This is an optimization exercise on Yosys and OpenROAD, whose aim is small area, not a production implementation. RTL that was checked went through simulation tests only; none was proved equivalent to the original. Not every run is shown, and edits may drop behaviour that the tests do not exercise. No functional check of the RTL was part of runs 5, 8 to 15, 19 and 25 to 27.

**flow/run.sh**
```bash
#!/bin/bash
# synth_recipe.tcl (not shown) runs the flow's synth.tcl, then flattens the netlist and writes it again
# the make line also repeats each setting of config.mk as NAME=value (left out here)
make -C /OpenROAD-flow-scripts/flow DESIGN_CONFIG=/design/flow/config.mk WORK_HOME=/design/flow/orfs CLKGATE_MAP_FILE= SYNTH_SCRIPT=/design/flow/synth_recipe.tcl finish
```
**flow/config.mk**
```make
export PLATFORM = sky130hd
export DESIGN_NAME = nonuniform_top_v0
export DESIGN_NICKNAME = nonuniform_top_v0
export VERILOG_FILES = /design/flow/design.v
export SDC_FILE = /design/flow/constraint.sdc
export NUM_CORES = 4
export LEC_CHECK = 0
export CAP_MARGIN = 20
export CORE_MARGIN = 2
export CORE_UTILIZATION = 40
export PLACE_DENSITY = 0.6
export SLEW_MARGIN = 20
export SYNTH_HIERARCHICAL = 1
export SYNTH_MINIMUM_KEEP_SIZE = 0
```
**flow/constraint.sdc**
```tcl
create_clock -name core_clock -period 10.0 [get_ports {i_clk}]
set_input_delay 2.0000 -clock core_clock [delete_from_list [all_inputs] [get_ports {i_clk}]]
set_output_delay 2.0000 -clock core_clock [all_outputs]
set_load 0.01 [all_outputs]
```
**flow/design.v**
```verilog
module nuc_mul (input [14:0] k, input [15:0] d, output [30:0] p);
wire pp1;
wire pp2;
wire pp3;
wire pp4;
wire pp5;
wire pp6;
wire pp7;
wire pp8;
wire pp9;
wire pp10;
wire pp11;
wire pp12;
wire pp13;
wire pp14;
wire pp15;
wire pp16;
wire pp17;
wire pp18;
wire pp19;
wire pp20;
wire pp21;
wire pp22;
wire pp23;
wire pp24;
wire pp25;
wire pp26;
wire pp27;
wire pp28;
wire pp29;
wire pp30;
wire pp31;
wire pp32;
wire pp33;
wire pp34;
wire pp35;
wire pp36;
wire pp37;
wire pp38;
wire pp39;
wire pp40;
wire pp41;
wire pp42;
wire pp43;
wire pp44;
wire pp45;
wire pp46;
wire pp47;
wire pp48;
wire pp49;
wire pp50;
wire pp51;
wire pp52;
wire pp53;
wire pp54;
wire pp55;
wire pp56;
wire pp57;
wire pp58;
wire pp59;
wire pp60;
wire pp61;
wire pp62;
wire pp63;
wire pp64;
wire pp65;
wire pp66;
wire pp67;
wire pp68;
wire pp69;
wire pp70;
wire pp71;
wire pp72;
wire pp73;
wire pp74;
wire pp75;
wire pp76;
wire pp77;
wire pp78;
wire pp79;
wire pp80;
wire pp81;
wire pp82;
wire pp83;
wire pp84;
wire pp85;
wire pp86;
wire pp87;
wire pp88;
wire pp89;
wire pp90;
wire pp91;
wire pp92;
wire pp93;
wire pp94;
wire pp95;
wire pp96;
wire pp97;
wire pp98;
wire pp99;
wire pp100;
wire pp101;
wire pp102;
wire pp103;
wire pp104;
wire pp105;
wire pp106;
wire pp107;
wire pp108;
wire pp109;
wire pp110;
wire pp111;
wire pp112;
wire pp113;
wire pp114;
wire pp115;
wire pp116;
wire pp117;
wire pp118;
wire pp119;
wire pp120;
wire pp121;
wire pp122;
wire pp123;
wire pp124;
wire pp125;
wire pp126;
wire pp127;
wire pp128;
wire pp129;
wire pp130;
wire pp131;
wire pp132;
wire pp133;
wire pp134;
wire pp135;
wire pp136;
wire pp137;
wire pp138;
wire pp139;
wire pp140;
wire pp141;
wire pp142;
wire pp143;
wire pp144;
wire pp145;
wire pp146;
wire pp147;
wire pp148;
wire pp149;
wire pp150;
wire pp151;
wire pp152;
wire pp153;
wire pp154;
wire pp155;
wire pp156;
wire pp157;
wire pp158;
wire pp159;
wire pp160;
wire pp161;
wire pp162;
wire pp163;
wire pp164;
wire pp165;
wire pp166;
wire pp167;
wire pp168;
wire pp169;
wire pp170;
wire pp171;
wire pp172;
wire pp173;
wire pp174;
wire pp175;
wire pp176;
wire pp177;
wire pp178;
wire pp179;
wire pp180;
wire pp181;
wire pp182;
wire pp183;
wire pp184;
wire pp185;
wire pp186;
wire pp187;
wire pp188;
wire pp189;
wire pp190;
wire pp191;
wire pp192;
wire pp193;
wire pp194;
wire pp195;
wire pp196;
wire pp197;
wire pp198;
wire pp199;
wire pp200;
wire pp201;
wire pp202;
wire pp203;
wire pp204;
wire pp205;
wire pp206;
wire pp207;
wire pp208;
wire pp209;
wire pp210;
wire pp211;
wire pp212;
wire pp213;
wire pp214;
wire pp215;
wire pp216;
wire pp217;
wire pp218;
wire pp219;
wire pp220;
wire pp221;
wire pp222;
wire pp223;
wire pp224;
wire pp225;
wire pp226;
wire pp227;
wire pp228;
wire pp229;
wire pp230;
wire pp231;
wire pp232;
wire pp233;
wire pp234;
wire pp235;
wire pp236;
wire pp237;
wire pp238;
wire pp239;
wire pp240;
wire s241;
wire c242;
wire s243;
wire c244;
wire s245;
wire c246;
wire s247;
wire c248;
wire s249;
wire c250;
wire s251;
wire c252;
wire s253;
wire c254;
wire s255;
wire c256;
wire s257;
wire c258;
wire s259;
wire c260;
wire s261;
wire c262;
wire s263;
wire c264;
wire s265;
wire c266;
wire s267;
wire c268;
wire s269;
wire c270;
wire s271;
wire c272;
wire s273;
wire c274;
wire s275;
wire c276;
wire s277;
wire c278;
wire s279;
wire c280;
wire s281;
wire c282;
wire s283;
wire c284;
wire s285;
wire c286;
wire s287;
wire c288;
wire s289;
wire c290;
wire s291;
wire c292;
wire s293;
wire c294;
wire s295;
wire c296;
wire s297;
wire c298;
wire s299;
wire c300;
wire s301;
wire c302;
wire s303;
wire c304;
wire s305;
wire c306;
wire s307;
wire c308;
wire s309;
wire c310;
wire s311;
wire c312;
wire s313;
wire c314;
wire s315;
wire c316;
wire s317;
wire c318;
wire s319;
wire c320;
wire s321;
wire c322;
wire s323;
wire c324;
wire s325;
wire c326;
wire s327;
wire c328;
wire s329;
wire c330;
wire s331;
wire c332;
wire s333;
wire c334;
wire s335;
wire c336;
wire s337;
wire c338;
wire s339;
wire c340;
wire s341;
wire c342;
wire s343;
wire c344;
wire s345;
wire c346;
wire s347;
wire c348;
wire s349;
wire c350;
wire s351;
wire c352;
wire s353;
wire c354;
wire s355;
wire c356;
wire s357;
wire c358;
wire s359;
wire c360;
wire s361;
wire c362;
wire s363;
wire c364;
wire s365;
wire c366;
wire s367;
wire c368;
wire s369;
wire c370;
wire s371;
wire c372;
wire s373;
wire c374;
wire s375;
wire c376;
wire s377;
wire c378;
wire s379;
wire c380;
wire s381;
wire c382;
wire s383;
wire c384;
wire s385;
wire c386;
wire s387;
wire c388;
wire s389;
wire c390;
wire s391;
wire c392;
wire s393;
wire c394;
wire s395;
wire c396;
wire s397;
wire c398;
wire s399;
wire c400;
wire s401;
wire c402;
wire s403;
wire c404;
wire s405;
wire c406;
wire s407;
wire c408;
wire s409;
wire c410;
wire s411;
wire c412;
wire s413;
wire c414;
wire s415;
wire c416;
wire s417;
wire c418;
wire s419;
wire c420;
wire s421;
wire c422;
wire s423;
wire c424;
wire s425;
wire c426;
wire s427;
wire c428;
wire s429;
wire c430;
wire s431;
wire c432;
wire s433;
wire c434;
wire s435;
wire c436;
wire s437;
wire c438;
wire s439;
wire c440;
wire s441;
wire c442;
wire s443;
wire c444;
wire s445;
wire c446;
wire s447;
wire c448;
wire s449;
wire c450;
wire s451;
wire c452;
wire s453;
wire c454;
wire s455;
wire c456;
wire s457;
wire c458;
wire s459;
wire c460;
wire s461;
wire c462;
wire s463;
wire c464;
wire s465;
wire c466;
wire s467;
wire c468;
wire s469;
wire c470;
wire s471;
wire c472;
wire s473;
wire c474;
wire s475;
wire c476;
wire s477;
wire c478;
wire s479;
wire c480;
wire s481;
wire c482;
wire s483;
wire c484;
wire s485;
wire c486;
wire s487;
wire c488;
wire s489;
wire c490;
wire s491;
wire c492;
wire s493;
wire c494;
wire s495;
wire c496;
wire s497;
wire c498;
wire s499;
wire c500;
wire s501;
wire c502;
wire s503;
wire c504;
wire s505;
wire c506;
wire s507;
wire c508;
wire s509;
wire c510;
wire s511;
wire c512;
wire s513;
wire c514;
wire s515;
wire c516;
wire s517;
wire c518;
wire s519;
wire c520;
wire s521;
wire c522;
wire s523;
wire c524;
wire s525;
wire c526;
wire s527;
wire c528;
wire s529;
wire c530;
wire s531;
wire c532;
wire s533;
wire c534;
wire s535;
wire c536;
wire s537;
wire c538;
wire s539;
wire c540;
wire s541;
wire c542;
wire s543;
wire c544;
wire s545;
wire c546;
wire s547;
wire c548;
wire s549;
wire c550;
wire s551;
wire c552;
wire s553;
wire c554;
wire s555;
wire c556;
wire s557;
wire c558;
wire s559;
wire c560;
wire s561;
wire c562;
wire s563;
wire c564;
wire s565;
wire c566;
wire s567;
wire c568;
wire s569;
wire c570;
wire s571;
wire c572;
wire s573;
wire c574;
wire s575;
wire c576;
wire s577;
wire c578;
wire s579;
wire c580;
wire s581;
wire c582;
wire s583;
wire c584;
wire s585;
wire c586;
wire s587;
wire c588;
wire s589;
wire c590;
wire s591;
wire c592;
wire s593;
wire c594;
wire s595;
wire c596;
wire s597;
wire c598;
wire s599;
wire c600;
wire s601;
wire c602;
wire s603;
wire c604;
wire s605;
wire c606;
wire s607;
wire c608;
wire s609;
wire c610;
wire s611;
wire c612;
wire s613;
wire c614;
wire s615;
wire c616;
wire s617;
wire c618;
wire s619;
wire c620;
wire s621;
wire c622;
wire s623;
wire c624;
wire s625;
wire c626;
wire s627;
wire c628;
wire s629;
wire c630;
wire s631;
wire c632;
assign pp1 = ~(k[0] & d[0]);
assign pp2 = ~(k[0] & d[1]);
assign pp3 = ~(k[0] & d[2]);
assign pp4 = ~(k[0] & d[3]);
assign pp5 = ~(k[0] & d[4]);
assign pp6 = ~(k[0] & d[5]);
assign pp7 = ~(k[0] & d[6]);
assign pp8 = ~(k[0] & d[7]);
assign pp9 = ~(k[0] & d[8]);
assign pp10 = ~(k[0] & d[9]);
assign pp11 = ~(k[0] & d[10]);
assign pp12 = ~(k[0] & d[11]);
assign pp13 = ~(k[0] & d[12]);
assign pp14 = ~(k[0] & d[13]);
assign pp15 = ~(k[0] & d[14]);
assign pp16 = k[0] & d[15];
assign pp17 = ~(k[1] & d[0]);
assign pp18 = ~(k[1] & d[1]);
assign pp19 = ~(k[1] & d[2]);
assign pp20 = ~(k[1] & d[3]);
assign pp21 = ~(k[1] & d[4]);
assign pp22 = ~(k[1] & d[5]);
assign pp23 = ~(k[1] & d[6]);
assign pp24 = ~(k[1] & d[7]);
assign pp25 = ~(k[1] & d[8]);
assign pp26 = ~(k[1] & d[9]);
assign pp27 = ~(k[1] & d[10]);
assign pp28 = ~(k[1] & d[11]);
assign pp29 = ~(k[1] & d[12]);
assign pp30 = ~(k[1] & d[13]);
assign pp31 = ~(k[1] & d[14]);
assign pp32 = k[1] & d[15];
assign pp33 = ~(k[2] & d[0]);
assign pp34 = ~(k[2] & d[1]);
assign pp35 = ~(k[2] & d[2]);
assign pp36 = ~(k[2] & d[3]);
assign pp37 = ~(k[2] & d[4]);
assign pp38 = ~(k[2] & d[5]);
assign pp39 = ~(k[2] & d[6]);
assign pp40 = ~(k[2] & d[7]);
assign pp41 = ~(k[2] & d[8]);
assign pp42 = ~(k[2] & d[9]);
assign pp43 = ~(k[2] & d[10]);
assign pp44 = ~(k[2] & d[11]);
assign pp45 = ~(k[2] & d[12]);
assign pp46 = ~(k[2] & d[13]);
assign pp47 = ~(k[2] & d[14]);
assign pp48 = k[2] & d[15];
assign pp49 = ~(k[3] & d[0]);
assign pp50 = ~(k[3] & d[1]);
assign pp51 = ~(k[3] & d[2]);
assign pp52 = ~(k[3] & d[3]);
assign pp53 = ~(k[3] & d[4]);
assign pp54 = ~(k[3] & d[5]);
assign pp55 = ~(k[3] & d[6]);
assign pp56 = ~(k[3] & d[7]);
assign pp57 = ~(k[3] & d[8]);
assign pp58 = ~(k[3] & d[9]);
assign pp59 = ~(k[3] & d[10]);
assign pp60 = ~(k[3] & d[11]);
assign pp61 = ~(k[3] & d[12]);
assign pp62 = ~(k[3] & d[13]);
assign pp63 = ~(k[3] & d[14]);
assign pp64 = k[3] & d[15];
assign pp65 = ~(k[4] & d[0]);
assign pp66 = ~(k[4] & d[1]);
assign pp67 = ~(k[4] & d[2]);
assign pp68 = ~(k[4] & d[3]);
assign pp69 = ~(k[4] & d[4]);
assign pp70 = ~(k[4] & d[5]);
assign pp71 = ~(k[4] & d[6]);
assign pp72 = ~(k[4] & d[7]);
assign pp73 = ~(k[4] & d[8]);
assign pp74 = ~(k[4] & d[9]);
assign pp75 = ~(k[4] & d[10]);
assign pp76 = ~(k[4] & d[11]);
assign pp77 = ~(k[4] & d[12]);
assign pp78 = ~(k[4] & d[13]);
assign pp79 = ~(k[4] & d[14]);
assign pp80 = k[4] & d[15];
assign pp81 = ~(k[5] & d[0]);
assign pp82 = ~(k[5] & d[1]);
assign pp83 = ~(k[5] & d[2]);
assign pp84 = ~(k[5] & d[3]);
assign pp85 = ~(k[5] & d[4]);
assign pp86 = ~(k[5] & d[5]);
assign pp87 = ~(k[5] & d[6]);
assign pp88 = ~(k[5] & d[7]);
assign pp89 = ~(k[5] & d[8]);
assign pp90 = ~(k[5] & d[9]);
assign pp91 = ~(k[5] & d[10]);
assign pp92 = ~(k[5] & d[11]);
assign pp93 = ~(k[5] & d[12]);
assign pp94 = ~(k[5] & d[13]);
assign pp95 = ~(k[5] & d[14]);
assign pp96 = k[5] & d[15];
assign pp97 = ~(k[6] & d[0]);
assign pp98 = ~(k[6] & d[1]);
assign pp99 = ~(k[6] & d[2]);
assign pp100 = ~(k[6] & d[3]);
assign pp101 = ~(k[6] & d[4]);
assign pp102 = ~(k[6] & d[5]);
assign pp103 = ~(k[6] & d[6]);
assign pp104 = ~(k[6] & d[7]);
assign pp105 = ~(k[6] & d[8]);
assign pp106 = ~(k[6] & d[9]);
assign pp107 = ~(k[6] & d[10]);
assign pp108 = ~(k[6] & d[11]);
assign pp109 = ~(k[6] & d[12]);
assign pp110 = ~(k[6] & d[13]);
assign pp111 = ~(k[6] & d[14]);
assign pp112 = k[6] & d[15];
assign pp113 = ~(k[7] & d[0]);
assign pp114 = ~(k[7] & d[1]);
assign pp115 = ~(k[7] & d[2]);
assign pp116 = ~(k[7] & d[3]);
assign pp117 = ~(k[7] & d[4]);
assign pp118 = ~(k[7] & d[5]);
assign pp119 = ~(k[7] & d[6]);
assign pp120 = ~(k[7] & d[7]);
assign pp121 = ~(k[7] & d[8]);
assign pp122 = ~(k[7] & d[9]);
assign pp123 = ~(k[7] & d[10]);
assign pp124 = ~(k[7] & d[11]);
assign pp125 = ~(k[7] & d[12]);
assign pp126 = ~(k[7] & d[13]);
assign pp127 = ~(k[7] & d[14]);
assign pp128 = k[7] & d[15];
assign pp129 = ~(k[8] & d[0]);
assign pp130 = ~(k[8] & d[1]);
assign pp131 = ~(k[8] & d[2]);
assign pp132 = ~(k[8] & d[3]);
assign pp133 = ~(k[8] & d[4]);
assign pp134 = ~(k[8] & d[5]);
assign pp135 = ~(k[8] & d[6]);
assign pp136 = ~(k[8] & d[7]);
assign pp137 = ~(k[8] & d[8]);
assign pp138 = ~(k[8] & d[9]);
assign pp139 = ~(k[8] & d[10]);
assign pp140 = ~(k[8] & d[11]);
assign pp141 = ~(k[8] & d[12]);
assign pp142 = ~(k[8] & d[13]);
assign pp143 = ~(k[8] & d[14]);
assign pp144 = k[8] & d[15];
assign pp145 = ~(k[9] & d[0]);
assign pp146 = ~(k[9] & d[1]);
assign pp147 = ~(k[9] & d[2]);
assign pp148 = ~(k[9] & d[3]);
assign pp149 = ~(k[9] & d[4]);
assign pp150 = ~(k[9] & d[5]);
assign pp151 = ~(k[9] & d[6]);
assign pp152 = ~(k[9] & d[7]);
assign pp153 = ~(k[9] & d[8]);
assign pp154 = ~(k[9] & d[9]);
assign pp155 = ~(k[9] & d[10]);
assign pp156 = ~(k[9] & d[11]);
assign pp157 = ~(k[9] & d[12]);
assign pp158 = ~(k[9] & d[13]);
assign pp159 = ~(k[9] & d[14]);
assign pp160 = k[9] & d[15];
assign pp161 = ~(k[10] & d[0]);
assign pp162 = ~(k[10] & d[1]);
assign pp163 = ~(k[10] & d[2]);
assign pp164 = ~(k[10] & d[3]);
assign pp165 = ~(k[10] & d[4]);
assign pp166 = ~(k[10] & d[5]);
assign pp167 = ~(k[10] & d[6]);
assign pp168 = ~(k[10] & d[7]);
assign pp169 = ~(k[10] & d[8]);
assign pp170 = ~(k[10] & d[9]);
assign pp171 = ~(k[10] & d[10]);
assign pp172 = ~(k[10] & d[11]);
assign pp173 = ~(k[10] & d[12]);
assign pp174 = ~(k[10] & d[13]);
assign pp175 = ~(k[10] & d[14]);
assign pp176 = k[10] & d[15];
assign pp177 = ~(k[11] & d[0]);
assign pp178 = ~(k[11] & d[1]);
assign pp179 = ~(k[11] & d[2]);
assign pp180 = ~(k[11] & d[3]);
assign pp181 = ~(k[11] & d[4]);
assign pp182 = ~(k[11] & d[5]);
assign pp183 = ~(k[11] & d[6]);
assign pp184 = ~(k[11] & d[7]);
assign pp185 = ~(k[11] & d[8]);
assign pp186 = ~(k[11] & d[9]);
assign pp187 = ~(k[11] & d[10]);
assign pp188 = ~(k[11] & d[11]);
assign pp189 = ~(k[11] & d[12]);
assign pp190 = ~(k[11] & d[13]);
assign pp191 = ~(k[11] & d[14]);
assign pp192 = k[11] & d[15];
assign pp193 = ~(k[12] & d[0]);
assign pp194 = ~(k[12] & d[1]);
assign pp195 = ~(k[12] & d[2]);
assign pp196 = ~(k[12] & d[3]);
assign pp197 = ~(k[12] & d[4]);
assign pp198 = ~(k[12] & d[5]);
assign pp199 = ~(k[12] & d[6]);
assign pp200 = ~(k[12] & d[7]);
assign pp201 = ~(k[12] & d[8]);
assign pp202 = ~(k[12] & d[9]);
assign pp203 = ~(k[12] & d[10]);
assign pp204 = ~(k[12] & d[11]);
assign pp205 = ~(k[12] & d[12]);
assign pp206 = ~(k[12] & d[13]);
assign pp207 = ~(k[12] & d[14]);
assign pp208 = k[12] & d[15];
assign pp209 = ~(k[13] & d[0]);
assign pp210 = ~(k[13] & d[1]);
assign pp211 = ~(k[13] & d[2]);
assign pp212 = ~(k[13] & d[3]);
assign pp213 = ~(k[13] & d[4]);
assign pp214 = ~(k[13] & d[5]);
assign pp215 = ~(k[13] & d[6]);
assign pp216 = ~(k[13] & d[7]);
assign pp217 = ~(k[13] & d[8]);
assign pp218 = ~(k[13] & d[9]);
assign pp219 = ~(k[13] & d[10]);
assign pp220 = ~(k[13] & d[11]);
assign pp221 = ~(k[13] & d[12]);
assign pp222 = ~(k[13] & d[13]);
assign pp223 = ~(k[13] & d[14]);
assign pp224 = k[13] & d[15];
assign pp225 = ~(k[14] & d[0]);
assign pp226 = ~(k[14] & d[1]);
assign pp227 = ~(k[14] & d[2]);
assign pp228 = ~(k[14] & d[3]);
assign pp229 = ~(k[14] & d[4]);
assign pp230 = ~(k[14] & d[5]);
assign pp231 = ~(k[14] & d[6]);
assign pp232 = ~(k[14] & d[7]);
assign pp233 = ~(k[14] & d[8]);
assign pp234 = ~(k[14] & d[9]);
assign pp235 = ~(k[14] & d[10]);
assign pp236 = ~(k[14] & d[11]);
assign pp237 = ~(k[14] & d[12]);
assign pp238 = ~(k[14] & d[13]);
assign pp239 = ~(k[14] & d[14]);
assign pp240 = k[14] & d[15];
nuc_han u242 (pp14, pp29, s241, c242);
nuc_fa u244 (pp15, pp30, pp45, s243, c244);
nuc_han u246 (pp60, pp75, s245, c246);
nuc_fa u248 (pp16, pp31, pp46, s247, c248);
nuc_fa u250 (pp61, pp76, pp91, s249, c250);
nuc_han u252 (pp106, pp121, s251, c252);
nuc_fa u254 (pp32, pp47, pp62, s253, c254);
nuc_fa u256 (pp77, pp92, pp107, s255, c256);
nuc_fa u258 (pp48, pp63, pp78, s257, c258);
nuc_han u260 (pp10, pp25, s259, c260);
nuc_fa u262 (pp11, pp26, pp41, s261, c262);
nuc_han u264 (pp56, pp71, s263, c264);
nuc_fa u266 (pp12, pp27, pp42, s265, c266);
nuc_fa u268 (pp57, pp72, pp87, s267, c268);
nuc_han u270 (pp102, pp117, s269, c270);
nuc_fa u272 (pp13, pp28, pp43, s271, c272);
nuc_fa u274 (pp58, pp73, pp88, s273, c274);
nuc_fa u276 (pp103, pp118, pp133, s275, c276);
nuc_han u278 (pp148, pp163, s277, c278);
nuc_fa u280 (s241, pp44, pp59, s279, c280);
nuc_fa u282 (pp74, pp89, pp104, s281, c282);
nuc_fa u284 (pp119, pp134, pp149, s283, c284);
nuc_fa u286 (pp164, pp179, pp194, s285, c286);
nuc_fa u288 (s243, s245, pp90, s287, c288);
nuc_fa u290 (pp105, pp120, pp135, s289, c290);
nuc_fa u292 (pp150, pp165, pp180, s291, c292);
nuc_fa u294 (pp195, pp210, pp225, s293, c294);
nuc_fa u296 (s247, s249, s251, s295, c296);
nuc_fa u298 (pp136, pp151, pp166, s297, c298);
nuc_fa u300 (pp181, pp196, pp211, s299, c300);
nuc_fa u302 (pp226, 1'b0, c244, s301, c302);
nuc_fa u304 (s253, s255, pp122, s303, c304);
nuc_fa u306 (pp137, pp152, pp167, s305, c306);
nuc_fa u308 (pp182, pp197, pp212, s307, c308);
nuc_fa u310 (pp227, c248, c250, s309, c310);
nuc_fa u312 (s257, pp93, pp108, s311, c312);
nuc_fa u314 (pp123, pp138, pp153, s313, c314);
nuc_fa u316 (pp168, pp183, pp198, s315, c316);
nuc_fa u318 (pp213, pp228, c254, s317, c318);
nuc_fa u320 (pp64, pp79, pp94, s319, c320);
nuc_fa u322 (pp109, pp124, pp139, s321, c322);
nuc_fa u324 (pp154, pp169, pp184, s323, c324);
nuc_fa u326 (pp199, pp214, pp229, s325, c326);
nuc_fa u328 (pp80, pp95, pp110, s327, c328);
nuc_fa u330 (pp125, pp140, pp155, s329, c330);
nuc_fa u332 (pp170, pp185, pp200, s331, c332);
nuc_fa u334 (pp96, pp111, pp126, s333, c334);
nuc_fa u336 (pp141, pp156, pp171, s335, c336);
nuc_fa u338 (pp112, pp127, pp142, s337, c338);
nuc_han u340 (pp7, pp22, s339, c340);
nuc_fa u342 (pp8, pp23, pp38, s341, c342);
nuc_han u344 (pp53, pp68, s343, c344);
nuc_fa u346 (pp9, pp24, pp39, s345, c346);
nuc_fa u348 (pp54, pp69, pp84, s347, c348);
nuc_han u350 (pp99, pp114, s349, c350);
nuc_fa u352 (s259, pp40, pp55, s351, c352);
nuc_fa u354 (pp70, pp85, pp100, s353, c354);
nuc_fa u356 (pp115, pp130, pp145, s355, c356);
nuc_fa u358 (s261, s263, pp86, s357, c358);
nuc_fa u360 (pp101, pp116, pp131, s359, c360);
nuc_fa u362 (pp146, pp161, c260, s361, c362);
nuc_fa u364 (s265, s267, s269, s363, c364);
nuc_fa u366 (pp132, pp147, pp162, s365, c366);
nuc_fa u368 (pp177, c262, c264, s367, c368);
nuc_fa u370 (s271, s273, s275, s369, c370);
nuc_fa u372 (s277, pp178, pp193, s371, c372);
nuc_fa u374 (c266, c268, c270, s373, c374);
nuc_fa u376 (s279, s281, s283, s375, c376);
nuc_fa u378 (s285, pp209, c272, s377, c378);
nuc_fa u380 (c274, c276, c278, s379, c380);
nuc_fa u382 (s287, s289, s291, s381, c382);
nuc_fa u384 (s293, c242, c280, s383, c384);
nuc_fa u386 (c282, c284, c286, s385, c386);
nuc_fa u388 (s295, s297, s299, s387, c388);
nuc_fa u390 (s301, c246, c288, s389, c390);
nuc_fa u392 (c290, c292, c294, s391, c392);
nuc_fa u394 (s303, s305, s307, s393, c394);
nuc_fa u396 (s309, c252, c296, s395, c396);
nuc_fa u398 (c298, c300, c302, s397, c398);
nuc_fa u400 (s311, s313, s315, s399, c400);
nuc_fa u402 (s317, c256, c304, s401, c402);
nuc_fa u404 (c306, c308, c310, s403, c404);
nuc_fa u406 (s319, s321, s323, s405, c406);
nuc_fa u408 (s325, c258, c312, s407, c408);
nuc_fa u410 (c314, c316, c318, s409, c410);
nuc_fa u412 (s327, s329, s331, s411, c412);
nuc_fa u414 (pp215, pp230, c320, s413, c414);
nuc_fa u416 (c322, c324, c326, s415, c416);
nuc_fa u418 (s333, s335, pp186, s417, c418);
nuc_fa u420 (pp201, pp216, pp231, s419, c420);
nuc_fa u422 (c328, c330, c332, s421, c422);
nuc_fa u424 (s337, pp157, pp172, s423, c424);
nuc_fa u426 (pp187, pp202, pp217, s425, c426);
nuc_fa u428 (pp232, c334, c336, s427, c428);
nuc_fa u430 (pp128, pp143, pp158, s429, c430);
nuc_fa u432 (pp173, pp188, pp203, s431, c432);
nuc_fa u434 (pp218, pp233, c338, s433, c434);
nuc_fa u436 (pp144, pp159, pp174, s435, c436);
nuc_fa u438 (pp189, pp204, pp219, s437, c438);
nuc_fa u440 (pp160, pp175, pp190, s439, c440);
nuc_han u442 (pp5, pp20, s441, c442);
nuc_fa u444 (pp6, pp21, pp36, s443, c444);
nuc_han u446 (pp51, pp66, s445, c446);
nuc_fa u448 (s339, pp37, pp52, s447, c448);
nuc_fa u450 (pp67, pp82, pp97, s449, c450);
nuc_fa u452 (s341, s343, pp83, s451, c452);
nuc_fa u454 (pp98, pp113, c340, s453, c454);
nuc_fa u456 (s345, s347, s349, s455, c456);
nuc_fa u458 (pp129, c342, c344, s457, c458);
nuc_fa u460 (s351, s353, s355, s459, c460);
nuc_fa u462 (c346, c348, c350, s461, c462);
nuc_fa u464 (s357, s359, s361, s463, c464);
nuc_fa u466 (c352, c354, c356, s465, c466);
nuc_fa u468 (s363, s365, s367, s467, c468);
nuc_fa u470 (c358, c360, c362, s469, c470);
nuc_fa u472 (s369, s371, s373, s471, c472);
nuc_fa u474 (c364, c366, c368, s473, c474);
nuc_fa u476 (s375, s377, s379, s475, c476);
nuc_fa u478 (c370, c372, c374, s477, c478);
nuc_fa u480 (s381, s383, s385, s479, c480);
nuc_fa u482 (c376, c378, c380, s481, c482);
nuc_fa u484 (s387, s389, s391, s483, c484);
nuc_fa u486 (c382, c384, c386, s485, c486);
nuc_fa u488 (s393, s395, s397, s487, c488);
nuc_fa u490 (c388, c390, c392, s489, c490);
nuc_fa u492 (s399, s401, s403, s491, c492);
nuc_fa u494 (c394, c396, c398, s493, c494);
nuc_fa u496 (s405, s407, s409, s495, c496);
nuc_fa u498 (c400, c402, c404, s497, c498);
nuc_fa u500 (s411, s413, s415, s499, c500);
nuc_fa u502 (c406, c408, c410, s501, c502);
nuc_fa u504 (s417, s419, s421, s503, c504);
nuc_fa u506 (c412, c414, c416, s505, c506);
nuc_fa u508 (s423, s425, s427, s507, c508);
nuc_fa u510 (c418, c420, c422, s509, c510);
nuc_fa u512 (s429, s431, s433, s511, c512);
nuc_fa u514 (c424, c426, c428, s513, c514);
nuc_fa u516 (s435, s437, pp234, s515, c516);
nuc_fa u518 (c430, c432, c434, s517, c518);
nuc_fa u520 (s439, pp205, pp220, s519, c520);
nuc_fa u522 (pp235, c436, c438, s521, c522);
nuc_fa u524 (pp176, pp191, pp206, s523, c524);
nuc_fa u526 (pp221, pp236, c440, s525, c526);
nuc_fa u528 (pp192, pp207, pp222, s527, c528);
nuc_han u530 (pp4, pp19, s529, c530);
nuc_fa u532 (s441, pp35, pp50, s531, c532);
nuc_fa u534 (s443, s445, pp81, s533, c534);
nuc_fa u536 (s447, s449, c444, s535, c536);
nuc_fa u538 (s451, s453, c448, s537, c538);
nuc_fa u540 (s455, s457, c452, s539, c540);
nuc_fa u542 (s459, s461, c456, s541, c542);
nuc_fa u544 (s463, s465, c460, s543, c544);
nuc_fa u546 (s467, s469, c464, s545, c546);
nuc_fa u548 (s471, s473, c468, s547, c548);
nuc_fa u550 (s475, s477, c472, s549, c550);
nuc_fa u552 (s479, s481, c476, s551, c552);
nuc_fa u554 (s483, s485, c480, s553, c554);
nuc_fa u556 (s487, s489, c484, s555, c556);
nuc_fa u558 (s491, s493, c488, s557, c558);
nuc_fa u560 (s495, s497, c492, s559, c560);
nuc_fa u562 (s499, s501, c496, s561, c562);
nuc_fa u564 (s503, s505, c500, s563, c564);
nuc_fa u566 (s507, s509, c504, s565, c566);
nuc_fa u568 (s511, s513, c508, s567, c568);
nuc_fa u570 (s515, s517, c512, s569, c570);
nuc_fa u572 (s519, s521, c516, s571, c572);
nuc_fa u574 (s523, s525, c520, s573, c574);
nuc_fa u576 (s527, pp237, c524, s575, c576);
nuc_fa u578 (pp208, pp223, pp238, s577, c578);
nuc_han u580 (pp3, pp18, s579, c580);
nuc_fa u582 (s529, pp34, pp49, s581, c582);
nuc_fa u584 (s531, pp65, c530, s583, c584);
nuc_fa u586 (s533, c442, c532, s585, c586);
nuc_fa u588 (s535, c446, c534, s587, c588);
nuc_fa u590 (s537, c450, c536, s589, c590);
nuc_fa u592 (s539, c454, c538, s591, c592);
nuc_fa u594 (s541, c458, c540, s593, c594);
nuc_fa u596 (s543, c462, c542, s595, c596);
nuc_fa u598 (s545, c466, c544, s597, c598);
nuc_fa u600 (s547, c470, c546, s599, c600);
nuc_fa u602 (s549, c474, c548, s601, c602);
nuc_fa u604 (s551, c478, c550, s603, c604);
nuc_fa u606 (s553, c482, c552, s605, c606);
nuc_fa u608 (s555, c486, c554, s607, c608);
nuc_fa u610 (s557, c490, c556, s609, c610);
nuc_fa u612 (s559, c494, c558, s611, c612);
nuc_fa u614 (s561, c498, c560, s613, c614);
nuc_fa u616 (s563, c502, c562, s615, c616);
nuc_fa u618 (s565, c506, c564, s617, c618);
nuc_fa u620 (s567, c510, c566, s619, c620);
nuc_fa u622 (s569, c514, c568, s621, c622);
nuc_fa u624 (s571, c518, c570, s623, c624);
nuc_fa u626 (s573, c522, c572, s625, c626);
nuc_fa u628 (s575, c526, c574, s627, c628);
nuc_fa u630 (s577, c528, c576, s629, c630);
nuc_fa u632 (pp224, pp239, c578, s631, c632);
wire [30:0] ra = {1'b0, pp240, s631, s629, s627, s625, s623, s621, s619, s617, s615, s613, s611, s609, s607, s605, s603, s601, s599, s597, s595, s593, s591, s589, s587, s585, s583, s581, s579, pp2, pp1};
wire [30:0] rb = {1'b1, c632, c630, c628, c626, c624, c622, c620, c618, c616, c614, c612, c610, c608, c606, c604, c602, c600, c598, c596, c594, c592, c590, c588, c586, c584, c582, c580, pp33, pp17, 1'b1};
assign p = ~(ra + rb + 1'b1);
endmodule
module nuc_fa (input a, input b, input c, output s, output co);
assign s = a ^ b ^ c;
assign co = (a & b) | (a & c) | (b & c);
endmodule
module nuc_han (input a, input b, output s, output co);
assign s = ~(a ^ b);
assign co = a | b;
endmodule
`timescale 1ns / 1ps
module nonuniform_top_v0 #(
    parameter IMAGE_WIDE_LENGTH = 256    ,
    parameter IMAGE_HIGH_LENGTH = 192    ,
    parameter ADDRS_DW          = 21     ,
    parameter DW                = 16
) (
    input                               i_rst_n                 ,
    input                               i_clk                   ,
    input   [DW-1:0]                    i_data                  ,
    input                               i_hs                    ,
    input                               i_vs                    ,
    input   [3:0]                       i_clac_b_mean_num       ,
    input                               i_clac_b_en             ,
    input   [ADDRS_DW-1:0]              i_b_addrs               ,
    output                              o_clac_b_done           ,
    input   [3:0]                       i_data_sel              ,
    input   [ADDRS_DW-1:0]              i_k_addrs               ,
    input                               i_init_k_load           ,
    output                              o_bp_type               ,
    output  [DW-1:0]                    o_data                  ,
    output  [DW-1:0]                    o_calc_b_mean_data      ,
    output  [DW-1:0]                    o_center_y16_data       ,
    output  [DW-1:0]                    o_sub_aver_y16          ,
    output                              o_hs                    ,
    output                              o_vs                    ,
    output                              o_mem_wr_start          ,
    output   [ADDRS_DW-1:0]             o_mem_wr_addrs          ,
    output   [ADDRS_DW-1:0]             o_mem_wr_lengths        ,
    output   [DW-1:0]                   o_mem_wr_data           ,
    output                              o_mem_wr_data_vld       ,
    output                              o_mem_rd0_start         ,
    output   [ADDRS_DW-1:0]             o_mem_rd0_addrs         ,
    output   [ADDRS_DW-1:0]             o_mem_rd0_lengths       ,
    input    [DW-1:0]                   i_mem_rd0_data          ,
    output                              o_mem_rd0_data_req      ,
    output                              o_mem_rd1_start         ,
    output   [ADDRS_DW-1:0]             o_mem_rd1_addrs         ,
    output   [ADDRS_DW-1:0]             o_mem_rd1_lengths       ,
    input    [DW-1:0]                   i_mem_rd1_data          ,
    output                              o_mem_rd1_data_req
);
localparam IMAGE_LENGTH = IMAGE_WIDE_LENGTH * IMAGE_HIGH_LENGTH;
reg     [12:0]  vsd;
reg     [10:0]  hsd;
always @(posedge i_clk) begin
    vsd <= {vsd[11:0], i_vs};
    hsd <= {hsd[9:0], i_hs};
end
assign o_vs = vsd[10];
assign o_hs = hsd[10];
wire    pix_vld   = i_hs & i_vs;
wire    frame_end = vsd[12] & ~vsd[11];
assign o_mem_rd0_data_req = pix_vld;
assign o_mem_rd1_data_req = pix_vld;
assign o_mem_rd0_addrs    = i_b_addrs;
assign o_mem_wr_addrs     = i_b_addrs;
assign o_mem_rd1_addrs    = i_k_addrs;
assign o_mem_rd0_lengths  = IMAGE_LENGTH;
assign o_mem_rd1_lengths  = IMAGE_LENGTH;
assign o_mem_wr_lengths   = IMAGE_LENGTH;
reg             rd_start;
reg     [1:0]   sel;             
reg             init_k_load;
always @(posedge i_clk) begin
    rd_start <= frame_end;
    if (frame_end) begin
        case (i_data_sel)
        4'b0010: sel <= 2'd1;
        4'b0100: sel <= 2'd2;
        4'b1000: sel <= 2'd3;
        default: sel <= 2'd0;
        endcase
        init_k_load <= i_init_k_load;
    end
end
assign o_mem_rd1_start = rd_start;
reg             calc_en;         
reg     [DW-1:0] data_dly;
always @(posedge i_clk) begin
    data_dly <= i_data;
end
wire    [DW-1:0]    b_word  = calc_en ? 16'd1 : i_mem_rd0_data;
wire    [14:0]      k_word  = init_k_load ? 15'd8192 : i_mem_rd1_data[14:0];
wire    [DW-1:0]    x_sub_b = data_dly - b_word;
wire    [30:0]      prod;        
reg     [DW-1:0]    y16;
nuc_mul mul_inst (.k(k_word), .d(x_sub_b), .p(prod));
always @(*) begin
    if (!prod[30] && (prod[29] | prod[28]))
        y16 = 16'h7FFF;
    else if (prod[30] && !(prod[29] & prod[28]))
        y16 = 16'h8000;
    else
        y16 = prod[28:13];
end
reg     [DW-1:0]    out_word;
always @(*) begin
    case (sel)
    2'd1:    out_word = data_dly;
    2'd2:    out_word = b_word;
    2'd3:    out_word = {1'b0, k_word};
    default: out_word = y16;
    endcase
end
reg     [DW-1:0]    pipe [0:9];
reg     [9:0]       bp_pipe;
integer i;
always @(posedge i_clk) begin
    pipe[0] <= out_word;
    for (i = 1; i < 10; i = i + 1)
        pipe[i] <= pipe[i-1];
    bp_pipe <= {bp_pipe[8:0], i_mem_rd1_data[DW-1]};
end
assign o_data    = pipe[9];
assign o_bp_type = bp_pipe[9];
reg     [7:0]   hcnt;
reg     [7:0]   vcnt;
wire            line_end = i_hs & (hcnt == 8'd255);
always @(posedge i_clk) begin
    if (!i_vs)
        hcnt <= 8'd0;
    else if (i_hs)
        hcnt <= hcnt + 1'b1;
    if (!i_vs)
        vcnt <= 8'd0;
    else if (line_end && (vcnt != IMAGE_HIGH_LENGTH - 1))
        vcnt <= vcnt + 1'b1;
end
wire    center_in = pix_vld && (hcnt == (IMAGE_WIDE_LENGTH >> 1) - 1)
                            && (vcnt == (IMAGE_HIGH_LENGTH >> 1) - 1);
reg     [3:0]       ccnt;        
reg     [DW-1:0]    center_y16;
reg     [DW-1:0]    center_out;
always @(posedge i_clk) begin
    if (center_in)
        ccnt <= 4'd10;
    else if (ccnt != 4'd0)
        ccnt <= ccnt - 1'b1;
    if (ccnt == 4'd10)
        center_y16 <= y16;
    if (ccnt == 4'd1)
        center_out <= center_y16;
end
assign o_center_y16_data = center_out;
reg     [1:0]   calc_en_dly;
reg             calc_sync;
reg             calc_done;
wire            vs_fall = vsd[1] & ~vsd[0];
wire            vs_rise = ~vsd[1] & vsd[0];
always @(posedge i_clk or negedge i_rst_n) begin
    if (!i_rst_n) begin
        calc_en_dly <= 2'b00;
        calc_sync   <= 1'b0;
        calc_en     <= 1'b0;
    end
    else begin
        calc_en_dly <= {calc_en_dly[0], i_clac_b_en};
        if (vs_fall && calc_sync)
            calc_sync <= 1'b0;
        else if ((calc_en_dly == 2'b01) && !calc_sync)
            calc_sync <= 1'b1;
        if (calc_en && calc_done)
            calc_en <= 1'b0;
        else if (vs_fall && calc_sync)
            calc_en <= 1'b1;
    end
end
reg     [7:0]   start_cnt;
reg     [5:0]   fcnt;
reg             wr_start;
reg             mean_en;
reg             calc_en_d;       
reg     [1:0]   round_d;         
always @(posedge i_clk) begin
    if (!calc_en)
        start_cnt <= 8'h0f;
    else if (i_vs)
        start_cnt <= 8'h00;
    else if (start_cnt != 8'hFF)
        start_cnt <= start_cnt + 8'h01;
    wr_start <= (start_cnt == 8'hF0);
    if (!calc_en)
        fcnt <= 6'd0;
    else if (start_cnt == 8'h0A)
        fcnt <= fcnt + 6'd1;
    case (i_clac_b_mean_num)
    4'b0001: calc_done <= (start_cnt == 8'h0A) && (fcnt > 6'd2 );
    4'b0010: calc_done <= (start_cnt == 8'h0A) && (fcnt > 6'd6 );
    4'b1000: calc_done <= (start_cnt == 8'h0A) && (fcnt > 6'd30);
    default: calc_done <= (start_cnt == 8'h0A) && (fcnt > 6'd14);
    endcase
    if (fcnt == 6'd0)
        mean_en <= 1'b0;
    else if (wr_start) begin
        case (i_clac_b_mean_num)
        4'b0001: if (fcnt == 6'd3 ) mean_en <= 1'b1;
        4'b0010: if (fcnt == 6'd7 ) mean_en <= 1'b1;
        4'b1000: if (fcnt == 6'd3 ) mean_en <= 1'b1;
        default: if (fcnt == 6'd15) mean_en <= 1'b1;
        endcase
    end
    calc_en_d <= calc_en;
    case (i_clac_b_mean_num)
    4'b0001: round_d <= 2'd0;
    4'b0010: round_d <= 2'd1;
    4'b1000: round_d <= 2'd3;
    default: round_d <= 2'd2;
    endcase
end
assign o_clac_b_done   = calc_done;
assign o_mem_wr_start  = wr_start;
assign o_mem_rd0_start = calc_en ? wr_start : rd_start;
wire    [16:0]  add_full = {1'b0, data_dly} + ({15'd0, 2'b10} << round_d);
wire    [14:0]  add_q    = calc_en_d ? add_full[16:2] : 15'd0;
wire    [DW-1:0] rd_word = calc_en ? i_mem_rd0_data : 16'd1;
reg     [DW-1:0] add_sh;
always @(*) begin
    case (i_clac_b_mean_num)
    4'b0001: add_sh = {1'b0, add_q};
    4'b0010: add_sh = {2'b0, add_q[14:1]};
    4'b1000: add_sh = {4'b0, add_q[14:3]};
    default: add_sh = {3'b0, add_q[14:2]};
    endcase
end
reg     [DW-1:0]    wr_data;
always @(posedge i_clk) begin
    wr_data <= add_sh + ((fcnt == 6'd0) ? 16'd0 : rd_word);
end
assign o_mem_wr_data     = wr_data;
assign o_mem_wr_data_vld = hsd[1] & vsd[1];
reg     [31:0]  data_sum;
wire    [31:0]  data_sum_nx;
wire    [32:0]  sum_c;
assign sum_c[0] = 1'b0;
genvar gi;
generate
    for (gi = 0; gi < 32; gi = gi + 1) begin : g_sum
        if (gi < DW) begin : g_fa
            nuc_fa u_fa (.a(data_sum[gi]), .b(wr_data[gi]), .c(sum_c[gi]), .s(data_sum_nx[gi]), .co(sum_c[gi+1]));
        end
        else begin : g_ha
            nuc_ha u_ha (.a(data_sum[gi]), .b(sum_c[gi]), .s(data_sum_nx[gi]), .co(sum_c[gi+1]));
        end
    end
endgenerate
always @(posedge i_clk) begin
    if (vs_rise && calc_en)
        data_sum <= 32'd0;
    else if (mean_en && o_mem_wr_data_vld)
        data_sum <= data_sum_nx;
end
localparam D_IDLE = 2'd0, D_S1 = 2'd1, D_S2 = 2'd2, D_S3 = 2'd3;
reg     [1:0]   dstate;
reg     [4:0]   dcnt;
reg     [1:0]   drem;
reg     [16:0]  dsh;
reg             dvld;
reg     [DW-1:0] mean;
wire    [2:0]   dtrial = {drem, dsh[16]};
wire            dq     = (dtrial >= 3'd3);
wire            dstart = (dstate == D_IDLE) && calc_done;
always @(posedge i_clk) begin
    if (!i_rst_n)
        dstate <= D_IDLE;
    else begin
        case (dstate)
        D_IDLE: if (calc_done) dstate <= D_S1;
        D_S1:   dstate <= D_S2;
        D_S2:   dstate <= (dcnt == 5'd0) ? D_S3 : D_S1;
        default: dstate <= D_IDLE;
        endcase
    end
end
always @(posedge i_clk) begin
    if (dstart)
        dcnt <= 5'd31;
    else if (dstate == D_S2)
        dcnt <= dcnt - 1'b1;
    if (dstart) begin
        drem <= {1'b0, data_sum[31]};
        dsh  <= data_sum[30:14];
    end
    else if ((dstate == D_S2) && (dcnt[4] | (dcnt[3:0] == 4'hF))) begin
        drem <= dq ? (dtrial - 3'd3) : dtrial[1:0];
        dsh  <= {dsh[15:0], dq};
    end
    dvld <= (dstate == D_S3);
    if (dvld)
        mean <= dsh[15:0];
end
assign o_calc_b_mean_data = mean;
wire    [DW:0]  sub_c;
assign sub_c[0] = 1'b1;
generate
    for (gi = 0; gi < DW; gi = gi + 1) begin : g_sub
        nuc_fa u_fa (.a(center_out[gi]), .b(~mean[gi]), .c(sub_c[gi]), .s(o_sub_aver_y16[gi]), .co(sub_c[gi+1]));
    end
endgenerate
endmodule
module nuc_ha (input a, input b, output s, output co);
assign s  = a ^ b;
assign co = a & b;
endmodule
```
==> run_1/layer_met1.png <==
(3 px per um) Supply wires on this layer in grey.
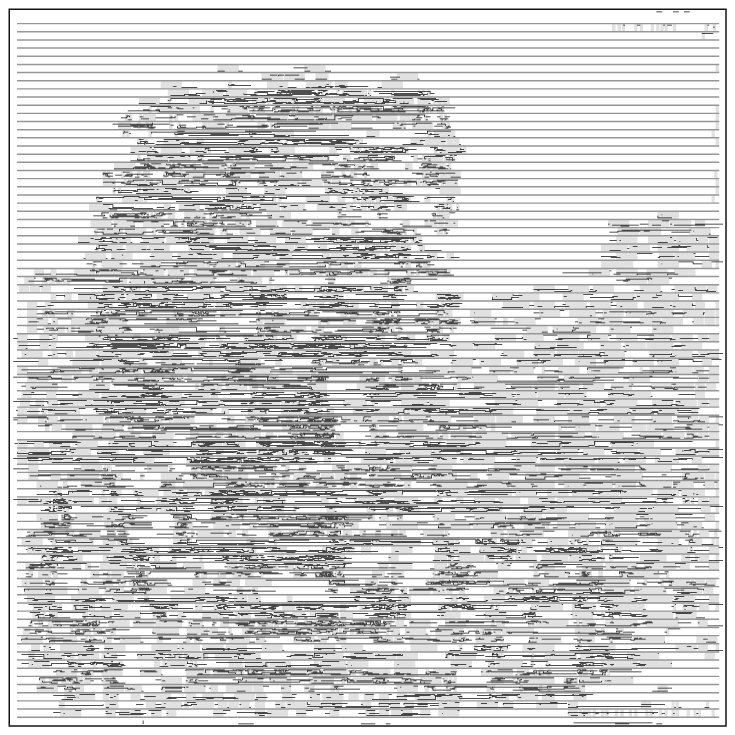
The wires run mostly horizontal. The layer holds 44% of the routed length.
via count: 15700
Total Routed Length: 55700 um

==> run_1/placement.png <==
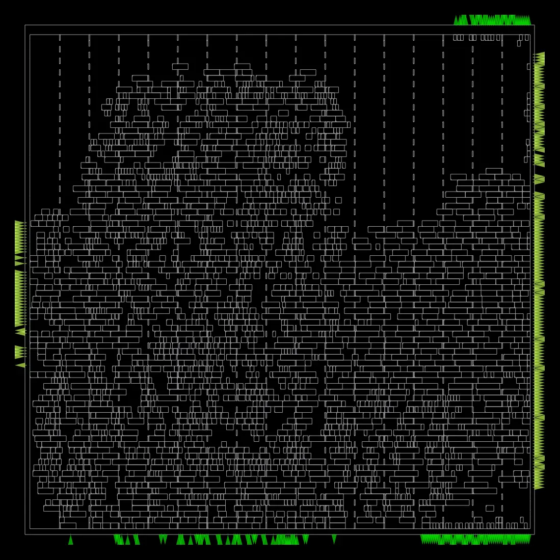
# fillers: 4916
final core occ: 48.6%
Final Instance Count excl. Fillers: 3094
Seq/total area: 31.7%

==> summary.txt, run 1 <==
Placer Congestion between 0.9 and 1; Clk Latency, worst-skew pair 540 ps; DR pass1 iterations 5; r2r startpoint data_sum[0]; CP Depth 31; GRT Overall Usage between 15 and 20%; Core Rows 85; max_cap viols 0; status timing/DRC/antenna clean; most frequent cells in the layout 395 x nand2_1, 308 x dfxtp_1, 198 x fa_1, 173 x buf_4, 149 x clkdlybuf4s50_1; WHS 323 ps; Die ar. 56900 um^2; Cells after Synth 2134; Seq. cell area 8340 um^2; TritonCTS clock tree built; Critical Path Start Type primary input; hold endpoint hsd[10]; HP Start hsd[9]; largest net degree at the start of global routing 33; CTS Buf Count 37; Yosys Warn Count 8; H-tree Lvls 2; layout cells sized above 1 13.6%; crit-path most repeated cell fa_1; final setup margin 229 ps; top cell family by delay on the critical path adder cells; Slew @ Worst Pin 1060 ps; clk slew on worst S/H paths 60 ps; first-iteration detailed-routing DRC count 940; Hold Buf Count CTS 0; num ports 320; Worst setup EP type flop; final slew viol count 0; Nets 2798
==> run_1/detail.png <==
Window x 47 to 72, y 166 to 191 um. Cells in grey, sequential cells in the stronger grey; small squares are vias.
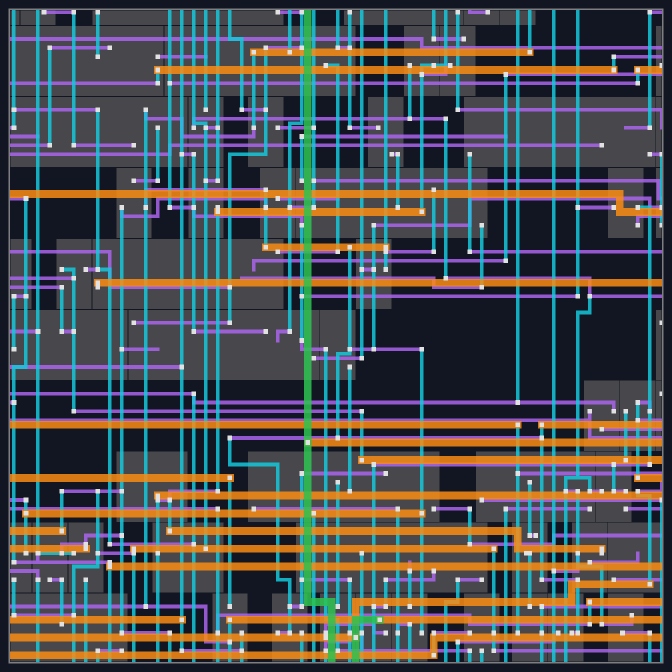
Key: metal 1 = purple; metal 4 = green; metal 3 = orange; metal 2 = cyan
Sequential cells in the window: 0. Most frequent: nand2_1 (24), fa_1 (11), inv_1 (5). 43 logic cells have their middle in the window.

==> run_1/power_grid.png <==
(1.5 px per um) Pins as bars on the die edge.
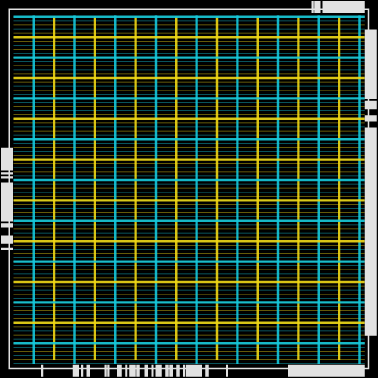
Key: VSS = cyan; VDD = yellow
17 straps on met5. The core has 85 rows. 86 met1 rails follow the rows.
Chip Width: 238 um
Die Y-Extent: 238 um
Placeable Area: 54100 um^2

## run 1: per-stage QoR
stage	TNS, ps	util, %	area, um^2
5_1_grt	-71.1	48.6	26300
4_1_cts	0	48.1	26000
2_1_floorplan	0	-	22300
3_3_place_gp	-10380	45.8	24800
6_report	0	48.6	26300
3_5_place_dp	-13660	45.8	24800
## run 1: state kept, by name, summed over array words and instances, names as in the netlist, 2 cells and up
| register | count |
|---|---|
| pipe | 160 |
| data_dly | 16 |
| calc_en_dly | 2 |
| data_sum | 32 |
| drem | 2 |
| vcnt | 8 |
| dsh | 17 |
| vsd | 13 |
| bp_pipe | 10 |
| wr_data | 16 |
| hcnt | 8 |
| mean | 16 |
| sel | 2 |
| dcnt | 5 |
| center_out | 16 |
| round_d | 2 |
| center_y16 | 16 |
| start_cnt | 8 |
| ccnt | 4 |
| dstate | 2 |
| hsd | 11 |
| fcnt | 6 |
## run 1: final cells by class
| class | instances | area share, % |
|---|---|---|
| inverters | 120 | 1.71 |
| flip-flops and latches | 381 | 31.7 |
| clock buffers | 47 | 3.81 |
| repair buffers | 333 | 11.3 |
| multi-input cells | 1495 | 47.3 |
| diodes | 2 | 0.0190 |
| clock inverters | 20 | 0.917 |
| well taps | 696 | 3.31 |
## run 1: per-layer routing
layer / wire length (um) / part of all wire [%] / GRT usage (%)
met1: 24600 / 44 / 27.0
met2: 25100 / 45 / 30.7
met3: 4580 / 8.2 / 4.41
met4: 1470 / 2.6 / 5.66
met5: 0 / 0 / 0
## run 1: worst max-delay path by stage
| stage | startpoint | to |
|---|---|---|
| 2_1_floorplan | i_mem_rd0_data[0] | pipe[0][11] |
| 3_3_place_gp | i_mem_rd0_data[0] | pipe[0][10] |
| 3_5_place_dp | i_mem_rd0_data[0] | pipe[0][10] |
| 4_1_cts | data_sum[0] | data_sum[31] |
| 5_1_grt | i_mem_rd0_data[2] | pipe[0][11] |
| 6_report | i_mem_rd0_data[8] | pipe[0][11] |
## run 1: repair_timing
item / CTS / global route
endpoints found under the setup margin: 2 / 33
gates resized for setup: 5 / 50
buffers inserted: 1 / 5
pin swaps: 0 / 30
cloned: 0 / 2
==> run 1 -> run 2 <==
--- a/flow/config.mk
+++ b/flow/config.mk
@@ -6,9 +6,10 @@
 export NUM_CORES = 4
 export LEC_CHECK = 0
-export CAP_MARGIN = 20
+export CAP_MARGIN = 0
 export CORE_MARGIN = 2
 export CORE_UTILIZATION = 40
+export GPL_TIMING_DRIVEN = 0
 export PLACE_DENSITY = 0.6
-export SLEW_MARGIN = 20
+export SLEW_MARGIN = 0
 export SYNTH_HIERARCHICAL = 1
 export SYNTH_MINIMUM_KEEP_SIZE = 0
==> run_2/detail.png <==
Window x 47 to 72, y 166 to 191 um. Cells in grey, sequential cells in the stronger grey; small squares are vias.
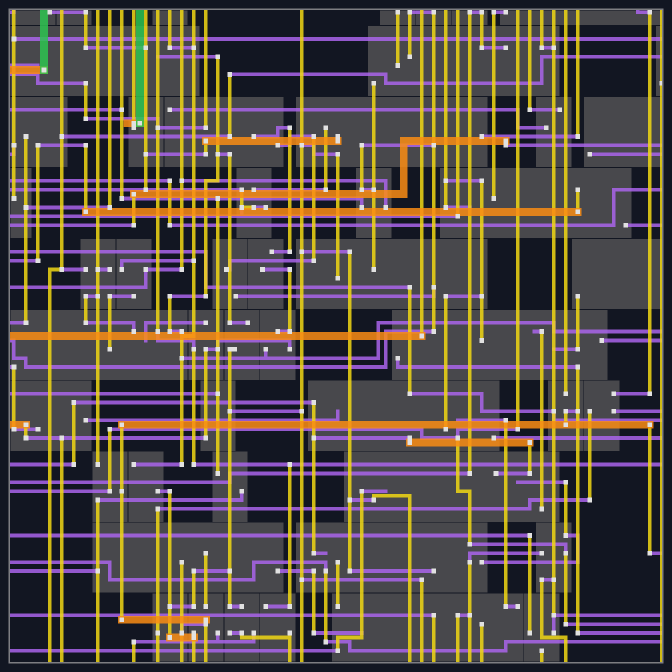
Key: metal 2 = yellow; metal 3 = orange; metal 1 = purple; metal 4 = green
Sequential cells in the window: 0. Most frequent: nand2_1 (15), fa_1 (10), clkbuf_1 (5). 37 logic cells have their middle in the window.

==> run_2/ir_drop.png <==
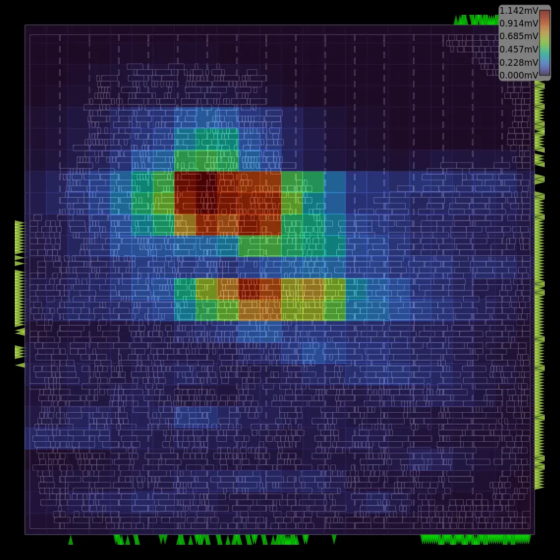

==> summary.txt, run 2 <==
status timing/DRC/antenna clean; crit-path most repeated cell fa_1; met3 routed WL slightly below 5000 um; Total Routed Length about 57000 um; max layer used met5; M1 wire length 24900 um; ant diodes 0; Critical Path End pipe[0][3]; first-iteration detailed-routing DRC count approximately 1100; Nets 2943; layout cells sized above 1 around 16%; Finished Cell Area ~28000 um^2; Core Rows 85; Cells after Synth 2134; max reg flops 160; Die Y-Extent 238 um; Yosys Warn Count 8; num ports 320; final slew viol count 0; Placeable Area 54100 um^2; GRT Overall Usage just under 20%; Chip Width 238 um; H-tree Lvls 2
[run 2: cell types whose count changed in the layout (fill, tap and decap cells not counted), moves of 10 or more]
cell / previous run / this run
clkdlybuf4s50_1: 149 / 204
buf_4: 173 / 186
ha_1: 105 / 92
nor2b_4: 2 / 12
clkbuf_1: 6 / 60
nor2_2: 2 / 16
nor2_1: 98 / 82
ha_4: 3 / 13
[run 2: routing by layer]
metal / vias up / GRT usage, %
met5: - / 0.433
met4: 2 / 6.00
met3: 109 / 4.71
met2: 665 / 31.3
met1: 7811 / 26.1
li1: 7612 / -
[run 2: area by class of cell]
class                   instances  share of cell area, %
multi-input cells            1495                   46.3
inverters                     120                   1.62
clock buffers                  53                   3.90
well taps                     696                   3.12
repair buffers                280                   9.65
plain buffers                 197                   4.62
flip-flops and latches        381                   29.9
clock inverters                17                  0.875
[run 2: through the flow]
stage	cells	hold WS [ps]	TNS [ps]
after global placement	3107	312	-60580
after floorplan	2197	310	0
final	3239	320	0
after global routing	3239	323	-300
after detailed placement	3108	312	-63610
after CTS	3211	320	0
[run 2: worst min-delay path by stage]
stage | depth (start not counted) | to | startpoint | slack (ps)
6_report | 0 | hsd[1] | hsd[0] | 320
4_1_cts | 0 | pipe[1][13] | pipe[0][13] | 320
3_5_place_dp | 0 | pipe[4][0] | pipe[3][0] | 310
3_3_place_gp | 0 | pipe[7][2] | pipe[6][2] | 310
2_1_floorplan | 0 | bp_pipe[1] | bp_pipe[0] | 310
5_1_grt | 0 | pipe[4][4] | pipe[3][4] | 320
[run 2: what timing repair did]
action	in CTS	in global routing
resized for setup	100	91
hold buffers	0	0
buffers inserted	34	27
endpoints found under the setup margin	34	33
pin swaps	40	58
gates cloned	0	4
[run 2: worst max-delay path: cells and delay by family]
kind,cells,cell delay (ps)
buf+inv,4,570
compound gates,7,1300
mux,1,300
fa+ha+maj,9,3990
simple gates,11,1900
xor+xnor,1,250
==> run 2 -> run 3 <==
==> flow/config.mk (replaced) <==
export PLATFORM = sky130hd
export DESIGN_NAME = nonuniform_top_v0
export DESIGN_NICKNAME = nonuniform_top_v0
export VERILOG_FILES = /design/flow/design.v
export SDC_FILE = /design/flow/constraint.sdc
export NUM_CORES = 4
export LEC_CHECK = 0
export CAP_MARGIN = 20
export CORE_MARGIN = 2
export CORE_UTILIZATION = 65
export PLACE_DENSITY = 0.8
export SLEW_MARGIN = 20
export SYNTH_HIERARCHICAL = 1
export SYNTH_MINIMUM_KEEP_SIZE = 0
==> run_3/layer_met1.png <==
(4 px per um) Supply wires on this layer in grey.
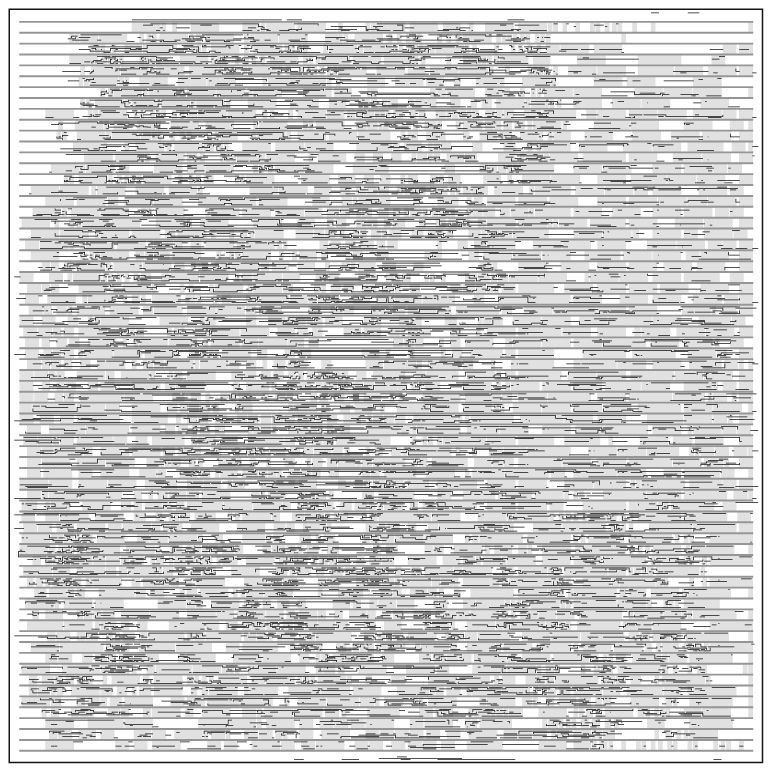
2446 nets have wire on it. The wires run mostly horizontal. The longest straight run is 44.6 um. The layer carries 21.4 mm of wire. The layer holds 38% of the routed length.
met1 usage: 40.2%
via count: 16300
Total Routed Length: 56500 um

==> summary.txt, run 3 <==
status timing/DRC/antenna clean; most flop-heavy register pipe; Core Rows 67; CP startpoint center_out[0]; first-iteration detailed-routing DRC count 1478; final setup margin 204 ps; number of global-route vias before repair 16400; max_cap viols 0; GRT Overall Usage between 30% and 40%; Mean Syn Cell Area 10.3 um^2; top cell family by delay on the critical path adder cells; Chip Width 188 um; commonest non-fill, non-tap cell in the layout nand2_1; most frequent cells in the layout 395 x nand2_1, 308 x dfxtp_1, 200 x fa_1, 151 x clkdlybuf4s50_1, 149 x buf_4; Nets 2774; max reg flops 160; Worst setup EP type output pin; Clk Latency, worst-skew pair 540 ps; final core occ 77.2%; Yosys Warn Count 8; num ports 320; DR pass1 iterations 5; HP Start vsd[4]; DPL Wire Length 41500 um; first-pass GRT wire length 87000 um; HP Class reg -> reg; clk slew on worst S/H paths 60 ps; crit-path most repeated cell fa_1; Finished Cell Area roughly 26000 um^2; Max Clk Rate 102 MHz; Die ar. 35300 um^2; biggest regs pipe: 160 flops, data_sum: 32 flops, dsh: 17 flops; Slew @ Worst Pin 909 ps; CP bufs+invs 1; layout cells sized above 1 12.6%; Cells after Synth 2134; r2r startpoint data_sum[0]; final slew viol count 0; Die Y-Extent approximately 190 um; Placement Cell Area ~24000 um^2; CTS Buf Count 38; TritonCTS clock tree built; Total Neg Setup Slack 0 ps; Worst path slowest cell clkdlybuf4s50_1; CP max FO 2; H-tree Lvls 2; Critical Path Start Type flop; largest net degree at the start of global routing 33; Max clock buf depth 3; Placeable Area between 30000 and 40000 um^2; Placer Congestion 0.972
==> run_3/detail.png <==
Window x 34 to 59, y 128 to 153 um. Cells in grey, sequential cells in the stronger grey; small squares are vias.
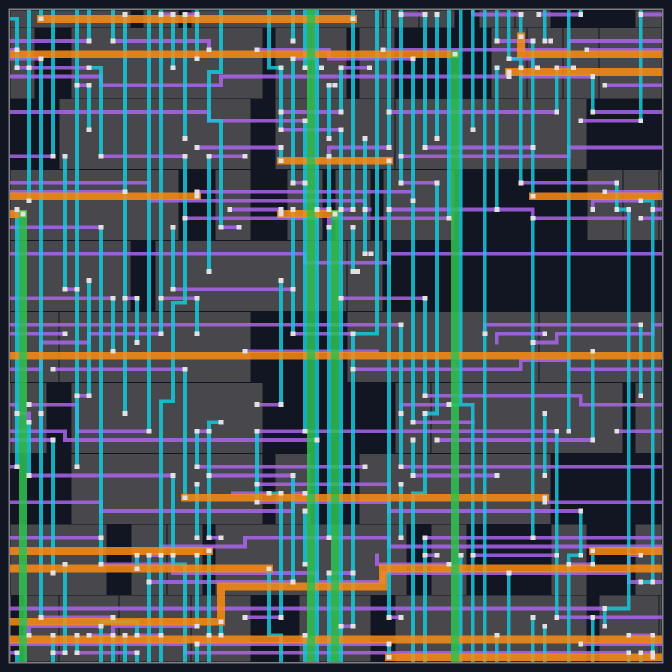
Key: metal 1 = purple; metal 4 = green; metal 2 = cyan; metal 3 = orange
Most frequent: nand2_1 (16), fa_1 (16), inv_1 (6). Sequential cells in the window: 0. 45 logic cells have their middle in the window.

## run 3: area by class of cell
| class | instances | area (um^2) |
|---|---|---|
| multi-input cells | 1495 | 12400 |
| clock buffers | 48 | 1050 |
| repair buffers | 308 | 2740 |
| well taps | 448 | 561 |
| inverters | 120 | 450 |
| fillers | 2192 | 7620 |
| flip-flops and latches | 381 | 8340 |
| clock inverters | 22 | 313 |
| diodes | 1 | 2.50 |
## run 3: worst register-to-register path, delay by kind of cell (launching register included)
family | cells | cell delay, ps
compound gates | 1 | 50
fa+ha+maj | 32 | 9190
flops | 1 | 330
simple gates | 1 | 60
## run 3: per-layer routing
| metal | part of all wire (%) | up-vias | wire length (um) | global-route usage [%] |
|---|---|---|---|---|
| met1 | 38 | 7863 | 21400 | 40.2 |
| met3 | 9.9 | 199 | 5590 | 7.45 |
| met2 | 47 | 912 | 26800 | 52.2 |
| li1 | - | 7291 | - | - |
| met4 | 4.7 | 0 | 2670 | 14.4 |
| met5 | 0 | - | 0 | 0 |
## run 3: timing repair
action / 4_1_cts / 5_1_grt
buffers inserted: 1 / 5
pin swaps: 1 / 14
endpoints found under the setup margin: 5 / 33
hold buffers: 0 / 0
resized for setup: 8 / 29
cloned: 0 / 1
## run 3: per-stage QoR
step           hold WS [ps]  cells
2_1_floorplan           310   2197
3_3_place_gp            310   2743
3_5_place_dp            312   2744
4_1_cts                 312   2815
5_1_grt                 310   2822
6_report                313   2823
## run 3: path summary, 6_finish.rpt
kind                                 endpoint  slack, ps  cells past startpoint
setup / recovery           o_sub_aver_y16[15]        200                     17
hold / removal                         vsd[5]        310                      0
setup reg to reg                 data_sum[31]        240                     34
hold reg to reg                        vsd[5]        310                      0
max in group asynchronous             calc_en       7980                      1
min in group asynchronous      calc_en_dly[1]       1750                      1
==> run_3/ir_drop.png <==
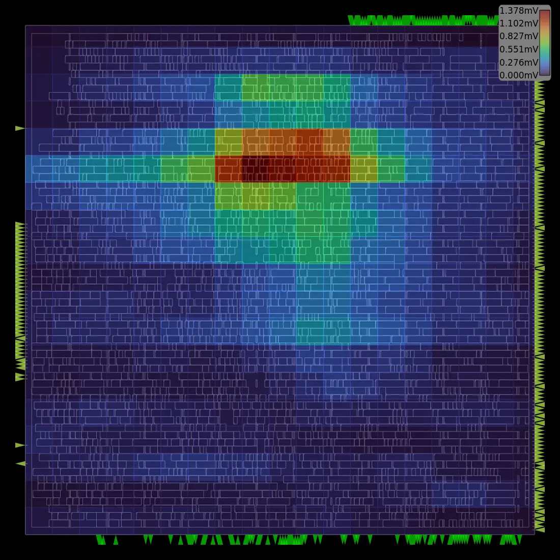

==> run 3 -> run 4 <==
==> flow/flow/run.sh (new file) <==
#!/bin/bash
# Standard ORFS layout, with the port buffers made from the smallest buffer cell.
set -euo pipefail
export BUFFER_PORTS_ARGS="-buffer_cell sky130_fd_sc_hd__buf_1"
bash standard.sh > standard.log 2>&1
==> flow/standard.sh (new file) <==
#!/bin/bash
# synth_recipe.tcl (not shown) runs the flow's synth.tcl, then flattens the netlist and writes it again
# the make line also repeats each setting of config.mk as NAME=value (left out here)
make -C /OpenROAD-flow-scripts/flow DESIGN_CONFIG=/design/flow/config.mk WORK_HOME=/design/flow/orfs CLKGATE_MAP_FILE= SYNTH_SCRIPT=/design/flow/synth_recipe.tcl "${@:-finish}"
--- a/flow/config.mk
+++ b/flow/config.mk
@@ -8,6 +8,6 @@
 export CAP_MARGIN = 20
 export CORE_MARGIN = 2
-export CORE_UTILIZATION = 65
-export PLACE_DENSITY = 0.8
+export CORE_UTILIZATION = 40
+export PLACE_DENSITY = 0.6
 export SLEW_MARGIN = 20
 export SYNTH_HIERARCHICAL = 1
removed: flow/run.sh
==> run_4/ir_drop.png <==
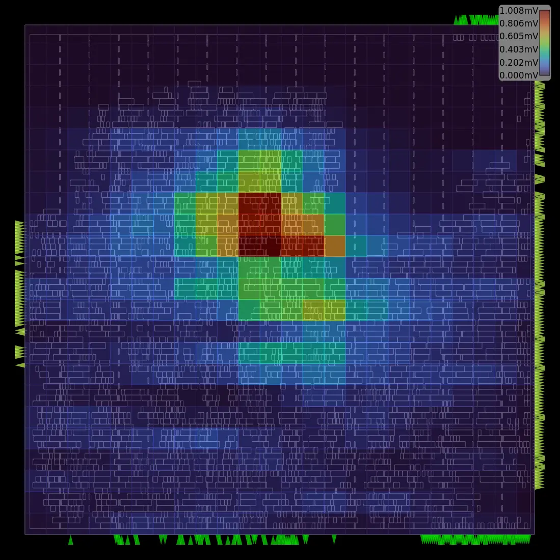

==> summary.txt, run 4 <==
status timing/DRC/antenna clean; max_cap viols 0; Starting Density between 40% and 50%; Clk Latency, worst-skew pair between 500 and 600 ps; most frequent cells in the layout 395 x nand2_1, 308 x dfxtp_1, 206 x fa_1, 151 x buf_1, 123 x buf_4; biggest regs pipe: 160 flops, data_sum: 32 flops, dsh: 17 flops; Placer Congestion 0.919; Critical Path Start Type flop; num ports 320; worst path cell trace fa_1 -> fa_1 -> fa_1 -> fa_1 -> fa_1 -> fa_1 -> fa_1 -> fa_1 -> fa_1 -> fa_1 -> fa_1 -> fa_1 -> fa_1 -> fa_1 -> fa_1 -> fa_1 -> buf_1; CP max FO 2; Placement Cell Area 23400 um^2; CP startpoint center_out[0]; max reg flops 160; CTS Buf Count 37; number of global-route vias before repair 15700; largest net degree at the start of global routing 33; r2r startpoint data_sum[0]; Core Rows 85; commonest non-fill, non-tap cell in the layout nand2_1; initial antenna violation count 2; Yosys Warn Count 8; HP Class reg -> reg; Slew @ Worst Pin 1080 ps; Worst setup EP type output pin; Mean Syn Cell Area roughly 10 um^2; Max Clk Rate 103 MHz; Placeable Area 54100 um^2; crit-path most repeated cell fa_1; Die ar. 56900 um^2; DPL Wire Length 42100 um; clk slew on worst S/H paths 60 ps; Cells after Synth 2134; Die Y-Extent 238 um; Finished Cell Area 24800 um^2; DRC 0; area delta synth->final 12.9%; WHS 323 ps; Chip Width 238 um; H-tree Lvls 2; Max clock buf depth 3; first-iteration detailed-routing DRC count around 1000; final slew viol count 0; Worst path slowest cell fa_1; HP Start pipe[1][1]; Nets between 2000 and 3000; DR pass1 iterations 6; Hold Buf Count CTS 0; TritonCTS clock tree built; most flop-heavy register pipe; layout cells sized above 1 between 10% and 20%
==> run_4/layer_met1.png <==
(3 px per um) Supply wires on this layer in grey.
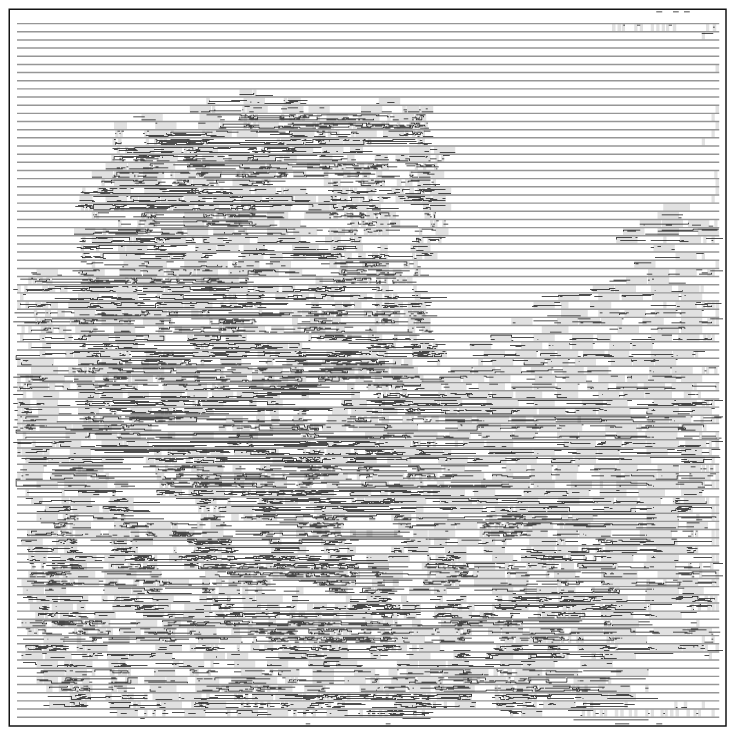
The layer holds 45% of the routed length. The longest straight run is 75.9 um. The layer carries 24.2 mm of wire.
via count: 15400
Total Routed Length: 54000 um
met1 usage: 26.2%

==> run 4: cell count changes in the layout (fill, tap and decap cells not counted), moves of 4 or more <==
cell / previous run / this run
buf_4: 149 / 123
buf_6: 4 / 0
fa_1: 200 / 206
clkbuf_8: 2 / 8
fa_2: 18 / 12
buf_1: 0 / 151
clkdlybuf4s50_1: 151 / 0
==> run 4: critical path: cells and delay by family, from the launching register on <==
family     cells  cell delay [ps]
flops          1              450
fa+ha+maj     16             6570
buf+inv        1              150
==> run 4: cell type report <==
type / instances / area, um^2
antenna: 2 / 5.00
clock buffer: 55 / 1090
clock inverter: 13 / 166
fill: 5105 / 29300
inverter: 120 / 450
multi-input combinational: 1495 / 12300
sequential: 381 / 8340
tap: 696 / 871
timing repair buffer: 277 / 1550
==> run 4: through the flow <==
| step | std cells | utilization [%] | setup slack, ps |
|---|---|---|---|
| 2_1_floorplan | 2197 | - | 24.4 |
| 3_3_place_gp | 2966 | 43.3 | -97.4 |
| 3_5_place_dp | 2966 | 43.3 | -328 |
| 4_1_cts | 3034 | 45.6 | 20.8 |
| 5_1_grt | 3037 | 45.8 | -5.76 |
| 6_report | 3039 | 45.8 | 283 |
==> run 4: per-layer routing <==
metal  up-vias  share of wire [%]  wire (um)  GRT usage (%)
met5         -                  0          0              0
met4         0                3.0       1610           6.57
li1       7215                  -          -              -
met2       638                 44      23800           29.6
met1      7390                 45      24200           26.2
met3       119                8.0       4340           4.88
==> run 4: what timing repair did <==
action | 4_1_cts | 5_1_grt
resized for setup | 4 | 18
setup endpoints to repair | 1 | 33
setup buffers | 0 | 2
pin swaps | 1 | 2
==> run 4: final timing paths <==
check                                          end  slack [ps]  cells after the start
worst min register to register          pipe[2][1]         320                      0
min in group asynchronous           calc_en_dly[1]        1370                      1
worst max register to register        data_sum[31]         370                     34
worst max-delay path            o_sub_aver_y16[15]         280                     17
max in group asynchronous           calc_en_dly[0]        8320                      1
worst min-delay path                    pipe[2][1]         320                      0
==> run 4 -> run 5 <==
--- a/flow/design.v
+++ b/flow/design.v
@@ -872,23 +872,23 @@
 assign pp239 = ~(k[14] & d[14]);
 assign pp240 = k[14] & d[15];
-nuc_han u242 (pp14, pp29, s241, c242);
+nuc_fa u242 (pp14, pp29, 1'b1, s241, c242);
 nuc_fa u244 (pp15, pp30, pp45, s243, c244);
-nuc_han u246 (pp60, pp75, s245, c246);
+nuc_fa u246 (pp60, pp75, 1'b1, s245, c246);
 nuc_fa u248 (pp16, pp31, pp46, s247, c248);
 nuc_fa u250 (pp61, pp76, pp91, s249, c250);
-nuc_han u252 (pp106, pp121, s251, c252);
+nuc_fa u252 (pp106, pp121, 1'b1, s251, c252);
 nuc_fa u254 (pp32, pp47, pp62, s253, c254);
 nuc_fa u256 (pp77, pp92, pp107, s255, c256);
 nuc_fa u258 (pp48, pp63, pp78, s257, c258);
-nuc_han u260 (pp10, pp25, s259, c260);
+nuc_fa u260 (pp10, pp25, 1'b1, s259, c260);
 nuc_fa u262 (pp11, pp26, pp41, s261, c262);
-nuc_han u264 (pp56, pp71, s263, c264);
+nuc_fa u264 (pp56, pp71, 1'b1, s263, c264);
 nuc_fa u266 (pp12, pp27, pp42, s265, c266);
 nuc_fa u268 (pp57, pp72, pp87, s267, c268);
-nuc_han u270 (pp102, pp117, s269, c270);
+nuc_fa u270 (pp102, pp117, 1'b1, s269, c270);
 nuc_fa u272 (pp13, pp28, pp43, s271, c272);
 nuc_fa u274 (pp58, pp73, pp88, s273, c274);
 nuc_fa u276 (pp103, pp118, pp133, s275, c276);
-nuc_han u278 (pp148, pp163, s277, c278);
+nuc_fa u278 (pp148, pp163, 1'b1, s277, c278);
 nuc_fa u280 (s241, pp44, pp59, s279, c280);
 nuc_fa u282 (pp74, pp89, pp104, s281, c282);
@@ -921,10 +921,10 @@
 nuc_fa u336 (pp141, pp156, pp171, s335, c336);
 nuc_fa u338 (pp112, pp127, pp142, s337, c338);
-nuc_han u340 (pp7, pp22, s339, c340);
+nuc_fa u340 (pp7, pp22, 1'b1, s339, c340);
 nuc_fa u342 (pp8, pp23, pp38, s341, c342);
-nuc_han u344 (pp53, pp68, s343, c344);
+nuc_fa u344 (pp53, pp68, 1'b1, s343, c344);
 nuc_fa u346 (pp9, pp24, pp39, s345, c346);
 nuc_fa u348 (pp54, pp69, pp84, s347, c348);
-nuc_han u350 (pp99, pp114, s349, c350);
+nuc_fa u350 (pp99, pp114, 1'b1, s349, c350);
 nuc_fa u352 (s259, pp40, pp55, s351, c352);
 nuc_fa u354 (pp70, pp85, pp100, s353, c354);
@@ -972,7 +972,7 @@
 nuc_fa u438 (pp189, pp204, pp219, s437, c438);
 nuc_fa u440 (pp160, pp175, pp190, s439, c440);
-nuc_han u442 (pp5, pp20, s441, c442);
+nuc_fa u442 (pp5, pp20, 1'b1, s441, c442);
 nuc_fa u444 (pp6, pp21, pp36, s443, c444);
-nuc_han u446 (pp51, pp66, s445, c446);
+nuc_fa u446 (pp51, pp66, 1'b1, s445, c446);
 nuc_fa u448 (s339, pp37, pp52, s447, c448);
 nuc_fa u450 (pp67, pp82, pp97, s449, c450);
@@ -1016,5 +1016,5 @@
 nuc_fa u526 (pp221, pp236, c440, s525, c526);
 nuc_fa u528 (pp192, pp207, pp222, s527, c528);
-nuc_han u530 (pp4, pp19, s529, c530);
+nuc_fa u530 (pp4, pp19, 1'b1, s529, c530);
 nuc_fa u532 (s441, pp35, pp50, s531, c532);
 nuc_fa u534 (s443, s445, pp81, s533, c534);
@@ -1041,5 +1041,5 @@
 nuc_fa u576 (s527, pp237, c524, s575, c576);
 nuc_fa u578 (pp208, pp223, pp238, s577, c578);
-nuc_han u580 (pp3, pp18, s579, c580);
+nuc_fa u580 (pp3, pp18, 1'b1, s579, c580);
 nuc_fa u582 (s529, pp34, pp49, s581, c582);
 nuc_fa u584 (s531, pp65, c530, s583, c584);
@@ -1076,8 +1076,4 @@
 assign co = (a & b) | (a & c) | (b & c);
 endmodule
-module nuc_han (input a, input b, output s, output co);
-assign s = ~(a ^ b);
-assign co = a | b;
-endmodule
 `timescale 1ns / 1ps
 module nonuniform_top_v0 #(
@@ -1314,4 +1310,5 @@
 wire    [31:0]  data_sum_nx;
 wire    [32:0]  sum_c;
+wire            sum_en = mean_en & o_mem_wr_data_vld;
 assign sum_c[0] = 1'b0;
 genvar gi;
@@ -1319,5 +1316,5 @@
     for (gi = 0; gi < 32; gi = gi + 1) begin : g_sum
         if (gi < DW) begin : g_fa
-            nuc_fa u_fa (.a(data_sum[gi]), .b(wr_data[gi]), .c(sum_c[gi]), .s(data_sum_nx[gi]), .co(sum_c[gi+1]));
+            nuc_fa u_fa (.a(data_sum[gi]), .b(wr_data[gi] & sum_en), .c(sum_c[gi]), .s(data_sum_nx[gi]), .co(sum_c[gi+1]));
         end
         else begin : g_ha
@@ -1329,6 +1326,6 @@
     if (vs_rise && calc_en)
         data_sum <= 32'd0;
-    else if (mean_en && o_mem_wr_data_vld)
-        data_sum <= data_sum_nx;
+    else
+        data_sum <= data_sum_nx;     
 end
 localparam D_IDLE = 2'd0, D_S1 = 2'd1, D_S2 = 2'd2, D_S3 = 2'd3;
==> flow/flow/run.sh (replaced) <==
#!/bin/bash
# Standard ORFS layout, with the port buffers made from the smallest buffer
# cell and no dummy loads in the clock tree.
set -euo pipefail
export BUFFER_PORTS_ARGS="-buffer_cell sky130_fd_sc_hd__buf_1"
export CTS_ARGS="-sink_clustering_enable -repair_clock_nets -dont_use_dummy_load"
bash standard.sh > standard.log 2>&1
--- a/flow/config.mk
+++ b/flow/config.mk
@@ -8,6 +8,6 @@
 export CAP_MARGIN = 20
 export CORE_MARGIN = 2
-export CORE_UTILIZATION = 40
-export PLACE_DENSITY = 0.6
+export CORE_UTILIZATION = 65
+export PLACE_DENSITY = 0.8
 export SLEW_MARGIN = 20
 export SYNTH_HIERARCHICAL = 1
==> run_5/power_grid.png <==
(2 px per um) Pins as bars on the die edge.
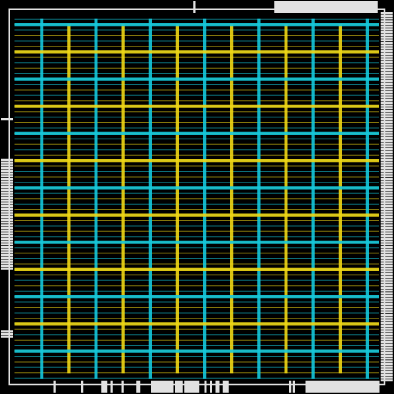
Key: VDD = yellow; VSS = cyan
The core has 66 rows. 13 straps on met4. 67 met1 rails follow the rows. 320 signal pins sit on the boundary. 13 straps on met5.
Chip Width: 187 um
Placeable Area: 32700 um^2
Die Y-Extent: 187 um

==> run_5/layer_met1.png <==
(4 px per um) Supply wires on this layer in grey.
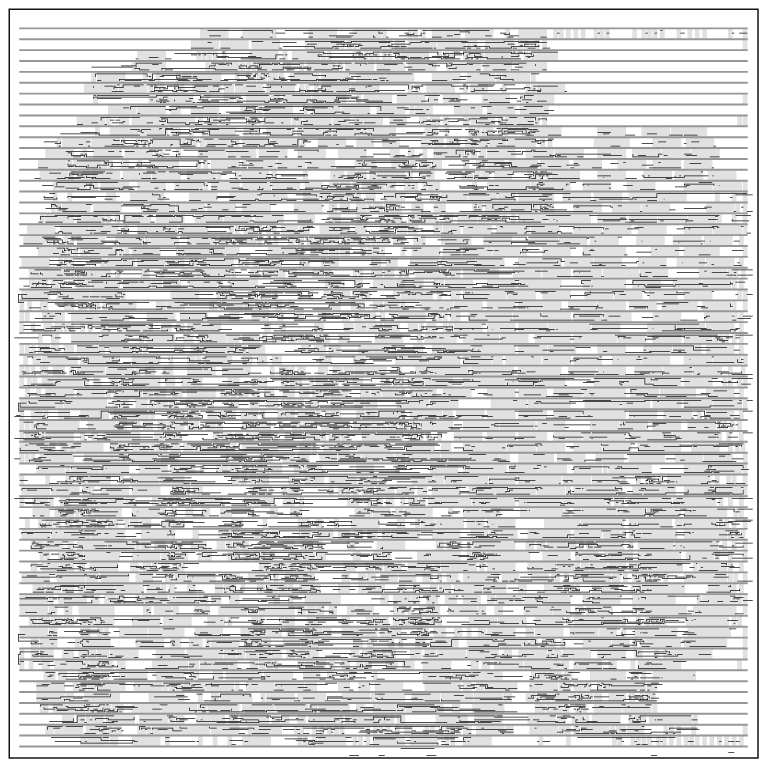
The wires run mostly horizontal. 2277 nets have wire on it. The longest straight run is 63.9 um.
via count: 15000
Total Routed Length: 51000 um

==> summary.txt, run 5 <==
Max Clk Rate 102 MHz; Total Neg Setup Slack 0 ps; Placement Cell Area 22900 um^2; Final Instance Count excl. Fillers approximately 2600; largest net degree at the start of global routing 33; TritonCTS clock tree built; final setup margin 201 ps; most frequent cells in the layout 332 x nand2_1, 308 x dfxtp_1, 218 x fa_1, 151 x buf_1, 112 x buf_4; Starting Density approximately 66%; Nets 2618; H-tree Lvls 2; most flop-heavy register pipe; Place WS -245 ps; met2 usage 48.3%; max reg flops 160; Hold Buf Count CTS 0; max_cap viols 0; Cells after Synth 1999; Placer Congestion 0.972; final core occ 72.9%; met1 usage 38.6%; Reg2Reg Capture Point data_sum[31]; Clk Latency, worst-skew pair between 500 and 600 ps; status timing/DRC/antenna clean; HP Class reg -> reg
[run 5: changes by cell type in the layout (fill, tap and decap cells not counted), moves of 8 or more]
cell      delta
clkbuf_8     -8
inv_1       -57
xnor2_1      +8
fa_1        +12
buf_4       -11
clkbuf_1     -9
nor2_1      -22
ha_1        -12
a21oi_1     -38
xor2_1       -8
conb_1      +14
nand2_1     -63
and2_1      +49
[run 5: worst max-delay path by stage]
| stage | startpoint | end | slack [ps] |
|---|---|---|---|
| 6_report | i_mem_rd0_data[0] | pipe[0][12] | 200 |
| 5_1_grt | i_mem_rd0_data[0] | pipe[0][12] | -60 |
| 4_1_cts | vsd[1] | data_sum[31] | 30 |
| 3_5_place_dp | i_mem_rd0_data[0] | pipe[0][12] | -250 |
| 3_3_place_gp | vsd[1] | data_sum[31] | -150 |
| 2_1_floorplan | i_mem_rd0_data[0] | pipe[0][5] | 10 |
[run 5: area by class of cell]
| cell class | count | share of cell area, % |
|---|---|---|
| Multi-Input combinational cell | 1439 | 51.7 |
| Sequential cell | 381 | 35.0 |
| Timing Repair Buffer | 267 | 6.22 |
| Clock buffer | 36 | 3.78 |
| Tap cell | 442 | 2.32 |
| Inverter | 63 | 0.992 |
| Antenna cell | 1 | 0.0105 |
[run 5: layer usage]
| layer | wire length, um | part of all wire (%) |
|---|---|---|
| met4 | 1620 | 3.2 |
| met2 | 24300 | 48 |
| met1 | 20100 | 39 |
| met5 | 32 | 0.063 |
| met3 | 4970 | 9.7 |
[run 5: repair_timing]
| item | 4_1_cts | 5_1_grt |
|---|---|---|
| setup endpoints to repair | 2 | 31 |
| pin swaps | 0 | 6 |
| setup buffers | 0 | 1 |
| resized for setup | 6 | 17 |
[run 5: critical path: cells and delay by family]
family | cells | cell delay (ps)
AOI/OAI and AO/OA | 8 | 1510
xor gates and xnor gates | 2 | 310
adders and majority gates | 9 | 4110
buffers and inverters | 4 | 590
muxes | 1 | 460
and+or+nand+nor | 6 | 1180
==> run 5 -> run 6 <==
--- a/flow/design.v
+++ b/flow/design.v
@@ -1,3 +1,3 @@
-module nuc_mul (input [14:0] k, input [15:0] d, output [30:0] p);
+module nuc_mul (input [14:0] k, input [15:0] d, output [30:13] p);
 wire pp1;
 wire pp2;
@@ -1070,5 +1070,6 @@
 wire [30:0] ra = {1'b0, pp240, s631, s629, s627, s625, s623, s621, s619, s617, s615, s613, s611, s609, s607, s605, s603, s601, s599, s597, s595, s593, s591, s589, s587, s585, s583, s581, s579, pp2, pp1};
 wire [30:0] rb = {1'b1, c632, c630, c628, c626, c624, c622, c620, c618, c616, c614, c612, c610, c608, c606, c604, c602, c600, c598, c596, c594, c592, c590, c588, c586, c584, c582, c580, pp33, pp17, 1'b1};
-assign p = ~(ra + rb + 1'b1);
+wire [30:0] sum = ~(ra + rb + 1'b1);
+assign p = sum[30:13];
 endmodule
 module nuc_fa (input a, input b, input c, output s, output co);
@@ -1161,5 +1162,5 @@
 wire    [14:0]      k_word  = init_k_load ? 15'd8192 : i_mem_rd1_data[14:0];
 wire    [DW-1:0]    x_sub_b = data_dly - b_word;
-wire    [30:0]      prod;        
+wire    [30:13]     prod;        
 reg     [DW-1:0]    y16;
 nuc_mul mul_inst (.k(k_word), .d(x_sub_b), .p(prod));
==> flow/flow/run.sh (replaced) <==
#!/bin/bash
# Standard ORFS layout (standard.sh), with the port buffers made from
# the smallest buffer cell and the clock tree built as below.
set -euo pipefail
export BUFFER_PORTS_ARGS="-buffer_cell sky130_fd_sc_hd__buf_1"
export CTS_ARGS="-sink_clustering_enable -repair_clock_nets -dont_use_dummy_load -buf_list {sky130_fd_sc_hd__clkbuf_8}"
bash standard.sh > standard.log 2>&1
==> summary.txt, run 6 <==
Worst setup EP type output pin; DPL Wire Length 39500 um; ant diodes 0; R2R depth 35; Hold Path Depth 0; top cell family by delay on the critical path adder cells; largest net degree at the start of global routing 40; DR WL/cell 18.9 um; most flop-heavy register pipe; via count 15700; DRC 0; Cells after Synth 2073; Starting Density 65.4%; clk slew on worst S/H paths 60 ps; Hold Buf Count CTS 0; post-CTS setup buffers 0; biggest regs pipe: 160 flops, data_sum: 32 flops, dsh: 17 flops; post-CTS sizing 6; TritonCTS clock tree built; first-iteration detailed-routing DRC count 1245; number of global-route vias before repair 15700; initial antenna violation count 0; final slew viol count 0; crit-path most repeated cell fa_1; Worst path slowest cell fa_1; H-tree Lvls 2; Core Rows 67; Nets 2689; status timing/DRC/antenna clean; most frequent cells in the layout 346 x nand2_1, 308 x dfxtp_1, 216 x fa_1, 151 x buf_1, 121 x nor2_1; Total Routed Length 51100 um; max reg flops 160; Max clock buf depth 3; Yosys Warn Count 8; Mean Syn Cell Area 10.5 um^2; Slew @ Worst Pin 1020 ps; GRT Overall Usage 29.5%; Die ar. 35000 um^2; HP Class reg -> reg; Critical Path Start Type flop; Finished Cell Area 23600 um^2; CP max FO 2; num ports 320; placed insts 2651; Placer Congestion approximately 0.95; DR pass1 iterations 6; CP bufs+invs 2; # fillers 2433; Placement Cell Area 22800 um^2; layout cells sized above 1 9.43%; commonest non-fill, non-tap cell in the layout nand2_1
-- run 6: changes by cell type in the layout (fill, tap and decap cells not counted), sizes merged, moves of 13 or more --
cell and delta:
xnor2 -13, nor2b -23, and2 -18, nand2 +14, nor3 +24, clkbuf +19
nor2 +44
-- run 6: layout make-up --
class	count	area, um^2	area share, %
multi-input cells	1510	12400	52.4
flip-flops and latches	381	8340	35.3
inverters	53	199	0.843
clock buffers	55	757	3.21
well taps	448	561	2.38
repair buffers	260	1390	5.87
-- run 6: worst register-to-register path, delay by kind of cell, from the launching register on --
| kind | cells | cell delay [ps] |
|---|---|---|
| adders and majority gates | 32 | 8800 |
| DFF | 1 | 310 |
| and+or+nand+nor | 3 | 500 |
-- run 6: final timing paths --
kind | from | to | slack, ps
max | mean[0] | o_sub_aver_y16[15] | 240
min | pipe[0][8] | pipe[1][8] | 300
max reg2reg | vsd[1] | data_sum[31] | 330
min reg2reg | pipe[0][8] | pipe[1][8] | 300
max in group asynchronous | i_rst_n | calc_en_dly[1] | 8330
min in group asynchronous | i_rst_n | calc_sync | 1370
-- run 6: cells by family after synthesis --
group                      after synthesis  synth area share, %
other                                    4               0.0689
xor gates and xnor gates                70                 2.82
and+or+nand+nor                        753                 16.3
DFF                                    381                 38.3
muxes                                   22                 1.25
adders and majority gates              324                 26.6
buffers and inverters                  258                 6.69
AOI/OAI and AO/OA                      261                 8.04
-- run 6: per-module statistics from Yosys, one instance, submodules excluded --
module / flops+latches / cells inside
nonuniform_top_v0: 381 / 1363
nuc_mul: 0 / 466
nuc_ha: 0 / 1
nuc_fa: 0 / 1
-- run 6: through the flow --
step                setup TNS (ps)  worst slack, ps
floorplan                        0             11.1
global placement              -139             -139
detailed placement           -1920             -246
CTS                              0             14.4
global route                     0             2.58
finish                           0              238
-- run 6: routing by layer --
metal / vias to the layer above / share of wire, % / track usage [%] / wire length, um
met5: - / 0 / 0.824 / 0
met2: 903 / 47 / 48.9 / 24200
li1: 7059 / - / - / -
met4: 0 / 3.7 / 10.3 / 1920
met1: 7549 / 38 / 37.8 / 19700
met3: 172 / 10 / 7.69 / 5340
==> run_6/power_grid.png <==
(2 px per um) Pins as bars on the die edge.
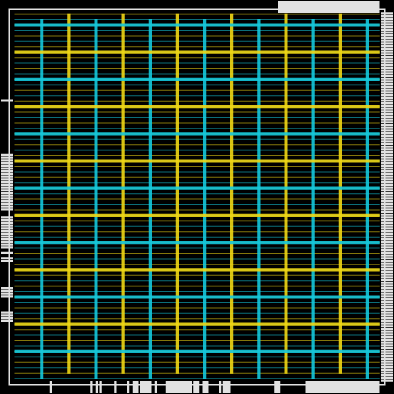
Key: VDD = yellow; VSS = cyan
13 straps on met4. 68 met1 rails follow the rows. 320 signal pins sit on the boundary. The core has 67 rows.
Chip Width: 187 um
Placeable Area: 33300 um^2
Die Y-Extent: 187 um

==> run_6/clk_routes.png <==
(2 px per um)
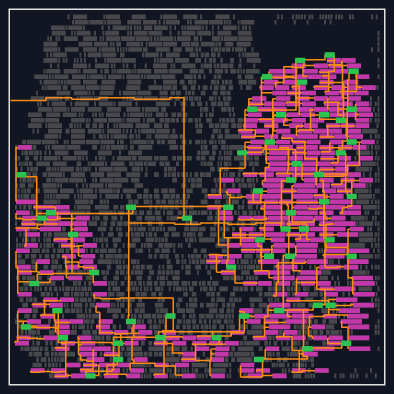
Key: flip-flops = magenta [count 381]; clock drivers = green [count 55]; clock wires = orange [length 3860 um]
There are 56 routed clock nets. Position of the flops: all over the die.
Worst Skew: 78.9 ps
Clk Latency, worst-skew pair: 590 ps

==> run 6 -> run 7 <==
==> flow/flow/run.sh (replaced) <==
#!/bin/bash
# Standard ORFS layout (standard.sh), with the port buffers made from
# the smallest buffer cell and the clock tree built as below.
set -euo pipefail
export BUFFER_PORTS_ARGS="-buffer_cell sky130_fd_sc_hd__buf_1"
export CTS_ARGS="-sink_clustering_enable -repair_clock_nets -dont_use_dummy_load -buf_list {sky130_fd_sc_hd__clkbuf_8} -sink_clustering_size 16 -sink_clustering_max_diameter 50"
bash standard.sh > standard.log 2>&1
==> run_7/placement.png <==
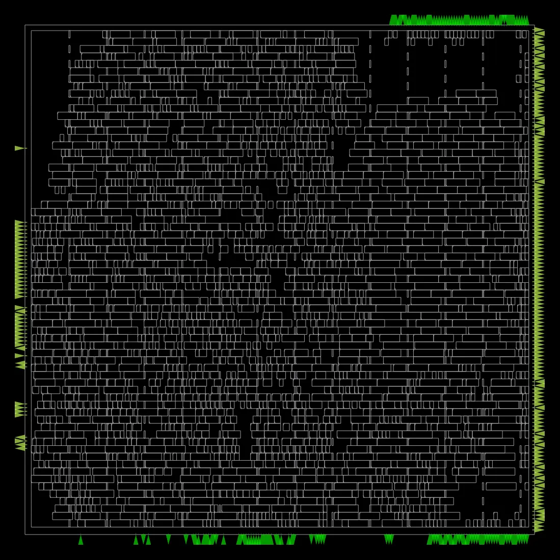
Core Rows: 67
seq_cells: 381
Seq/total area: 35.7%
final core occ: 70.1%
tap cells: 448

==> run_7/detail.png <==
Window x 34 to 59, y 128 to 153 um. Cells in grey, sequential cells in the stronger grey; small squares are vias.
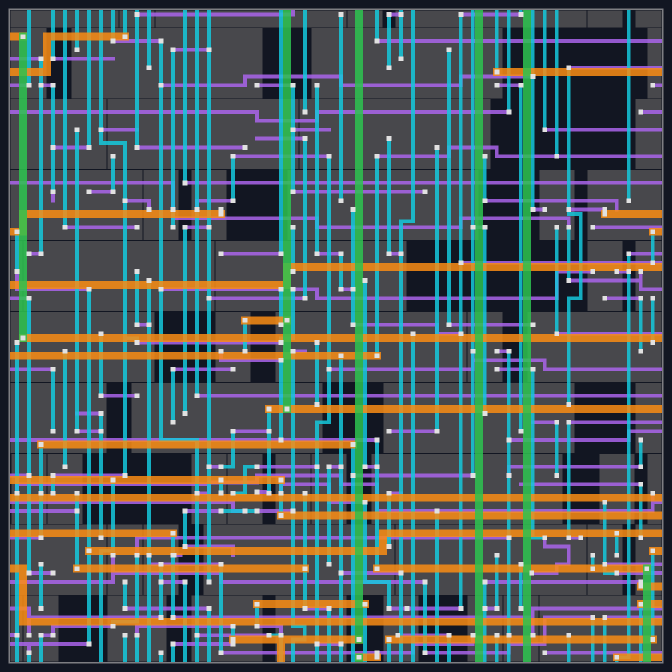
Key: metal 2 = cyan; metal 4 = green; metal 1 = purple; metal 3 = orange
Sequential cells in the window: 0. Most frequent: fa_1 (20), nand2_1 (18). 44 logic cells have their middle in the window.

==> summary.txt, run 7 <==
Cells after Synth 2073; Starting Density 65.4%; HP Class reg -> reg; CTS Buf Count 35; final slew viol count 0; largest net degree at the start of global routing 40; status timing/DRC/antenna clean; final setup margin approximately 220 ps; initial antenna violation count 0; Max Clk Rate 102 MHz; biggest regs pipe: 160 flops, data_sum: 32 flops, dsh: 17 flops; ant diodes 0; Slew @ Worst Pin approximately 1000 ps; Placer Congestion 0.949; first-pass GRT wire length just over 80000 um; Place WS -246 ps; simple-gate share of the synthesized area 16.3%; Hold Buf Count CTS 0; Worst path slowest cell fa_1; H-tree Lvls 2; Worst setup EP type output pin; number of global-route vias before repair between 15000 and 20000; worst path cell trace inv_1 -> fa_1 -> fa_1 -> fa_1 -> fa_1 -> fa_1 -> fa_1 -> fa_1 -> fa_1 -> fa_1 -> fa_1 -> fa_2 -> fa_1 -> fa_1 -> fa_1 -> fa_1 -> fa_1 -> buf_1; Finished Cell Area roughly 23000 um^2; max reg flops 160; post-synthesis xor/xnor area fraction approximately 2.8%; Placeable Area 33300 um^2; # fillers 2496; Die Y-Extent 187 um; max_cap viols 0; Critical Path Start Type flop; area delta synth->final 7.18%; Die ar. 35000 um^2; Placement Cell Area 22800 um^2
run 7: timing repair:
action,4_1_cts,5_1_grt
cloned,0,0
endpoints found under the setup margin,2,17
gates resized for setup,7,16
pin swaps,0,2
setup buffers,0,4
run 7: cell families (layout without fill, tap and decap cells):
kind of cell	after synthesis	after routing
AO/OA/AOI/OAI	261	261
XOR/XNOR	70	70
adder cells (fa/ha/maj)	324	324
buffers and inverters	258	351
flip-flops	381	381
multiplexers	22	22
other	4	80
AND/OR/NAND/NOR	753	753
run 7: critical path, delay by kind of cell, from the launching register on:
family | cells | cell delay, ps
adders and majority gates | 16 | 6540
buffers and inverters | 2 | 240
DFF | 1 | 460
run 7: final cells by class:
class	count	area (um^2)	share of cell area [%]
flip-flops and latches	381	8340	35.7
inverters	53	199	0.852
clock buffers	35	482	2.06
well taps	448	561	2.40
repair buffers	263	1410	6.05
multi-input cells	1510	12300	52.9
run 7: Yosys stat by module (local to each module, per instance):
| module | flip-flops and latches | area [um^2] |
|---|---|---|
| nonuniform_top_v0 | 381 | 14600 |
| nuc_ha | 0 | 12.5 |
| nuc_fa | 0 | 20.0 |
| nuc_mul | 0 | 2420 |
run 7: worst paths after layout:
kind | start | to | slack, ps | cells after the start
hold reg to reg | pipe[0][15] | pipe[1][15] | 290 | 0
hold / removal | pipe[0][15] | pipe[1][15] | 290 | 0
min in group asynchronous | i_rst_n | calc_sync | 1360 | 1
setup reg to reg | vsd[1] | data_sum[31] | 340 | 35
max in group asynchronous | i_rst_n | calc_en_dly[0] | 8340 | 1
setup / recovery | mean[0] | o_sub_aver_y16[15] | 220 | 18
run 7: metrics by stage:
step                      utilization, %  hold WS [ps]  TNS, ps
after floorplan                        -           310        0
after global routing                70.1           282        0
after detailed placement            68.4           312    -1920
after global placement              68.4           310     -139
after CTS                           69.9           284        0
final                               70.1           290        0
run 7: layer usage:
metal  track usage, %  wire, um  up-vias
met1             37.6     19600     7465
met3             7.77      5420      164
met2             48.5     24100      881
met5            0.824         0        -
met4             10.3      1990        0
li1                 -         -     7028
==> run_7/ir_drop.png <==
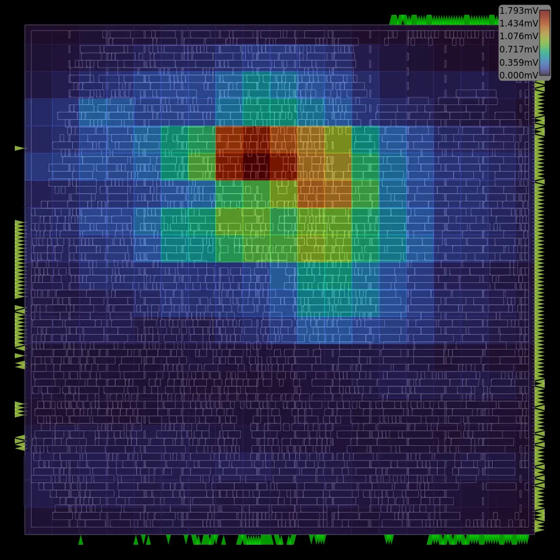

==> run 7 -> run 8 <==
--- a/flow/design.v
+++ b/flow/design.v
@@ -1163,29 +1163,23 @@
 wire    [DW-1:0]    x_sub_b = data_dly - b_word;
 wire    [30:13]     prod;        
-reg     [DW-1:0]    y16;
 nuc_mul mul_inst (.k(k_word), .d(x_sub_b), .p(prod));
-always @(*) begin
-    if (!prod[30] && (prod[29] | prod[28]))
-        y16 = 16'h7FFF;
-    else if (prod[30] && !(prod[29] & prod[28]))
-        y16 = 16'h8000;
-    else
-        y16 = prod[28:13];
-end
-reg     [DW-1:0]    out_word;
+reg     [DW-1:0]    raw_word;
 always @(*) begin
     case (sel)
-    2'd1:    out_word = data_dly;
-    2'd2:    out_word = b_word;
-    2'd3:    out_word = {1'b0, k_word};
-    default: out_word = y16;
+    2'd1:    raw_word = data_dly;
+    2'd2:    raw_word = b_word;
+    default: raw_word = {1'b0, k_word};
     endcase
 end
-reg     [DW-1:0]    pipe [0:9];
+reg     [17:0]      pipe0;
+wire    [DW-1:0]    pipe0_sat;
+reg     [DW-1:0]    pipe [1:9];
 reg     [9:0]       bp_pipe;
 integer i;
+nuc_sat sat_pipe (.p(pipe0), .y(pipe0_sat));
 always @(posedge i_clk) begin
-    pipe[0] <= out_word;
-    for (i = 1; i < 10; i = i + 1)
+    pipe0 <= (sel == 2'd0) ? prod : {{2{raw_word[DW-1]}}, raw_word};
+    pipe[1] <= pipe0_sat;
+    for (i = 2; i < 10; i = i + 1)
         pipe[i] <= pipe[i-1];
     bp_pipe <= {bp_pipe[8:0], i_mem_rd1_data[DW-1]};
@@ -1209,6 +1203,8 @@
                             && (vcnt == (IMAGE_HIGH_LENGTH >> 1) - 1);
 reg     [3:0]       ccnt;        
-reg     [DW-1:0]    center_y16;
+reg     [17:0]      center_prod;
+wire    [DW-1:0]    center_sat;
 reg     [DW-1:0]    center_out;
+nuc_sat sat_center (.p(center_prod), .y(center_sat));
 always @(posedge i_clk) begin
     if (center_in)
@@ -1217,7 +1213,7 @@
         ccnt <= ccnt - 1'b1;
     if (ccnt == 4'd10)
-        center_y16 <= y16;
+        center_prod <= prod;
     if (ccnt == 4'd1)
-        center_out <= center_y16;
+        center_out <= center_sat;
 end
 assign o_center_y16_data = center_out;
@@ -1382,2 +1378,6 @@
 assign co = a & b;
 endmodule
+module nuc_sat (input [17:0] p, output [15:0] y);
+assign y = (!p[17] && (p[16] | p[15])) ? 16'h7FFF :
+           ( p[17] && !(p[16] & p[15])) ? 16'h8000 : p[15:0];
+endmodule
==> run_8/ir_drop.png <==
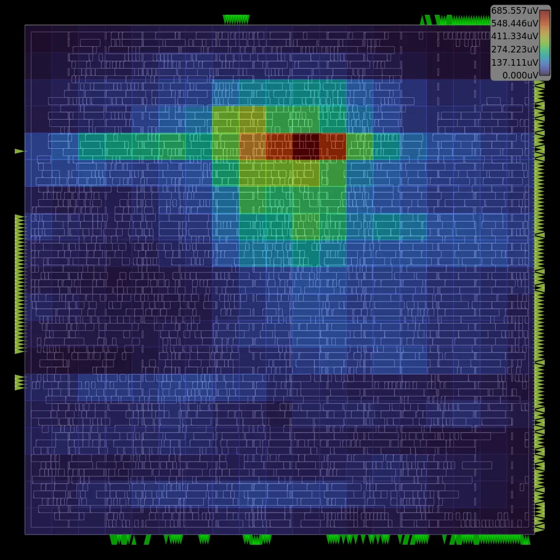

==> summary.txt, run 8 <==
Nets 2671; num ports 320; Starting Density 65.6%; CP bufs+invs 0; R2R depth 35; Hold Buf Count CTS 0; DRC 0; number of global-route vias before repair 15700; HP Start bp_pipe[7]; HP Class reg -> reg; CP max FO 3; Critical Path End data_sum[31]; Core Rows 68; Placer Congestion 0.948; biggest regs pipe: 144 flops, data_sum: 32 flops; post-CTS setup buffers 0; clk slew on worst S/H paths 100 ps; Seq. cell area 8440 um^2; H-tree Lvls 1; Mean Syn Cell Area between 10 and 15 um^2; most frequent cells in the layout 373 x nand2_1, 310 x dfxtp_1, 215 x fa_1, 151 x buf_1, 103 x and2_1; r2r startpoint hsd[1]; first-pass GRT wire length 82500 um; Yosys Warn Count 8; first-iteration detailed-routing DRC count between 1000 and 1500; status timing/DRC/antenna clean; Die Y-Extent around 190 um; Worst setup EP type flop; final slew viol count 0; Max clock buf depth 3; GRT Overall Usage 29.1%
==> run_8/layer_met1.png <==
(4 px per um) Supply wires on this layer in grey.
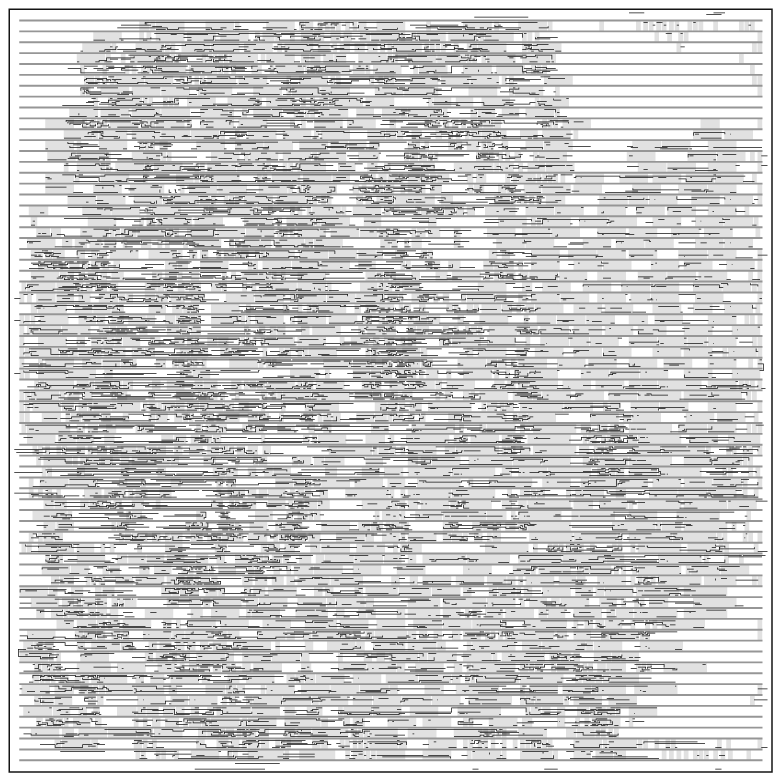
The layer carries 20.4 mm of wire. The wires run mostly horizontal. The longest straight run is 45.5 um. The layer holds 39% of the routed length. 2359 nets have wire on it.
met1 usage: 38.1%
via count: 15800
Total Routed Length: 52000 um

run 8: metal layers:
layer	track usage, %	wire, um
met3	7.89	5520
met2	47.0	24300
met1	38.1	20400
met5	0	0
met4	9.90	1880
run 8: area by class of cell:
cell class / count / share of cell area, %
multi-input combinational: 1594 / 55.5
sequential: 385 / 36.1
timing repair buffer: 182 / 3.42
tap: 455 / 2.43
clock buffer: 31 / 1.82
inverter: 46 / 0.739
run 8: per-module statistics from Yosys, one instance, submodules excluded:
module             flops+latches  area [um^2]  times used  cells
nonuniform_top_v0            385        14600           1   1329
nuc_ha                         0         12.5          16      1
nuc_fa                         0         20.0         228      1
nuc_mul                        0         2590           1    487
nuc_sat                        0          320           2     54
run 8: cell families (layout without fill, tap and decap cells):
family | count (synthesis) | after routing | share of synthesized area [%]
xor gates and xnor gates | 78 | 78 | 3.09
DFF | 385 | 385 | 37.4
other | 4 | 80 | 0.0665
adders and majority gates | 328 | 328 | 25.9
AOI/OAI and AO/OA | 343 | 343 | 10.5
buffers and inverters | 265 | 259 | 6.76
muxes | 7 | 7 | 0.316
and+or+nand+nor | 758 | 758 | 16.0
run 8: worst reg2reg max path, delay by kind of cell, from the launching register on:
kind          cells  cell delay (ps)
fa+ha+maj        32             8800
simple gates      3              470
flops             1              330
run 8: worst min-delay path by stage:
stage	end	slack [ps]
global route	pipe[9][10]	330
CTS	pipe[7][6]	330
floorplan	bp_pipe[1]	310
finish	bp_pipe[8]	330
global placement	pipe[4][14]	310
detailed placement	hsd[7]	310
run 8: per-stage QoR:
| step | hold WS (ps) | TNS (ps) | setup WS [ps] | instance area, um^2 |
|---|---|---|---|---|
| finish | 328 | 0 | 263 | 23400 |
| global route | 331 | 0 | 19.6 | 23400 |
| CTS | 330 | 0 | 5.71 | 23400 |
| detailed placement | 312 | -232 | -214 | 22900 |
| global placement | 310 | -103 | -103 | 22900 |
| floorplan | 310 | 0 | 154 | 22800 |
==> run 8 -> run 9 <==
--- a/flow/flow/run.sh
+++ b/flow/flow/run.sh
@@ -4,4 +4,5 @@
 set -euo pipefail
 export BUFFER_PORTS_ARGS="-buffer_cell sky130_fd_sc_hd__buf_1"
+export GPL_KEEP_OVERFLOW=0
 export CTS_ARGS="-sink_clustering_enable -repair_clock_nets -dont_use_dummy_load -buf_list {sky130_fd_sc_hd__clkbuf_8} -sink_clustering_size 16 -sink_clustering_max_diameter 50"
 bash standard.sh > standard.log 2>&1
==> run_9/ir_drop.png <==
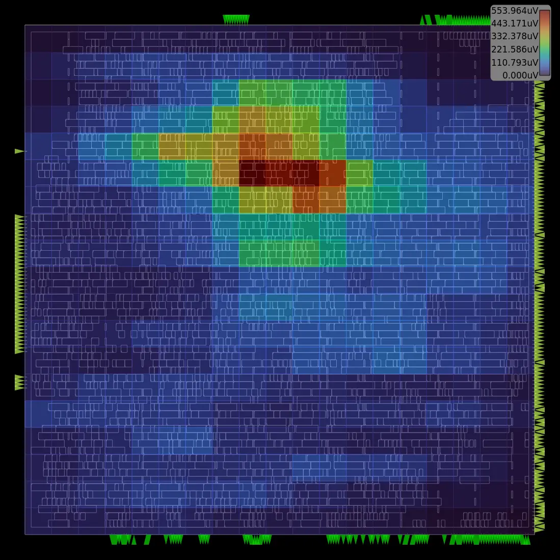

==> summary.txt, run 9 <==
status timing/DRC/antenna clean; Worst path slowest cell fa_1; clk slew on worst S/H paths 90 ps; via count 15800; H-tree Lvls 2; most frequent cells in the layout 373 x nand2_1, 309 x dfxtp_1, 216 x fa_1, 151 x buf_1, 103 x and2_1; worst path cell trace fa_1 -> fa_1 -> fa_1 -> fa_2 -> fa_2 -> fa_1 -> fa_1 -> fa_1 -> fa_1 -> fa_1 -> fa_1 -> fa_1 -> fa_1 -> fa_1 -> fa_1 -> fa_1 -> buf_1; number of global-route vias before repair between 15000 and 20000; Total Neg Setup Slack 0 ps; num ports 320; Starting Density between 60% and 70%; Worst setup EP type output pin; most used routing layer met2; final slew viol count 0; Placer Congestion 0.991; crit-path most repeated cell fa_1; GRT Overall Usage between 20% and 30%; Die ar. 36200 um^2; met3 GRT Util 7.43%; DR WL/cell 19.5 um; DR pass1 iterations 6; Placeable Area 34400 um^2; CP max FO 2; Seq. cell area 8440 um^2; first-iteration detailed-routing DRC count 1478; Cells after Synth ~2200; first-pass GRT wire length 81400 um; DPL Wire Length 40300 um; HP Class reg -> reg; Total Routed Length 52400 um; Mean Syn Cell Area between 10 and 15 um^2; Finished Cell Area 23600 um^2; Chip Width 190 um; met1 usage around 37%; Max Clk Rate ~100 MHz; layout cells sized above 1 5.98%; max reg flops 144; max_cap viols 0; Critical Path Start Type flop; Die Y-Extent between 150 and 200 um; Placement Cell Area 23000 um^2; initial antenna violation count 0; Hold Buf Count CTS 0; placed insts between 2000 and 3000; biggest regs pipe: 144 flops, data_sum: 32 flops; met2 usage 46.9%; commonest non-fill, non-tap cell in the layout nand2_1; R2R depth 35
==> run_9/placement.png <==
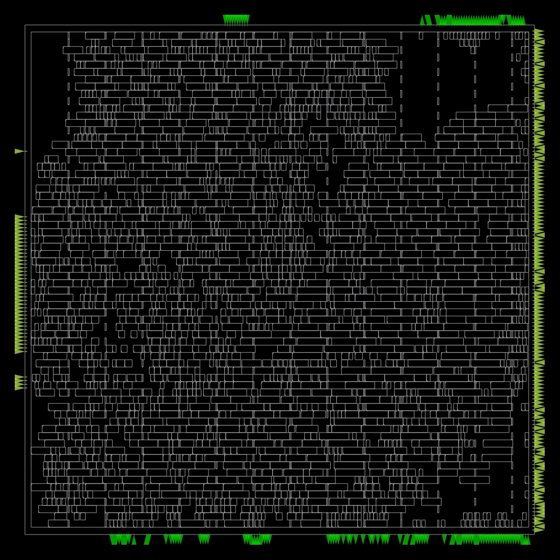
# fillers: 2546
Core Rows: 68
Final Instance Count excl. Fillers: 2695

## run 9: worst max-delay path: cells and delay by family, from the launching register on
family	cells	cell delay (ps)
adders and majority gates	16	6650
buffers and inverters	1	150
DFF	1	460
## run 9: Yosys stat by module, one instance, submodules excluded
module / flip-flops and latches / copies in the design / cell area (um^2) / cells
nonuniform_top_v0: 385 / 1 / 14600 / 1329
nuc_fa: 0 / 228 / 20.0 / 1
nuc_ha: 0 / 16 / 12.5 / 1
nuc_mul: 0 / 1 / 2590 / 487
nuc_sat: 0 / 2 / 320 / 54
## run 9: per-layer routing
layer  share of wire, %  wire length (um)
met5                  0                 0
met4                4.3              2280
met3                 10              5440
met2                 47             24400
met1                 39             20300
## run 9: logic make-up after synthesis
group,share of synthesized area (%)
AOI/OAI and AO/OA,10.5
DFF,37.4
and+or+nand+nor,16.0
muxes,0.316
xor gates and xnor gates,3.09
other,0.0665
buffers and inverters,6.76
adders and majority gates,25.9
## run 9: final timing paths
path | startpoint | endpoint | slack, ps
hold reg to reg | pipe[2][13] | pipe[3][13] | 300
max in group asynchronous | i_rst_n | calc_sync | 8360
hold / removal | pipe[2][13] | pipe[3][13] | 300
setup / recovery | center_out[0] | o_sub_aver_y16[15] | 190
setup reg to reg | hsd[1] | data_sum[31] | 280
min in group asynchronous | i_rst_n | calc_en | 1330
## run 9: timing repair
item                                    in CTS  in global routing
pin swaps                                    0                  1
endpoints found under the setup margin       4                  6
gates resized for setup                     11                  8
hold endpoints to repair                     0                  0
setup buffers                                0                  4
## run 9: metrics by stage
stage                     hold slack (ps)  worst slack, ps
final                                 301              191
after global routing                  299             3.56
after floorplan                       310              154
after global placement                310             -314
after CTS                             293             22.2
after detailed placement              312             -425
## run 9: area by class of cell
type | count | area share [%]
Multi-Input combinational cell | 1594 | 55.3
Clock buffer | 35 | 2.04
Tap cell | 455 | 2.41
Timing Repair Buffer | 180 | 3.78
Sequential cell | 385 | 35.7
Inverter | 46 | 0.731
==> run 9 -> run 10 <==
--- a/flow/design.v
+++ b/flow/design.v
@@ -1172,13 +1172,20 @@
     endcase
 end
+function [15:0] sat16;
+    input [17:0] p;
+    reg          pos, neg;
+    begin
+        pos   = !p[17] && (p[16] | p[15]);
+        neg   =  p[17] && !(p[16] & p[15]);
+        sat16 = {neg | (p[15] & !pos), {15{pos}} | (p[14:0] & {15{!neg}})};
+    end
+endfunction
 reg     [17:0]      pipe0;
-wire    [DW-1:0]    pipe0_sat;
 reg     [DW-1:0]    pipe [1:9];
 reg     [9:0]       bp_pipe;
 integer i;
-nuc_sat sat_pipe (.p(pipe0), .y(pipe0_sat));
 always @(posedge i_clk) begin
     pipe0 <= (sel == 2'd0) ? prod : {{2{raw_word[DW-1]}}, raw_word};
-    pipe[1] <= pipe0_sat;
+    pipe[1] <= sat16(pipe0);
     for (i = 2; i < 10; i = i + 1)
         pipe[i] <= pipe[i-1];
@@ -1204,7 +1211,5 @@
 reg     [3:0]       ccnt;        
 reg     [17:0]      center_prod;
-wire    [DW-1:0]    center_sat;
 reg     [DW-1:0]    center_out;
-nuc_sat sat_center (.p(center_prod), .y(center_sat));
 always @(posedge i_clk) begin
     if (center_in)
@@ -1215,5 +1220,5 @@
         center_prod <= prod;
     if (ccnt == 4'd1)
-        center_out <= center_sat;
+        center_out <= sat16(center_prod);
 end
 assign o_center_y16_data = center_out;
@@ -1378,6 +1383,2 @@
 assign co = a & b;
 endmodule
-module nuc_sat (input [17:0] p, output [15:0] y);
-assign y = (!p[17] && (p[16] | p[15])) ? 16'h7FFF :
-           ( p[17] && !(p[16] & p[15])) ? 16'h8000 : p[15:0];
-endmodule
--- a/flow/flow/run.sh
+++ b/flow/flow/run.sh
@@ -4,5 +4,5 @@
 set -euo pipefail
 export BUFFER_PORTS_ARGS="-buffer_cell sky130_fd_sc_hd__buf_1"
-export GPL_KEEP_OVERFLOW=0
+export SKIP_REPAIR_TIE_FANOUT=1
 export CTS_ARGS="-sink_clustering_enable -repair_clock_nets -dont_use_dummy_load -buf_list {sky130_fd_sc_hd__clkbuf_8} -sink_clustering_size 16 -sink_clustering_max_diameter 50"
 bash standard.sh > standard.log 2>&1
==> run_10/clk_routes.png <==
(2 px per um)
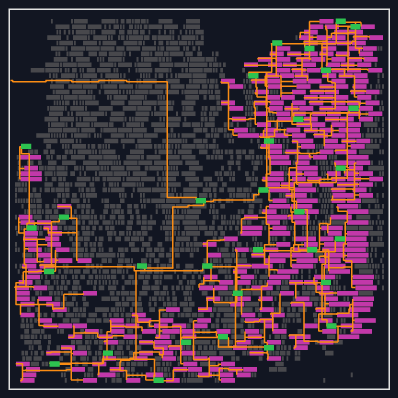
Key: flip-flops = magenta [count 385]; clock drivers = green [count 31]; clock wires = orange [length 3620 um]
Position of the flops: all over the die.
Worst Skew: 53.9 ps
Clk Latency, worst-skew pair: 610 ps

==> run_10/placement.png <==
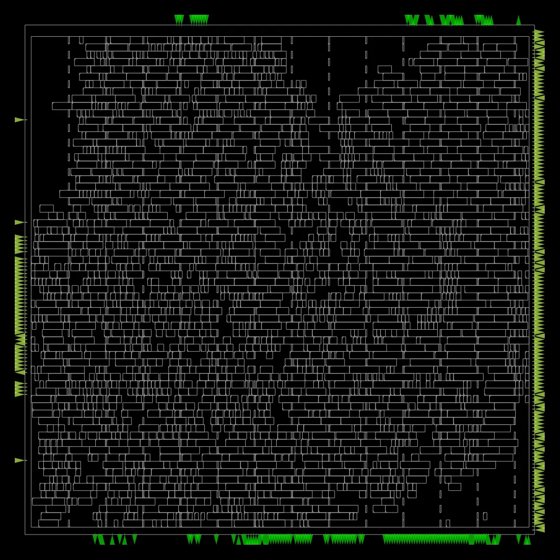
Final Instance Count excl. Fillers: 2639
Placeable Area: 33700 um^2

==> summary.txt, run 10 <==
R2R depth 35; H-tree Lvls 1; met3 GRT Util under 10%; clk slew on worst S/H paths 90 ps; met2 usage 47.0%; most frequent cells in the layout 396 x nand2_1, 310 x dfxtp_1, 217 x fa_1, 151 x buf_1, 144 x nor2_1; number of global-route vias before repair 15600; GRT Overall Usage 28.6%; final slew viol count 0; first-pass GRT wire length 81000 um; CP max FO 2; Nets 2622; r2r startpoint vsd[1]; placed insts 2606; DR WL/cell 19.1 um; top cell family by delay on the critical path adder cells; biggest regs pipe: 144 flops, data_sum: 32 flops; final setup margin 208 ps; crit-path most repeated cell ha_1; Total Routed Length about 50000 um; Yosys Warn Count 8; most flop-heavy register pipe; Reg2Reg Capture Point data_sum[31]; Max Clk Rate 102 MHz; Die ar. 35800 um^2; Finished Cell Area 22900 um^2; # fillers between 2000 and 3000; Core Rows 67; CP bufs+invs 0; Placer Congestion 0.951; final core occ 68.0%; hold endpoint hsd[4]; Starting Density between 60% and 70%; via count 15600; Total Neg Setup Slack 0 ps; TritonCTS clock tree built; CTS Buf Count 31; Worst path slowest cell fa_1; status timing/DRC/antenna clean; DRC 0; Die Y-Extent approximately 190 um; Slew @ Worst Pin 1160 ps; first-iteration detailed-routing DRC count 1339; initial antenna violation count 3; Worst setup EP type flop; met1 usage 37.3%; max_cap viols 0; Critical Path Start Type flop
run 10: per-module statistics from Yosys (local to each module, per instance):
| module | cells inside | cell area [um^2] |
|---|---|---|
| nonuniform_top_v0 | 1477 | 15100 |
| nuc_fa | 1 | 20.0 |
| nuc_ha | 1 | 12.5 |
| nuc_mul | 465 | 2430 |
run 10: cell families (layout without fill, tap and decap cells):
kind of cell / count (synthesis) / in the layout / share of synthesized area (%)
buf+inv: 261 / 264 / 6.53
other cells: 4 / 6 / 0.0673
compound gates: 304 / 304 / 9.05
xor+xnor: 76 / 76 / 2.98
simple gates: 820 / 820 / 17.0
flops: 385 / 385 / 37.8
fa+ha+maj: 327 / 327 / 26.1
mux: 9 / 9 / 0.410
run 10: how the worst max path moves through the flow:
stage	slack (ps)	endpoint	start	depth (start not counted)
after detailed placement	-230	data_sum[31]	vsd[1]	35
after floorplan	10	data_sum[31]	vsd[1]	36
after global routing	-40	data_sum[31]	vsd[1]	35
final	210	data_sum[31]	vsd[1]	35
after CTS	20	o_sub_aver_y16[15]	mean[0]	18
after global placement	-70	data_sum[31]	vsd[1]	35
run 10: layout make-up:
cell class | count | share of cell area [%]
multi-input combinational | 1540 | 54.5
sequential | 385 | 36.8
timing repair buffer | 186 | 3.62
tap | 448 | 2.44
clock buffer | 31 | 1.86
inverter | 47 | 0.769
antenna | 2 | 0.0218
run 10: routing by layer:
metal / wire (um) / up-vias
met3: 5030 / 215
met5: 12 / -
met2: 23500 / 835
li1: - / 7082
met1: 20000 / 7512
met4: 1910 / 2
run 10: worst register-to-register path, delay by kind of cell, from the launching register on:
family	cells	cell delay, ps
and+or+nand+nor	3	500
adders and majority gates	32	8860
DFF	1	320
run 10: repair_timing:
action | CTS | global route
pin swaps | 0 | 0
resized for setup | 7 | 7
buffers inserted | 0 | 0
gates cloned | 0 | 0
hold endpoints to repair | 0 | 0
endpoints found under the setup margin | 2 | 3
hold buffers | 0 | 0
==> run 10 -> run 11 <==
--- a/flow/config.mk
+++ b/flow/config.mk
@@ -8,6 +8,6 @@
 export CAP_MARGIN = 20
 export CORE_MARGIN = 2
-export CORE_UTILIZATION = 65
-export PLACE_DENSITY = 0.8
+export CORE_UTILIZATION = 75
+export PLACE_DENSITY = 0.88
 export SLEW_MARGIN = 20
 export SYNTH_HIERARCHICAL = 1
==> run_11/layer_met1.png <==
(4 px per um) Supply wires on this layer in grey.
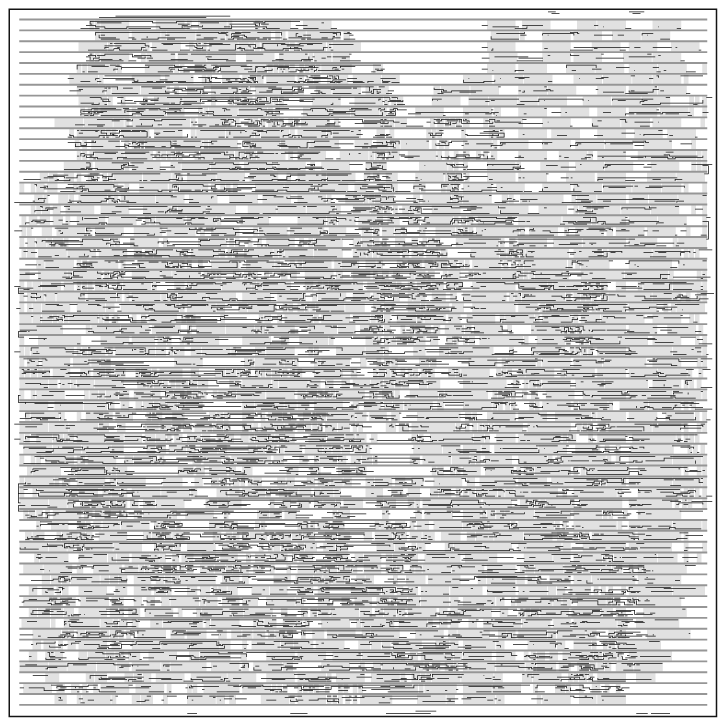
2325 nets have wire on it. The wires run mostly horizontal. The longest straight run is 59.8 um.
met1 usage: 41.6%
via count: 15900
Total Routed Length: 50600 um

==> run_11/power_grid.png <==
(2 px per um) Pins as bars on the die edge.
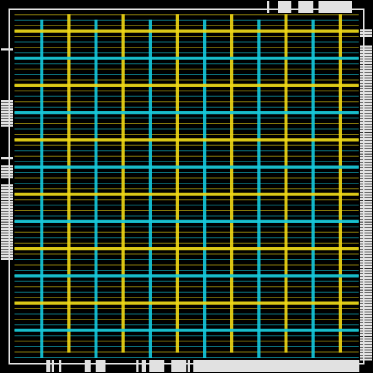
Key: VDD = yellow; VSS = cyan
64 met1 rails follow the rows. The core has 63 rows. 320 signal pins sit on the boundary. 12 straps on met5. 12 straps on met4.
Die Y-Extent: 176 um
Placeable Area: 29500 um^2

==> summary.txt, run 11 <==
status timing/DRC/antenna clean; # fillers 1824; Worst path slowest cell fa_2; final slew viol count 0; biggest regs pipe: 144 flops, data_sum: 32 flops; Clk Latency, worst-skew pair 630 ps; Cells after Synth 2186; Chip Width around 180 um; initial antenna violation count 3; DR WL/cell 19.6 um; CP max FO 2; clk slew on worst S/H paths 100 ps; Critical Path Start Type flop; adder-cell share of the synthesized area approximately a quarter; Max Clk Rate 102 MHz; post-synthesis compound-gate area fraction a little under a tenth; Total Neg Setup Slack 0 ps; HP Class reg -> reg; DRC 0; GRT Overall Usage 32.4%; largest net degree at the start of global routing a little under 60; DR pass1 iterations 5; largest family of logic cells by synthesized area adder cells; Die ar. between 30000 and 40000 um^2; Nets ~2600; most frequent cells in the layout 396 x nand2_1, 309 x dfxtp_1, 213 x fa_1, 151 x buf_1, 144 x nor2_1; post-synthesis xor/xnor area fraction 2.98%; first-iteration detailed-routing DRC count 1548; layout cells sized above 1 6.02%; commonest non-fill, non-tap cell in the layout nand2_1; number of global-route vias before repair roughly 16000; most flop-heavy register pipe; max reg flops 144; Worst Skew 83.8 ps; Placer Congestion between 0.9 and 1; area delta synth->final 3.14%; DPL Wire Length roughly 38000 um; Max clock buf depth 3; Mean Syn Cell Area a little over 10 um^2; TritonCTS clock tree built; Slew @ Worst Pin 1060 ps; CTS Buf Count 31; crit-path most repeated cell fa_2; Core Rows 63; top cells by area, synth dfxtp_1 28%, fa_1 21%, edfxtp_1 9.6%; simple-gate share of the synthesized area 17.0%; Yosys Warn Count 8; max_cap viols 0; Starting Density between 70% and 80%; WHS 296 ps
==> run 11: critical path: cells and delay by family, from the launching register on <==
family,cells,cell delay (ps)
AND/OR/NAND/NOR,3,480
flip-flops,1,330
adder cells (fa/ha/maj),32,8930
==> run 11: cell families after synthesis <==
| group | after synthesis |
|---|---|
| AND/OR/NAND/NOR | 820 |
| flip-flops | 385 |
| adder cells (fa/ha/maj) | 327 |
| AO/OA/AOI/OAI | 304 |
| buffers and inverters | 261 |
| XOR/XNOR | 76 |
| multiplexers | 9 |
| other | 4 |
==> run 11: layout make-up <==
cell class	instances	area [um^2]	share of cell area (%)
Tap cell	390	488	2.12
Antenna cell	1	2.50	0.0109
Multi-Input combinational cell	1540	12600	54.7
Inverter	47	176	0.767
Sequential cell	385	8440	36.7
Clock buffer	31	427	1.85
Timing Repair Buffer	189	877	3.81
==> run 11: path summary, 6_finish.rpt <==
path	to	cells after the start
setup reg to reg	data_sum[31]	35
min in group asynchronous	calc_en	1
max in group asynchronous	calc_en_dly[0]	1
hold / removal	pipe[2][14]	0
setup / recovery	data_sum[31]	35
hold reg to reg	pipe[2][14]	0
==> run 11: layer usage <==
metal	vias to the layer above	track usage (%)	wire, um
met5	-	0	0
met4	0	11.3	1950
met3	208	7.90	5330
met2	959	54.2	24000
met1	7665	41.6	19300
li1	7085	-	-
==> run 11: Yosys stat by module, one instance, submodules excluded <==
module	flops+latches	area (um^2)
nonuniform_top_v0	385	15100
nuc_mul	0	2430
nuc_fa	0	20.0
nuc_ha	0	12.5
==> run 11: repair_timing <==
action,4_1_cts,5_1_grt
setup buffers,0,1
hold buffers,0,0
setup endpoints to repair,3,4
gates resized for setup,7,31
pin swaps,0,17
hold endpoints to repair,0,0
==> run 11: through the flow <==
step	cell area (um^2)	worst slack [ps]	util (%)	std cells
finish	23000	150	78.0	2583
global route	23000	-69.1	78.0	2583
CTS	22900	3.22	77.5	2581
detailed placement	22400	-310	76.0	2550
global placement	22400	-77.3	76.0	2550
floorplan	22300	12.1	-	2186
==> run_11/detail.png <==
Window x 32 to 57, y 120 to 145 um. Cells in grey, sequential cells in the stronger grey; small squares are vias.
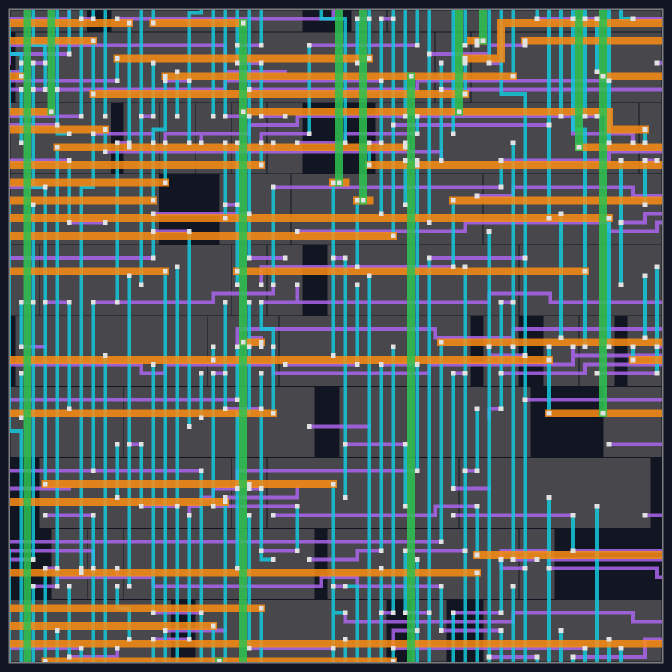

==> run 11 -> run 12 <==
==> flow/flow/run.sh (replaced) <==
#!/bin/bash
# Standard ORFS layout (standard.sh), with the port buffers made from
# the smallest buffer cell and the clock tree built as below.
set -euo pipefail
export BUFFER_PORTS_ARGS="-buffer_cell sky130_fd_sc_hd__buf_1"
export SKIP_REPAIR_TIE_FANOUT=1
export CTS_ARGS="-sink_clustering_enable -repair_clock_nets -dont_use_dummy_load -buf_list {sky130_fd_sc_hd__clkbuf_4} -sink_clustering_size 10 -sink_clustering_max_diameter 40"
bash standard.sh > standard.log 2>&1
--- a/flow/config.mk
+++ b/flow/config.mk
@@ -8,6 +8,6 @@
 export CAP_MARGIN = 20
 export CORE_MARGIN = 2
-export CORE_UTILIZATION = 75
-export PLACE_DENSITY = 0.88
+export CORE_UTILIZATION = 65
+export PLACE_DENSITY = 0.8
 export SLEW_MARGIN = 20
 export SYNTH_HIERARCHICAL = 1
==> run_12/detail.png <==
Window x 35 to 60, y 129 to 154 um. Cells in grey, sequential cells in the stronger grey; small squares are vias.
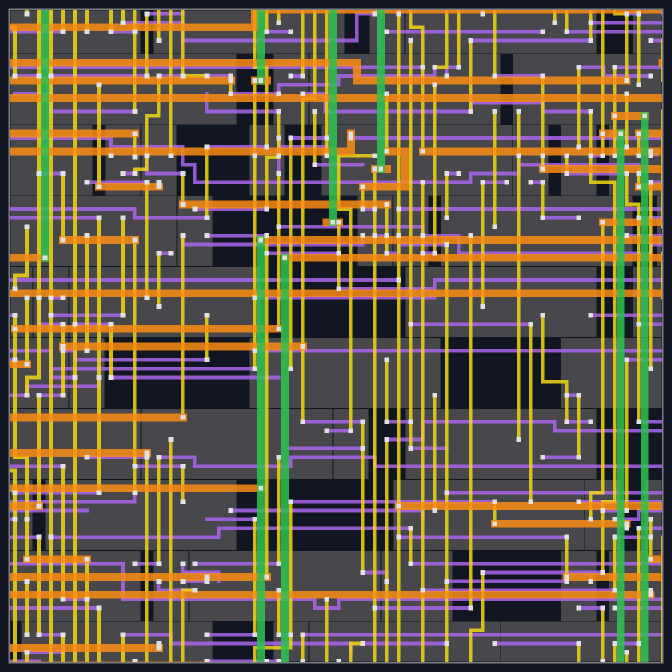
Key: metal 2 = yellow; metal 1 = purple; metal 3 = orange; metal 4 = green
45 logic cells have their middle in the window. Most frequent: fa_1 (23), nand2_1 (20). Sequential cells in the window: 0.

==> run_12/power_grid.png <==
(2 px per um) Pins as bars on the die edge.
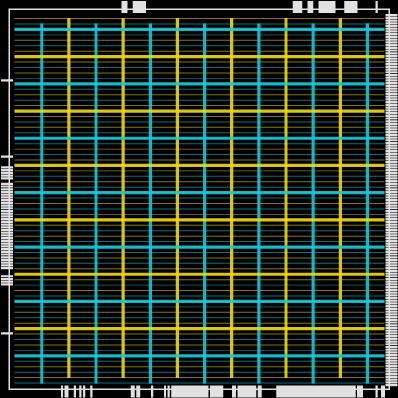
Key: VSS = cyan; VDD = yellow
68 met1 rails follow the rows. 13 straps on met4. The core has 67 rows. 13 straps on met5. 320 signal pins sit on the boundary.
Chip Width: 189 um
Placeable Area: 33700 um^2
Die Y-Extent: 189 um

==> summary.txt, run 12 <==
status timing/DRC/antenna clean; Hold Path Depth 0; max_cap viols 0; Starting Density about 66%; HP Start pipe[1][5]; commonest non-fill, non-tap cell in the layout nand2_1; r2r startpoint vsd[1]; Cells after Synth 2186; area delta synth->final 2.58%; post-CTS setup buffers 0; DRC 0; worst path cell trace inv_1 -> fa_2 -> fa_2 -> fa_1 -> fa_1 -> fa_1 -> fa_1 -> fa_1 -> fa_1 -> fa_2 -> fa_1 -> fa_1 -> fa_1 -> fa_1 -> fa_1 -> fa_1 -> fa_1 -> clkbuf_2; biggest regs pipe: 144 flops, data_sum: 32 flops; Worst path slowest cell fa_1; Nets 2639; Core Rows 67; most flop-heavy register pipe; most frequent cells in the layout 396 x nand2_1, 310 x dfxtp_1, 213 x fa_1, 150 x buf_1, 144 x nor2_1; hold endpoint pipe[2][5]; GRT Overall Usage 28.7%; max reg flops 144; DR pass1 iterations 6; H-tree Lvls 2; Total Routed Length 50900 um; Die ar. ~36000 um^2; num ports 320; Total Neg Setup Slack 0 ps; Clk Latency, worst-skew pair between 700 and 800 ps; Critical Path Start Type flop
## run 12: cell counts after synthesis
Identical to the previous run, type by type.
## run 12: through the flow
step / worst slack (ps) / area (um^2) / hold slack (ps) / utilization [%]
after detailed placement: -233 / 22500 / 312 / 66.7
after global placement: -70.3 / 22500 / 310 / 66.6
final: 221 / 22900 / 302 / 67.9
after floorplan: 12.1 / 22300 / 310 / -
after global routing: 6.80 / 22900 / 270 / 67.9
after CTS: 1.38 / 22800 / 293 / 67.8
## run 12: cell families (layout without fill, tap and decap cells)
| logic type | after synthesis | after routing | share of synthesized area [%] |
|---|---|---|---|
| AND/OR/NAND/NOR | 820 | 820 | 17.0 |
| flip-flops | 385 | 385 | 37.8 |
| adder cells (fa/ha/maj) | 327 | 327 | 26.1 |
| AO/OA/AOI/OAI | 304 | 304 | 9.05 |
| buffers and inverters | 261 | 281 | 6.53 |
| XOR/XNOR | 76 | 76 | 2.98 |
| multiplexers | 9 | 9 | 0.410 |
| other | 4 | 8 | 0.0673 |
## run 12: cell type report
| class | instances | area, um^2 | share of cell area, % |
|---|---|---|---|
| Multi-Input combinational cell | 1540 | 12500 | 54.6 |
| Sequential cell | 385 | 8440 | 36.9 |
| Timing Repair Buffer | 186 | 831 | 3.63 |
| Tap cell | 448 | 561 | 2.45 |
| Clock buffer | 48 | 360 | 1.58 |
| Inverter | 47 | 176 | 0.771 |
| Antenna cell | 4 | 10.0 | 0.0438 |
## run 12: worst max-delay path by stage
| stage | start | end | cells past startpoint |
|---|---|---|---|
| after global routing | center_out[0] | o_sub_aver_y16[15] | 17 |
| after detailed placement | vsd[1] | data_sum[31] | 35 |
| final | mean[0] | o_sub_aver_y16[15] | 18 |
| after global placement | vsd[1] | data_sum[31] | 35 |
| after floorplan | vsd[1] | data_sum[31] | 36 |
| after CTS | mean[0] | o_sub_aver_y16[15] | 18 |
## run 12: layer usage
layer	GRT usage, %	routed length [um]
met2	46.6	23700
met5	0	12
met4	11.7	1830
met3	7.08	5170
met1	37.2	20200
## run 12: timing repair
| item | in CTS | in global routing |
|---|---|---|
| resized for setup | 8 | 11 |
| endpoints found under the setup margin | 3 | 3 |
| pin swaps | 0 | 1 |
## run 12: critical path: cells and delay by family, from the launching register on
kind	cells	cell delay (ps)
DFF	1	410
adders and majority gates	16	6470
buffers and inverters	2	220
==> run 12 -> run 13 <==
--- a/flow/design.v
+++ b/flow/design.v
@@ -1120,4 +1120,5 @@
 );
 localparam IMAGE_LENGTH = IMAGE_WIDE_LENGTH * IMAGE_HIGH_LENGTH;
+genvar gi;
 reg     [12:0]  vsd;
 reg     [10:0]  hsd;
@@ -1194,19 +1195,21 @@
 assign o_data    = pipe[9];
 assign o_bp_type = bp_pipe[9];
-reg     [7:0]   hcnt;
-reg     [7:0]   vcnt;
-wire            line_end = i_hs & (hcnt == 8'd255);
+localparam CENTER_NUM = (IMAGE_HIGH_LENGTH / 2 - 1) * IMAGE_WIDE_LENGTH + IMAGE_WIDE_LENGTH / 2 - 1;
+reg     [14:0]  pcnt;
+wire    [14:0]  pcnt_inc;
+wire    [15:0]  pcnt_c;
+assign pcnt_c[0] = 1'b1;
+generate
+    for (gi = 0; gi < 15; gi = gi + 1) begin : g_pcnt
+        nuc_ha u_ha (.a(pcnt[gi]), .b(pcnt_c[gi]), .s(pcnt_inc[gi]), .co(pcnt_c[gi+1]));
+    end
+endgenerate
 always @(posedge i_clk) begin
     if (!i_vs)
-        hcnt <= 8'd0;
-    else if (i_hs)
-        hcnt <= hcnt + 1'b1;
-    if (!i_vs)
-        vcnt <= 8'd0;
-    else if (line_end && (vcnt != IMAGE_HIGH_LENGTH - 1))
-        vcnt <= vcnt + 1'b1;
+        pcnt <= 15'd0;
+    else if (i_hs && !(pcnt[14] & pcnt[13]))
+        pcnt <= pcnt_inc;
 end
-wire    center_in = pix_vld && (hcnt == (IMAGE_WIDE_LENGTH >> 1) - 1)
-                            && (vcnt == (IMAGE_HIGH_LENGTH >> 1) - 1);
+wire    center_in = pix_vld && (pcnt == CENTER_NUM);
 reg     [3:0]       ccnt;        
 reg     [17:0]      center_prod;
@@ -1291,19 +1294,61 @@
 assign o_mem_wr_start  = wr_start;
 assign o_mem_rd0_start = calc_en ? wr_start : rd_start;
-wire    [16:0]  add_full = {1'b0, data_dly} + ({15'd0, 2'b10} << round_d);
-wire    [14:0]  add_q    = calc_en_d ? add_full[16:2] : 15'd0;
-wire    [DW-1:0] rd_word = calc_en ? i_mem_rd0_data : 16'd1;
-reg     [DW-1:0] add_sh;
+reg     [1:0]   sh_c;            
 always @(*) begin
     case (i_clac_b_mean_num)
-    4'b0001: add_sh = {1'b0, add_q};
-    4'b0010: add_sh = {2'b0, add_q[14:1]};
-    4'b1000: add_sh = {4'b0, add_q[14:3]};
-    default: add_sh = {3'b0, add_q[14:2]};
+    4'b0001: sh_c = 2'd0;
+    4'b0010: sh_c = 2'd1;
+    4'b1000: sh_c = 2'd3;
+    default: sh_c = 2'd2;
+    endcase
+end
+reg     [13:0]  x_sh;
+always @(*) begin
+    case (sh_c)
+    2'd0:    x_sh = data_dly[15:2];
+    2'd1:    x_sh = {1'b0, data_dly[15:3]};
+    2'd2:    x_sh = {2'b0, data_dly[15:4]};
+    default: x_sh = {3'b0, data_dly[15:5]};
     endcase
 end
+reg             drop_c;
+integer         bi;
+always @(*) begin
+    drop_c = 1'b1;
+    for (bi = 1; bi <= 4; bi = bi + 1)
+        if ((bi >= round_d + 1) && (bi <= sh_c + 1) && !data_dly[bi])
+            drop_c = 1'b0;
+end
+wire    [2:0]   t_add;
+assign t_add[0] = calc_en_d & ((round_d <= sh_c) ? drop_c : ({1'b0, round_d} == {1'b0, sh_c} + 3'd1));
+assign t_add[1] = calc_en_d & ({1'b0, round_d} == {1'b0, sh_c} + 3'd2);
+assign t_add[2] = calc_en_d & ({1'b0, round_d} == {1'b0, sh_c} + 3'd3);
+wire    [13:0]  a_in = x_sh & {14{calc_en_d}};
+wire    [13:0]  a_sum;
+wire    [14:0]  a_c;
+assign a_c[0] = t_add[0];
+generate
+    for (gi = 0; gi < 14; gi = gi + 1) begin : g_inc
+        if (gi == 1 || gi == 2) begin : g_t
+            nuc_ha u_ha (.a(a_in[gi]), .b(a_c[gi] | t_add[gi]), .s(a_sum[gi]), .co(a_c[gi+1]));
+        end
+        else begin : g_n
+            nuc_ha u_ha (.a(a_in[gi]), .b(a_c[gi]), .s(a_sum[gi]), .co(a_c[gi+1]));
+        end
+    end
+endgenerate
+wire    [DW-1:0] rd_word = (fcnt == 6'd0) ? 16'd0 : calc_en ? i_mem_rd0_data : 16'd1;
+wire    [DW-1:0] add_a   = {1'b0, a_c[14], a_sum};
+wire    [DW-1:0] wr_nx;
+wire    [DW:0]   wr_c;
+assign wr_c[0] = 1'b0;
+generate
+    for (gi = 0; gi < DW; gi = gi + 1) begin : g_wr
+        nuc_fa u_fa (.a(add_a[gi]), .b(rd_word[gi]), .c(wr_c[gi]), .s(wr_nx[gi]), .co(wr_c[gi+1]));
+    end
+endgenerate
 reg     [DW-1:0]    wr_data;
 always @(posedge i_clk) begin
-    wr_data <= add_sh + ((fcnt == 6'd0) ? 16'd0 : rd_word);
+    wr_data <= wr_nx;
 end
 assign o_mem_wr_data     = wr_data;
@@ -1314,5 +1359,4 @@
 wire            sum_en = mean_en & o_mem_wr_data_vld;
 assign sum_c[0] = 1'b0;
-genvar gi;
 generate
     for (gi = 0; gi < 32; gi = gi + 1) begin : g_sum
==> flow/flow/run.sh (replaced) <==
#!/bin/bash
# Standard ORFS layout (standard.sh), with the port buffers made from
# the smallest buffer cell and the clock tree built as below.
set -euo pipefail
export BUFFER_PORTS_ARGS="-buffer_cell sky130_fd_sc_hd__buf_1"
export SKIP_REPAIR_TIE_FANOUT=1
export CTS_ARGS="-sink_clustering_enable -repair_clock_nets -dont_use_dummy_load -buf_list {sky130_fd_sc_hd__clkbuf_8} -sink_clustering_size 16 -sink_clustering_max_diameter 50"
bash standard.sh > standard.log 2>&1
==> run_13/layer_met1.png <==
(4 px per um) Supply wires on this layer in grey.
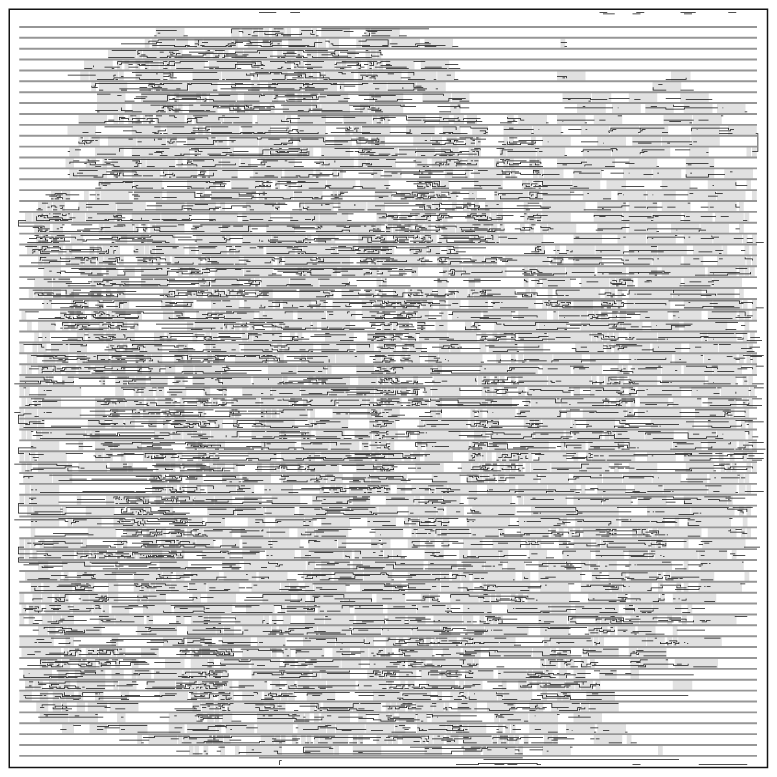
The longest straight run is 65.8 um. 2312 nets have wire on it.
via count: 15200
Total Routed Length: 49300 um
met1 usage: 36.9%

==> summary.txt, run 13 <==
clk slew on worst S/H paths about 90 ps; DPL Wire Length 37300 um; first-iteration detailed-routing DRC count 1306; met2 wire len roughly 23000 um; crit-path most repeated cell fa_1; top cell family by delay on the critical path adder cells; Nets between 2000 and 3000; number of global-route vias before repair 15300; M1 wire length 19500 um; status timing/DRC/antenna clean; Worst path slowest cell fa_1; Hold Buf Count CTS 0; Worst Skew 101 ps; most frequent cells in the layout 426 x nand2_1, 309 x dfxtp_1, 227 x fa_1, 150 x buf_1, 141 x nor2_1; most used routing layer met2; Yosys Warn Count 8; WHS between 300 and 400 ps; DR WL/cell 18.9 um; CP bufs+invs 1; first-pass GRT wire length 79300 um; Placer Congestion slightly above 0.9; num ports 320; Slew @ Worst Pin 1150 ps; max_cap viols 0; Placement Cell Area 22400 um^2; Critical Path Start Type flop; Worst setup EP type output pin; GRT Overall Usage approximately 28%; DRC 0; Mean Syn Cell Area ~10 um^2; top cells by area, synth dfxtp_1 28%, fa_1 22%, edfxtp_1 9.6%; commonest non-fill, non-tap cell in the layout nand2_1; most flop-heavy register pipe; post-CTS sizing 8
==> run_13/power_grid.png <==
(2 px per um) Pins as bars on the die edge.
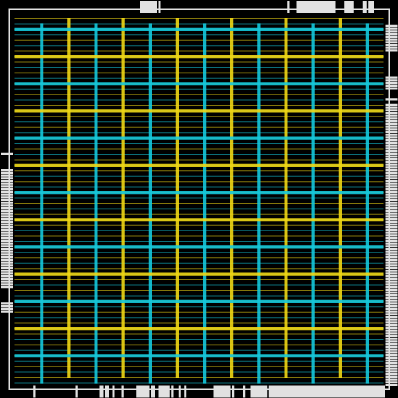
Key: VSS = cyan; VDD = yellow
320 signal pins sit on the boundary. 13 straps on met5. The core has 67 rows. 13 straps on met4. 68 met1 rails follow the rows.
Placeable Area: 33600 um^2
Chip Width: 189 um
Die Y-Extent: 189 um

run 13: cell count changes after synthesis, moves of 10 or more:
| cell | change |
|---|---|
| and2_1 | -18 |
| a21boi_0 | +10 |
| xor2_1 | -13 |
| o21ai_0 | -18 |
| buf_2 | +11 |
| nand2_1 | +30 |
| fa_1 | +14 |
| a222oi_1 | +12 |
| o211a_1 | +11 |
| xnor2_1 | -24 |
run 13: per-module statistics from Yosys, one instance, submodules excluded:
| module | cell area, um^2 | flip-flops and latches |
|---|---|---|
| nonuniform_top_v0 | 14300 | 384 |
| nuc_ha | 12.5 | 0 |
| nuc_fa | 20.0 | 0 |
| nuc_mul | 2590 | 0 |
run 13: metrics by stage:
step,instances,worst slack (ps)
floorplan,2146,4.72
global placement,2564,-95.7
detailed placement,2564,-166
CTS,2599,31.3
global route,2599,0.269
finish,2601,255
run 13: layout make-up:
type / count / area share, %
Antenna cell: 2 / 0.0218
Clock buffer: 35 / 2.10
Inverter: 42 / 0.687
Multi-Input combinational cell: 1498 / 54.3
Sequential cell: 384 / 36.7
Tap cell: 448 / 2.44
Timing Repair Buffer: 192 / 3.82
run 13: logic make-up after synthesis:
kind of cell	count (synthesis)	synth area share (%)
flops	384	37.8
mux	4	0.185
simple gates	805	16.4
compound gates	296	9.39
other cells	4	0.0673
buf+inv	264	6.73
xor+xnor	39	1.53
fa+ha+maj	350	27.9
run 13: path summary, 6_finish.rpt:
| path | startpoint | to | slack (ps) | depth (start not counted) |
|---|---|---|---|---|
| worst max-delay path | center_out[0] | o_sub_aver_y16[15] | 260 | 17 |
| min in group asynchronous | i_rst_n | calc_en_dly[1] | 1340 | 1 |
| worst max register to register | hsd[1] | data_sum[31] | 290 | 35 |
| max in group asynchronous | i_rst_n | calc_sync | 8380 | 1 |
| worst min-delay path | pipe[1][5] | pipe[2][5] | 310 | 0 |
| worst min register to register | pipe[1][5] | pipe[2][5] | 310 | 0 |
==> run 13 -> run 14 <==
--- a/flow/design.v
+++ b/flow/design.v
@@ -1359,4 +1359,6 @@
 wire            sum_en = mean_en & o_mem_wr_data_vld;
 assign sum_c[0] = 1'b0;
+wire    [15:0]  hi_ones;         
+assign hi_ones[0] = 1'b1;
 generate
     for (gi = 0; gi < 32; gi = gi + 1) begin : g_sum
@@ -1364,6 +1366,9 @@
             nuc_fa u_fa (.a(data_sum[gi]), .b(wr_data[gi] & sum_en), .c(sum_c[gi]), .s(data_sum_nx[gi]), .co(sum_c[gi+1]));
         end
-        else begin : g_ha
-            nuc_ha u_ha (.a(data_sum[gi]), .b(sum_c[gi]), .s(data_sum_nx[gi]), .co(sum_c[gi+1]));
+        else begin : g_inc
+            if (gi > DW) begin : g_ones
+                assign hi_ones[gi-DW] = hi_ones[gi-DW-1] & data_sum[gi-1];
+            end
+            assign data_sum_nx[gi] = data_sum[gi] ^ (sum_c[DW] & hi_ones[gi-DW]);
         end
     end
==> summary.txt, run 14 <==
num ports 320; post-CTS sizing 0; Core Rows 67; Place WS -379 ps; adder-cell share of the synthesized area around 27%; DR pass1 iterations 9; most flop-heavy register pipe; post-CTS setup buffers 0; H-tree Lvls 1; number of global-route vias before repair 15800; Mean Syn Cell Area 10.3 um^2; max_cap viols 0; CTS Buf Count 31; final core occ 68.1%; Max clock buf depth 3; Worst Skew 97.1 ps; DPL Wire Length approximately 38000 um; Nets 2613; status timing/DRC/antenna clean; via count between 15000 and 20000; met1 usage 38.3%; Placement Cell Area 22400 um^2; first-pass GRT wire length 81100 um; WHS 291 ps; Die ar. ~36000 um^2; Total Routed Length 50300 um; GRT Overall Usage between 20% and 30%; top cells by area, synth dfxtp_1 28%, fa_1 22%, edfxtp_1 9.6%; biggest regs pipe: 144 flops, data_sum: 32 flops; Slew @ Worst Pin ~1100 ps; max reg flops 144; Placer Congestion 0.972; placed insts 2588; portion of netlist area occupied by mux cells 0.185%; r2r startpoint hsd[1]; R2R depth 23; DRC 0; layout cells sized above 1 5.30%; first-iteration detailed-routing DRC count 1412; Worst setup EP type output pin; # fillers 2531; largest net degree at the start of global routing 61; met2 usage 46.3%; final setup margin about 210 ps; Yosys Warn Count 8; Placeable Area 33600 um^2
run 14: changes by cell type after synthesis, moves of 5 or more:
cell / change
and2_1: -12
buf_2: -9
nand3_1: +11
a21oi_1: +9
o211a_1: -12
nand4_1: +5
o21ai_0: +18
nor2_1: +8
nand2_1: -14
clkbuf_1: +8
xnor2_1: +10
ha_1: -14
inv_1: +8
run 14: metal layers:
| metal | up-vias | wire length [um] |
|---|---|---|
| li1 | 7040 | - |
| met1 | 7501 | 20200 |
| met2 | 791 | 23300 |
| met3 | 188 | 4820 |
| met4 | 0 | 1930 |
| met5 | - | 0 |
run 14: worst min-delay path by stage:
stage	from	endpoint	slack, ps	cells past startpoint
after floorplan	bp_pipe[0]	bp_pipe[1]	310	0
after global placement	pipe[3][13]	pipe[4][13]	310	0
after detailed placement	pipe[5][5]	pipe[6][5]	310	0
after CTS	pipe[1][3]	pipe[2][3]	280	0
after global routing	pipe[1][3]	pipe[2][3]	310	0
final	pipe[1][3]	pipe[2][3]	290	0
run 14: cells by family after synthesis:
group | count (synthesis)
flip-flops | 384
multiplexers | 4
adder cells (fa/ha/maj) | 336
AND/OR/NAND/NOR | 802
buffers and inverters | 271
AO/OA/AOI/OAI | 316
other | 4
XOR/XNOR | 52
run 14: worst max-delay path, cell delays in order (launching register included):
cell      delay, ps
edfxtp_1        450
fa_1            460
fa_1            410
fa_1            420
fa_2            420
fa_2            390
fa_1            400
fa_1            400
fa_1            400
fa_1            400
fa_1            400
fa_1            400
fa_1            390
fa_1            390
fa_1            400
fa_1            410
fa_1            540
buf_1           160
run 14: cell type report:
| cell class | count | area, um^2 | area share, % |
|---|---|---|---|
| Multi-Input combinational cell | 1514 | 12400 | 54.2 |
| Inverter | 51 | 204 | 0.891 |
| Timing Repair Buffer | 191 | 867 | 3.79 |
| Tap cell | 448 | 561 | 2.45 |
| Sequential cell | 384 | 8420 | 36.8 |
| Clock buffer | 31 | 427 | 1.86 |
==> run_14/power_grid.png <==
(2 px per um) Pins as bars on the die edge.
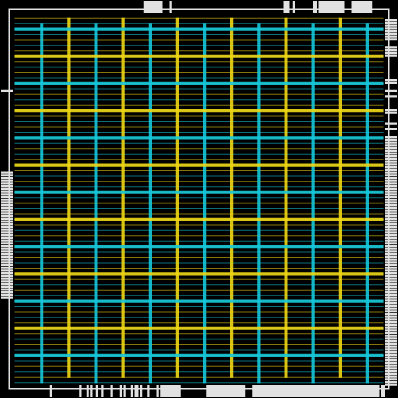
Key: VSS = cyan; VDD = yellow
The core has 67 rows. 320 signal pins sit on the boundary. 13 straps on met4. 68 met1 rails follow the rows.
Die Y-Extent: 189 um
Chip Width: 189 um

==> run_14/clk_routes.png <==
(2 px per um)
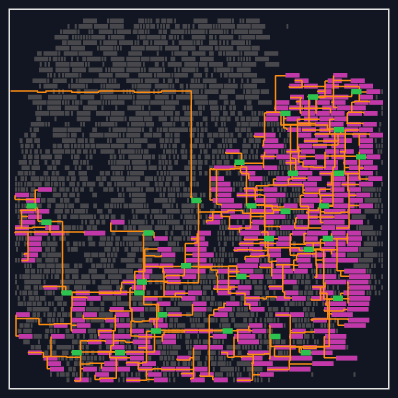
Key: clock wires = orange [length 3640 um]; flip-flops = magenta [count 384]; clock drivers = green [count 31]
There are 32 routed clock nets.
Clk Latency, worst-skew pair: 620 ps

==> run_14/ir_drop.png <==
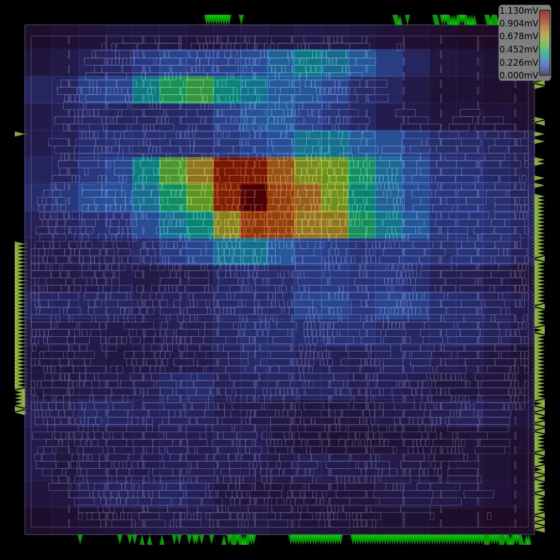

==> run 14 -> run 15 <==
--- a/flow/config.mk
+++ b/flow/config.mk
@@ -9,4 +9,5 @@
 export CORE_MARGIN = 2
 export CORE_UTILIZATION = 65
+export GPL_TIMING_DRIVEN = 0
 export PLACE_DENSITY = 0.8
 export SLEW_MARGIN = 20
==> run_15/ir_drop.png <==
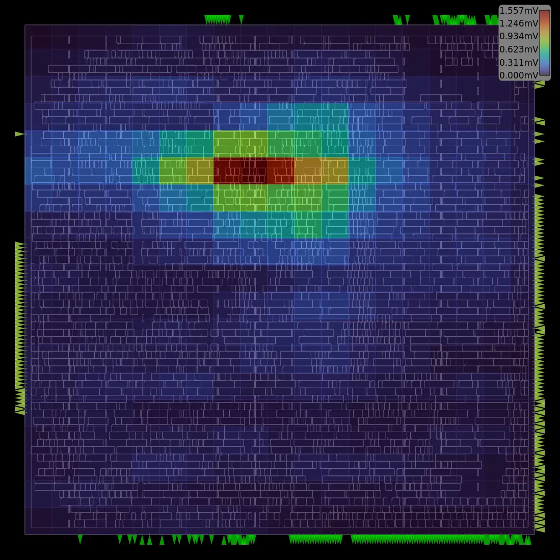

==> run_15/detail.png <==
Window x 35 to 60, y 129 to 154 um. Cells in grey, sequential cells in the stronger grey; small squares are vias.
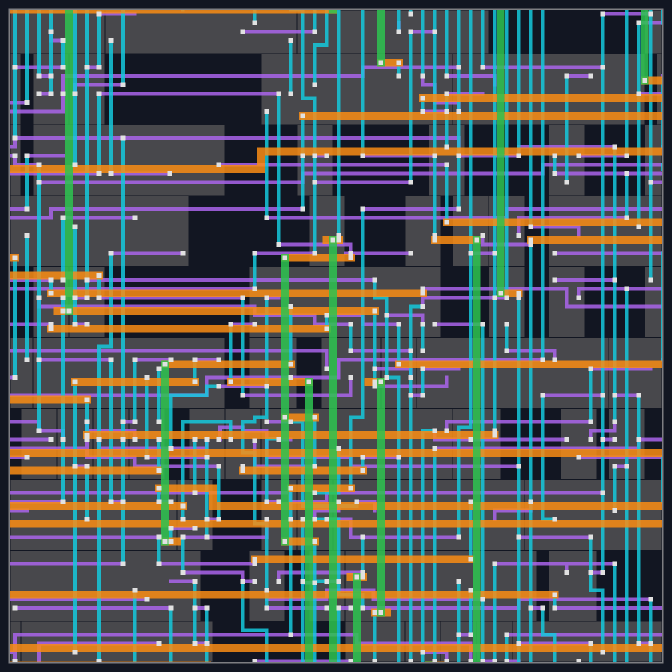
Key: metal 2 = cyan; metal 4 = green; metal 3 = orange; metal 1 = purple
53 logic cells have their middle in the window. Sequential cells in the window: 0. Most frequent: nand2_1 (24), fa_1 (18), clkbuf_1 (6).

==> summary.txt, run 15 <==
status timing/DRC/antenna clean; Total Neg Setup Slack 0 ps; Worst Skew 87.7 ps; Starting Density 66.2%; crit-path most repeated cell fa_1; top cell family by delay on the critical path adder cells; Max clock buf depth 3; Placeable Area 33600 um^2; Place WS -739 ps; Die ar. 35700 um^2; largest net degree at the start of global routing 61; DR WL/cell roughly 19 um; commonest non-fill, non-tap cell in the layout nand2_1; Die Y-Extent around 190 um; CP bufs+invs 1; area of the multi-input gates 12400 um^2; DPL Wire Length 41500 um; Critical Path Start Type flop; num ports 320; area delta synth->final 8.75%; Placer Congestion 0.974; Seq. cell area 8420 um^2; max reg flops 144; H-tree Lvls 2; CTS Buf Count 35; most frequent cells in the layout 412 x nand2_1, 309 x dfxtp_1, 235 x fa_1, 214 x buf_1, 148 x nor2_1; critical path's largest stage delay ~530 ps; TritonCTS clock tree built
-- run 15: cell types whose count changed in the layout (fill, tap and decap cells not counted), sizes merged --
| cell | previous run | this run |
|---|---|---|
| buf | 191 | 350 |
| clkbuf | 31 | 120 |
| diode | 0 | 1 |
-- run 15: path summary, 6_finish.rpt --
path,slack (ps),end,cells past startpoint,from
min in group asynchronous,1360,calc_sync,1,i_rst_n
setup / recovery,180,o_sub_aver_y16[15],17,center_out[0]
hold / removal,320,vsd[6],0,vsd[5]
max in group asynchronous,8340,calc_en,1,i_rst_n
setup reg to reg,520,pipe0[10],28,calc_en
hold reg to reg,320,vsd[6],0,vsd[5]
-- run 15: cells by family after synthesis --
| group | synth area share (%) |
|---|---|
| mux | 0.185 |
| flops | 37.8 |
| simple gates | 16.4 |
| other cells | 0.0674 |
| compound gates | 9.53 |
| xor+xnor | 2.05 |
| buf+inv | 6.85 |
| fa+ha+maj | 27.2 |
-- run 15: final cells by class --
class / count / share of cell area (%)
repair buffers: 215 / 3.40
flip-flops and latches: 384 / 34.8
inverters: 51 / 0.843
multi-input cells: 1514 / 51.1
clock buffers: 35 / 1.99
diodes: 1 / 0.0103
well taps: 448 / 2.32
plain buffers: 220 / 5.54
-- run 15: Yosys stat by module, one instance, submodules excluded --
module | copies in the design | flops+latches | cell area, um^2
nuc_mul | 1 | 0 | 2590
nonuniform_top_v0 | 1 | 384 | 14400
nuc_ha | 29 | 0 | 12.5
nuc_fa | 244 | 0 | 20.0
-- run 15: routing by layer --
layer	share of wire, %	track usage, %	vias up
li1	-	-	7533
met1	39	39.3	7856
met2	46	47.6	961
met3	10	7.23	192
met4	4.1	11.5	0
met5	0	0	-
-- run 15: metrics by stage --
step	hold slack, ps	instance area (um^2)	cells
3_5_place_dp	312	23700	2831
5_1_grt	322	24200	2867
3_3_place_gp	309	23700	2830
6_report	321	24200	2868
4_1_cts	318	24200	2867
2_1_floorplan	310	22300	2169
-- run 15: timing repair --
item,4_1_cts,5_1_grt
pin swaps,0,0
gates resized for setup,4,19
buffers inserted,1,0
endpoints found under the setup margin,4,15
==> run 15 -> run 16 <==
--- a/flow/design.v
+++ b/flow/design.v
@@ -1070,6 +1070,98 @@
 wire [30:0] ra = {1'b0, pp240, s631, s629, s627, s625, s623, s621, s619, s617, s615, s613, s611, s609, s607, s605, s603, s601, s599, s597, s595, s593, s591, s589, s587, s585, s583, s581, s579, pp2, pp1};
 wire [30:0] rb = {1'b1, c632, c630, c628, c626, c624, c622, c620, c618, c616, c614, c612, c610, c608, c606, c604, c602, c600, c598, c596, c594, c592, c590, c588, c586, c584, c582, c580, pp33, pp17, 1'b1};
-wire [30:0] sum = ~(ra + rb + 1'b1);
-assign p = sum[30:13];
+wire [13:0] lc;
+assign lc[0] = 1'b1;
+nuc_maj m0 (ra[0], rb[0], lc[0], lc[1]);
+nuc_maj m1 (ra[1], rb[1], lc[1], lc[2]);
+nuc_maj m2 (ra[2], rb[2], lc[2], lc[3]);
+nuc_maj m3 (ra[3], rb[3], lc[3], lc[4]);
+nuc_maj m4 (ra[4], rb[4], lc[4], lc[5]);
+nuc_maj m5 (ra[5], rb[5], lc[5], lc[6]);
+nuc_maj m6 (ra[6], rb[6], lc[6], lc[7]);
+nuc_maj m7 (ra[7], rb[7], lc[7], lc[8]);
+nuc_maj m8 (ra[8], rb[8], lc[8], lc[9]);
+nuc_maj m9 (ra[9], rb[9], lc[9], lc[10]);
+nuc_maj m10 (ra[10], rb[10], lc[10], lc[11]);
+nuc_maj m11 (ra[11], rb[11], lc[11], lc[12]);
+nuc_maj m12 (ra[12], rb[12], lc[12], lc[13]);
+wire [17:0] hg = ra[30:13] & rb[30:13];
+wire [17:0] hp = ra[30:13] ^ rb[30:13];
+wire bg1 = hg[1] | (hp[1] & hg[0]);
+wire bp1 = hp[1] & hp[0];
+wire bg2 = hg[3] | (hp[3] & hg[2]);
+wire bp2 = hp[3] & hp[2];
+wire bg3 = hg[5] | (hp[5] & hg[4]);
+wire bp3 = hp[5] & hp[4];
+wire bg4 = hg[7] | (hp[7] & hg[6]);
+wire bp4 = hp[7] & hp[6];
+wire bg5 = hg[9] | (hp[9] & hg[8]);
+wire bp5 = hp[9] & hp[8];
+wire bg6 = hg[11] | (hp[11] & hg[10]);
+wire bp6 = hp[11] & hp[10];
+wire bg7 = hg[13] | (hp[13] & hg[12]);
+wire bp7 = hp[13] & hp[12];
+wire bg8 = hg[15] | (hp[15] & hg[14]);
+wire bp8 = hp[15] & hp[14];
+wire bg9 = bg2 | (bp2 & bg1);
+wire bp9 = bp2 & bp1;
+wire bg10 = bg4 | (bp4 & bg3);
+wire bp10 = bp4 & bp3;
+wire bg11 = bg6 | (bp6 & bg5);
+wire bp11 = bp6 & bp5;
+wire bg12 = bg8 | (bp8 & bg7);
+wire bp12 = bp8 & bp7;
+wire bg13 = bg10 | (bp10 & bg9);
+wire bp13 = bp10 & bp9;
+wire bg14 = bg12 | (bp12 & bg11);
+wire bp14 = bp12 & bp11;
+wire bg15 = bg14 | (bp14 & bg13);
+wire bp15 = bp14 & bp13;
+wire bg16 = bg11 | (bp11 & bg13);
+wire bp16 = bp11 & bp13;
+wire bg17 = bg3 | (bp3 & bg9);
+wire bp17 = bp3 & bp9;
+wire bg18 = bg5 | (bp5 & bg13);
+wire bp18 = bp5 & bp13;
+wire bg19 = bg7 | (bp7 & bg16);
+wire bp19 = bp7 & bp16;
+wire bg20 = hg[2] | (hp[2] & bg1);
+wire bp20 = hp[2] & bp1;
+wire bg21 = hg[4] | (hp[4] & bg9);
+wire bp21 = hp[4] & bp9;
+wire bg22 = hg[6] | (hp[6] & bg17);
+wire bp22 = hp[6] & bp17;
+wire bg23 = hg[8] | (hp[8] & bg13);
+wire bp23 = hp[8] & bp13;
+wire bg24 = hg[10] | (hp[10] & bg18);
+wire bp24 = hp[10] & bp18;
+wire bg25 = hg[12] | (hp[12] & bg16);
+wire bp25 = hp[12] & bp16;
+wire bg26 = hg[14] | (hp[14] & bg19);
+wire bp26 = hp[14] & bp19;
+wire bg27 = hg[16] | (hp[16] & bg15);
+wire bp27 = hp[16] & bp15;
+wire [17:0] hc;
+assign hc[0] = lc[13];
+assign hc[1] = hg[0] | (hp[0] & lc[13]);
+assign hc[2] = bg1 | (bp1 & lc[13]);
+assign hc[3] = bg20 | (bp20 & lc[13]);
+assign hc[4] = bg9 | (bp9 & lc[13]);
+assign hc[5] = bg21 | (bp21 & lc[13]);
+assign hc[6] = bg17 | (bp17 & lc[13]);
+assign hc[7] = bg22 | (bp22 & lc[13]);
+assign hc[8] = bg13 | (bp13 & lc[13]);
+assign hc[9] = bg23 | (bp23 & lc[13]);
+assign hc[10] = bg18 | (bp18 & lc[13]);
+assign hc[11] = bg24 | (bp24 & lc[13]);
+assign hc[12] = bg16 | (bp16 & lc[13]);
+assign hc[13] = bg25 | (bp25 & lc[13]);
+assign hc[14] = bg19 | (bp19 & lc[13]);
+assign hc[15] = bg26 | (bp26 & lc[13]);
+assign hc[16] = bg15 | (bp15 & lc[13]);
+assign hc[17] = bg27 | (bp27 & lc[13]);
+assign p = ~(hp ^ hc);
+endmodule
+module nuc_maj (input a, input b, input c, output y);
+assign y = (a & b) | (a & c) | (b & c);
 endmodule
 module nuc_fa (input a, input b, input c, output s, output co);
--- a/flow/config.mk
+++ b/flow/config.mk
@@ -9,5 +9,4 @@
 export CORE_MARGIN = 2
 export CORE_UTILIZATION = 65
-export GPL_TIMING_DRIVEN = 0
 export PLACE_DENSITY = 0.8
 export SLEW_MARGIN = 20
==> run_16/detail.png <==
Window x 34 to 59, y 127 to 152 um. Cells in grey, sequential cells in the stronger grey; small squares are vias.
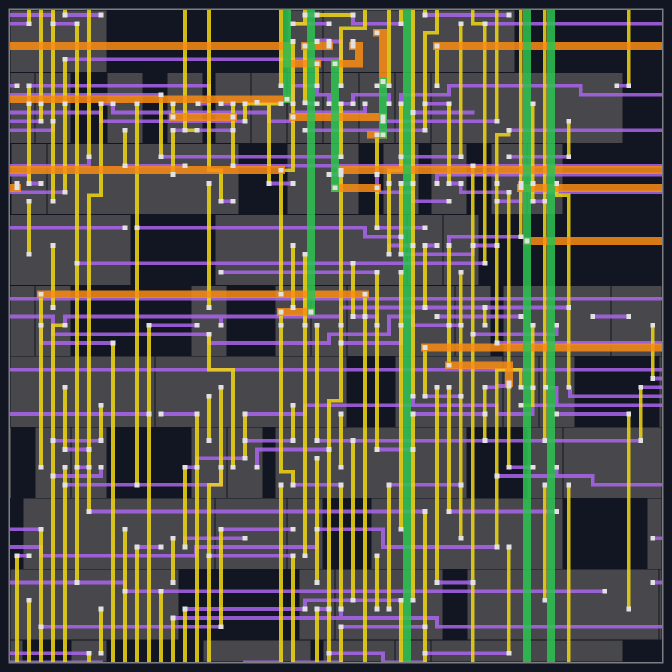
Key: metal 1 = purple; metal 2 = yellow; metal 4 = green; metal 3 = orange
52 logic cells have their middle in the window. Most frequent: nand2_1 (32), fa_1 (14), maj3_2 (4). Sequential cells in the window: 0.

==> summary.txt, run 16 <==
status timing/DRC/antenna clean; simple-gate share of the synthesized area roughly 16%; portion of netlist area occupied by mux cells less than 1%; adder-cell share of the synthesized area ~28%; layout cells sized above 1 slightly above 6%; Mean Syn Cell Area 10.5 um^2; max layer used met5; Slew @ Worst Pin 1090 ps; Placer Congestion just over 0.9; DPL Wire Length 34300 um; top cells by area, synth dfxtp_1 29%, fa_1 23%, edfxtp_1 9.9%; Die Y-Extent 186 um; DRC 0; max_cap viols 0; Cells after Synth 2042; initial antenna violation count 2; met3 routed WL 4030 um; most frequent cells in the layout 389 x nand2_1, 309 x dfxtp_1, 241 x fa_1, 151 x buf_1, 138 x nor2_1; clk slew on worst S/H paths 80 ps; Place WS -340 ps; met2 usage 44.0%; met2 wire len between 20000 and 25000 um; R2R depth 23; Max Clk Rate 103 MHz; Chip Width 186 um; post-synthesis xor/xnor area fraction about 2.2%; most flop-heavy register pipe; TritonCTS clock tree built; CP startpoint center_out[0]; Nets 2495; Reg2Reg Capture Point data_sum[24]; max reg flops 144; final setup margin about 280 ps; Total Routed Length roughly 45000 um; most used routing layer met2; DR WL/cell 17.9 um; Worst Skew 56.2 ps; met1 usage 34.9%; M1 wire length around 18000 um; DR pass1 iterations 9; post-CTS setup buffers 0; final core occ 68.2%; met3 GRT Util 6.08%; via count 14200; post-synthesis compound-gate area fraction ~7.4%; Worst setup EP type output pin; Critical Path Start Type flop; Yosys Warn Count 8; first-pass GRT wire length 71600 um; HP Class reg -> reg; CTS Buf Count 34; r2r startpoint vsd[1]; Starting Density 66.0%; largest net degree at the start of global routing 61; Core Rows 66
==> run_16/ir_drop.png <==
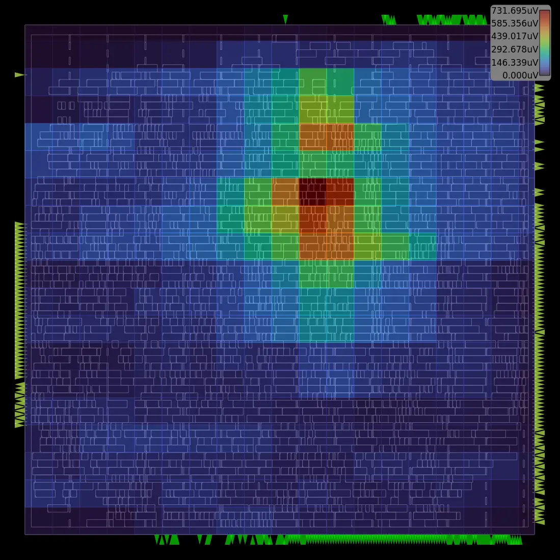

-- run 16: cell count changes after synthesis, moves of 11 or more --
cell	delta
nand2_1	-23
a21oi_1	-13
a21o_1	-12
ha_1	-11
nor2_1	-11
maj3_2	+13
-- run 16: area by class of cell --
type	count	area, um^2
repair buffers	199	927
multi-input cells	1397	11600
well taps	442	553
flip-flops and latches	384	8420
diodes	1	2.50
fillers	2438	10300
inverters	49	189
clock buffers	34	468
-- run 16: critical path: stages, from the launching register on --
cell	delay, ps
edfxtp_1	450
fa_1	470
fa_1	390
fa_1	390
fa_1	420
fa_1	400
fa_1	410
fa_1	390
fa_1	390
fa_1	390
fa_1	390
fa_1	410
fa_1	400
fa_1	410
fa_1	400
fa_1	410
fa_1	490
buf_1	150
-- run 16: modules after synthesis (local to each module, per instance) --
module,cells inside,flops+latches,area (um^2)
nonuniform_top_v0,1397,384,14300
nuc_mul,359,0,1750
nuc_fa,1,0,20.0
nuc_ha,1,0,12.5
nuc_maj,1,0,11.3
-- run 16: repair_timing --
item | in CTS | in global routing
hold buffers | 0 | 0
setup endpoints to repair | 0 | 1
resized for setup | 0 | 3
-- run 16: how the worst min path moves through the flow --
stage / startpoint / end / slack, ps / cells after the start
after floorplan: bp_pipe[0] / bp_pipe[1] / 310 / 0
after global placement: pipe[4][1] / pipe[5][1] / 310 / 0
after detailed placement: bp_pipe[4] / bp_pipe[5] / 310 / 0
after CTS: pipe[7][8] / pipe[8][8] / 280 / 0
after global routing: pipe[5][1] / pipe[6][1] / 280 / 0
final: pipe[5][12] / pipe[6][12] / 280 / 0
-- run 16: kinds of logic after synthesis --
| logic type | after synthesis |
|---|---|
| fa+ha+maj | 339 |
| buf+inv | 261 |
| compound gates | 248 |
| xor+xnor | 54 |
| simple gates | 746 |
| flops | 384 |
| other cells | 4 |
| mux | 6 |
-- run 16: metrics by stage --
stage | hold WS [ps] | instances | instance area [um^2]
after floorplan | 310 | 2042 | 21500
after global placement | 310 | 2471 | 21700
after detailed placement | 312 | 2471 | 21700
after CTS | 280 | 2505 | 22200
after global routing | 283 | 2505 | 22200
final | 283 | 2506 | 22200
==> run_16/clk_routes.png <==
(2 px per um)
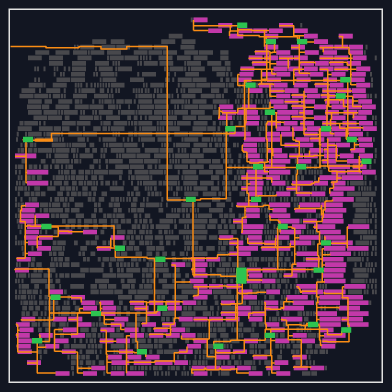

==> run 16 -> run 17 <==
==> flow/flow/run.sh (replaced) <==
#!/bin/bash
# Standard ORFS layout (standard.sh), with the port buffers made from
# the smallest buffer cell and the clock tree built as below.
set -euo pipefail
export BUFFER_PORTS_ARGS="-buffer_cell sky130_fd_sc_hd__buf_1"
export SKIP_REPAIR_TIE_FANOUT=1
export CTS_ARGS="-sink_clustering_enable -repair_clock_nets -dont_use_dummy_load -buf_list {sky130_fd_sc_hd__clkbuf_4} -sink_clustering_size 10 -sink_clustering_max_diameter 40"
bash standard.sh > standard.log 2>&1
==> run_17/clk_routes.png <==
(2 px per um)
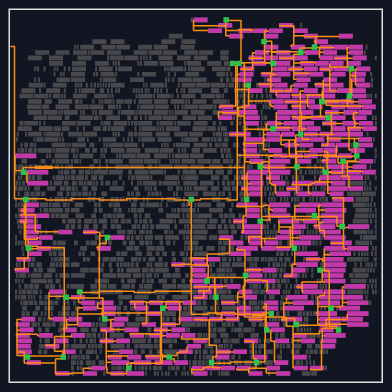
Key: clock wires = orange [length 3930 um]; clock drivers = green [count 49]; flip-flops = magenta [count 384]
There are 50 routed clock nets.
Worst Skew: 67.8 ps
Clk Latency, worst-skew pair: 760 ps

==> run_17/placement.png <==
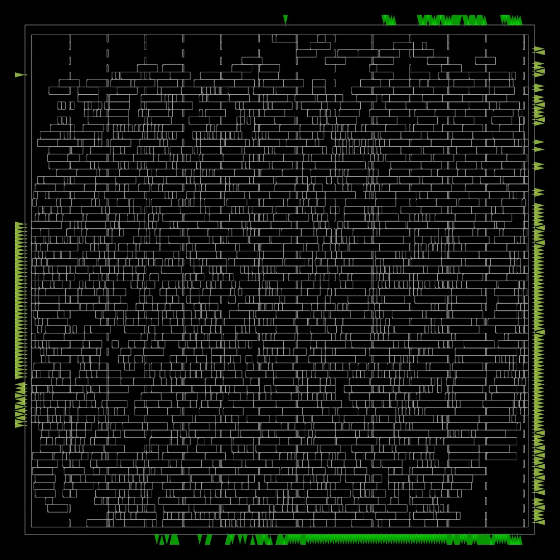
seq_cells: 384
Placeable Area: 32500 um^2
Seq/total area: 38.1%
Final Instance Count excl. Fillers: 2526

==> summary.txt, run 17 <==
status timing/DRC/antenna clean; top cells by area, synth dfxtp_1 29%, fa_1 23%, edfxtp_1 9.9%; Placer Congestion 0.907; clk cell area share about 1.7%; most flop-heavy register pipe; num ports 320; biggest regs pipe: 144 flops, data_sum: 32 flops; # fillers 2457; Reg2Reg Capture Point data_sum[31]; CP max FO 2; commonest non-fill, non-tap cell in the layout nand2_1; final slew viol count 0; Starting Density 66.0%; Max Clk Rate 103 MHz; largest net degree at the start of global routing 61; via count 14300; max_cap viols 0; final setup margin 289 ps; most frequent cells in the layout 389 x nand2_1, 309 x dfxtp_1, 239 x fa_1, 150 x buf_1, 138 x nor2_1; first-iteration detailed-routing DRC count 1123; Total Routed Length 45100 um; layout cells sized above 1 about 7.0%; most used routing layer met2; HP Start pipe[1][6]; hold endpoint pipe[2][6]; DRC 0
==> run 17: worst max-delay path: cells and delay by family (launching register included) <==
family / cells / cell delay (ps)
fa+ha+maj: 16 / 6370
flops: 1 / 450
buf+inv: 1 / 130
==> run 17: worst max path at each step <==
| stage | start | endpoint | slack [ps] | cells after the start |
|---|---|---|---|---|
| after floorplan | i_clac_b_mean_num[3] | wr_data[15] | 20 | 27 |
| after global placement | i_clac_b_mean_num[1] | wr_data[15] | -210 | 27 |
| after detailed placement | i_clac_b_mean_num[1] | wr_data[15] | -340 | 27 |
| after CTS | center_out[0] | o_sub_aver_y16[15] | 0.04 | 17 |
| after global routing | center_out[0] | o_sub_aver_y16[15] | 30 | 17 |
| final | center_out[0] | o_sub_aver_y16[15] | 290 | 17 |
==> run 17: repair_timing <==
item / in CTS / in global routing
resized for setup: 0 / 5
buffers inserted: 0 / 1
hold buffers: 0 / 0
hold endpoints to repair: 0 / 0
setup endpoints to repair: 0 / 1
==> run 17: cells by family (layout without fill, tap and decap cells) <==
family | count (synthesis) | in the layout | share of synthesized area, %
flops | 384 | 384 | 39.2
compound gates | 248 | 248 | 7.40
mux | 6 | 6 | 0.285
xor+xnor | 54 | 54 | 2.20
simple gates | 746 | 746 | 15.7
fa+ha+maj | 339 | 339 | 28.3
other cells | 4 | 9 | 0.0699
buf+inv | 261 | 298 | 6.87
==> run 17: stage by stage <==
| stage | std cells | cell area [um^2] | utilization, % | setup TNS [ps] |
|---|---|---|---|---|
| CTS | 2520 | 22100 | 67.9 | 0 |
| global placement | 2471 | 21700 | 66.7 | -210 |
| floorplan | 2042 | 21500 | - | 0 |
| global route | 2525 | 22100 | 68.0 | 0 |
| detailed placement | 2471 | 21700 | 66.7 | -340 |
| finish | 2526 | 22100 | 68.0 | 0 |
==> run 17 -> run 18 <==
--- a/flow/config.mk
+++ b/flow/config.mk
@@ -6,4 +6,5 @@
 export NUM_CORES = 4
 export LEC_CHECK = 0
+export ABC_AREA = 1
 export CAP_MARGIN = 20
 export CORE_MARGIN = 2
==> run_18/detail.png <==
Window x 34 to 59, y 127 to 152 um. Cells in grey, sequential cells in the stronger grey; small squares are vias.
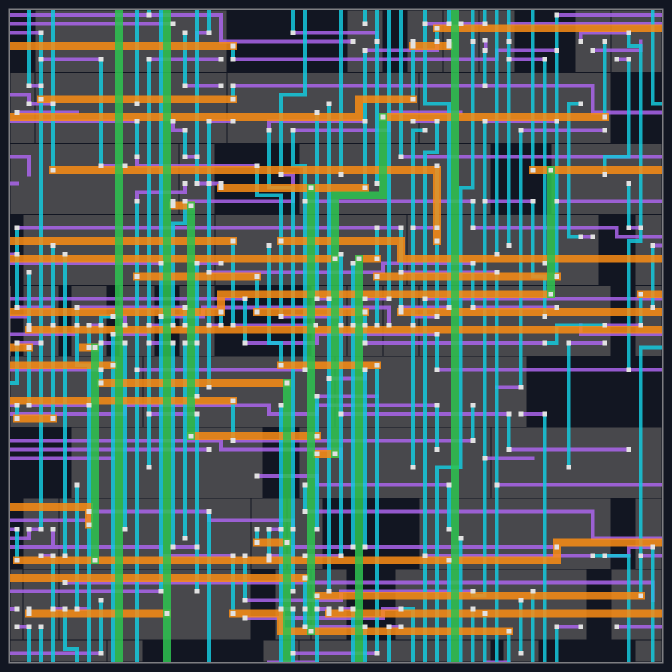
Key: metal 3 = orange; metal 1 = purple; metal 4 = green; metal 2 = cyan
Most frequent: nand2_1 (21), fa_1 (21). Sequential cells in the window: 0. 42 logic cells have their middle in the window.

==> run_18/clk_routes.png <==
(2 px per um)
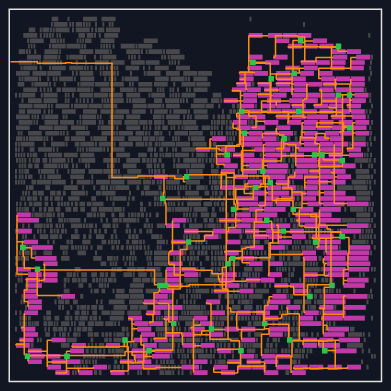
Key: clock drivers = green [count 46]; clock wires = orange [length 3710 um]; flip-flops = magenta [count 384]
There are 47 routed clock nets.
Clk Latency, worst-skew pair: 660 ps
Worst Skew: 74.4 ps

==> summary.txt, run 18 <==
H-tree Lvls 2; Reg2Reg Capture Point pipe0[11]; top cells by area, synth dfxtp_1 29%, fa_1 23%, edfxtp_1 10%; critical path's largest stage delay 480 ps; Critical Path Start Type flop; Starting Density 65.9%; Core Rows 66; Final Instance Count excl. Fillers 2663; final slew viol count 0; initial antenna violation count 2; status timing/DRC/antenna clean; Placer Congestion ~0.99; clk slew on worst S/H paths roughly 100 ps; crit-path most repeated cell fa_1; Placeable Area 32500 um^2; adder-cell share of the synthesized area 27.7%; commonest non-fill, non-tap cell in the layout nand2_1; # fillers 2469; most frequent cells in the layout 472 x nand2_1, 309 x dfxtp_1, 259 x inv_1, 243 x fa_1, 151 x buf_1; biggest regs pipe: 144 flops, data_sum: 32 flops; Worst path slowest cell fa_1; worst path cell trace fa_1 -> fa_2 -> fa_1 -> fa_1 -> fa_1 -> fa_1 -> fa_1 -> fa_1 -> fa_1 -> fa_1 -> fa_2 -> fa_1 -> fa_1 -> fa_1 -> fa_1 -> fa_1 -> buf_1; CP Depth 17; Nets 2652; CTS Buf Count 46; most flop-heavy register pipe; CP bufs+invs 1; Max Clk Rate 103 MHz; post-synthesis compound-gate area fraction 6.84%; GRT Overall Usage between 20% and 30%; Worst setup EP type output pin; post-CTS sizing 0; num ports 320; Mean Syn Cell Area around 9.8 um^2; CP max FO 2; post-CTS setup buffers 0; TritonCTS clock tree built; via count between 10000 and 15000; HP Start pipe[1][1]; area delta synth->final 2.77%; largest net degree at the start of global routing 61; CP startpoint center_out[0]; Slew @ Worst Pin just over 1000 ps; HP Class reg -> reg; Hold Buf Count CTS 0; r2r startpoint calc_en; Critical Path End o_sub_aver_y16[15]
run 18: changes by cell type in the layout (fill, tap and decap cells not counted), sizes merged, moves of 13 or more:
cell / delta
nand2b: -24
xnor2: -20
a21oi: +29
inv: +212
nor2: -16
and2: -74
nor2b: -28
nand2: +95
nand3: +45
a22oi: -17
or3: -14
o21ai: +36
maj3: -13
run 18: per-stage QoR:
step / cell area (um^2) / setup WS (ps) / setup TNS (ps)
2_1_floorplan: 21400 / 6.42 / 0
3_3_place_gp: 21600 / -174 / -174
3_5_place_dp: 21600 / -397 / -403
4_1_cts: 21900 / 72.4 / 0
5_1_grt: 22000 / 39.2 / 0
6_report: 22000 / 257 / 0
run 18: cells by family (layout without fill, tap and decap cells):
kind of cell,count (synthesis),count (layout)
AND/OR/NAND/NOR,711,711
buffers and inverters,473,504
flip-flops,384,384
adder cells (fa/ha/maj),326,326
AO/OA/AOI/OAI,260,260
XOR/XNOR,31,31
other,4,5
run 18: worst reg2reg max path: cells and delay by family (launching register included):
family | cells | cell delay (ps)
buf+inv | 2 | 850
simple gates | 18 | 1470
fa+ha+maj | 8 | 3750
xor+xnor | 1 | 610
flops | 1 | 690
compound gates | 6 | 1030
run 18: cell type report:
| type | count | share of cell area, % |
|---|---|---|
| Sequential cell | 384 | 38.3 |
| Timing Repair Buffer | 197 | 4.15 |
| Clock buffer | 46 | 1.57 |
| Multi-Input combinational cell | 1332 | 49.0 |
| Tap cell | 442 | 2.52 |
| Inverter | 261 | 4.46 |
| Antenna cell | 1 | 0.0114 |
run 18: modules after synthesis, one instance, submodules excluded:
module | flops+latches | cells inside
nuc_fa | 0 | 1
nuc_mul | 0 | 426
nuc_maj | 0 | 4
nuc_ha | 0 | 1
nonuniform_top_v0 | 384 | 1438
run 18: metal layers:
layer / global-route usage, % / part of all wire (%) / vias to the layer above
met1: 36.4 / 38 / 6901
li1: - / - / 6770
met4: 12.1 / 4.1 / 0
met5: 0 / 0 / -
met3: 6.65 / 10 / 180
met2: 47.3 / 47 / 780
==> run 18 -> run 19 <==
--- a/flow/design.v
+++ b/flow/design.v
@@ -1305,5 +1305,5 @@
 wire    center_in = pix_vld && (pcnt == CENTER_NUM);
 reg     [3:0]       ccnt;        
-reg     [17:0]      center_prod;
+reg     [DW-1:0]    center_y16;
 reg     [DW-1:0]    center_out;
 always @(posedge i_clk) begin
@@ -1313,7 +1313,7 @@
         ccnt <= ccnt - 1'b1;
     if (ccnt == 4'd10)
-        center_prod <= prod;
+        center_y16 <= sat16(prod);
     if (ccnt == 4'd1)
-        center_out <= sat16(center_prod);
+        center_out <= center_y16;
 end
 assign o_center_y16_data = center_out;
==> summary.txt, run 19 <==
status timing/DRC/antenna clean; largest net degree at the start of global routing just over 60; M1 wire length around 19000 um; Finished Cell Area 22000 um^2; final setup margin 221 ps; Final Instance Count excl. Fillers about 2600; area delta synth->final 3.04%; post-synthesis xor/xnor area fraction 1.32%; placed insts 2598; most frequent cells in the layout 456 x nand2_1, 309 x dfxtp_1, 256 x inv_1, 242 x fa_1, 149 x buf_1; commonest non-fill, non-tap cell in the layout nand2_1; DR pass1 iterations 5; most flop-heavy register pipe; Worst Skew 62.3 ps; Die ar. ~34000 um^2; Placer Congestion 0.948; Max clock buf depth 3; CP max FO 2; Clk Latency, worst-skew pair 670 ps; layout cells sized above 1 7.66%; max reg flops 144; CTS Buf Count 48; largest family of logic cells by synthesized area adder cells; TritonCTS clock tree built; Nets 2637; met2 wire len 23300 um; portion of netlist area occupied by mux cells 0%; DPL Wire Length 37100 um; Core Rows 66; Max Clk Rate between 100 and 150 MHz; Total Routed Length 48300 um; first-pass GRT wire length 77500 um; top cells by area, synth dfxtp_1 29%, fa_1 23%, edfxtp_1 9.7%; biggest regs pipe: 144 flops, data_sum: 32 flops, pipe0: 18 flops; met3 routed WL between 4000 and 5000 um; max layer used met5; Chip Width 185 um; first-iteration detailed-routing DRC count 960
-- run 19: cells by family (layout without fill, tap and decap cells) --
family                   count (synthesis)  count (layout)
XOR/XNOR                                32              32
AND/OR/NAND/NOR                        693             693
buffers and inverters                  471             506
AO/OA/AOI/OAI                          262             262
other                                    4               6
adder cells (fa/ha/maj)                326             326
flip-flops                             382             382
-- run 19: final timing paths --
check,startpoint,endpoint,slack (ps),depth (start not counted)
max,center_out[0],o_sub_aver_y16[15],220,17
min,pipe[1][10],pipe[2][10],290,0
max reg2reg,calc_en,center_y16[10],1180,36
min reg2reg,pipe[1][10],pipe[2][10],290,0
max in group asynchronous,i_rst_n,calc_en_dly[0],8570,1
min in group asynchronous,i_rst_n,calc_en_dly[1],1170,1
-- run 19: final cells by class --
cell class,count,area (um^2)
fillers,2514,10400
clock buffers,48,360
well taps,442,553
multi-input cells,1317,10800
inverters,258,968
diodes,2,5.00
repair buffers,200,937
flip-flops and latches,382,8360
-- run 19: critical path, cell delays in order (launching register included) --
cell and delay, ps:
edfxtp_1 510, fa_2 430, fa_2 380, fa_1 390
fa_1 400, fa_1 400, fa_1 400, fa_1 400
fa_1 400, fa_1 410, fa_2 370, fa_1 390
fa_1 400, fa_1 390, fa_1 400, fa_1 410
fa_1 500, clkbuf_2 130
-- run 19: timing repair --
item | CTS | global route
pin swaps | 0 | 2
cloned | 0 | 0
endpoints found under the setup margin | 1 | 2
setup buffers | 0 | 1
gates resized for setup | 1 | 7
-- run 19: stage by stage --
step           setup TNS [ps]  hold WS [ps]  util [%]
4_1_cts                     0           281      67.7
5_1_grt                     0           293      67.8
2_1_floorplan               0           310         -
6_report                    0           291      67.8
3_3_place_gp             -187           310      66.6
3_5_place_dp             -330           312      66.6
-- run 19: layer usage --
metal | GRT usage (%) | vias up
li1 | - | 6731
met1 | 37.3 | 7001
met2 | 50.1 | 777
met3 | 6.94 | 121
met4 | 8.95 | 4
met5 | 0 | -
==> run_19/layer_met1.png <==
(4 px per um) Supply wires on this layer in grey.
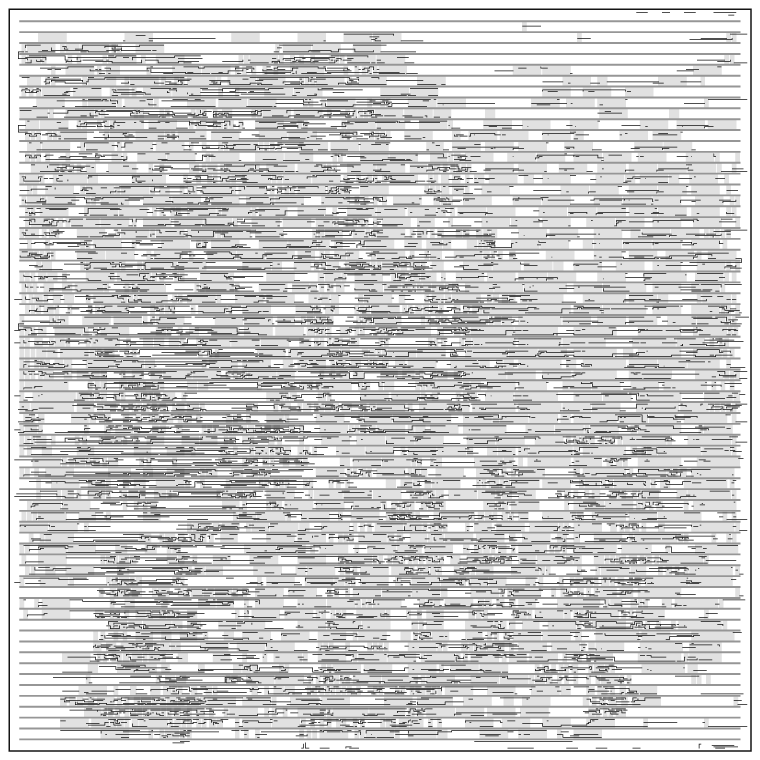
The longest straight run is 44.6 um. The wires run mostly horizontal. The layer holds 39% of the routed length. The layer carries 18800 um of wire. 2362 nets have wire on it.
met1 usage: 37.3%
via count: 14600

==> run_19/ir_drop.png <==
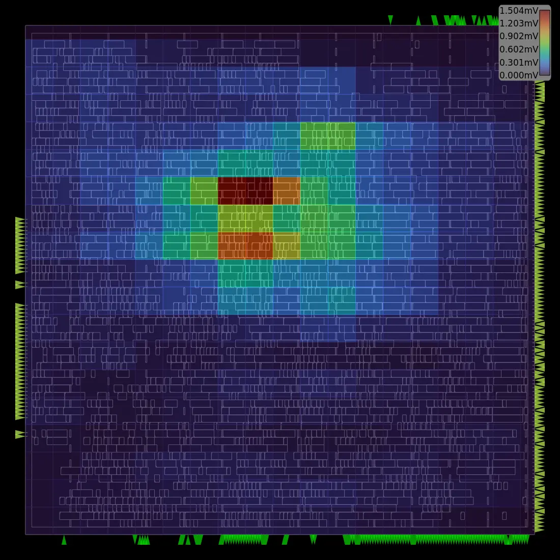

==> run 19 -> run 20 <==
--- a/flow/design.v
+++ b/flow/design.v
@@ -1274,12 +1274,11 @@
     end
 endfunction
-reg     [17:0]      pipe0;
-reg     [DW-1:0]    pipe [1:9];
+wire    [DW-1:0]    y16 = sat16(prod);
+reg     [DW-1:0]    pipe [0:9];
 reg     [9:0]       bp_pipe;
 integer i;
 always @(posedge i_clk) begin
-    pipe0 <= (sel == 2'd0) ? prod : {{2{raw_word[DW-1]}}, raw_word};
-    pipe[1] <= sat16(pipe0);
-    for (i = 2; i < 10; i = i + 1)
+    pipe[0] <= (sel == 2'd0) ? y16 : raw_word;
+    for (i = 1; i < 10; i = i + 1)
         pipe[i] <= pipe[i-1];
     bp_pipe <= {bp_pipe[8:0], i_mem_rd1_data[DW-1]};
@@ -1313,5 +1312,5 @@
         ccnt <= ccnt - 1'b1;
     if (ccnt == 4'd10)
-        center_y16 <= sat16(prod);
+        center_y16 <= y16;
     if (ccnt == 4'd1)
         center_out <= center_y16;
--- a/flow/config.mk
+++ b/flow/config.mk
@@ -9,6 +9,6 @@
 export CAP_MARGIN = 20
 export CORE_MARGIN = 2
-export CORE_UTILIZATION = 65
-export PLACE_DENSITY = 0.8
+export CORE_UTILIZATION = 60
+export PLACE_DENSITY = 0.72
 export SLEW_MARGIN = 20
 export SYNTH_HIERARCHICAL = 1
==> summary.txt, run 20 <==
DR WL/cell approximately 18 um; DRC 0; Worst setup EP type flop; simple-gate share of the synthesized area 14.2%; Reg2Reg Capture Point pipe[0][9]; Worst path slowest cell fa_1; status timing/DRC/antenna clean; max reg flops 160; area delta synth->final 3.24%; Placeable Area about 35000 um^2; Cells after Synth ~2100; post-CTS setup buffers 0; Chip Width 191 um; Mean Syn Cell Area 9.93 um^2; critical path's largest stage delay around 460 ps; post-synthesis compound-gate area fraction 6.42%; Slew @ Worst Pin between 1000 and 1500 ps; WHS 275 ps; Critical Path Start Type primary input; Placement Cell Area 21300 um^2; r2r startpoint calc_en; first-iteration detailed-routing DRC count between 1000 and 1500; Hold Buf Count CTS 0; Worst Skew 79.9 ps; CP bufs+invs 3
run 20: changes by cell type in the layout (fill, tap and decap cells not counted), sizes merged, moves of 13 or more:
| cell | change |
|---|---|
| o21ai | +13 |
| nand2 | +26 |
| inv | -24 |
| a21oi | -48 |
| o211ai | -13 |
| nand3 | -13 |
| o221ai | +13 |
run 20: per-layer routing:
layer / vias to the layer above / share of wire (%) / global-route usage (%)
met2: 690 / 47 / 43.9
li1: 6591 / - / -
met3: 129 / 8.1 / 4.72
met1: 6860 / 42 / 36.5
met5: - / 0 / 0
met4: 0 / 3.4 / 10.7
run 20: what timing repair did:
item | CTS | global route
gates resized for setup | 2 | 3
endpoints found under the setup margin | 1 | 1
gates cloned | 0 | 0
run 20: layout make-up:
class	count	area [um^2]
Fill cell	2891	12800
Multi-Input combinational cell	1297	10600
Sequential cell	380	8320
Timing Repair Buffer	199	953
Inverter	234	878
Tap cell	455	569
Clock buffer	49	368
Antenna cell	2	5.00
run 20: per-module statistics from Yosys, one instance, submodules excluded:
module,copies in the design,cells inside,cell area [um^2],flip-flops and latches
nuc_maj,13,4,21.3,0
nuc_ha,29,1,12.5,0
nuc_fa,244,1,20.0,0
nonuniform_top_v0,1,1367,13600,380
nuc_mul,1,426,1940,0
run 20: worst min-delay path by stage:
stage                     slack (ps)  cells past startpoint  startpoint         end
final                            270                      0  pipe[8][6]  pipe[9][6]
after global routing             290                      0  pipe[8][6]  pipe[9][6]
after floorplan                  310                      0  bp_pipe[0]  bp_pipe[1]
after global placement           310                      0  pipe[8][7]  pipe[9][7]
after CTS                        260                      0  pipe[8][6]  pipe[9][6]
after detailed placement         310                      0      hsd[4]      hsd[5]
run 20: worst register-to-register path, delay by kind of cell, from the launching register on:
kind | cells | cell delay, ps
AO/OA/AOI/OAI | 8 | 1650
XOR/XNOR | 1 | 160
adder cells (fa/ha/maj) | 8 | 3750
buffers and inverters | 4 | 940
flip-flops | 1 | 410
AND/OR/NAND/NOR | 18 | 1400
run 20: stage by stage:
step                cells  setup WS, ps  utilization (%)
global route         2615          3.54             62.9
CTS                  2614          39.2             62.8
detailed placement   2565          -416             61.8
global placement     2565          -237             61.8
floorplan            2118          62.5                -
finish               2616           209             62.9
==> run_20/detail.png <==
Window x 35 to 60, y 131 to 156 um. Cells in grey, sequential cells in the stronger grey; small squares are vias.
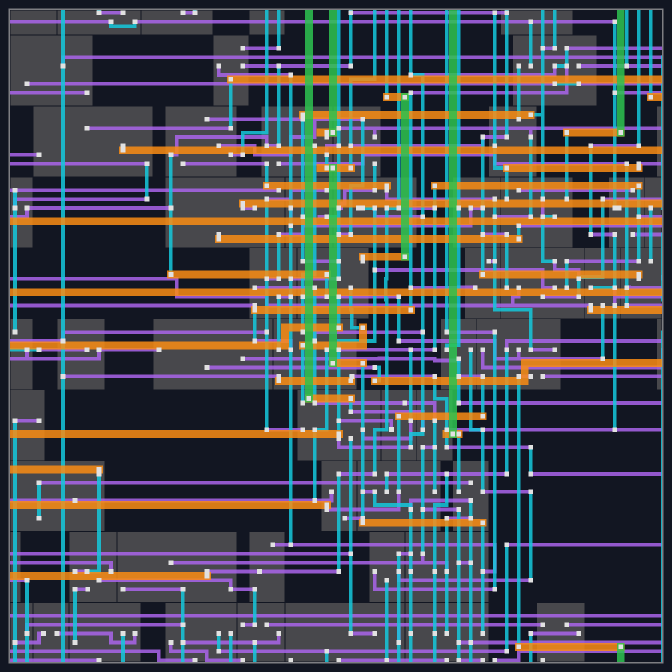
Key: metal 1 = purple; metal 3 = orange; metal 2 = cyan; metal 4 = green
45 logic cells have their middle in the window. Most frequent: nand2_1 (7), ha_1 (7). Sequential cells in the window: 0.

==> run_20/layer_met1.png <==
(3 px per um) Supply wires on this layer in grey.
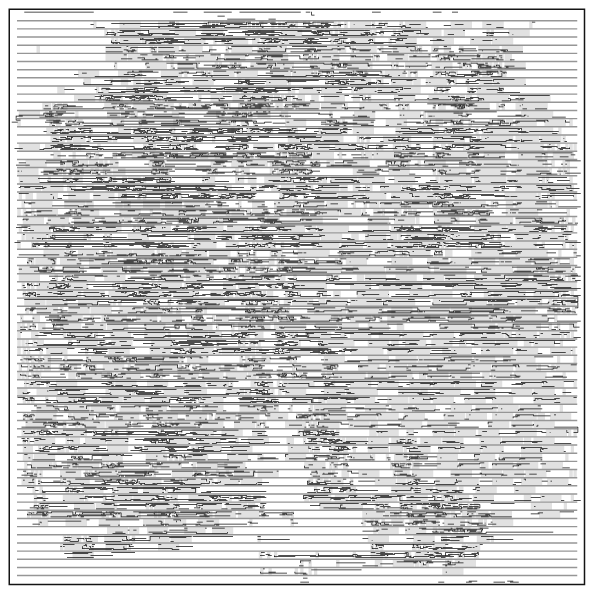
The wires run mostly horizontal. 2303 nets have wire on it.
Total Routed Length: 47700 um
via count: 14300
met1 usage: 36.5%

==> run 20 -> run 21 <==
--- a/flow/flow/run.sh
+++ b/flow/flow/run.sh
@@ -5,4 +5,5 @@
 export BUFFER_PORTS_ARGS="-buffer_cell sky130_fd_sc_hd__buf_1"
 export SKIP_REPAIR_TIE_FANOUT=1
+export GPL_KEEP_OVERFLOW=0
 export CTS_ARGS="-sink_clustering_enable -repair_clock_nets -dont_use_dummy_load -buf_list {sky130_fd_sc_hd__clkbuf_4} -sink_clustering_size 10 -sink_clustering_max_diameter 40"
 bash standard.sh > standard.log 2>&1
--- a/flow/config.mk
+++ b/flow/config.mk
@@ -9,6 +9,6 @@
 export CAP_MARGIN = 20
 export CORE_MARGIN = 2
-export CORE_UTILIZATION = 60
-export PLACE_DENSITY = 0.72
+export CORE_UTILIZATION = 65
+export PLACE_DENSITY = 0.8
 export SLEW_MARGIN = 20
 export SYNTH_HIERARCHICAL = 1
==> run_21/placement.png <==
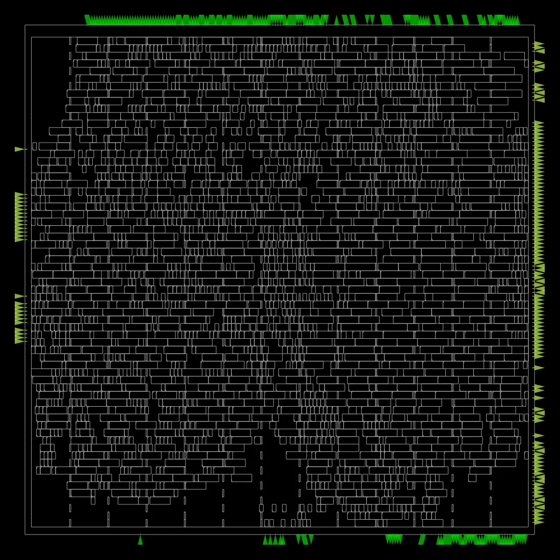
tap cells: 402
Core Rows: 65
Placeable Area: 31700 um^2
# fillers: 2444
Seq/total area: 38.2%

==> summary.txt, run 21 <==
status timing/DRC/antenna clean; Num Clock Sinks 380; layout cells sized above 1 8.56%; DR WL/cell between 15 and 20 um; Total Routed Length 46700 um; most frequent cells in the layout 481 x nand2_1, 307 x dfxtp_1, 240 x fa_1, 229 x inv_1, 146 x buf_1; TritonCTS clock tree built; biggest regs pipe: 160 flops, data_sum: 32 flops, dsh: 17 flops; CTS Buf Count 47; max_cap viols 0; Final Setup Violations 0; Nets 2572; Total Neg Setup Slack 0 ps; Die Y-Extent 184 um; DR pass1 iterations 5; top cells by area, synth dfxtp_1 29%, fa_1 23%, edfxtp_1 9.8%; Slew @ Worst Pin 1070 ps; number of global-route vias before repair 14700; Chip Width 184 um; most flop-heavy register pipe; critical path data arrival time between 7000 and 8000 ps; CP max FO 2; first-iteration detailed-routing DRC count 1115; largest net degree at the start of global routing 61; Placer Congestion about 0.9; Clk Latency, worst-skew pair slightly below 700 ps; DRC 0; Critical Path Start Type flop; area delta synth->final 3.63%; final slew viol count 0; Cells after Synth 2118; Place WS -1400 ps; Max Clk Rate 102 MHz; final setup margin between 200 and 250 ps; Worst setup EP type output pin; max reg flops 160; Mean Syn Cell Area 9.93 um^2; initial antenna violation count 3; clk slew on worst S/H paths 100 ps; Yosys Warn Count 8; num ports 320; Hold Buf Count CTS 0; via count about 14000; commonest non-fill, non-tap cell in the layout nand2_1; Worst Skew 108 ps
==> run_21/ir_drop.png <==
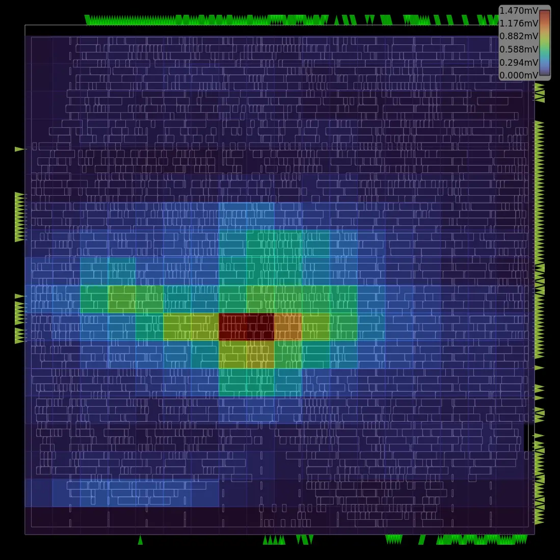

run 21: cell counts after synthesis:
No cell type changed its count.
run 21: routing by layer:
layer	wire length (um)	track usage [%]	vias up
li1	-	-	6543
met1	18900	37.4	6787
met2	22200	46.4	735
met3	4060	6.68	144
met4	1470	10.2	4
met5	27	0	-
run 21: final timing paths:
path / start / end / depth (start not counted)
max reg2reg: calc_en / pipe[0][3] / 36
min reg2reg: pipe[3][14] / pipe[4][14] / 0
min: pipe[3][14] / pipe[4][14] / 0
max in group asynchronous: i_rst_n / calc_en / 1
max: center_out[0] / o_sub_aver_y16[15] / 17
min in group asynchronous: i_rst_n / calc_en_dly[1] / 1
run 21: logic make-up (layout without fill, tap and decap cells):
logic type,count (synthesis),after routing,share of synthesized area (%)
and+or+nand+nor,705,705,14.2
AOI/OAI and AO/OA,228,228,6.42
other,4,5,0.0713
DFF,380,380,39.5
buffers and inverters,441,462,10.2
adders and majority gates,327,327,28.2
xor gates and xnor gates,33,33,1.37
run 21: layout make-up:
type	instances	area, um^2
Multi-Input combinational cell	1297	10900
Fill cell	2444	9920
Sequential cell	380	8320
Inverter	234	886
Timing Repair Buffer	180	853
Tap cell	402	503
Clock buffer	47	353
Timing Repair inverter	1	5.00
Antenna cell	1	2.50
run 21: timing repair:
item                       CTS  global route
pin swaps                    2             7
gates cloned                 0             1
gates resized for setup     15            22
buffers inserted             4            15
setup endpoints to repair   32            33
run 21: through the flow:
stage	cell area [um^2]	utilization, %	instances
global route	21800	68.7	2542
global placement	20800	65.7	2464
finish	21800	68.7	2542
CTS	21600	68.0	2525
detailed placement	21100	66.6	2474
floorplan	21000	-	2118
run 21: worst max-delay path: stages (launching register included):
cell and delay, ps:
edfxtp_1 460, fa_1 490, fa_2 370, fa_1 400, fa_1 400, fa_1 400, fa_1 400, fa_1 410
fa_1 400, fa_1 400, fa_1 390, fa_1 390, fa_1 380, fa_1 410, fa_1 400, fa_1 400
fa_1 490, clkbuf_2 130
run 21: Yosys stat by module (local to each module, per instance):
module	flip-flops and latches	cell area, um^2	copies in the design	cells inside
nuc_ha	0	12.5	29	1
nuc_maj	0	21.3	13	4
nuc_fa	0	20.0	244	1
nuc_mul	0	1940	1	426
nonuniform_top_v0	380	13600	1	1367
==> run 21 -> run 22 <==
--- a/flow/flow/run.sh
+++ b/flow/flow/run.sh
@@ -5,5 +5,4 @@
 export BUFFER_PORTS_ARGS="-buffer_cell sky130_fd_sc_hd__buf_1"
 export SKIP_REPAIR_TIE_FANOUT=1
-export GPL_KEEP_OVERFLOW=0
 export CTS_ARGS="-sink_clustering_enable -repair_clock_nets -dont_use_dummy_load -buf_list {sky130_fd_sc_hd__clkbuf_4} -sink_clustering_size 10 -sink_clustering_max_diameter 40"
 bash standard.sh > standard.log 2>&1
==> run_22/placement.png <==
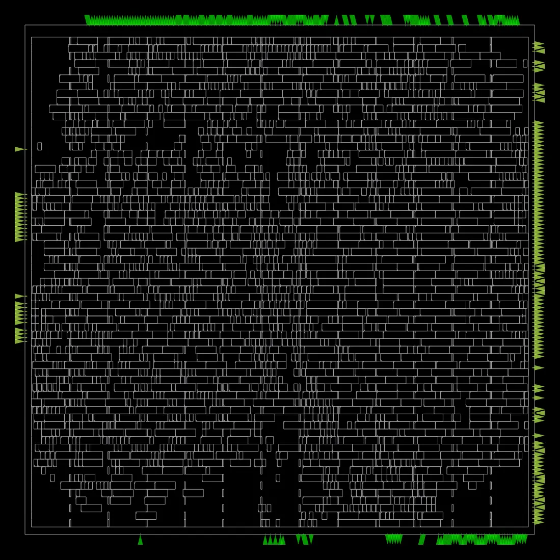
seq_cells: 380
Final Instance Count excl. Fillers: 2564
final core occ: 68.3%

==> run_22/clk_routes.png <==
(2 px per um)
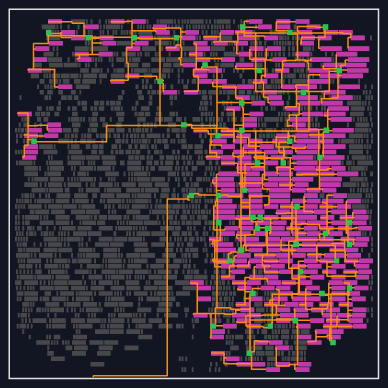
Key: flip-flops = magenta [count 380]; clock drivers = green [count 47]; clock wires = orange [length 3650 um]
There are 48 routed clock nets.
Worst Skew: 80.5 ps
Clk Latency, worst-skew pair: 670 ps

==> summary.txt, run 22 <==
clk slew on worst S/H paths 100 ps; critical path data arrival time 10330 ps; H-tree Lvls 2; final setup margin 192 ps; Nets between 2000 and 3000; top cell family by delay on the critical path adder cells; Max clock buf depth 3; most frequent cells in the layout 481 x nand2_1, 307 x dfxtp_1, 244 x fa_1, 233 x inv_1, 150 x buf_1; Worst path slowest cell fa_1; Place WS -465 ps; CP Depth 29; R2R depth 30; Die ar. approximately 34000 um^2; max_cap viols 0; Placeable Area 31700 um^2; Hold Buf Count CTS 0; biggest regs pipe: 160 flops, data_sum: 32 flops, dsh: 17 flops; max reg flops between 150 and 200; status timing/DRC/antenna clean; TritonCTS clock tree built; DR WL/cell 18.1 um; Yosys Warn Count 8; placed insts ~2500; Hold Path Depth 0
run 22: cell counts after synthesis:
Identical to the previous run, type by type.
run 22: path summary, 6_finish.rpt:
check	start	to	slack (ps)
max in group asynchronous	i_rst_n	calc_en	8600
min in group asynchronous	i_rst_n	calc_en_dly[0]	1160
worst min register to register	pipe[0][5]	pipe[1][5]	280
worst max register to register	vsd[1]	data_sum[30]	1570
worst max-delay path	i_clac_b_mean_num[1]	wr_data[15]	190
worst min-delay path	pipe[0][5]	pipe[1][5]	280
run 22: worst register-to-register path, delay by kind of cell, from the launching register on:
family                     cells  cell delay [ps]
adders and majority gates     16             6620
buffers and inverters          2              280
DFF                            1              370
and+or+nand+nor               12             1010
run 22: layer usage:
| layer | share of wire [%] | GRT usage [%] |
|---|---|---|
| met1 | 40 | 36.2 |
| met2 | 48 | 46.3 |
| met3 | 9.5 | 6.66 |
| met4 | 3.4 | 10.9 |
| met5 | 0.028 | 0 |
run 22: cells by family after synthesis:
group / Yosys count / synth area share (%)
AND/OR/NAND/NOR: 705 / 14.2
adder cells (fa/ha/maj): 327 / 28.2
flip-flops: 380 / 39.5
XOR/XNOR: 33 / 1.37
other: 4 / 0.0713
buffers and inverters: 441 / 10.2
AO/OA/AOI/OAI: 228 / 6.42
run 22: stage by stage:
step	hold WS (ps)	setup TNS (ps)
detailed placement	312	-533
CTS	283	0
global placement	310	-204
floorplan	310	0
global route	276	-68.1
finish	284	0
run 22: area by class of cell:
cell class	instances	area, um^2
Sequential cell	380	8320
Clock buffer	47	353
Tap cell	402	503
Multi-Input combinational cell	1297	10600
Antenna cell	1	2.50
Inverter	234	878
Timing Repair Buffer	203	971
Fill cell	2408	10100
run 22: Yosys stat by module (local to each module, per instance):
module	cell area, um^2	cells inside	flops+latches	times used
nonuniform_top_v0	13600	1367	380	1
nuc_fa	20.0	1	0	244
nuc_ha	12.5	1	0	29
nuc_maj	21.3	4	0	13
nuc_mul	1940	426	0	1
==> run 22 -> run 23 <==
--- a/flow/config.mk
+++ b/flow/config.mk
@@ -10,5 +10,5 @@
 export CORE_MARGIN = 2
 export CORE_UTILIZATION = 65
-export PLACE_DENSITY = 0.8
+export PLACE_DENSITY = 0.88
 export SLEW_MARGIN = 20
 export SYNTH_HIERARCHICAL = 1
==> summary.txt, run 23 <==
GRT Overall Usage 29.0%; final slew viol count 0; HP Class reg -> reg; Total Routed Length 47800 um; Starting Density 66.3%; clk slew on worst S/H paths 110 ps; DPL Wire Length approximately 37000 um; num ports 320; max_cap viols 0; post-CTS setup buffers 0; Final Setup Violations 0; HP Start pipe[0][13]; area of the multi-input gates 10600 um^2; Clk Latency, worst-skew pair 690 ps; Cells after Synth 2118; Max Clk Rate 103 MHz; Worst path slowest cell fa_1; Place WS -393 ps; max reg flops 160; DR WL/cell ~19 um; commonest non-fill, non-tap cell in the layout nand2_1; Slew @ Worst Pin 1010 ps; layout cells sized above 1 7.26%; post-CTS sizing 0; Die ar. roughly 34000 um^2; Worst setup EP type flop; Die Y-Extent 184 um; final setup margin 249 ps; CTS Buf Count 47; first-iteration detailed-routing DRC count 1285; critical path's largest stage delay 440 ps; status timing/DRC/antenna clean; Placeable Area 31700 um^2; initial antenna violation count 2; critical path data arrival time 10300 ps; Seq. cell area 8320 um^2; Finished Cell Area 21700 um^2; top cells by area, synth dfxtp_1 29%, fa_1 23%, edfxtp_1 9.8%; crit-path most repeated cell fa_1; most flop-heavy register pipe; Num Clock Sinks 380; most frequent cells in the layout 482 x nand2_1, 307 x dfxtp_1, 244 x fa_1, 233 x inv_1, 151 x buf_1; # fillers 2338
run 23: stage by stage:
| step | utilization (%) | instances | hold slack (ps) |
|---|---|---|---|
| floorplan | - | 2118 | 310 |
| global placement | 67.1 | 2516 | 310 |
| detailed placement | 67.1 | 2516 | 312 |
| CTS | 68.2 | 2563 | 275 |
| global route | 68.3 | 2565 | 266 |
| finish | 68.3 | 2565 | 275 |
run 23: logic make-up after synthesis:
family | synth area share (%)
other | 0.0713
xor gates and xnor gates | 1.37
AOI/OAI and AO/OA | 6.42
adders and majority gates | 28.2
and+or+nand+nor | 14.2
DFF | 39.5
buffers and inverters | 10.2
run 23: path summary, 6_finish.rpt:
path | end | slack [ps] | cells past startpoint
worst max-delay path | wr_data[15] | 250 | 29
worst min-delay path | pipe[1][13] | 270 | 0
worst max register to register | pipe[0][13] | 1290 | 40
worst min register to register | pipe[1][13] | 270 | 0
max in group asynchronous | calc_sync | 8550 | 1
min in group asynchronous | calc_en | 1160 | 1
run 23: routing by layer:
metal / up-vias / wire (um) / part of all wire, % / GRT usage [%]
li1: 6594 / - / - / -
met1: 6992 / 18400 / 39 / 37.5
met2: 812 / 22800 / 48 / 47.7
met3: 193 / 4240 / 8.9 / 4.91
met4: 0 / 2270 / 4.8 / 14.3
met5: - / 0 / 0 / 0
run 23: critical path, delay by kind of cell:
| kind | cells | cell delay [ps] |
|---|---|---|
| simple gates | 5 | 510 |
| buf+inv | 3 | 300 |
| fa+ha+maj | 18 | 7020 |
| compound gates | 3 | 470 |
run 23: layout make-up:
cell class,instances,share of cell area [%]
diodes,1,0.0116
multi-input cells,1297,49.1
inverters,234,4.06
well taps,402,2.32
flip-flops and latches,380,38.4
clock buffers,47,1.63
repair buffers,204,4.46
run 23: per-module statistics from Yosys (local to each module, per instance):
module	times used	flip-flops and latches	cells
nonuniform_top_v0	1	380	1367
nuc_mul	1	0	426
nuc_maj	13	0	4
nuc_fa	244	0	1
nuc_ha	29	0	1
==> run_23/placement.png <==
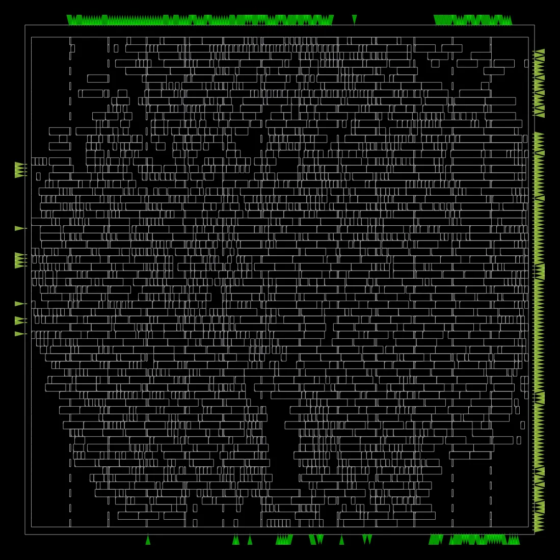
Final Instance Count excl. Fillers: 2565
Seq/total area: 38.4%

==> run_23/detail.png <==
Window x 33 to 58, y 125 to 150 um. Cells in grey, sequential cells in the stronger grey; small squares are vias.
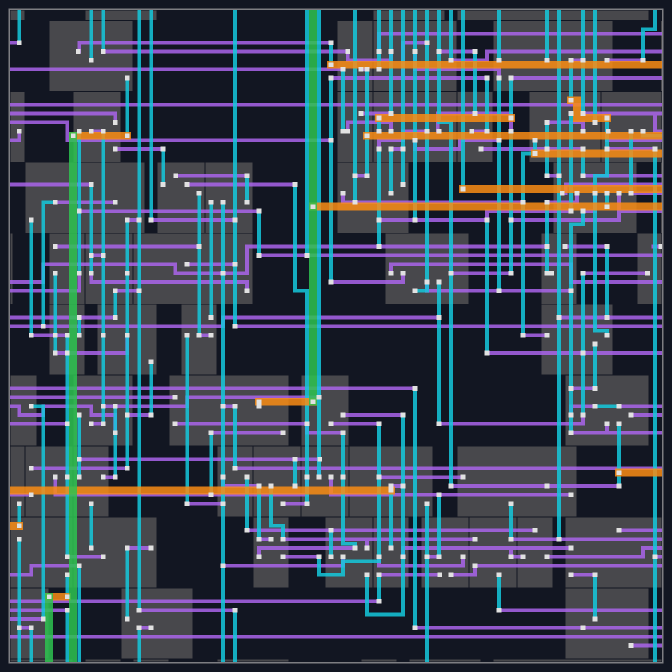
Key: metal 3 = orange; metal 1 = purple; metal 2 = cyan; metal 4 = green
Sequential cells in the window: 0. Most frequent: nand2_1 (6), a21oi_1 (6), ha_1 (6). 47 logic cells have their middle in the window.

==> run 23 -> run 24 <==
==> flow/flow/run.sh (replaced) <==
#!/bin/bash
# Standard ORFS layout (standard.sh), with the port buffers made from
# the smallest buffer cell and the clock tree built as below.
set -euo pipefail
export BUFFER_PORTS_ARGS="-buffer_cell sky130_fd_sc_hd__buf_1"
export SKIP_REPAIR_TIE_FANOUT=1
export CTS_ARGS="-sink_clustering_enable -repair_clock_nets -dont_use_dummy_load -buf_list {sky130_fd_sc_hd__clkbuf_2 sky130_fd_sc_hd__clkbuf_4} -sink_clustering_size 10 -sink_clustering_max_diameter 40"
bash standard.sh > standard.log 2>&1
--- a/flow/config.mk
+++ b/flow/config.mk
@@ -10,5 +10,5 @@
 export CORE_MARGIN = 2
 export CORE_UTILIZATION = 65
-export PLACE_DENSITY = 0.88
+export PLACE_DENSITY = 0.8
 export SLEW_MARGIN = 20
 export SYNTH_HIERARCHICAL = 1
==> run_24/layer_met1.png <==
(4 px per um) Supply wires on this layer in grey.
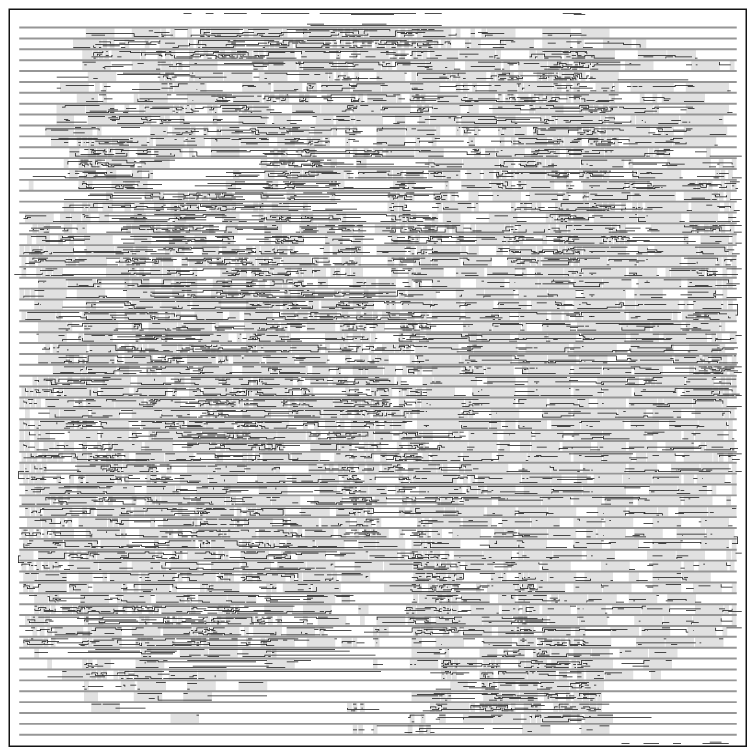
The wires run mostly horizontal. The layer holds 40% of the routed length.
Total Routed Length: 46400 um
via count: 14400
met1 usage: 36.2%

==> summary.txt, run 24 <==
HP Class reg -> reg; Core Rows 65; Final Instance Count excl. Fillers 2564; Critical Path Start Type primary input; Max Clk Rate a little over 100 MHz; Num Clock Sinks 380; critical path data arrival time 10330 ps; Starting Density 66.3%; top cell family by delay on the critical path adder cells; Die ar. 33800 um^2; GRT Overall Usage around 28%; status timing/DRC/antenna clean; Slew @ Worst Pin roughly 940 ps; number of global-route vias before repair 14600; CP startpoint i_clac_b_mean_num[1]; crit-path most repeated cell fa_1; max layer used met5; Worst path slowest cell fa_1; Worst Skew 80.5 ps; final slew viol count 0; layout cells sized above 1 7.31%; Max clock buf depth 3; num ports 320; Clk Latency, worst-skew pair ~670 ps; initial antenna violation count 2; met2 usage 46.3%; Reg2Reg Capture Point data_sum[30]; clk slew on worst S/H paths around 100 ps; commonest non-fill, non-tap cell in the layout nand2_1; Chip Width 184 um; CP max FO 2; Placer Congestion 0.906
==> run_24/ir_drop.png <==
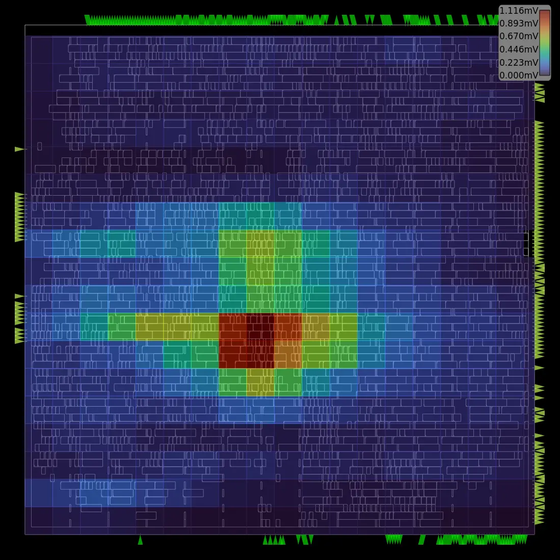

run 24: modules after synthesis, one instance, submodules excluded:
| module | cell area [um^2] | flops+latches |
|---|---|---|
| nonuniform_top_v0 | 13600 | 380 |
| nuc_fa | 20.0 | 0 |
| nuc_ha | 12.5 | 0 |
| nuc_maj | 21.3 | 0 |
| nuc_mul | 1940 | 0 |
run 24: how the worst min path moves through the flow:
| stage | end | start | depth (start not counted) | slack [ps] |
|---|---|---|---|---|
| 3_3_place_gp | hsd[9] | hsd[8] | 0 | 310 |
| 5_1_grt | pipe[1][5] | pipe[0][5] | 0 | 280 |
| 4_1_cts | pipe[1][5] | pipe[0][5] | 0 | 280 |
| 2_1_floorplan | bp_pipe[1] | bp_pipe[0] | 0 | 310 |
| 6_report | pipe[1][5] | pipe[0][5] | 0 | 280 |
| 3_5_place_dp | pipe[1][12] | pipe[0][12] | 0 | 310 |
run 24: area by class of cell:
class	count	area, um^2
fillers	2408	10100
diodes	1	2.50
multi-input cells	1297	10600
inverters	234	878
repair buffers	203	971
clock buffers	47	353
well taps	402	503
flip-flops and latches	380	8320
run 24: kinds of logic (layout without fill, tap and decap cells):
| logic type | Yosys count | after routing | share of synthesized area, % |
|---|---|---|---|
| other | 4 | 5 | 0.0713 |
| AND/OR/NAND/NOR | 705 | 705 | 14.2 |
| buffers and inverters | 441 | 484 | 10.2 |
| adder cells (fa/ha/maj) | 327 | 327 | 28.2 |
| AO/OA/AOI/OAI | 228 | 228 | 6.42 |
| flip-flops | 380 | 380 | 39.5 |
| XOR/XNOR | 33 | 33 | 1.37 |
run 24: timing repair:
item | in CTS | in global routing
gates resized for setup | 0 | 9
hold buffers | 0 | 0
endpoints found under the setup margin | 0 | 2
endpoints found under the hold margin | 0 | 0
run 24: stage by stage:
step,area [um^2],worst slack [ps]
CTS,21600,122
floorplan,21000,62.5
global route,21700,-68.1
finish,21700,192
detailed placement,21300,-465
global placement,21300,-204
run 24: worst register-to-register path: cells and delay by family, from the launching register on:
kind | cells | cell delay (ps)
flops | 1 | 370
simple gates | 12 | 1010
buf+inv | 2 | 280
fa+ha+maj | 16 | 6620
==> run 24 -> run 25 <==
--- a/flow/design.v
+++ b/flow/design.v
@@ -1342,4 +1342,18 @@
 reg     [7:0]   start_cnt;
 reg     [5:0]   fcnt;
+wire    [7:0]   start_inc;
+wire    [8:0]   start_c;
+wire    [5:0]   fcnt_inc;
+wire    [6:0]   fcnt_c;
+assign start_c[0] = 1'b1;
+assign fcnt_c[0]  = 1'b1;
+generate
+    for (gi = 0; gi < 8; gi = gi + 1) begin : g_start_inc
+        nuc_ha u_ha (.a(start_cnt[gi]), .b(start_c[gi]), .s(start_inc[gi]), .co(start_c[gi+1]));
+    end
+    for (gi = 0; gi < 6; gi = gi + 1) begin : g_fcnt_inc
+        nuc_ha u_ha (.a(fcnt[gi]), .b(fcnt_c[gi]), .s(fcnt_inc[gi]), .co(fcnt_c[gi+1]));
+    end
+endgenerate
 reg             wr_start;
 reg             mean_en;
@@ -1352,10 +1366,10 @@
         start_cnt <= 8'h00;
     else if (start_cnt != 8'hFF)
-        start_cnt <= start_cnt + 8'h01;
+        start_cnt <= start_inc;
     wr_start <= (start_cnt == 8'hF0);
     if (!calc_en)
         fcnt <= 6'd0;
     else if (start_cnt == 8'h0A)
-        fcnt <= fcnt + 6'd1;
+        fcnt <= fcnt_inc;
     case (i_clac_b_mean_num)
     4'b0001: calc_done <= (start_cnt == 8'h0A) && (fcnt > 6'd2 );
==> flow/flow/run.sh (replaced) <==
#!/bin/bash
# Standard ORFS layout (standard.sh), with the port buffers made from
# the smallest buffer cell and the clock tree built as below.
set -euo pipefail
export BUFFER_PORTS_ARGS="-buffer_cell sky130_fd_sc_hd__buf_1"
export SKIP_REPAIR_TIE_FANOUT=1
export CTS_ARGS="-sink_clustering_enable -repair_clock_nets -dont_use_dummy_load -buf_list {sky130_fd_sc_hd__clkbuf_4} -sink_clustering_size 10 -sink_clustering_max_diameter 40"
bash standard.sh > standard.log 2>&1
==> run_25/placement.png <==
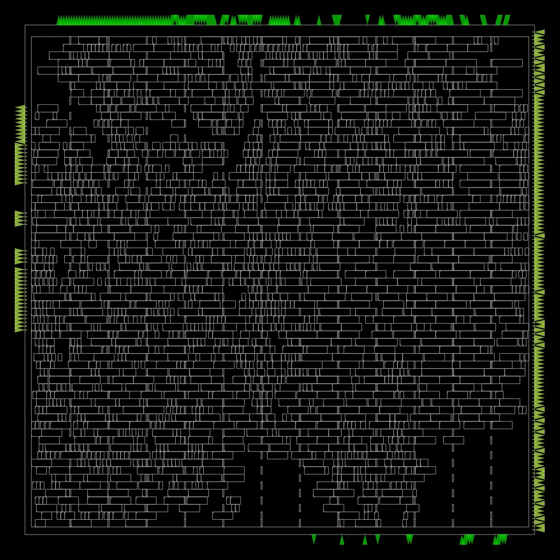
Seq/total area: 38.4%
final core occ: 68.3%
# fillers: 2394
Final Instance Count excl. Fillers: 2556

==> run_25/detail.png <==
Window x 33 to 58, y 125 to 150 um. Cells in grey, sequential cells in the stronger grey; small squares are vias.
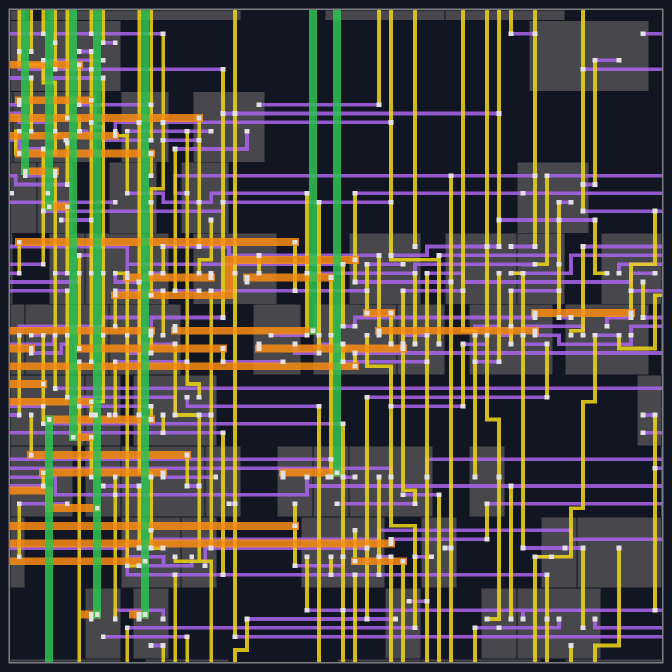
Key: metal 1 = purple; metal 2 = yellow; metal 3 = orange; metal 4 = green
Sequential cells in the window: 0. 46 logic cells have their middle in the window. Most frequent: inv_1 (9), nand2_1 (7), a221oi_1 (7).

==> summary.txt, run 25 <==
WHS 304 ps; Chip Width 184 um; final setup margin 223 ps; number of global-route vias before repair 14600; status timing/DRC/antenna clean; Placeable Area 31700 um^2; DR WL/cell 18.2 um; CTS Buf Count 48; Num Clock Sinks 380; Starting Density between 60% and 70%; Mean Syn Cell Area 9.99 um^2; critical path data arrival time 7780 ps; num ports 320; max reg flops 160; DPL Wire Length 35700 um; Finished Cell Area around 22000 um^2; Worst Skew approximately 70 ps; GRT Overall Usage 28.5%; Yosys Warn Count 8; first-pass GRT wire length 74300 um; area of the multi-input gates 10700 um^2; biggest regs pipe: 160 flops, data_sum: 32 flops, dsh: 17 flops; clk slew on worst S/H paths approximately 100 ps; Worst setup EP type output pin; most flop-heavy register pipe; Placement Cell Area between 20000 and 25000 um^2; Die ar. around 34000 um^2; Final Setup Violations 0; Core Rows 65; Place WS -262 ps; DRC 0; Die Y-Extent about 180 um; Cells after Synth 2103; dominant cell type by area after synthesis dfxtp_1; initial antenna violation count 2; layout cells sized above 1 7.48%; H-tree Lvls 2; commonest non-fill, non-tap cell in the layout nand2_1; Total Neg Setup Slack 0 ps; Max clock buf depth 3; DR pass1 iterations 6; top cells by area, synth dfxtp_1 29%, fa_1 23%, edfxtp_1 9.9%; Critical Path Start Type flop; Hold Buf Count CTS 0; max_cap viols 0; Slew @ Worst Pin 979 ps; most frequent cells in the layout 492 x nand2_1, 307 x dfxtp_1, 244 x fa_1, 215 x inv_1, 150 x buf_1; largest net degree at the start of global routing just over 60; CP max FO 2; Nets roughly 2600; first-iteration detailed-routing DRC count 1323; Max Clk Rate 102 MHz; Seq. cell area 8320 um^2
[run 25: area by class of cell]
class	count	area share (%)
multi-input combinational	1300	49.2
antenna	1	0.0115
clock buffer	48	1.66
inverter	217	3.76
sequential	380	38.4
tap	402	2.32
timing repair buffer	208	4.65
[run 25: layer usage]
metal / vias to the layer above / track usage (%) / wire, um
met1: 6854 / 37.0 / 18400
met4: 2 / 12.7 / 1920
met5: - / 0 / 10
met3: 169 / 5.61 / 4110
li1: 6563 / - / -
met2: 723 / 46.9 / 22000
[run 25: logic make-up (layout without fill, tap and decap cells)]
logic type	Yosys count	count (layout)	synth area share, %
AND/OR/NAND/NOR	716	716	14.4
buffers and inverters	423	473	9.85
flip-flops	380	380	39.6
adder cells (fa/ha/maj)	335	335	28.8
AO/OA/AOI/OAI	214	214	6.05
XOR/XNOR	31	31	1.29
other	4	5	0.0715
[run 25: Yosys stat by module (local to each module, per instance)]
module / cells inside / flops+latches
nuc_maj: 4 / 0
nuc_ha: 1 / 0
nonuniform_top_v0: 1338 / 380
nuc_mul: 426 / 0
nuc_fa: 1 / 0
[run 25: final timing paths]
kind                          startpoint            endpoint  slack [ps]  depth (start not counted)
min in group asynchronous        i_rst_n           calc_sync        1130                          1
setup reg to reg                 calc_en          pipe[0][4]        1310                         41
hold / removal                pipe[1][4]          pipe[2][4]         300                          0
setup / recovery           center_out[0]  o_sub_aver_y16[15]         220                         17
hold reg to reg               pipe[1][4]          pipe[2][4]         300                          0
max in group asynchronous        i_rst_n             calc_en        8580                          1
[run 25: critical path: stages (launching register included)]
cell,delay [ps]
edfxtp_1,450
fa_2,440
fa_2,370
fa_1,400
fa_1,400
fa_1,410
fa_1,410
fa_1,390
fa_1,410
fa_1,400
fa_1,390
fa_1,400
fa_1,400
fa_1,400
fa_1,390
fa_1,390
fa_1,500
clkbuf_2,140
[run 25: what timing repair did]
item                       CTS  global route
buffers inserted             0             0
gates resized for setup      0             3
setup endpoints to repair    0             1
==> run 26: too many edits to list; what changed since run 25 <==
flow/design.v: 1538 -> 280 lines; modules unchanged: 0
  nonuniform_top_v0: edited, 363 -> 279 lines
  removed: nuc_mul, nuc_maj, nuc_fa, nuc_ha
==> flow/run.sh (new file) <==
#!/bin/bash
# synth_recipe.tcl (not shown) runs the flow's synth.tcl, then flattens the netlist and writes it again
# the make line also repeats each setting of config.mk as NAME=value (left out here)
make -C /OpenROAD-flow-scripts/flow DESIGN_CONFIG=/design/flow/config.mk WORK_HOME=/design/flow/orfs CLKGATE_MAP_FILE= SYNTH_SCRIPT=/design/flow/synth_recipe.tcl finish
==> flow/config.mk (replaced) <==
export PLATFORM = sky130hd
export DESIGN_NAME = nonuniform_top_v0
export DESIGN_NICKNAME = nonuniform_top_v0
export VERILOG_FILES = /design/flow/design.v
export SDC_FILE = /design/flow/constraint.sdc
export NUM_CORES = 4
export LEC_CHECK = 0
export CAP_MARGIN = 20
export CORE_MARGIN = 2
export CORE_UTILIZATION = 40
export PLACE_DENSITY = 0.6
export SLEW_MARGIN = 20
removed: flow/flow/run.sh
removed: flow/standard.sh
==> summary.txt, run 26 <==
status timing/DRC/antenna clean; CTS Buf Count 36; Total Neg Setup Slack 0 ps; max_cap viols 0; GRT Overall Usage 19.5%; Placer Congestion 0.891; clock buffers 50; Placement Cell Area 26400 um^2; critical path's largest stage delay about 540 ps; Seq/total area 29.8%; Final Instance Count excl. Fillers 3472; DR WL/cell 17.0 um; DR pass1 iterations 5; Finished Cell Area 28000 um^2; placed insts 3386; Nets approximately 3200; final setup margin 191 ps; Final Setup Violations 0; Total Routed Length 59100 um; most flop-heavy register pipe; HP Class reg -> reg; clk slew on worst S/H paths 70 ps; Non-clock buffers 307; Seq. cell area 8340 um^2; seq_cells around 380; Num Clock Sinks 381; layout cells sized above 1 10.5%; # fillers around 5500; number of global-route vias before repair approximately 18000; r2r startpoint calc_en; final slew viol count 0; CP max FO 9; final core occ 47.5%; tap cells 773
-- run 26: cell types whose count changed in the layout (fill, tap and decap cells not counted), moves of 48 or more --
cell and delta:
clkdlybuf4s50_1 +146, fa_1 -62, inv_1 +65, and2_1 +56, xnor2_1 +66, nand2_1 -210, conb_1 +59, ha_1 +107
clkbuf_4 -48, nor2_1 +63, buf_4 +91, buf_1 -150
-- run 26: critical path, delay by kind of cell --
kind                       cells  cell delay (ps)
AOI/OAI and AO/OA              8             1540
xor gates and xnor gates       1              170
adders and majority gates      8             3580
buffers and inverters          7             1240
muxes                          1              320
and+or+nand+nor                9             1320
-- run 26: worst max path at each step --
| stage | end | from | slack, ps |
|---|---|---|---|
| floorplan | center_y16[4] | i_mem_rd0_data[0] | 0.7 |
| global placement | center_y16[5] | i_mem_rd0_data[0] | -640 |
| detailed placement | center_y16[2] | i_mem_rd0_data[0] | -790 |
| CTS | pipe[0][14] | i_mem_rd0_data[0] | 4 |
| global route | pipe[0][14] | i_mem_rd0_data[6] | -90 |
| finish | pipe[0][14] | i_mem_rd0_data[6] | 190 |
-- run 26: logic make-up (layout without fill, tap and decap cells) --
group / Yosys count / in the layout / synth area share (%)
other: 2 / 64 / 0.0316
and+or+nand+nor: 758 / 758 / 15.0
buffers and inverters: 475 / 652 / 9.55
muxes: 21 / 21 / 0.889
xor gates and xnor gates: 129 / 129 / 4.78
adders and majority gates: 384 / 384 / 26.0
AOI/OAI and AO/OA: 310 / 310 / 8.67
DFF: 381 / 381 / 35.0
-- run 26: repair_timing --
item                       in CTS  in global routing
cloned                          1                  0
resized for setup              13                 37
setup endpoints to repair      30                 32
buffers inserted               10                  8
hold endpoints to repair        0                  0
pin swaps                      18                 27
-- run 26: routing by layer --
| metal | wire length (um) | share of wire (%) | vias up |
|---|---|---|---|
| li1 | - | - | 8226 |
| met1 | 26400 | 45 | 8201 |
| met2 | 26800 | 45 | 566 |
| met3 | 4200 | 7.1 | 135 |
| met4 | 1770 | 3.0 | 0 |
| met5 | 0 | 0 | - |
==> run_26/power_grid.png <==
(1.5 px per um) Pins as bars on the die edge.
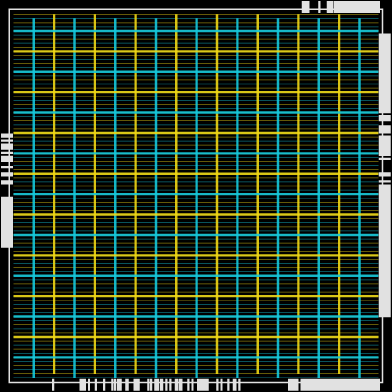
Key: VDD = yellow; VSS = cyan
90 met1 rails follow the rows. 320 signal pins sit on the boundary. The core has 89 rows.
Placeable Area: 58900 um^2
Chip Width: 248 um
Die Y-Extent: 248 um

==> run_26/clk_routes.png <==
(2 px per um)
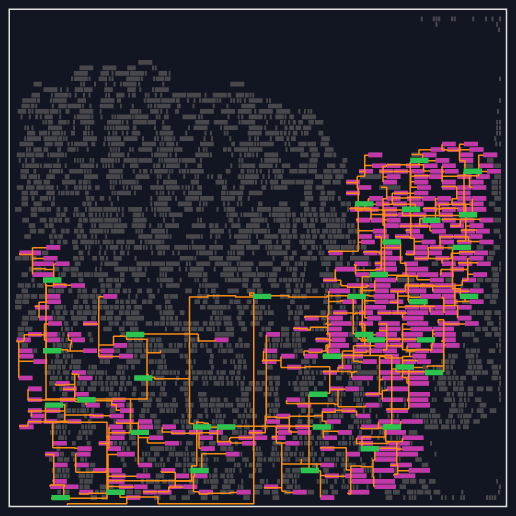
Key: clock drivers = green [count 36]; flip-flops = magenta [count 381]; clock wires = orange [length 4330 um]
There are 37 routed clock nets.
Worst Skew: 15.2 ps
Clk Latency, worst-skew pair: 540 ps

==> run_26/ir_drop.png <==
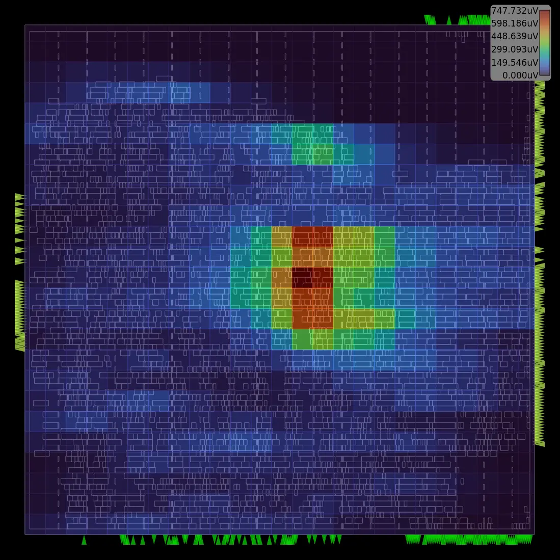

--- run 27: outline of the changes from run 26 ---
flow/design.v: 280 -> 819 lines; modules unchanged: 0
  mult_signed_nuc: new, 23 lines
  unsigned_divider: new, 115 lines
  calc_b_v10: new, 295 lines
  revise_v10: new, 248 lines
  nonuniform_top_v0: edited, 279 -> 136 lines
==> module unsigned_divider as of run 27 <==
module unsigned_divider #(
    parameter NUMER_DW   =  16                                      ,
    parameter DENOM_DW   =  16                                     
) (
    input                                       i_clk               ,
    input                                       i_rst_n             ,
    input                                       i_div_en            ,
    input           [NUMER_DW-1:0]              i_numer             ,
    input           [DENOM_DW-1:0]              i_denom             ,
    output reg      [NUMER_DW-1:0]              o_quotient          ,
    output reg                                  o_quotient_vld           
);  
function integer depth2width;
input [31:0] depth;
begin : fnDepth2Width
    if (depth > 1) begin
        for (depth2width=0; depth>0; depth2width = depth2width + 1)
            depth = depth>>1;
        end
    else
    depth2width = 0;
end
endfunction 
localparam IDLE   = 3'b000;
localparam STATE1 = 3'b001;
localparam STATE2 = 3'b010;
localparam STATE3 = 3'b100;
reg         [2:0]                               state_c     ;
reg         [NUMER_DW-1:0]                      numer_buff  ;
reg         [DENOM_DW-1:0]                      denom_buff  ;
reg         [depth2width(NUMER_DW)-1:0]         cnt         ;
reg         [DENOM_DW:0]                        numer_high  ;
always @(posedge i_clk ) begin
    if(!i_rst_n)begin
        state_c <= IDLE;
    end
    else begin
        case (state_c)
    IDLE   : begin
        if(i_div_en == 1'b1)begin
            state_c <= STATE1;
        end
        else begin
            state_c <= IDLE;
        end
    end
    STATE1 :state_c <= STATE2;
    STATE2 :begin
        if(|cnt ==1'b0)begin
            state_c <= STATE3;
        end
        else begin
            state_c <= STATE1;
        end
    end
    STATE3 : state_c <= IDLE;
            default: state_c <= IDLE;
        endcase
    end
end
always @(posedge i_clk ) begin
    if((state_c == IDLE) && i_div_en == 1'b1)begin
        numer_buff <= i_numer;
        denom_buff <= i_denom;
    end
    else begin
        numer_buff <= numer_buff;
        denom_buff <= denom_buff;
    end
end
always @(posedge i_clk ) begin
    if((i_div_en == 1'b1) && (state_c ==IDLE))begin
       numer_high <= {(DENOM_DW+1){1'b0}}; 
    end
    else if(state_c == STATE1)begin
        numer_high <= {numer_high[DENOM_DW-1:0],numer_buff[cnt]};
    end
    else if(state_c == STATE2 && numer_high >= {1'b0,denom_buff})begin
        numer_high <= numer_high - {1'b0,denom_buff};
    end
    else begin
        numer_high <= numer_high;
    end
end
always @(posedge i_clk ) begin
    if((i_div_en == 1'b1) && (state_c ==IDLE))begin
        cnt <= NUMER_DW-1;
    end
    else if(state_c ==STATE2)begin
        cnt <= cnt-1'b1;
    end
    else begin
        cnt <= cnt;
    end
end
always @(posedge i_clk ) begin
    if((state_c == STATE2) && {1'b0,denom_buff}  <= numer_high)begin
        o_quotient <= {o_quotient[NUMER_DW-2:0],1'b1};
    end
    else if(state_c == STATE2)begin
        o_quotient <= {o_quotient[NUMER_DW-2:0],1'b0};
    end
    else begin
        o_quotient <= o_quotient;
    end
end
always @(posedge i_clk ) begin
    if(state_c == STATE3)begin
        o_quotient_vld <= 1'b1;        
    end
    else begin
        o_quotient_vld <= 1'b0;
    end
end
endmodule
==> module mult_signed_nuc as of run 27 <==
module mult_signed_nuc (
    input                clk    ,
    input                rstn   ,
    input         [15:0] mul_a  ,
    input         [15:0] mul_b  ,
    output        [31:0] product
);
reg  signed [15:0] a_r  ;
reg  signed [15:0] b_r  ;
reg         [31:0] p_r0 ;
reg         [31:0] p_r1 ;
reg         [31:0] p_r2 ;
reg         [31:0] p_r3 ;
always @(posedge clk) begin
    a_r  <= mul_a;
    b_r  <= mul_b;
    p_r0 <= a_r * b_r;
    p_r1 <= p_r0;
    p_r2 <= p_r1;
    p_r3 <= p_r2;
end
assign product = p_r3;
endmodule
==> run_27/ir_drop.png <==
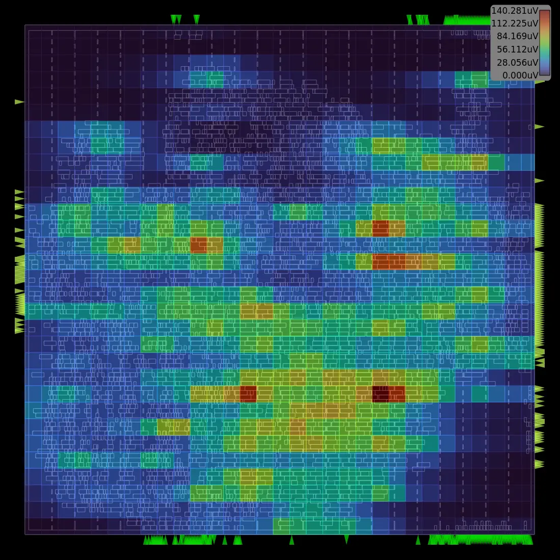

==> summary.txt, run 27 <==
Cells after Synth 3427; Finished Cell Area between 40000 and 50000 um^2; GRT Overall Usage between 10% and 20%; DPL Wire Length 58800 um; Max Clk Rate 150 MHz; commonest non-fill, non-tap cell in the layout dfxtp_1; Clk Latency, worst-skew pair 650 ps; status timing/DRC/antenna clean; Die Y-Extent 308 um; DR pass1 iterations 5; Mean Syn Cell Area 10.8 um^2; CTS Buf Count 86; Worst setup EP type flop; post-CTS setup buffers 0; num ports 320; WHS approximately 300 ps; most flop-heavy register revise_v10_inst.data_x16_dly; CP bufs+invs 5; Die ar. between 90000 and 100000 um^2; ant diodes 0; largest net degree at the start of global routing 51; Placeable Area around 92000 um^2; Max clock buf depth 3; top cells by area, synth dfxtp_1 43%, fa_1 10%, ha_1 7.9%; CP startpoint revise_v10_inst.data_k_dly[5]; Yosys Warn Count 88; Critical Path Start Type flop; via count 22800; biggest regs revise_v10_inst.data_x16_dly: 160 flops, revise_v10_inst.data_b_dly: 144 flops, revise_v10_inst.data_k_dly: 128 flops; number of global-route vias before repair 22600; layout cells sized above 1 5.44%; worst path cell trace nand2_1 -> fa_1 -> inv_1 -> fa_1 -> inv_1 -> fa_1 -> inv_1 -> fa_1 -> fa_1 -> inv_1 -> fa_1 -> inv_1 -> ha_1 -> a211oi_1 -> o221ai_1 -> a21o_1 -> a21oi_2 -> a31oi_4 -> a311o_2 -> a31o_2 -> a211oi_1 -> nor2_1; max reg flops 160; crit-path most repeated cell fa_1; r2r startpoint revise_v10_inst.data_k_dly[5]; critical path's largest stage delay 710 ps; clk slew on worst S/H paths 60 ps; Total Neg Setup Slack 0 ps; initial antenna violation count 7; Nets about 4000; CP max FO 17; final slew viol count 0; Placement Cell Area 39000 um^2; Worst Skew 42.3 ps; critical path data arrival time 7190 ps; post-CTS sizing 0; HP Start revise_v10_inst.mult_signed_nuc_inst.p_r2[29]; top cell family by delay on the critical path adder cells; most frequent cells in the layout 794 x dfxtp_1, 340 x nand2_1, 309 x inv_1, 234 x ha_1, 186 x fa_1; TritonCTS clock tree built; Starting Density 40.3%
==> run_27/placement.png <==
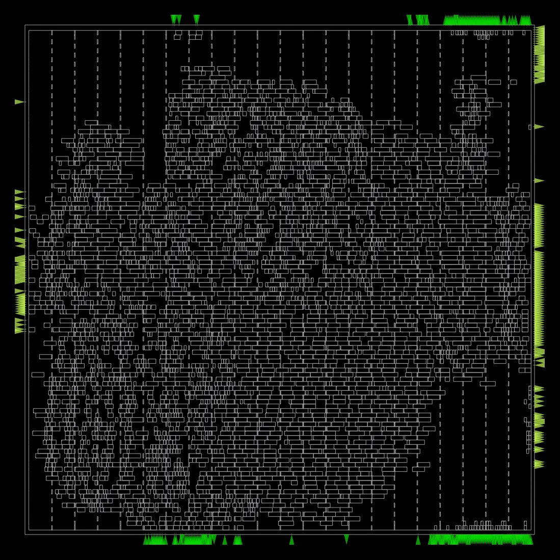
Core Rows: 111
Final Instance Count excl. Fillers: 4770
seq_cells: 882

run 27: cell count changes after synthesis, moves of 30 or more:
cell / before / now
a21oi_1: 87 / 150
and2_1: 57 / 143
and3_1: 19 / 73
dfxtp_1: 308 / 794
ha_1: 200 / 234
nand2_1: 282 / 340
nand2b_1: 49 / 19
run 27: cell type report:
class | count | area (um^2)
Fill cell | 8492 | 49800
Sequential cell | 882 | 18500
Multi-Input combinational cell | 2070 | 16200
Clock buffer | 119 | 2470
Timing Repair Buffer | 167 | 1630
Tap cell | 1186 | 1480
Inverter | 310 | 1160
Clock inverter | 36 | 425
run 27: worst paths after layout:
| check | end | slack (ps) | cells after the start |
|---|---|---|---|
| min reg2reg | revise_v10_inst.mult_signed_nuc_inst.p_r3[29] | 300 | 0 |
| min in group asynchronous | calc_b_v10_inst.calc_en_dly[1] | 1640 | 1 |
| max reg2reg | revise_v10_inst.mult_signed_nuc_inst.p_r0[28] | 3330 | 22 |
| max in group asynchronous | calc_b_v10_inst.calc_en_dly[0] | 8110 | 1 |
| min | revise_v10_inst.mult_signed_nuc_inst.p_r3[29] | 300 | 0 |
| max | revise_v10_inst.mult_signed_nuc_inst.p_r0[28] | 3330 | 22 |
run 27: cell families (layout without fill, tap and decap cells):
logic type	count (synthesis)	count (layout)	share of synthesized area (%)
flops	882	882	50.1
buf+inv	536	632	6.74
xor+xnor	152	152	3.60
mux	18	18	0.830
other cells	2	63	0.0203
simple gates	960	960	12.6
fa+ha+maj	421	421	18.0
compound gates	456	456	8.06
run 27: routing by layer:
layer  global-route usage [%]  vias to the layer above  routed length [um]
met3                     3.57                      113                4440
met2                     26.4                      559               35100
met4                     4.78                        6                1920
met5                        0                        -                  44
li1                         -                    11400                   -
met1                     22.4                    10700               36300
run 27: per-stage QoR:
stage | setup slack [ps] | instances
2_1_floorplan | 3770 | 3488
3_3_place_gp | 3420 | 4615
3_5_place_dp | 3330 | 4615
4_1_cts | 3310 | 4770
5_1_grt | 2930 | 4770
6_report | 3330 | 4770

==> notes/layouts.md <==
Pictures saved along the way, in no particular order.

Static IR drop.
Plate I
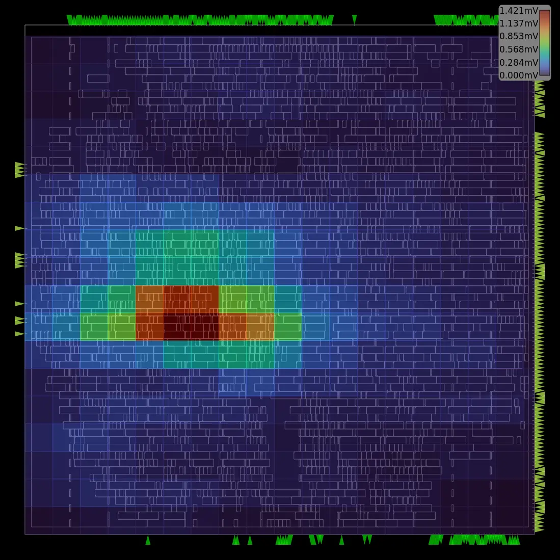
Plate II
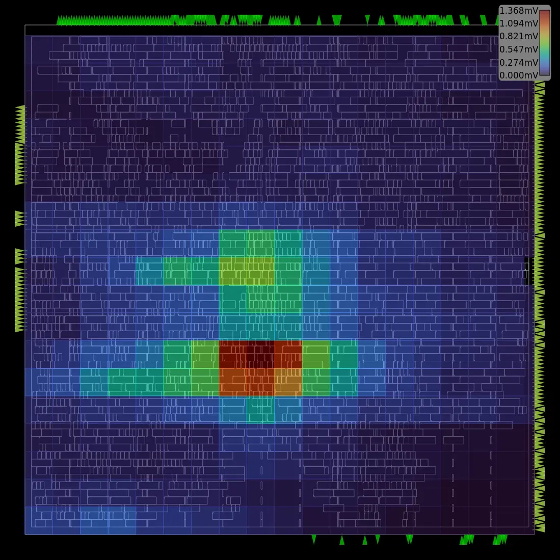
Plate III
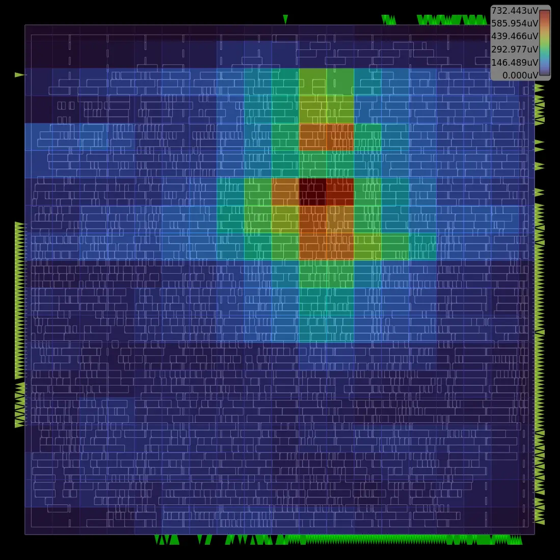
Plate IV
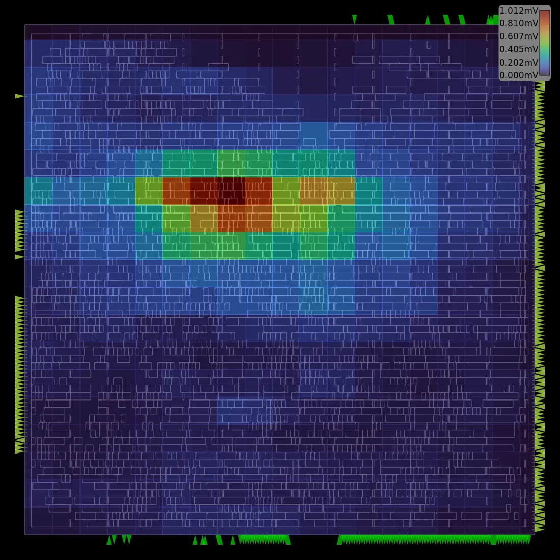
Plate V
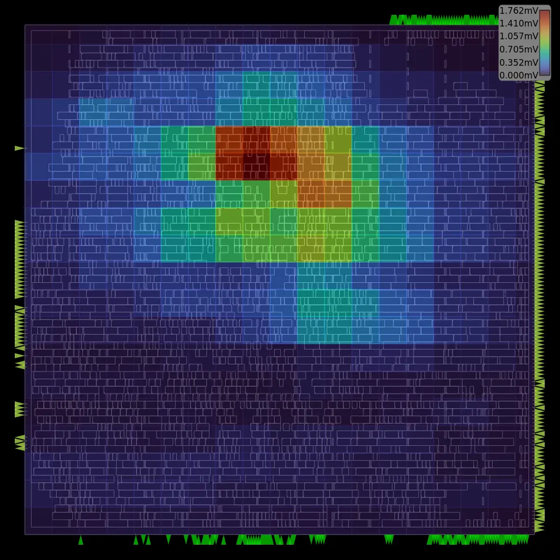
Plate VI
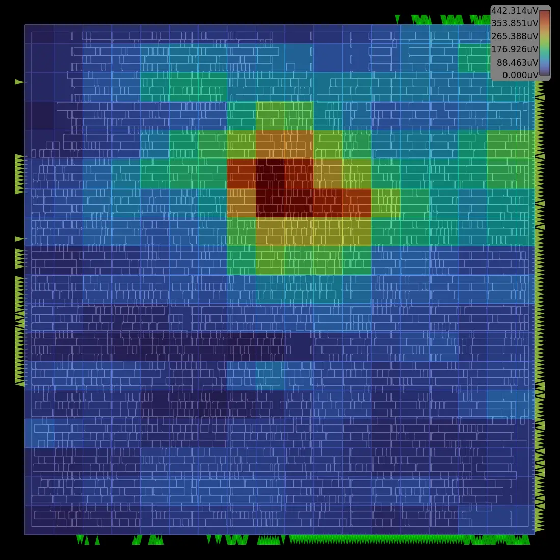
| picture | from |
|---|---|
| Plate V | run 6 |
| Plate VI | run 11 |
| Plate III | run 17 |
| Plate I | run 23 |
| Plate IV | run 18 |
| Plate II | run 25 |

-- port drivers added, routing unchanged --
The flow's constraints put no driver on any port. The routed layouts listed below were extracted and timed again, unchanged, in two steps.
Step 1: set_driving_cell puts a clkbuf_16 on i_clk and a buf_2 on each other input, an assumption about the parent block.
Step 2 times the ports against the registers' clock, not the clock port: input delays grow and output delays shrink by t, the midpoint of the rising clock arrivals with the driver on.
Slacks: ideal ports / drivers / drivers and shift; pairs: ideal ports / drivers.
run | t (ns) | setup WS [ns] | slew at the worst register clock pin (ns) | pins driven straight from the clock port
run 1 | 0.581 | 0.229 / 0.204 / -0.344 | 0.07 / 0.07 | 1
run 2 | 0.583 | 0.128 / 0.150 / -0.433 | 0.07 / 0.07 | 1
run 3 | 0.584 | 0.204 / 0.151 / -0.314 | 0.07 / 0.07 | 1
run 4 | 0.589 | 0.283 / 0.232 / -0.211 | 0.06 / 0.06 | 1
run 5 | 0.542 | 0.201 / 0.214 / -0.318 | 0.07 / 0.07 | 1
run 6 | 0.603 | 0.238 / 0.190 / -0.094 | 0.07 / 0.07 | 1
run 7 | 0.553 | 0.221 / 0.176 / -0.159 | 0.10 / 0.10 | 1
run 8 | 0.631 | 0.263 / 0.240 / 0.086 | 0.10 / 0.10 | 1
run 9 | 0.577 | 0.191 / 0.142 / -0.104 | 0.09 / 0.09 | 1
run 10 | 0.630 | 0.208 / 0.170 / 0.208 | 0.09 / 0.09 | 1
run 11 | 0.633 | 0.150 / 0.150 / 0.150 | 0.10 / 0.10 | 1
run 12 | 0.715 | 0.221 / 0.175 / 0.235 | 0.11 / 0.11 | 1
run 13 | 0.564 | 0.255 / 0.211 / -0.139 | 0.10 / 0.10 | 1
run 14 | 0.615 | 0.213 / 0.166 / -0.354 | 0.09 / 0.09 | 1
run 15 | 0.553 | 0.182 / 0.134 / -0.312 | 0.10 / 0.10 | 1
run 16 | 0.575 | 0.279 / 0.229 / -0.242 | 0.10 / 0.10 | 1
run 17 | 0.776 | 0.289 / 0.241 / -0.413 | 0.11 / 0.11 | 1
run 18 | 0.680 | 0.257 / 0.209 / -0.358 | 0.10 / 0.10 | 1
run 19 | 0.690 | 0.221 / 0.174 / -0.322 | 0.11 / 0.11 | 1
run 20 | 0.727 | 0.209 / 0.177 / -0.499 | 0.10 / 0.10 | 1
run 21 | 0.668 | 0.230 / 0.187 / -0.405 | 0.11 / 0.11 | 1
run 22 | 0.668 | 0.192 / 0.174 / -0.459 | 0.10 / 0.10 | 1
run 23 | 0.689 | 0.249 / 0.229 / -0.423 | 0.11 / 0.11 | 1
run 24 | 0.668 | 0.192 / 0.174 / -0.459 | 0.10 / 0.10 | 1
run 25 | 0.716 | 0.223 / 0.180 / -0.251 | 0.11 / 0.11 | 1
run 26 | 0.587 | 0.191 / 0.190 / -0.397 | 0.07 / 0.07 | 1
run 27 | 0.695 | 3.325 / 3.325 / 3.325 | 0.06 / 0.06 | 1
With both steps, setup timing fails in 22 of these runs, where it was met with ideal ports. The setup slack of run 20, which loses most, moves by -0.032 ns with the drivers and by -0.708 ns with both steps.
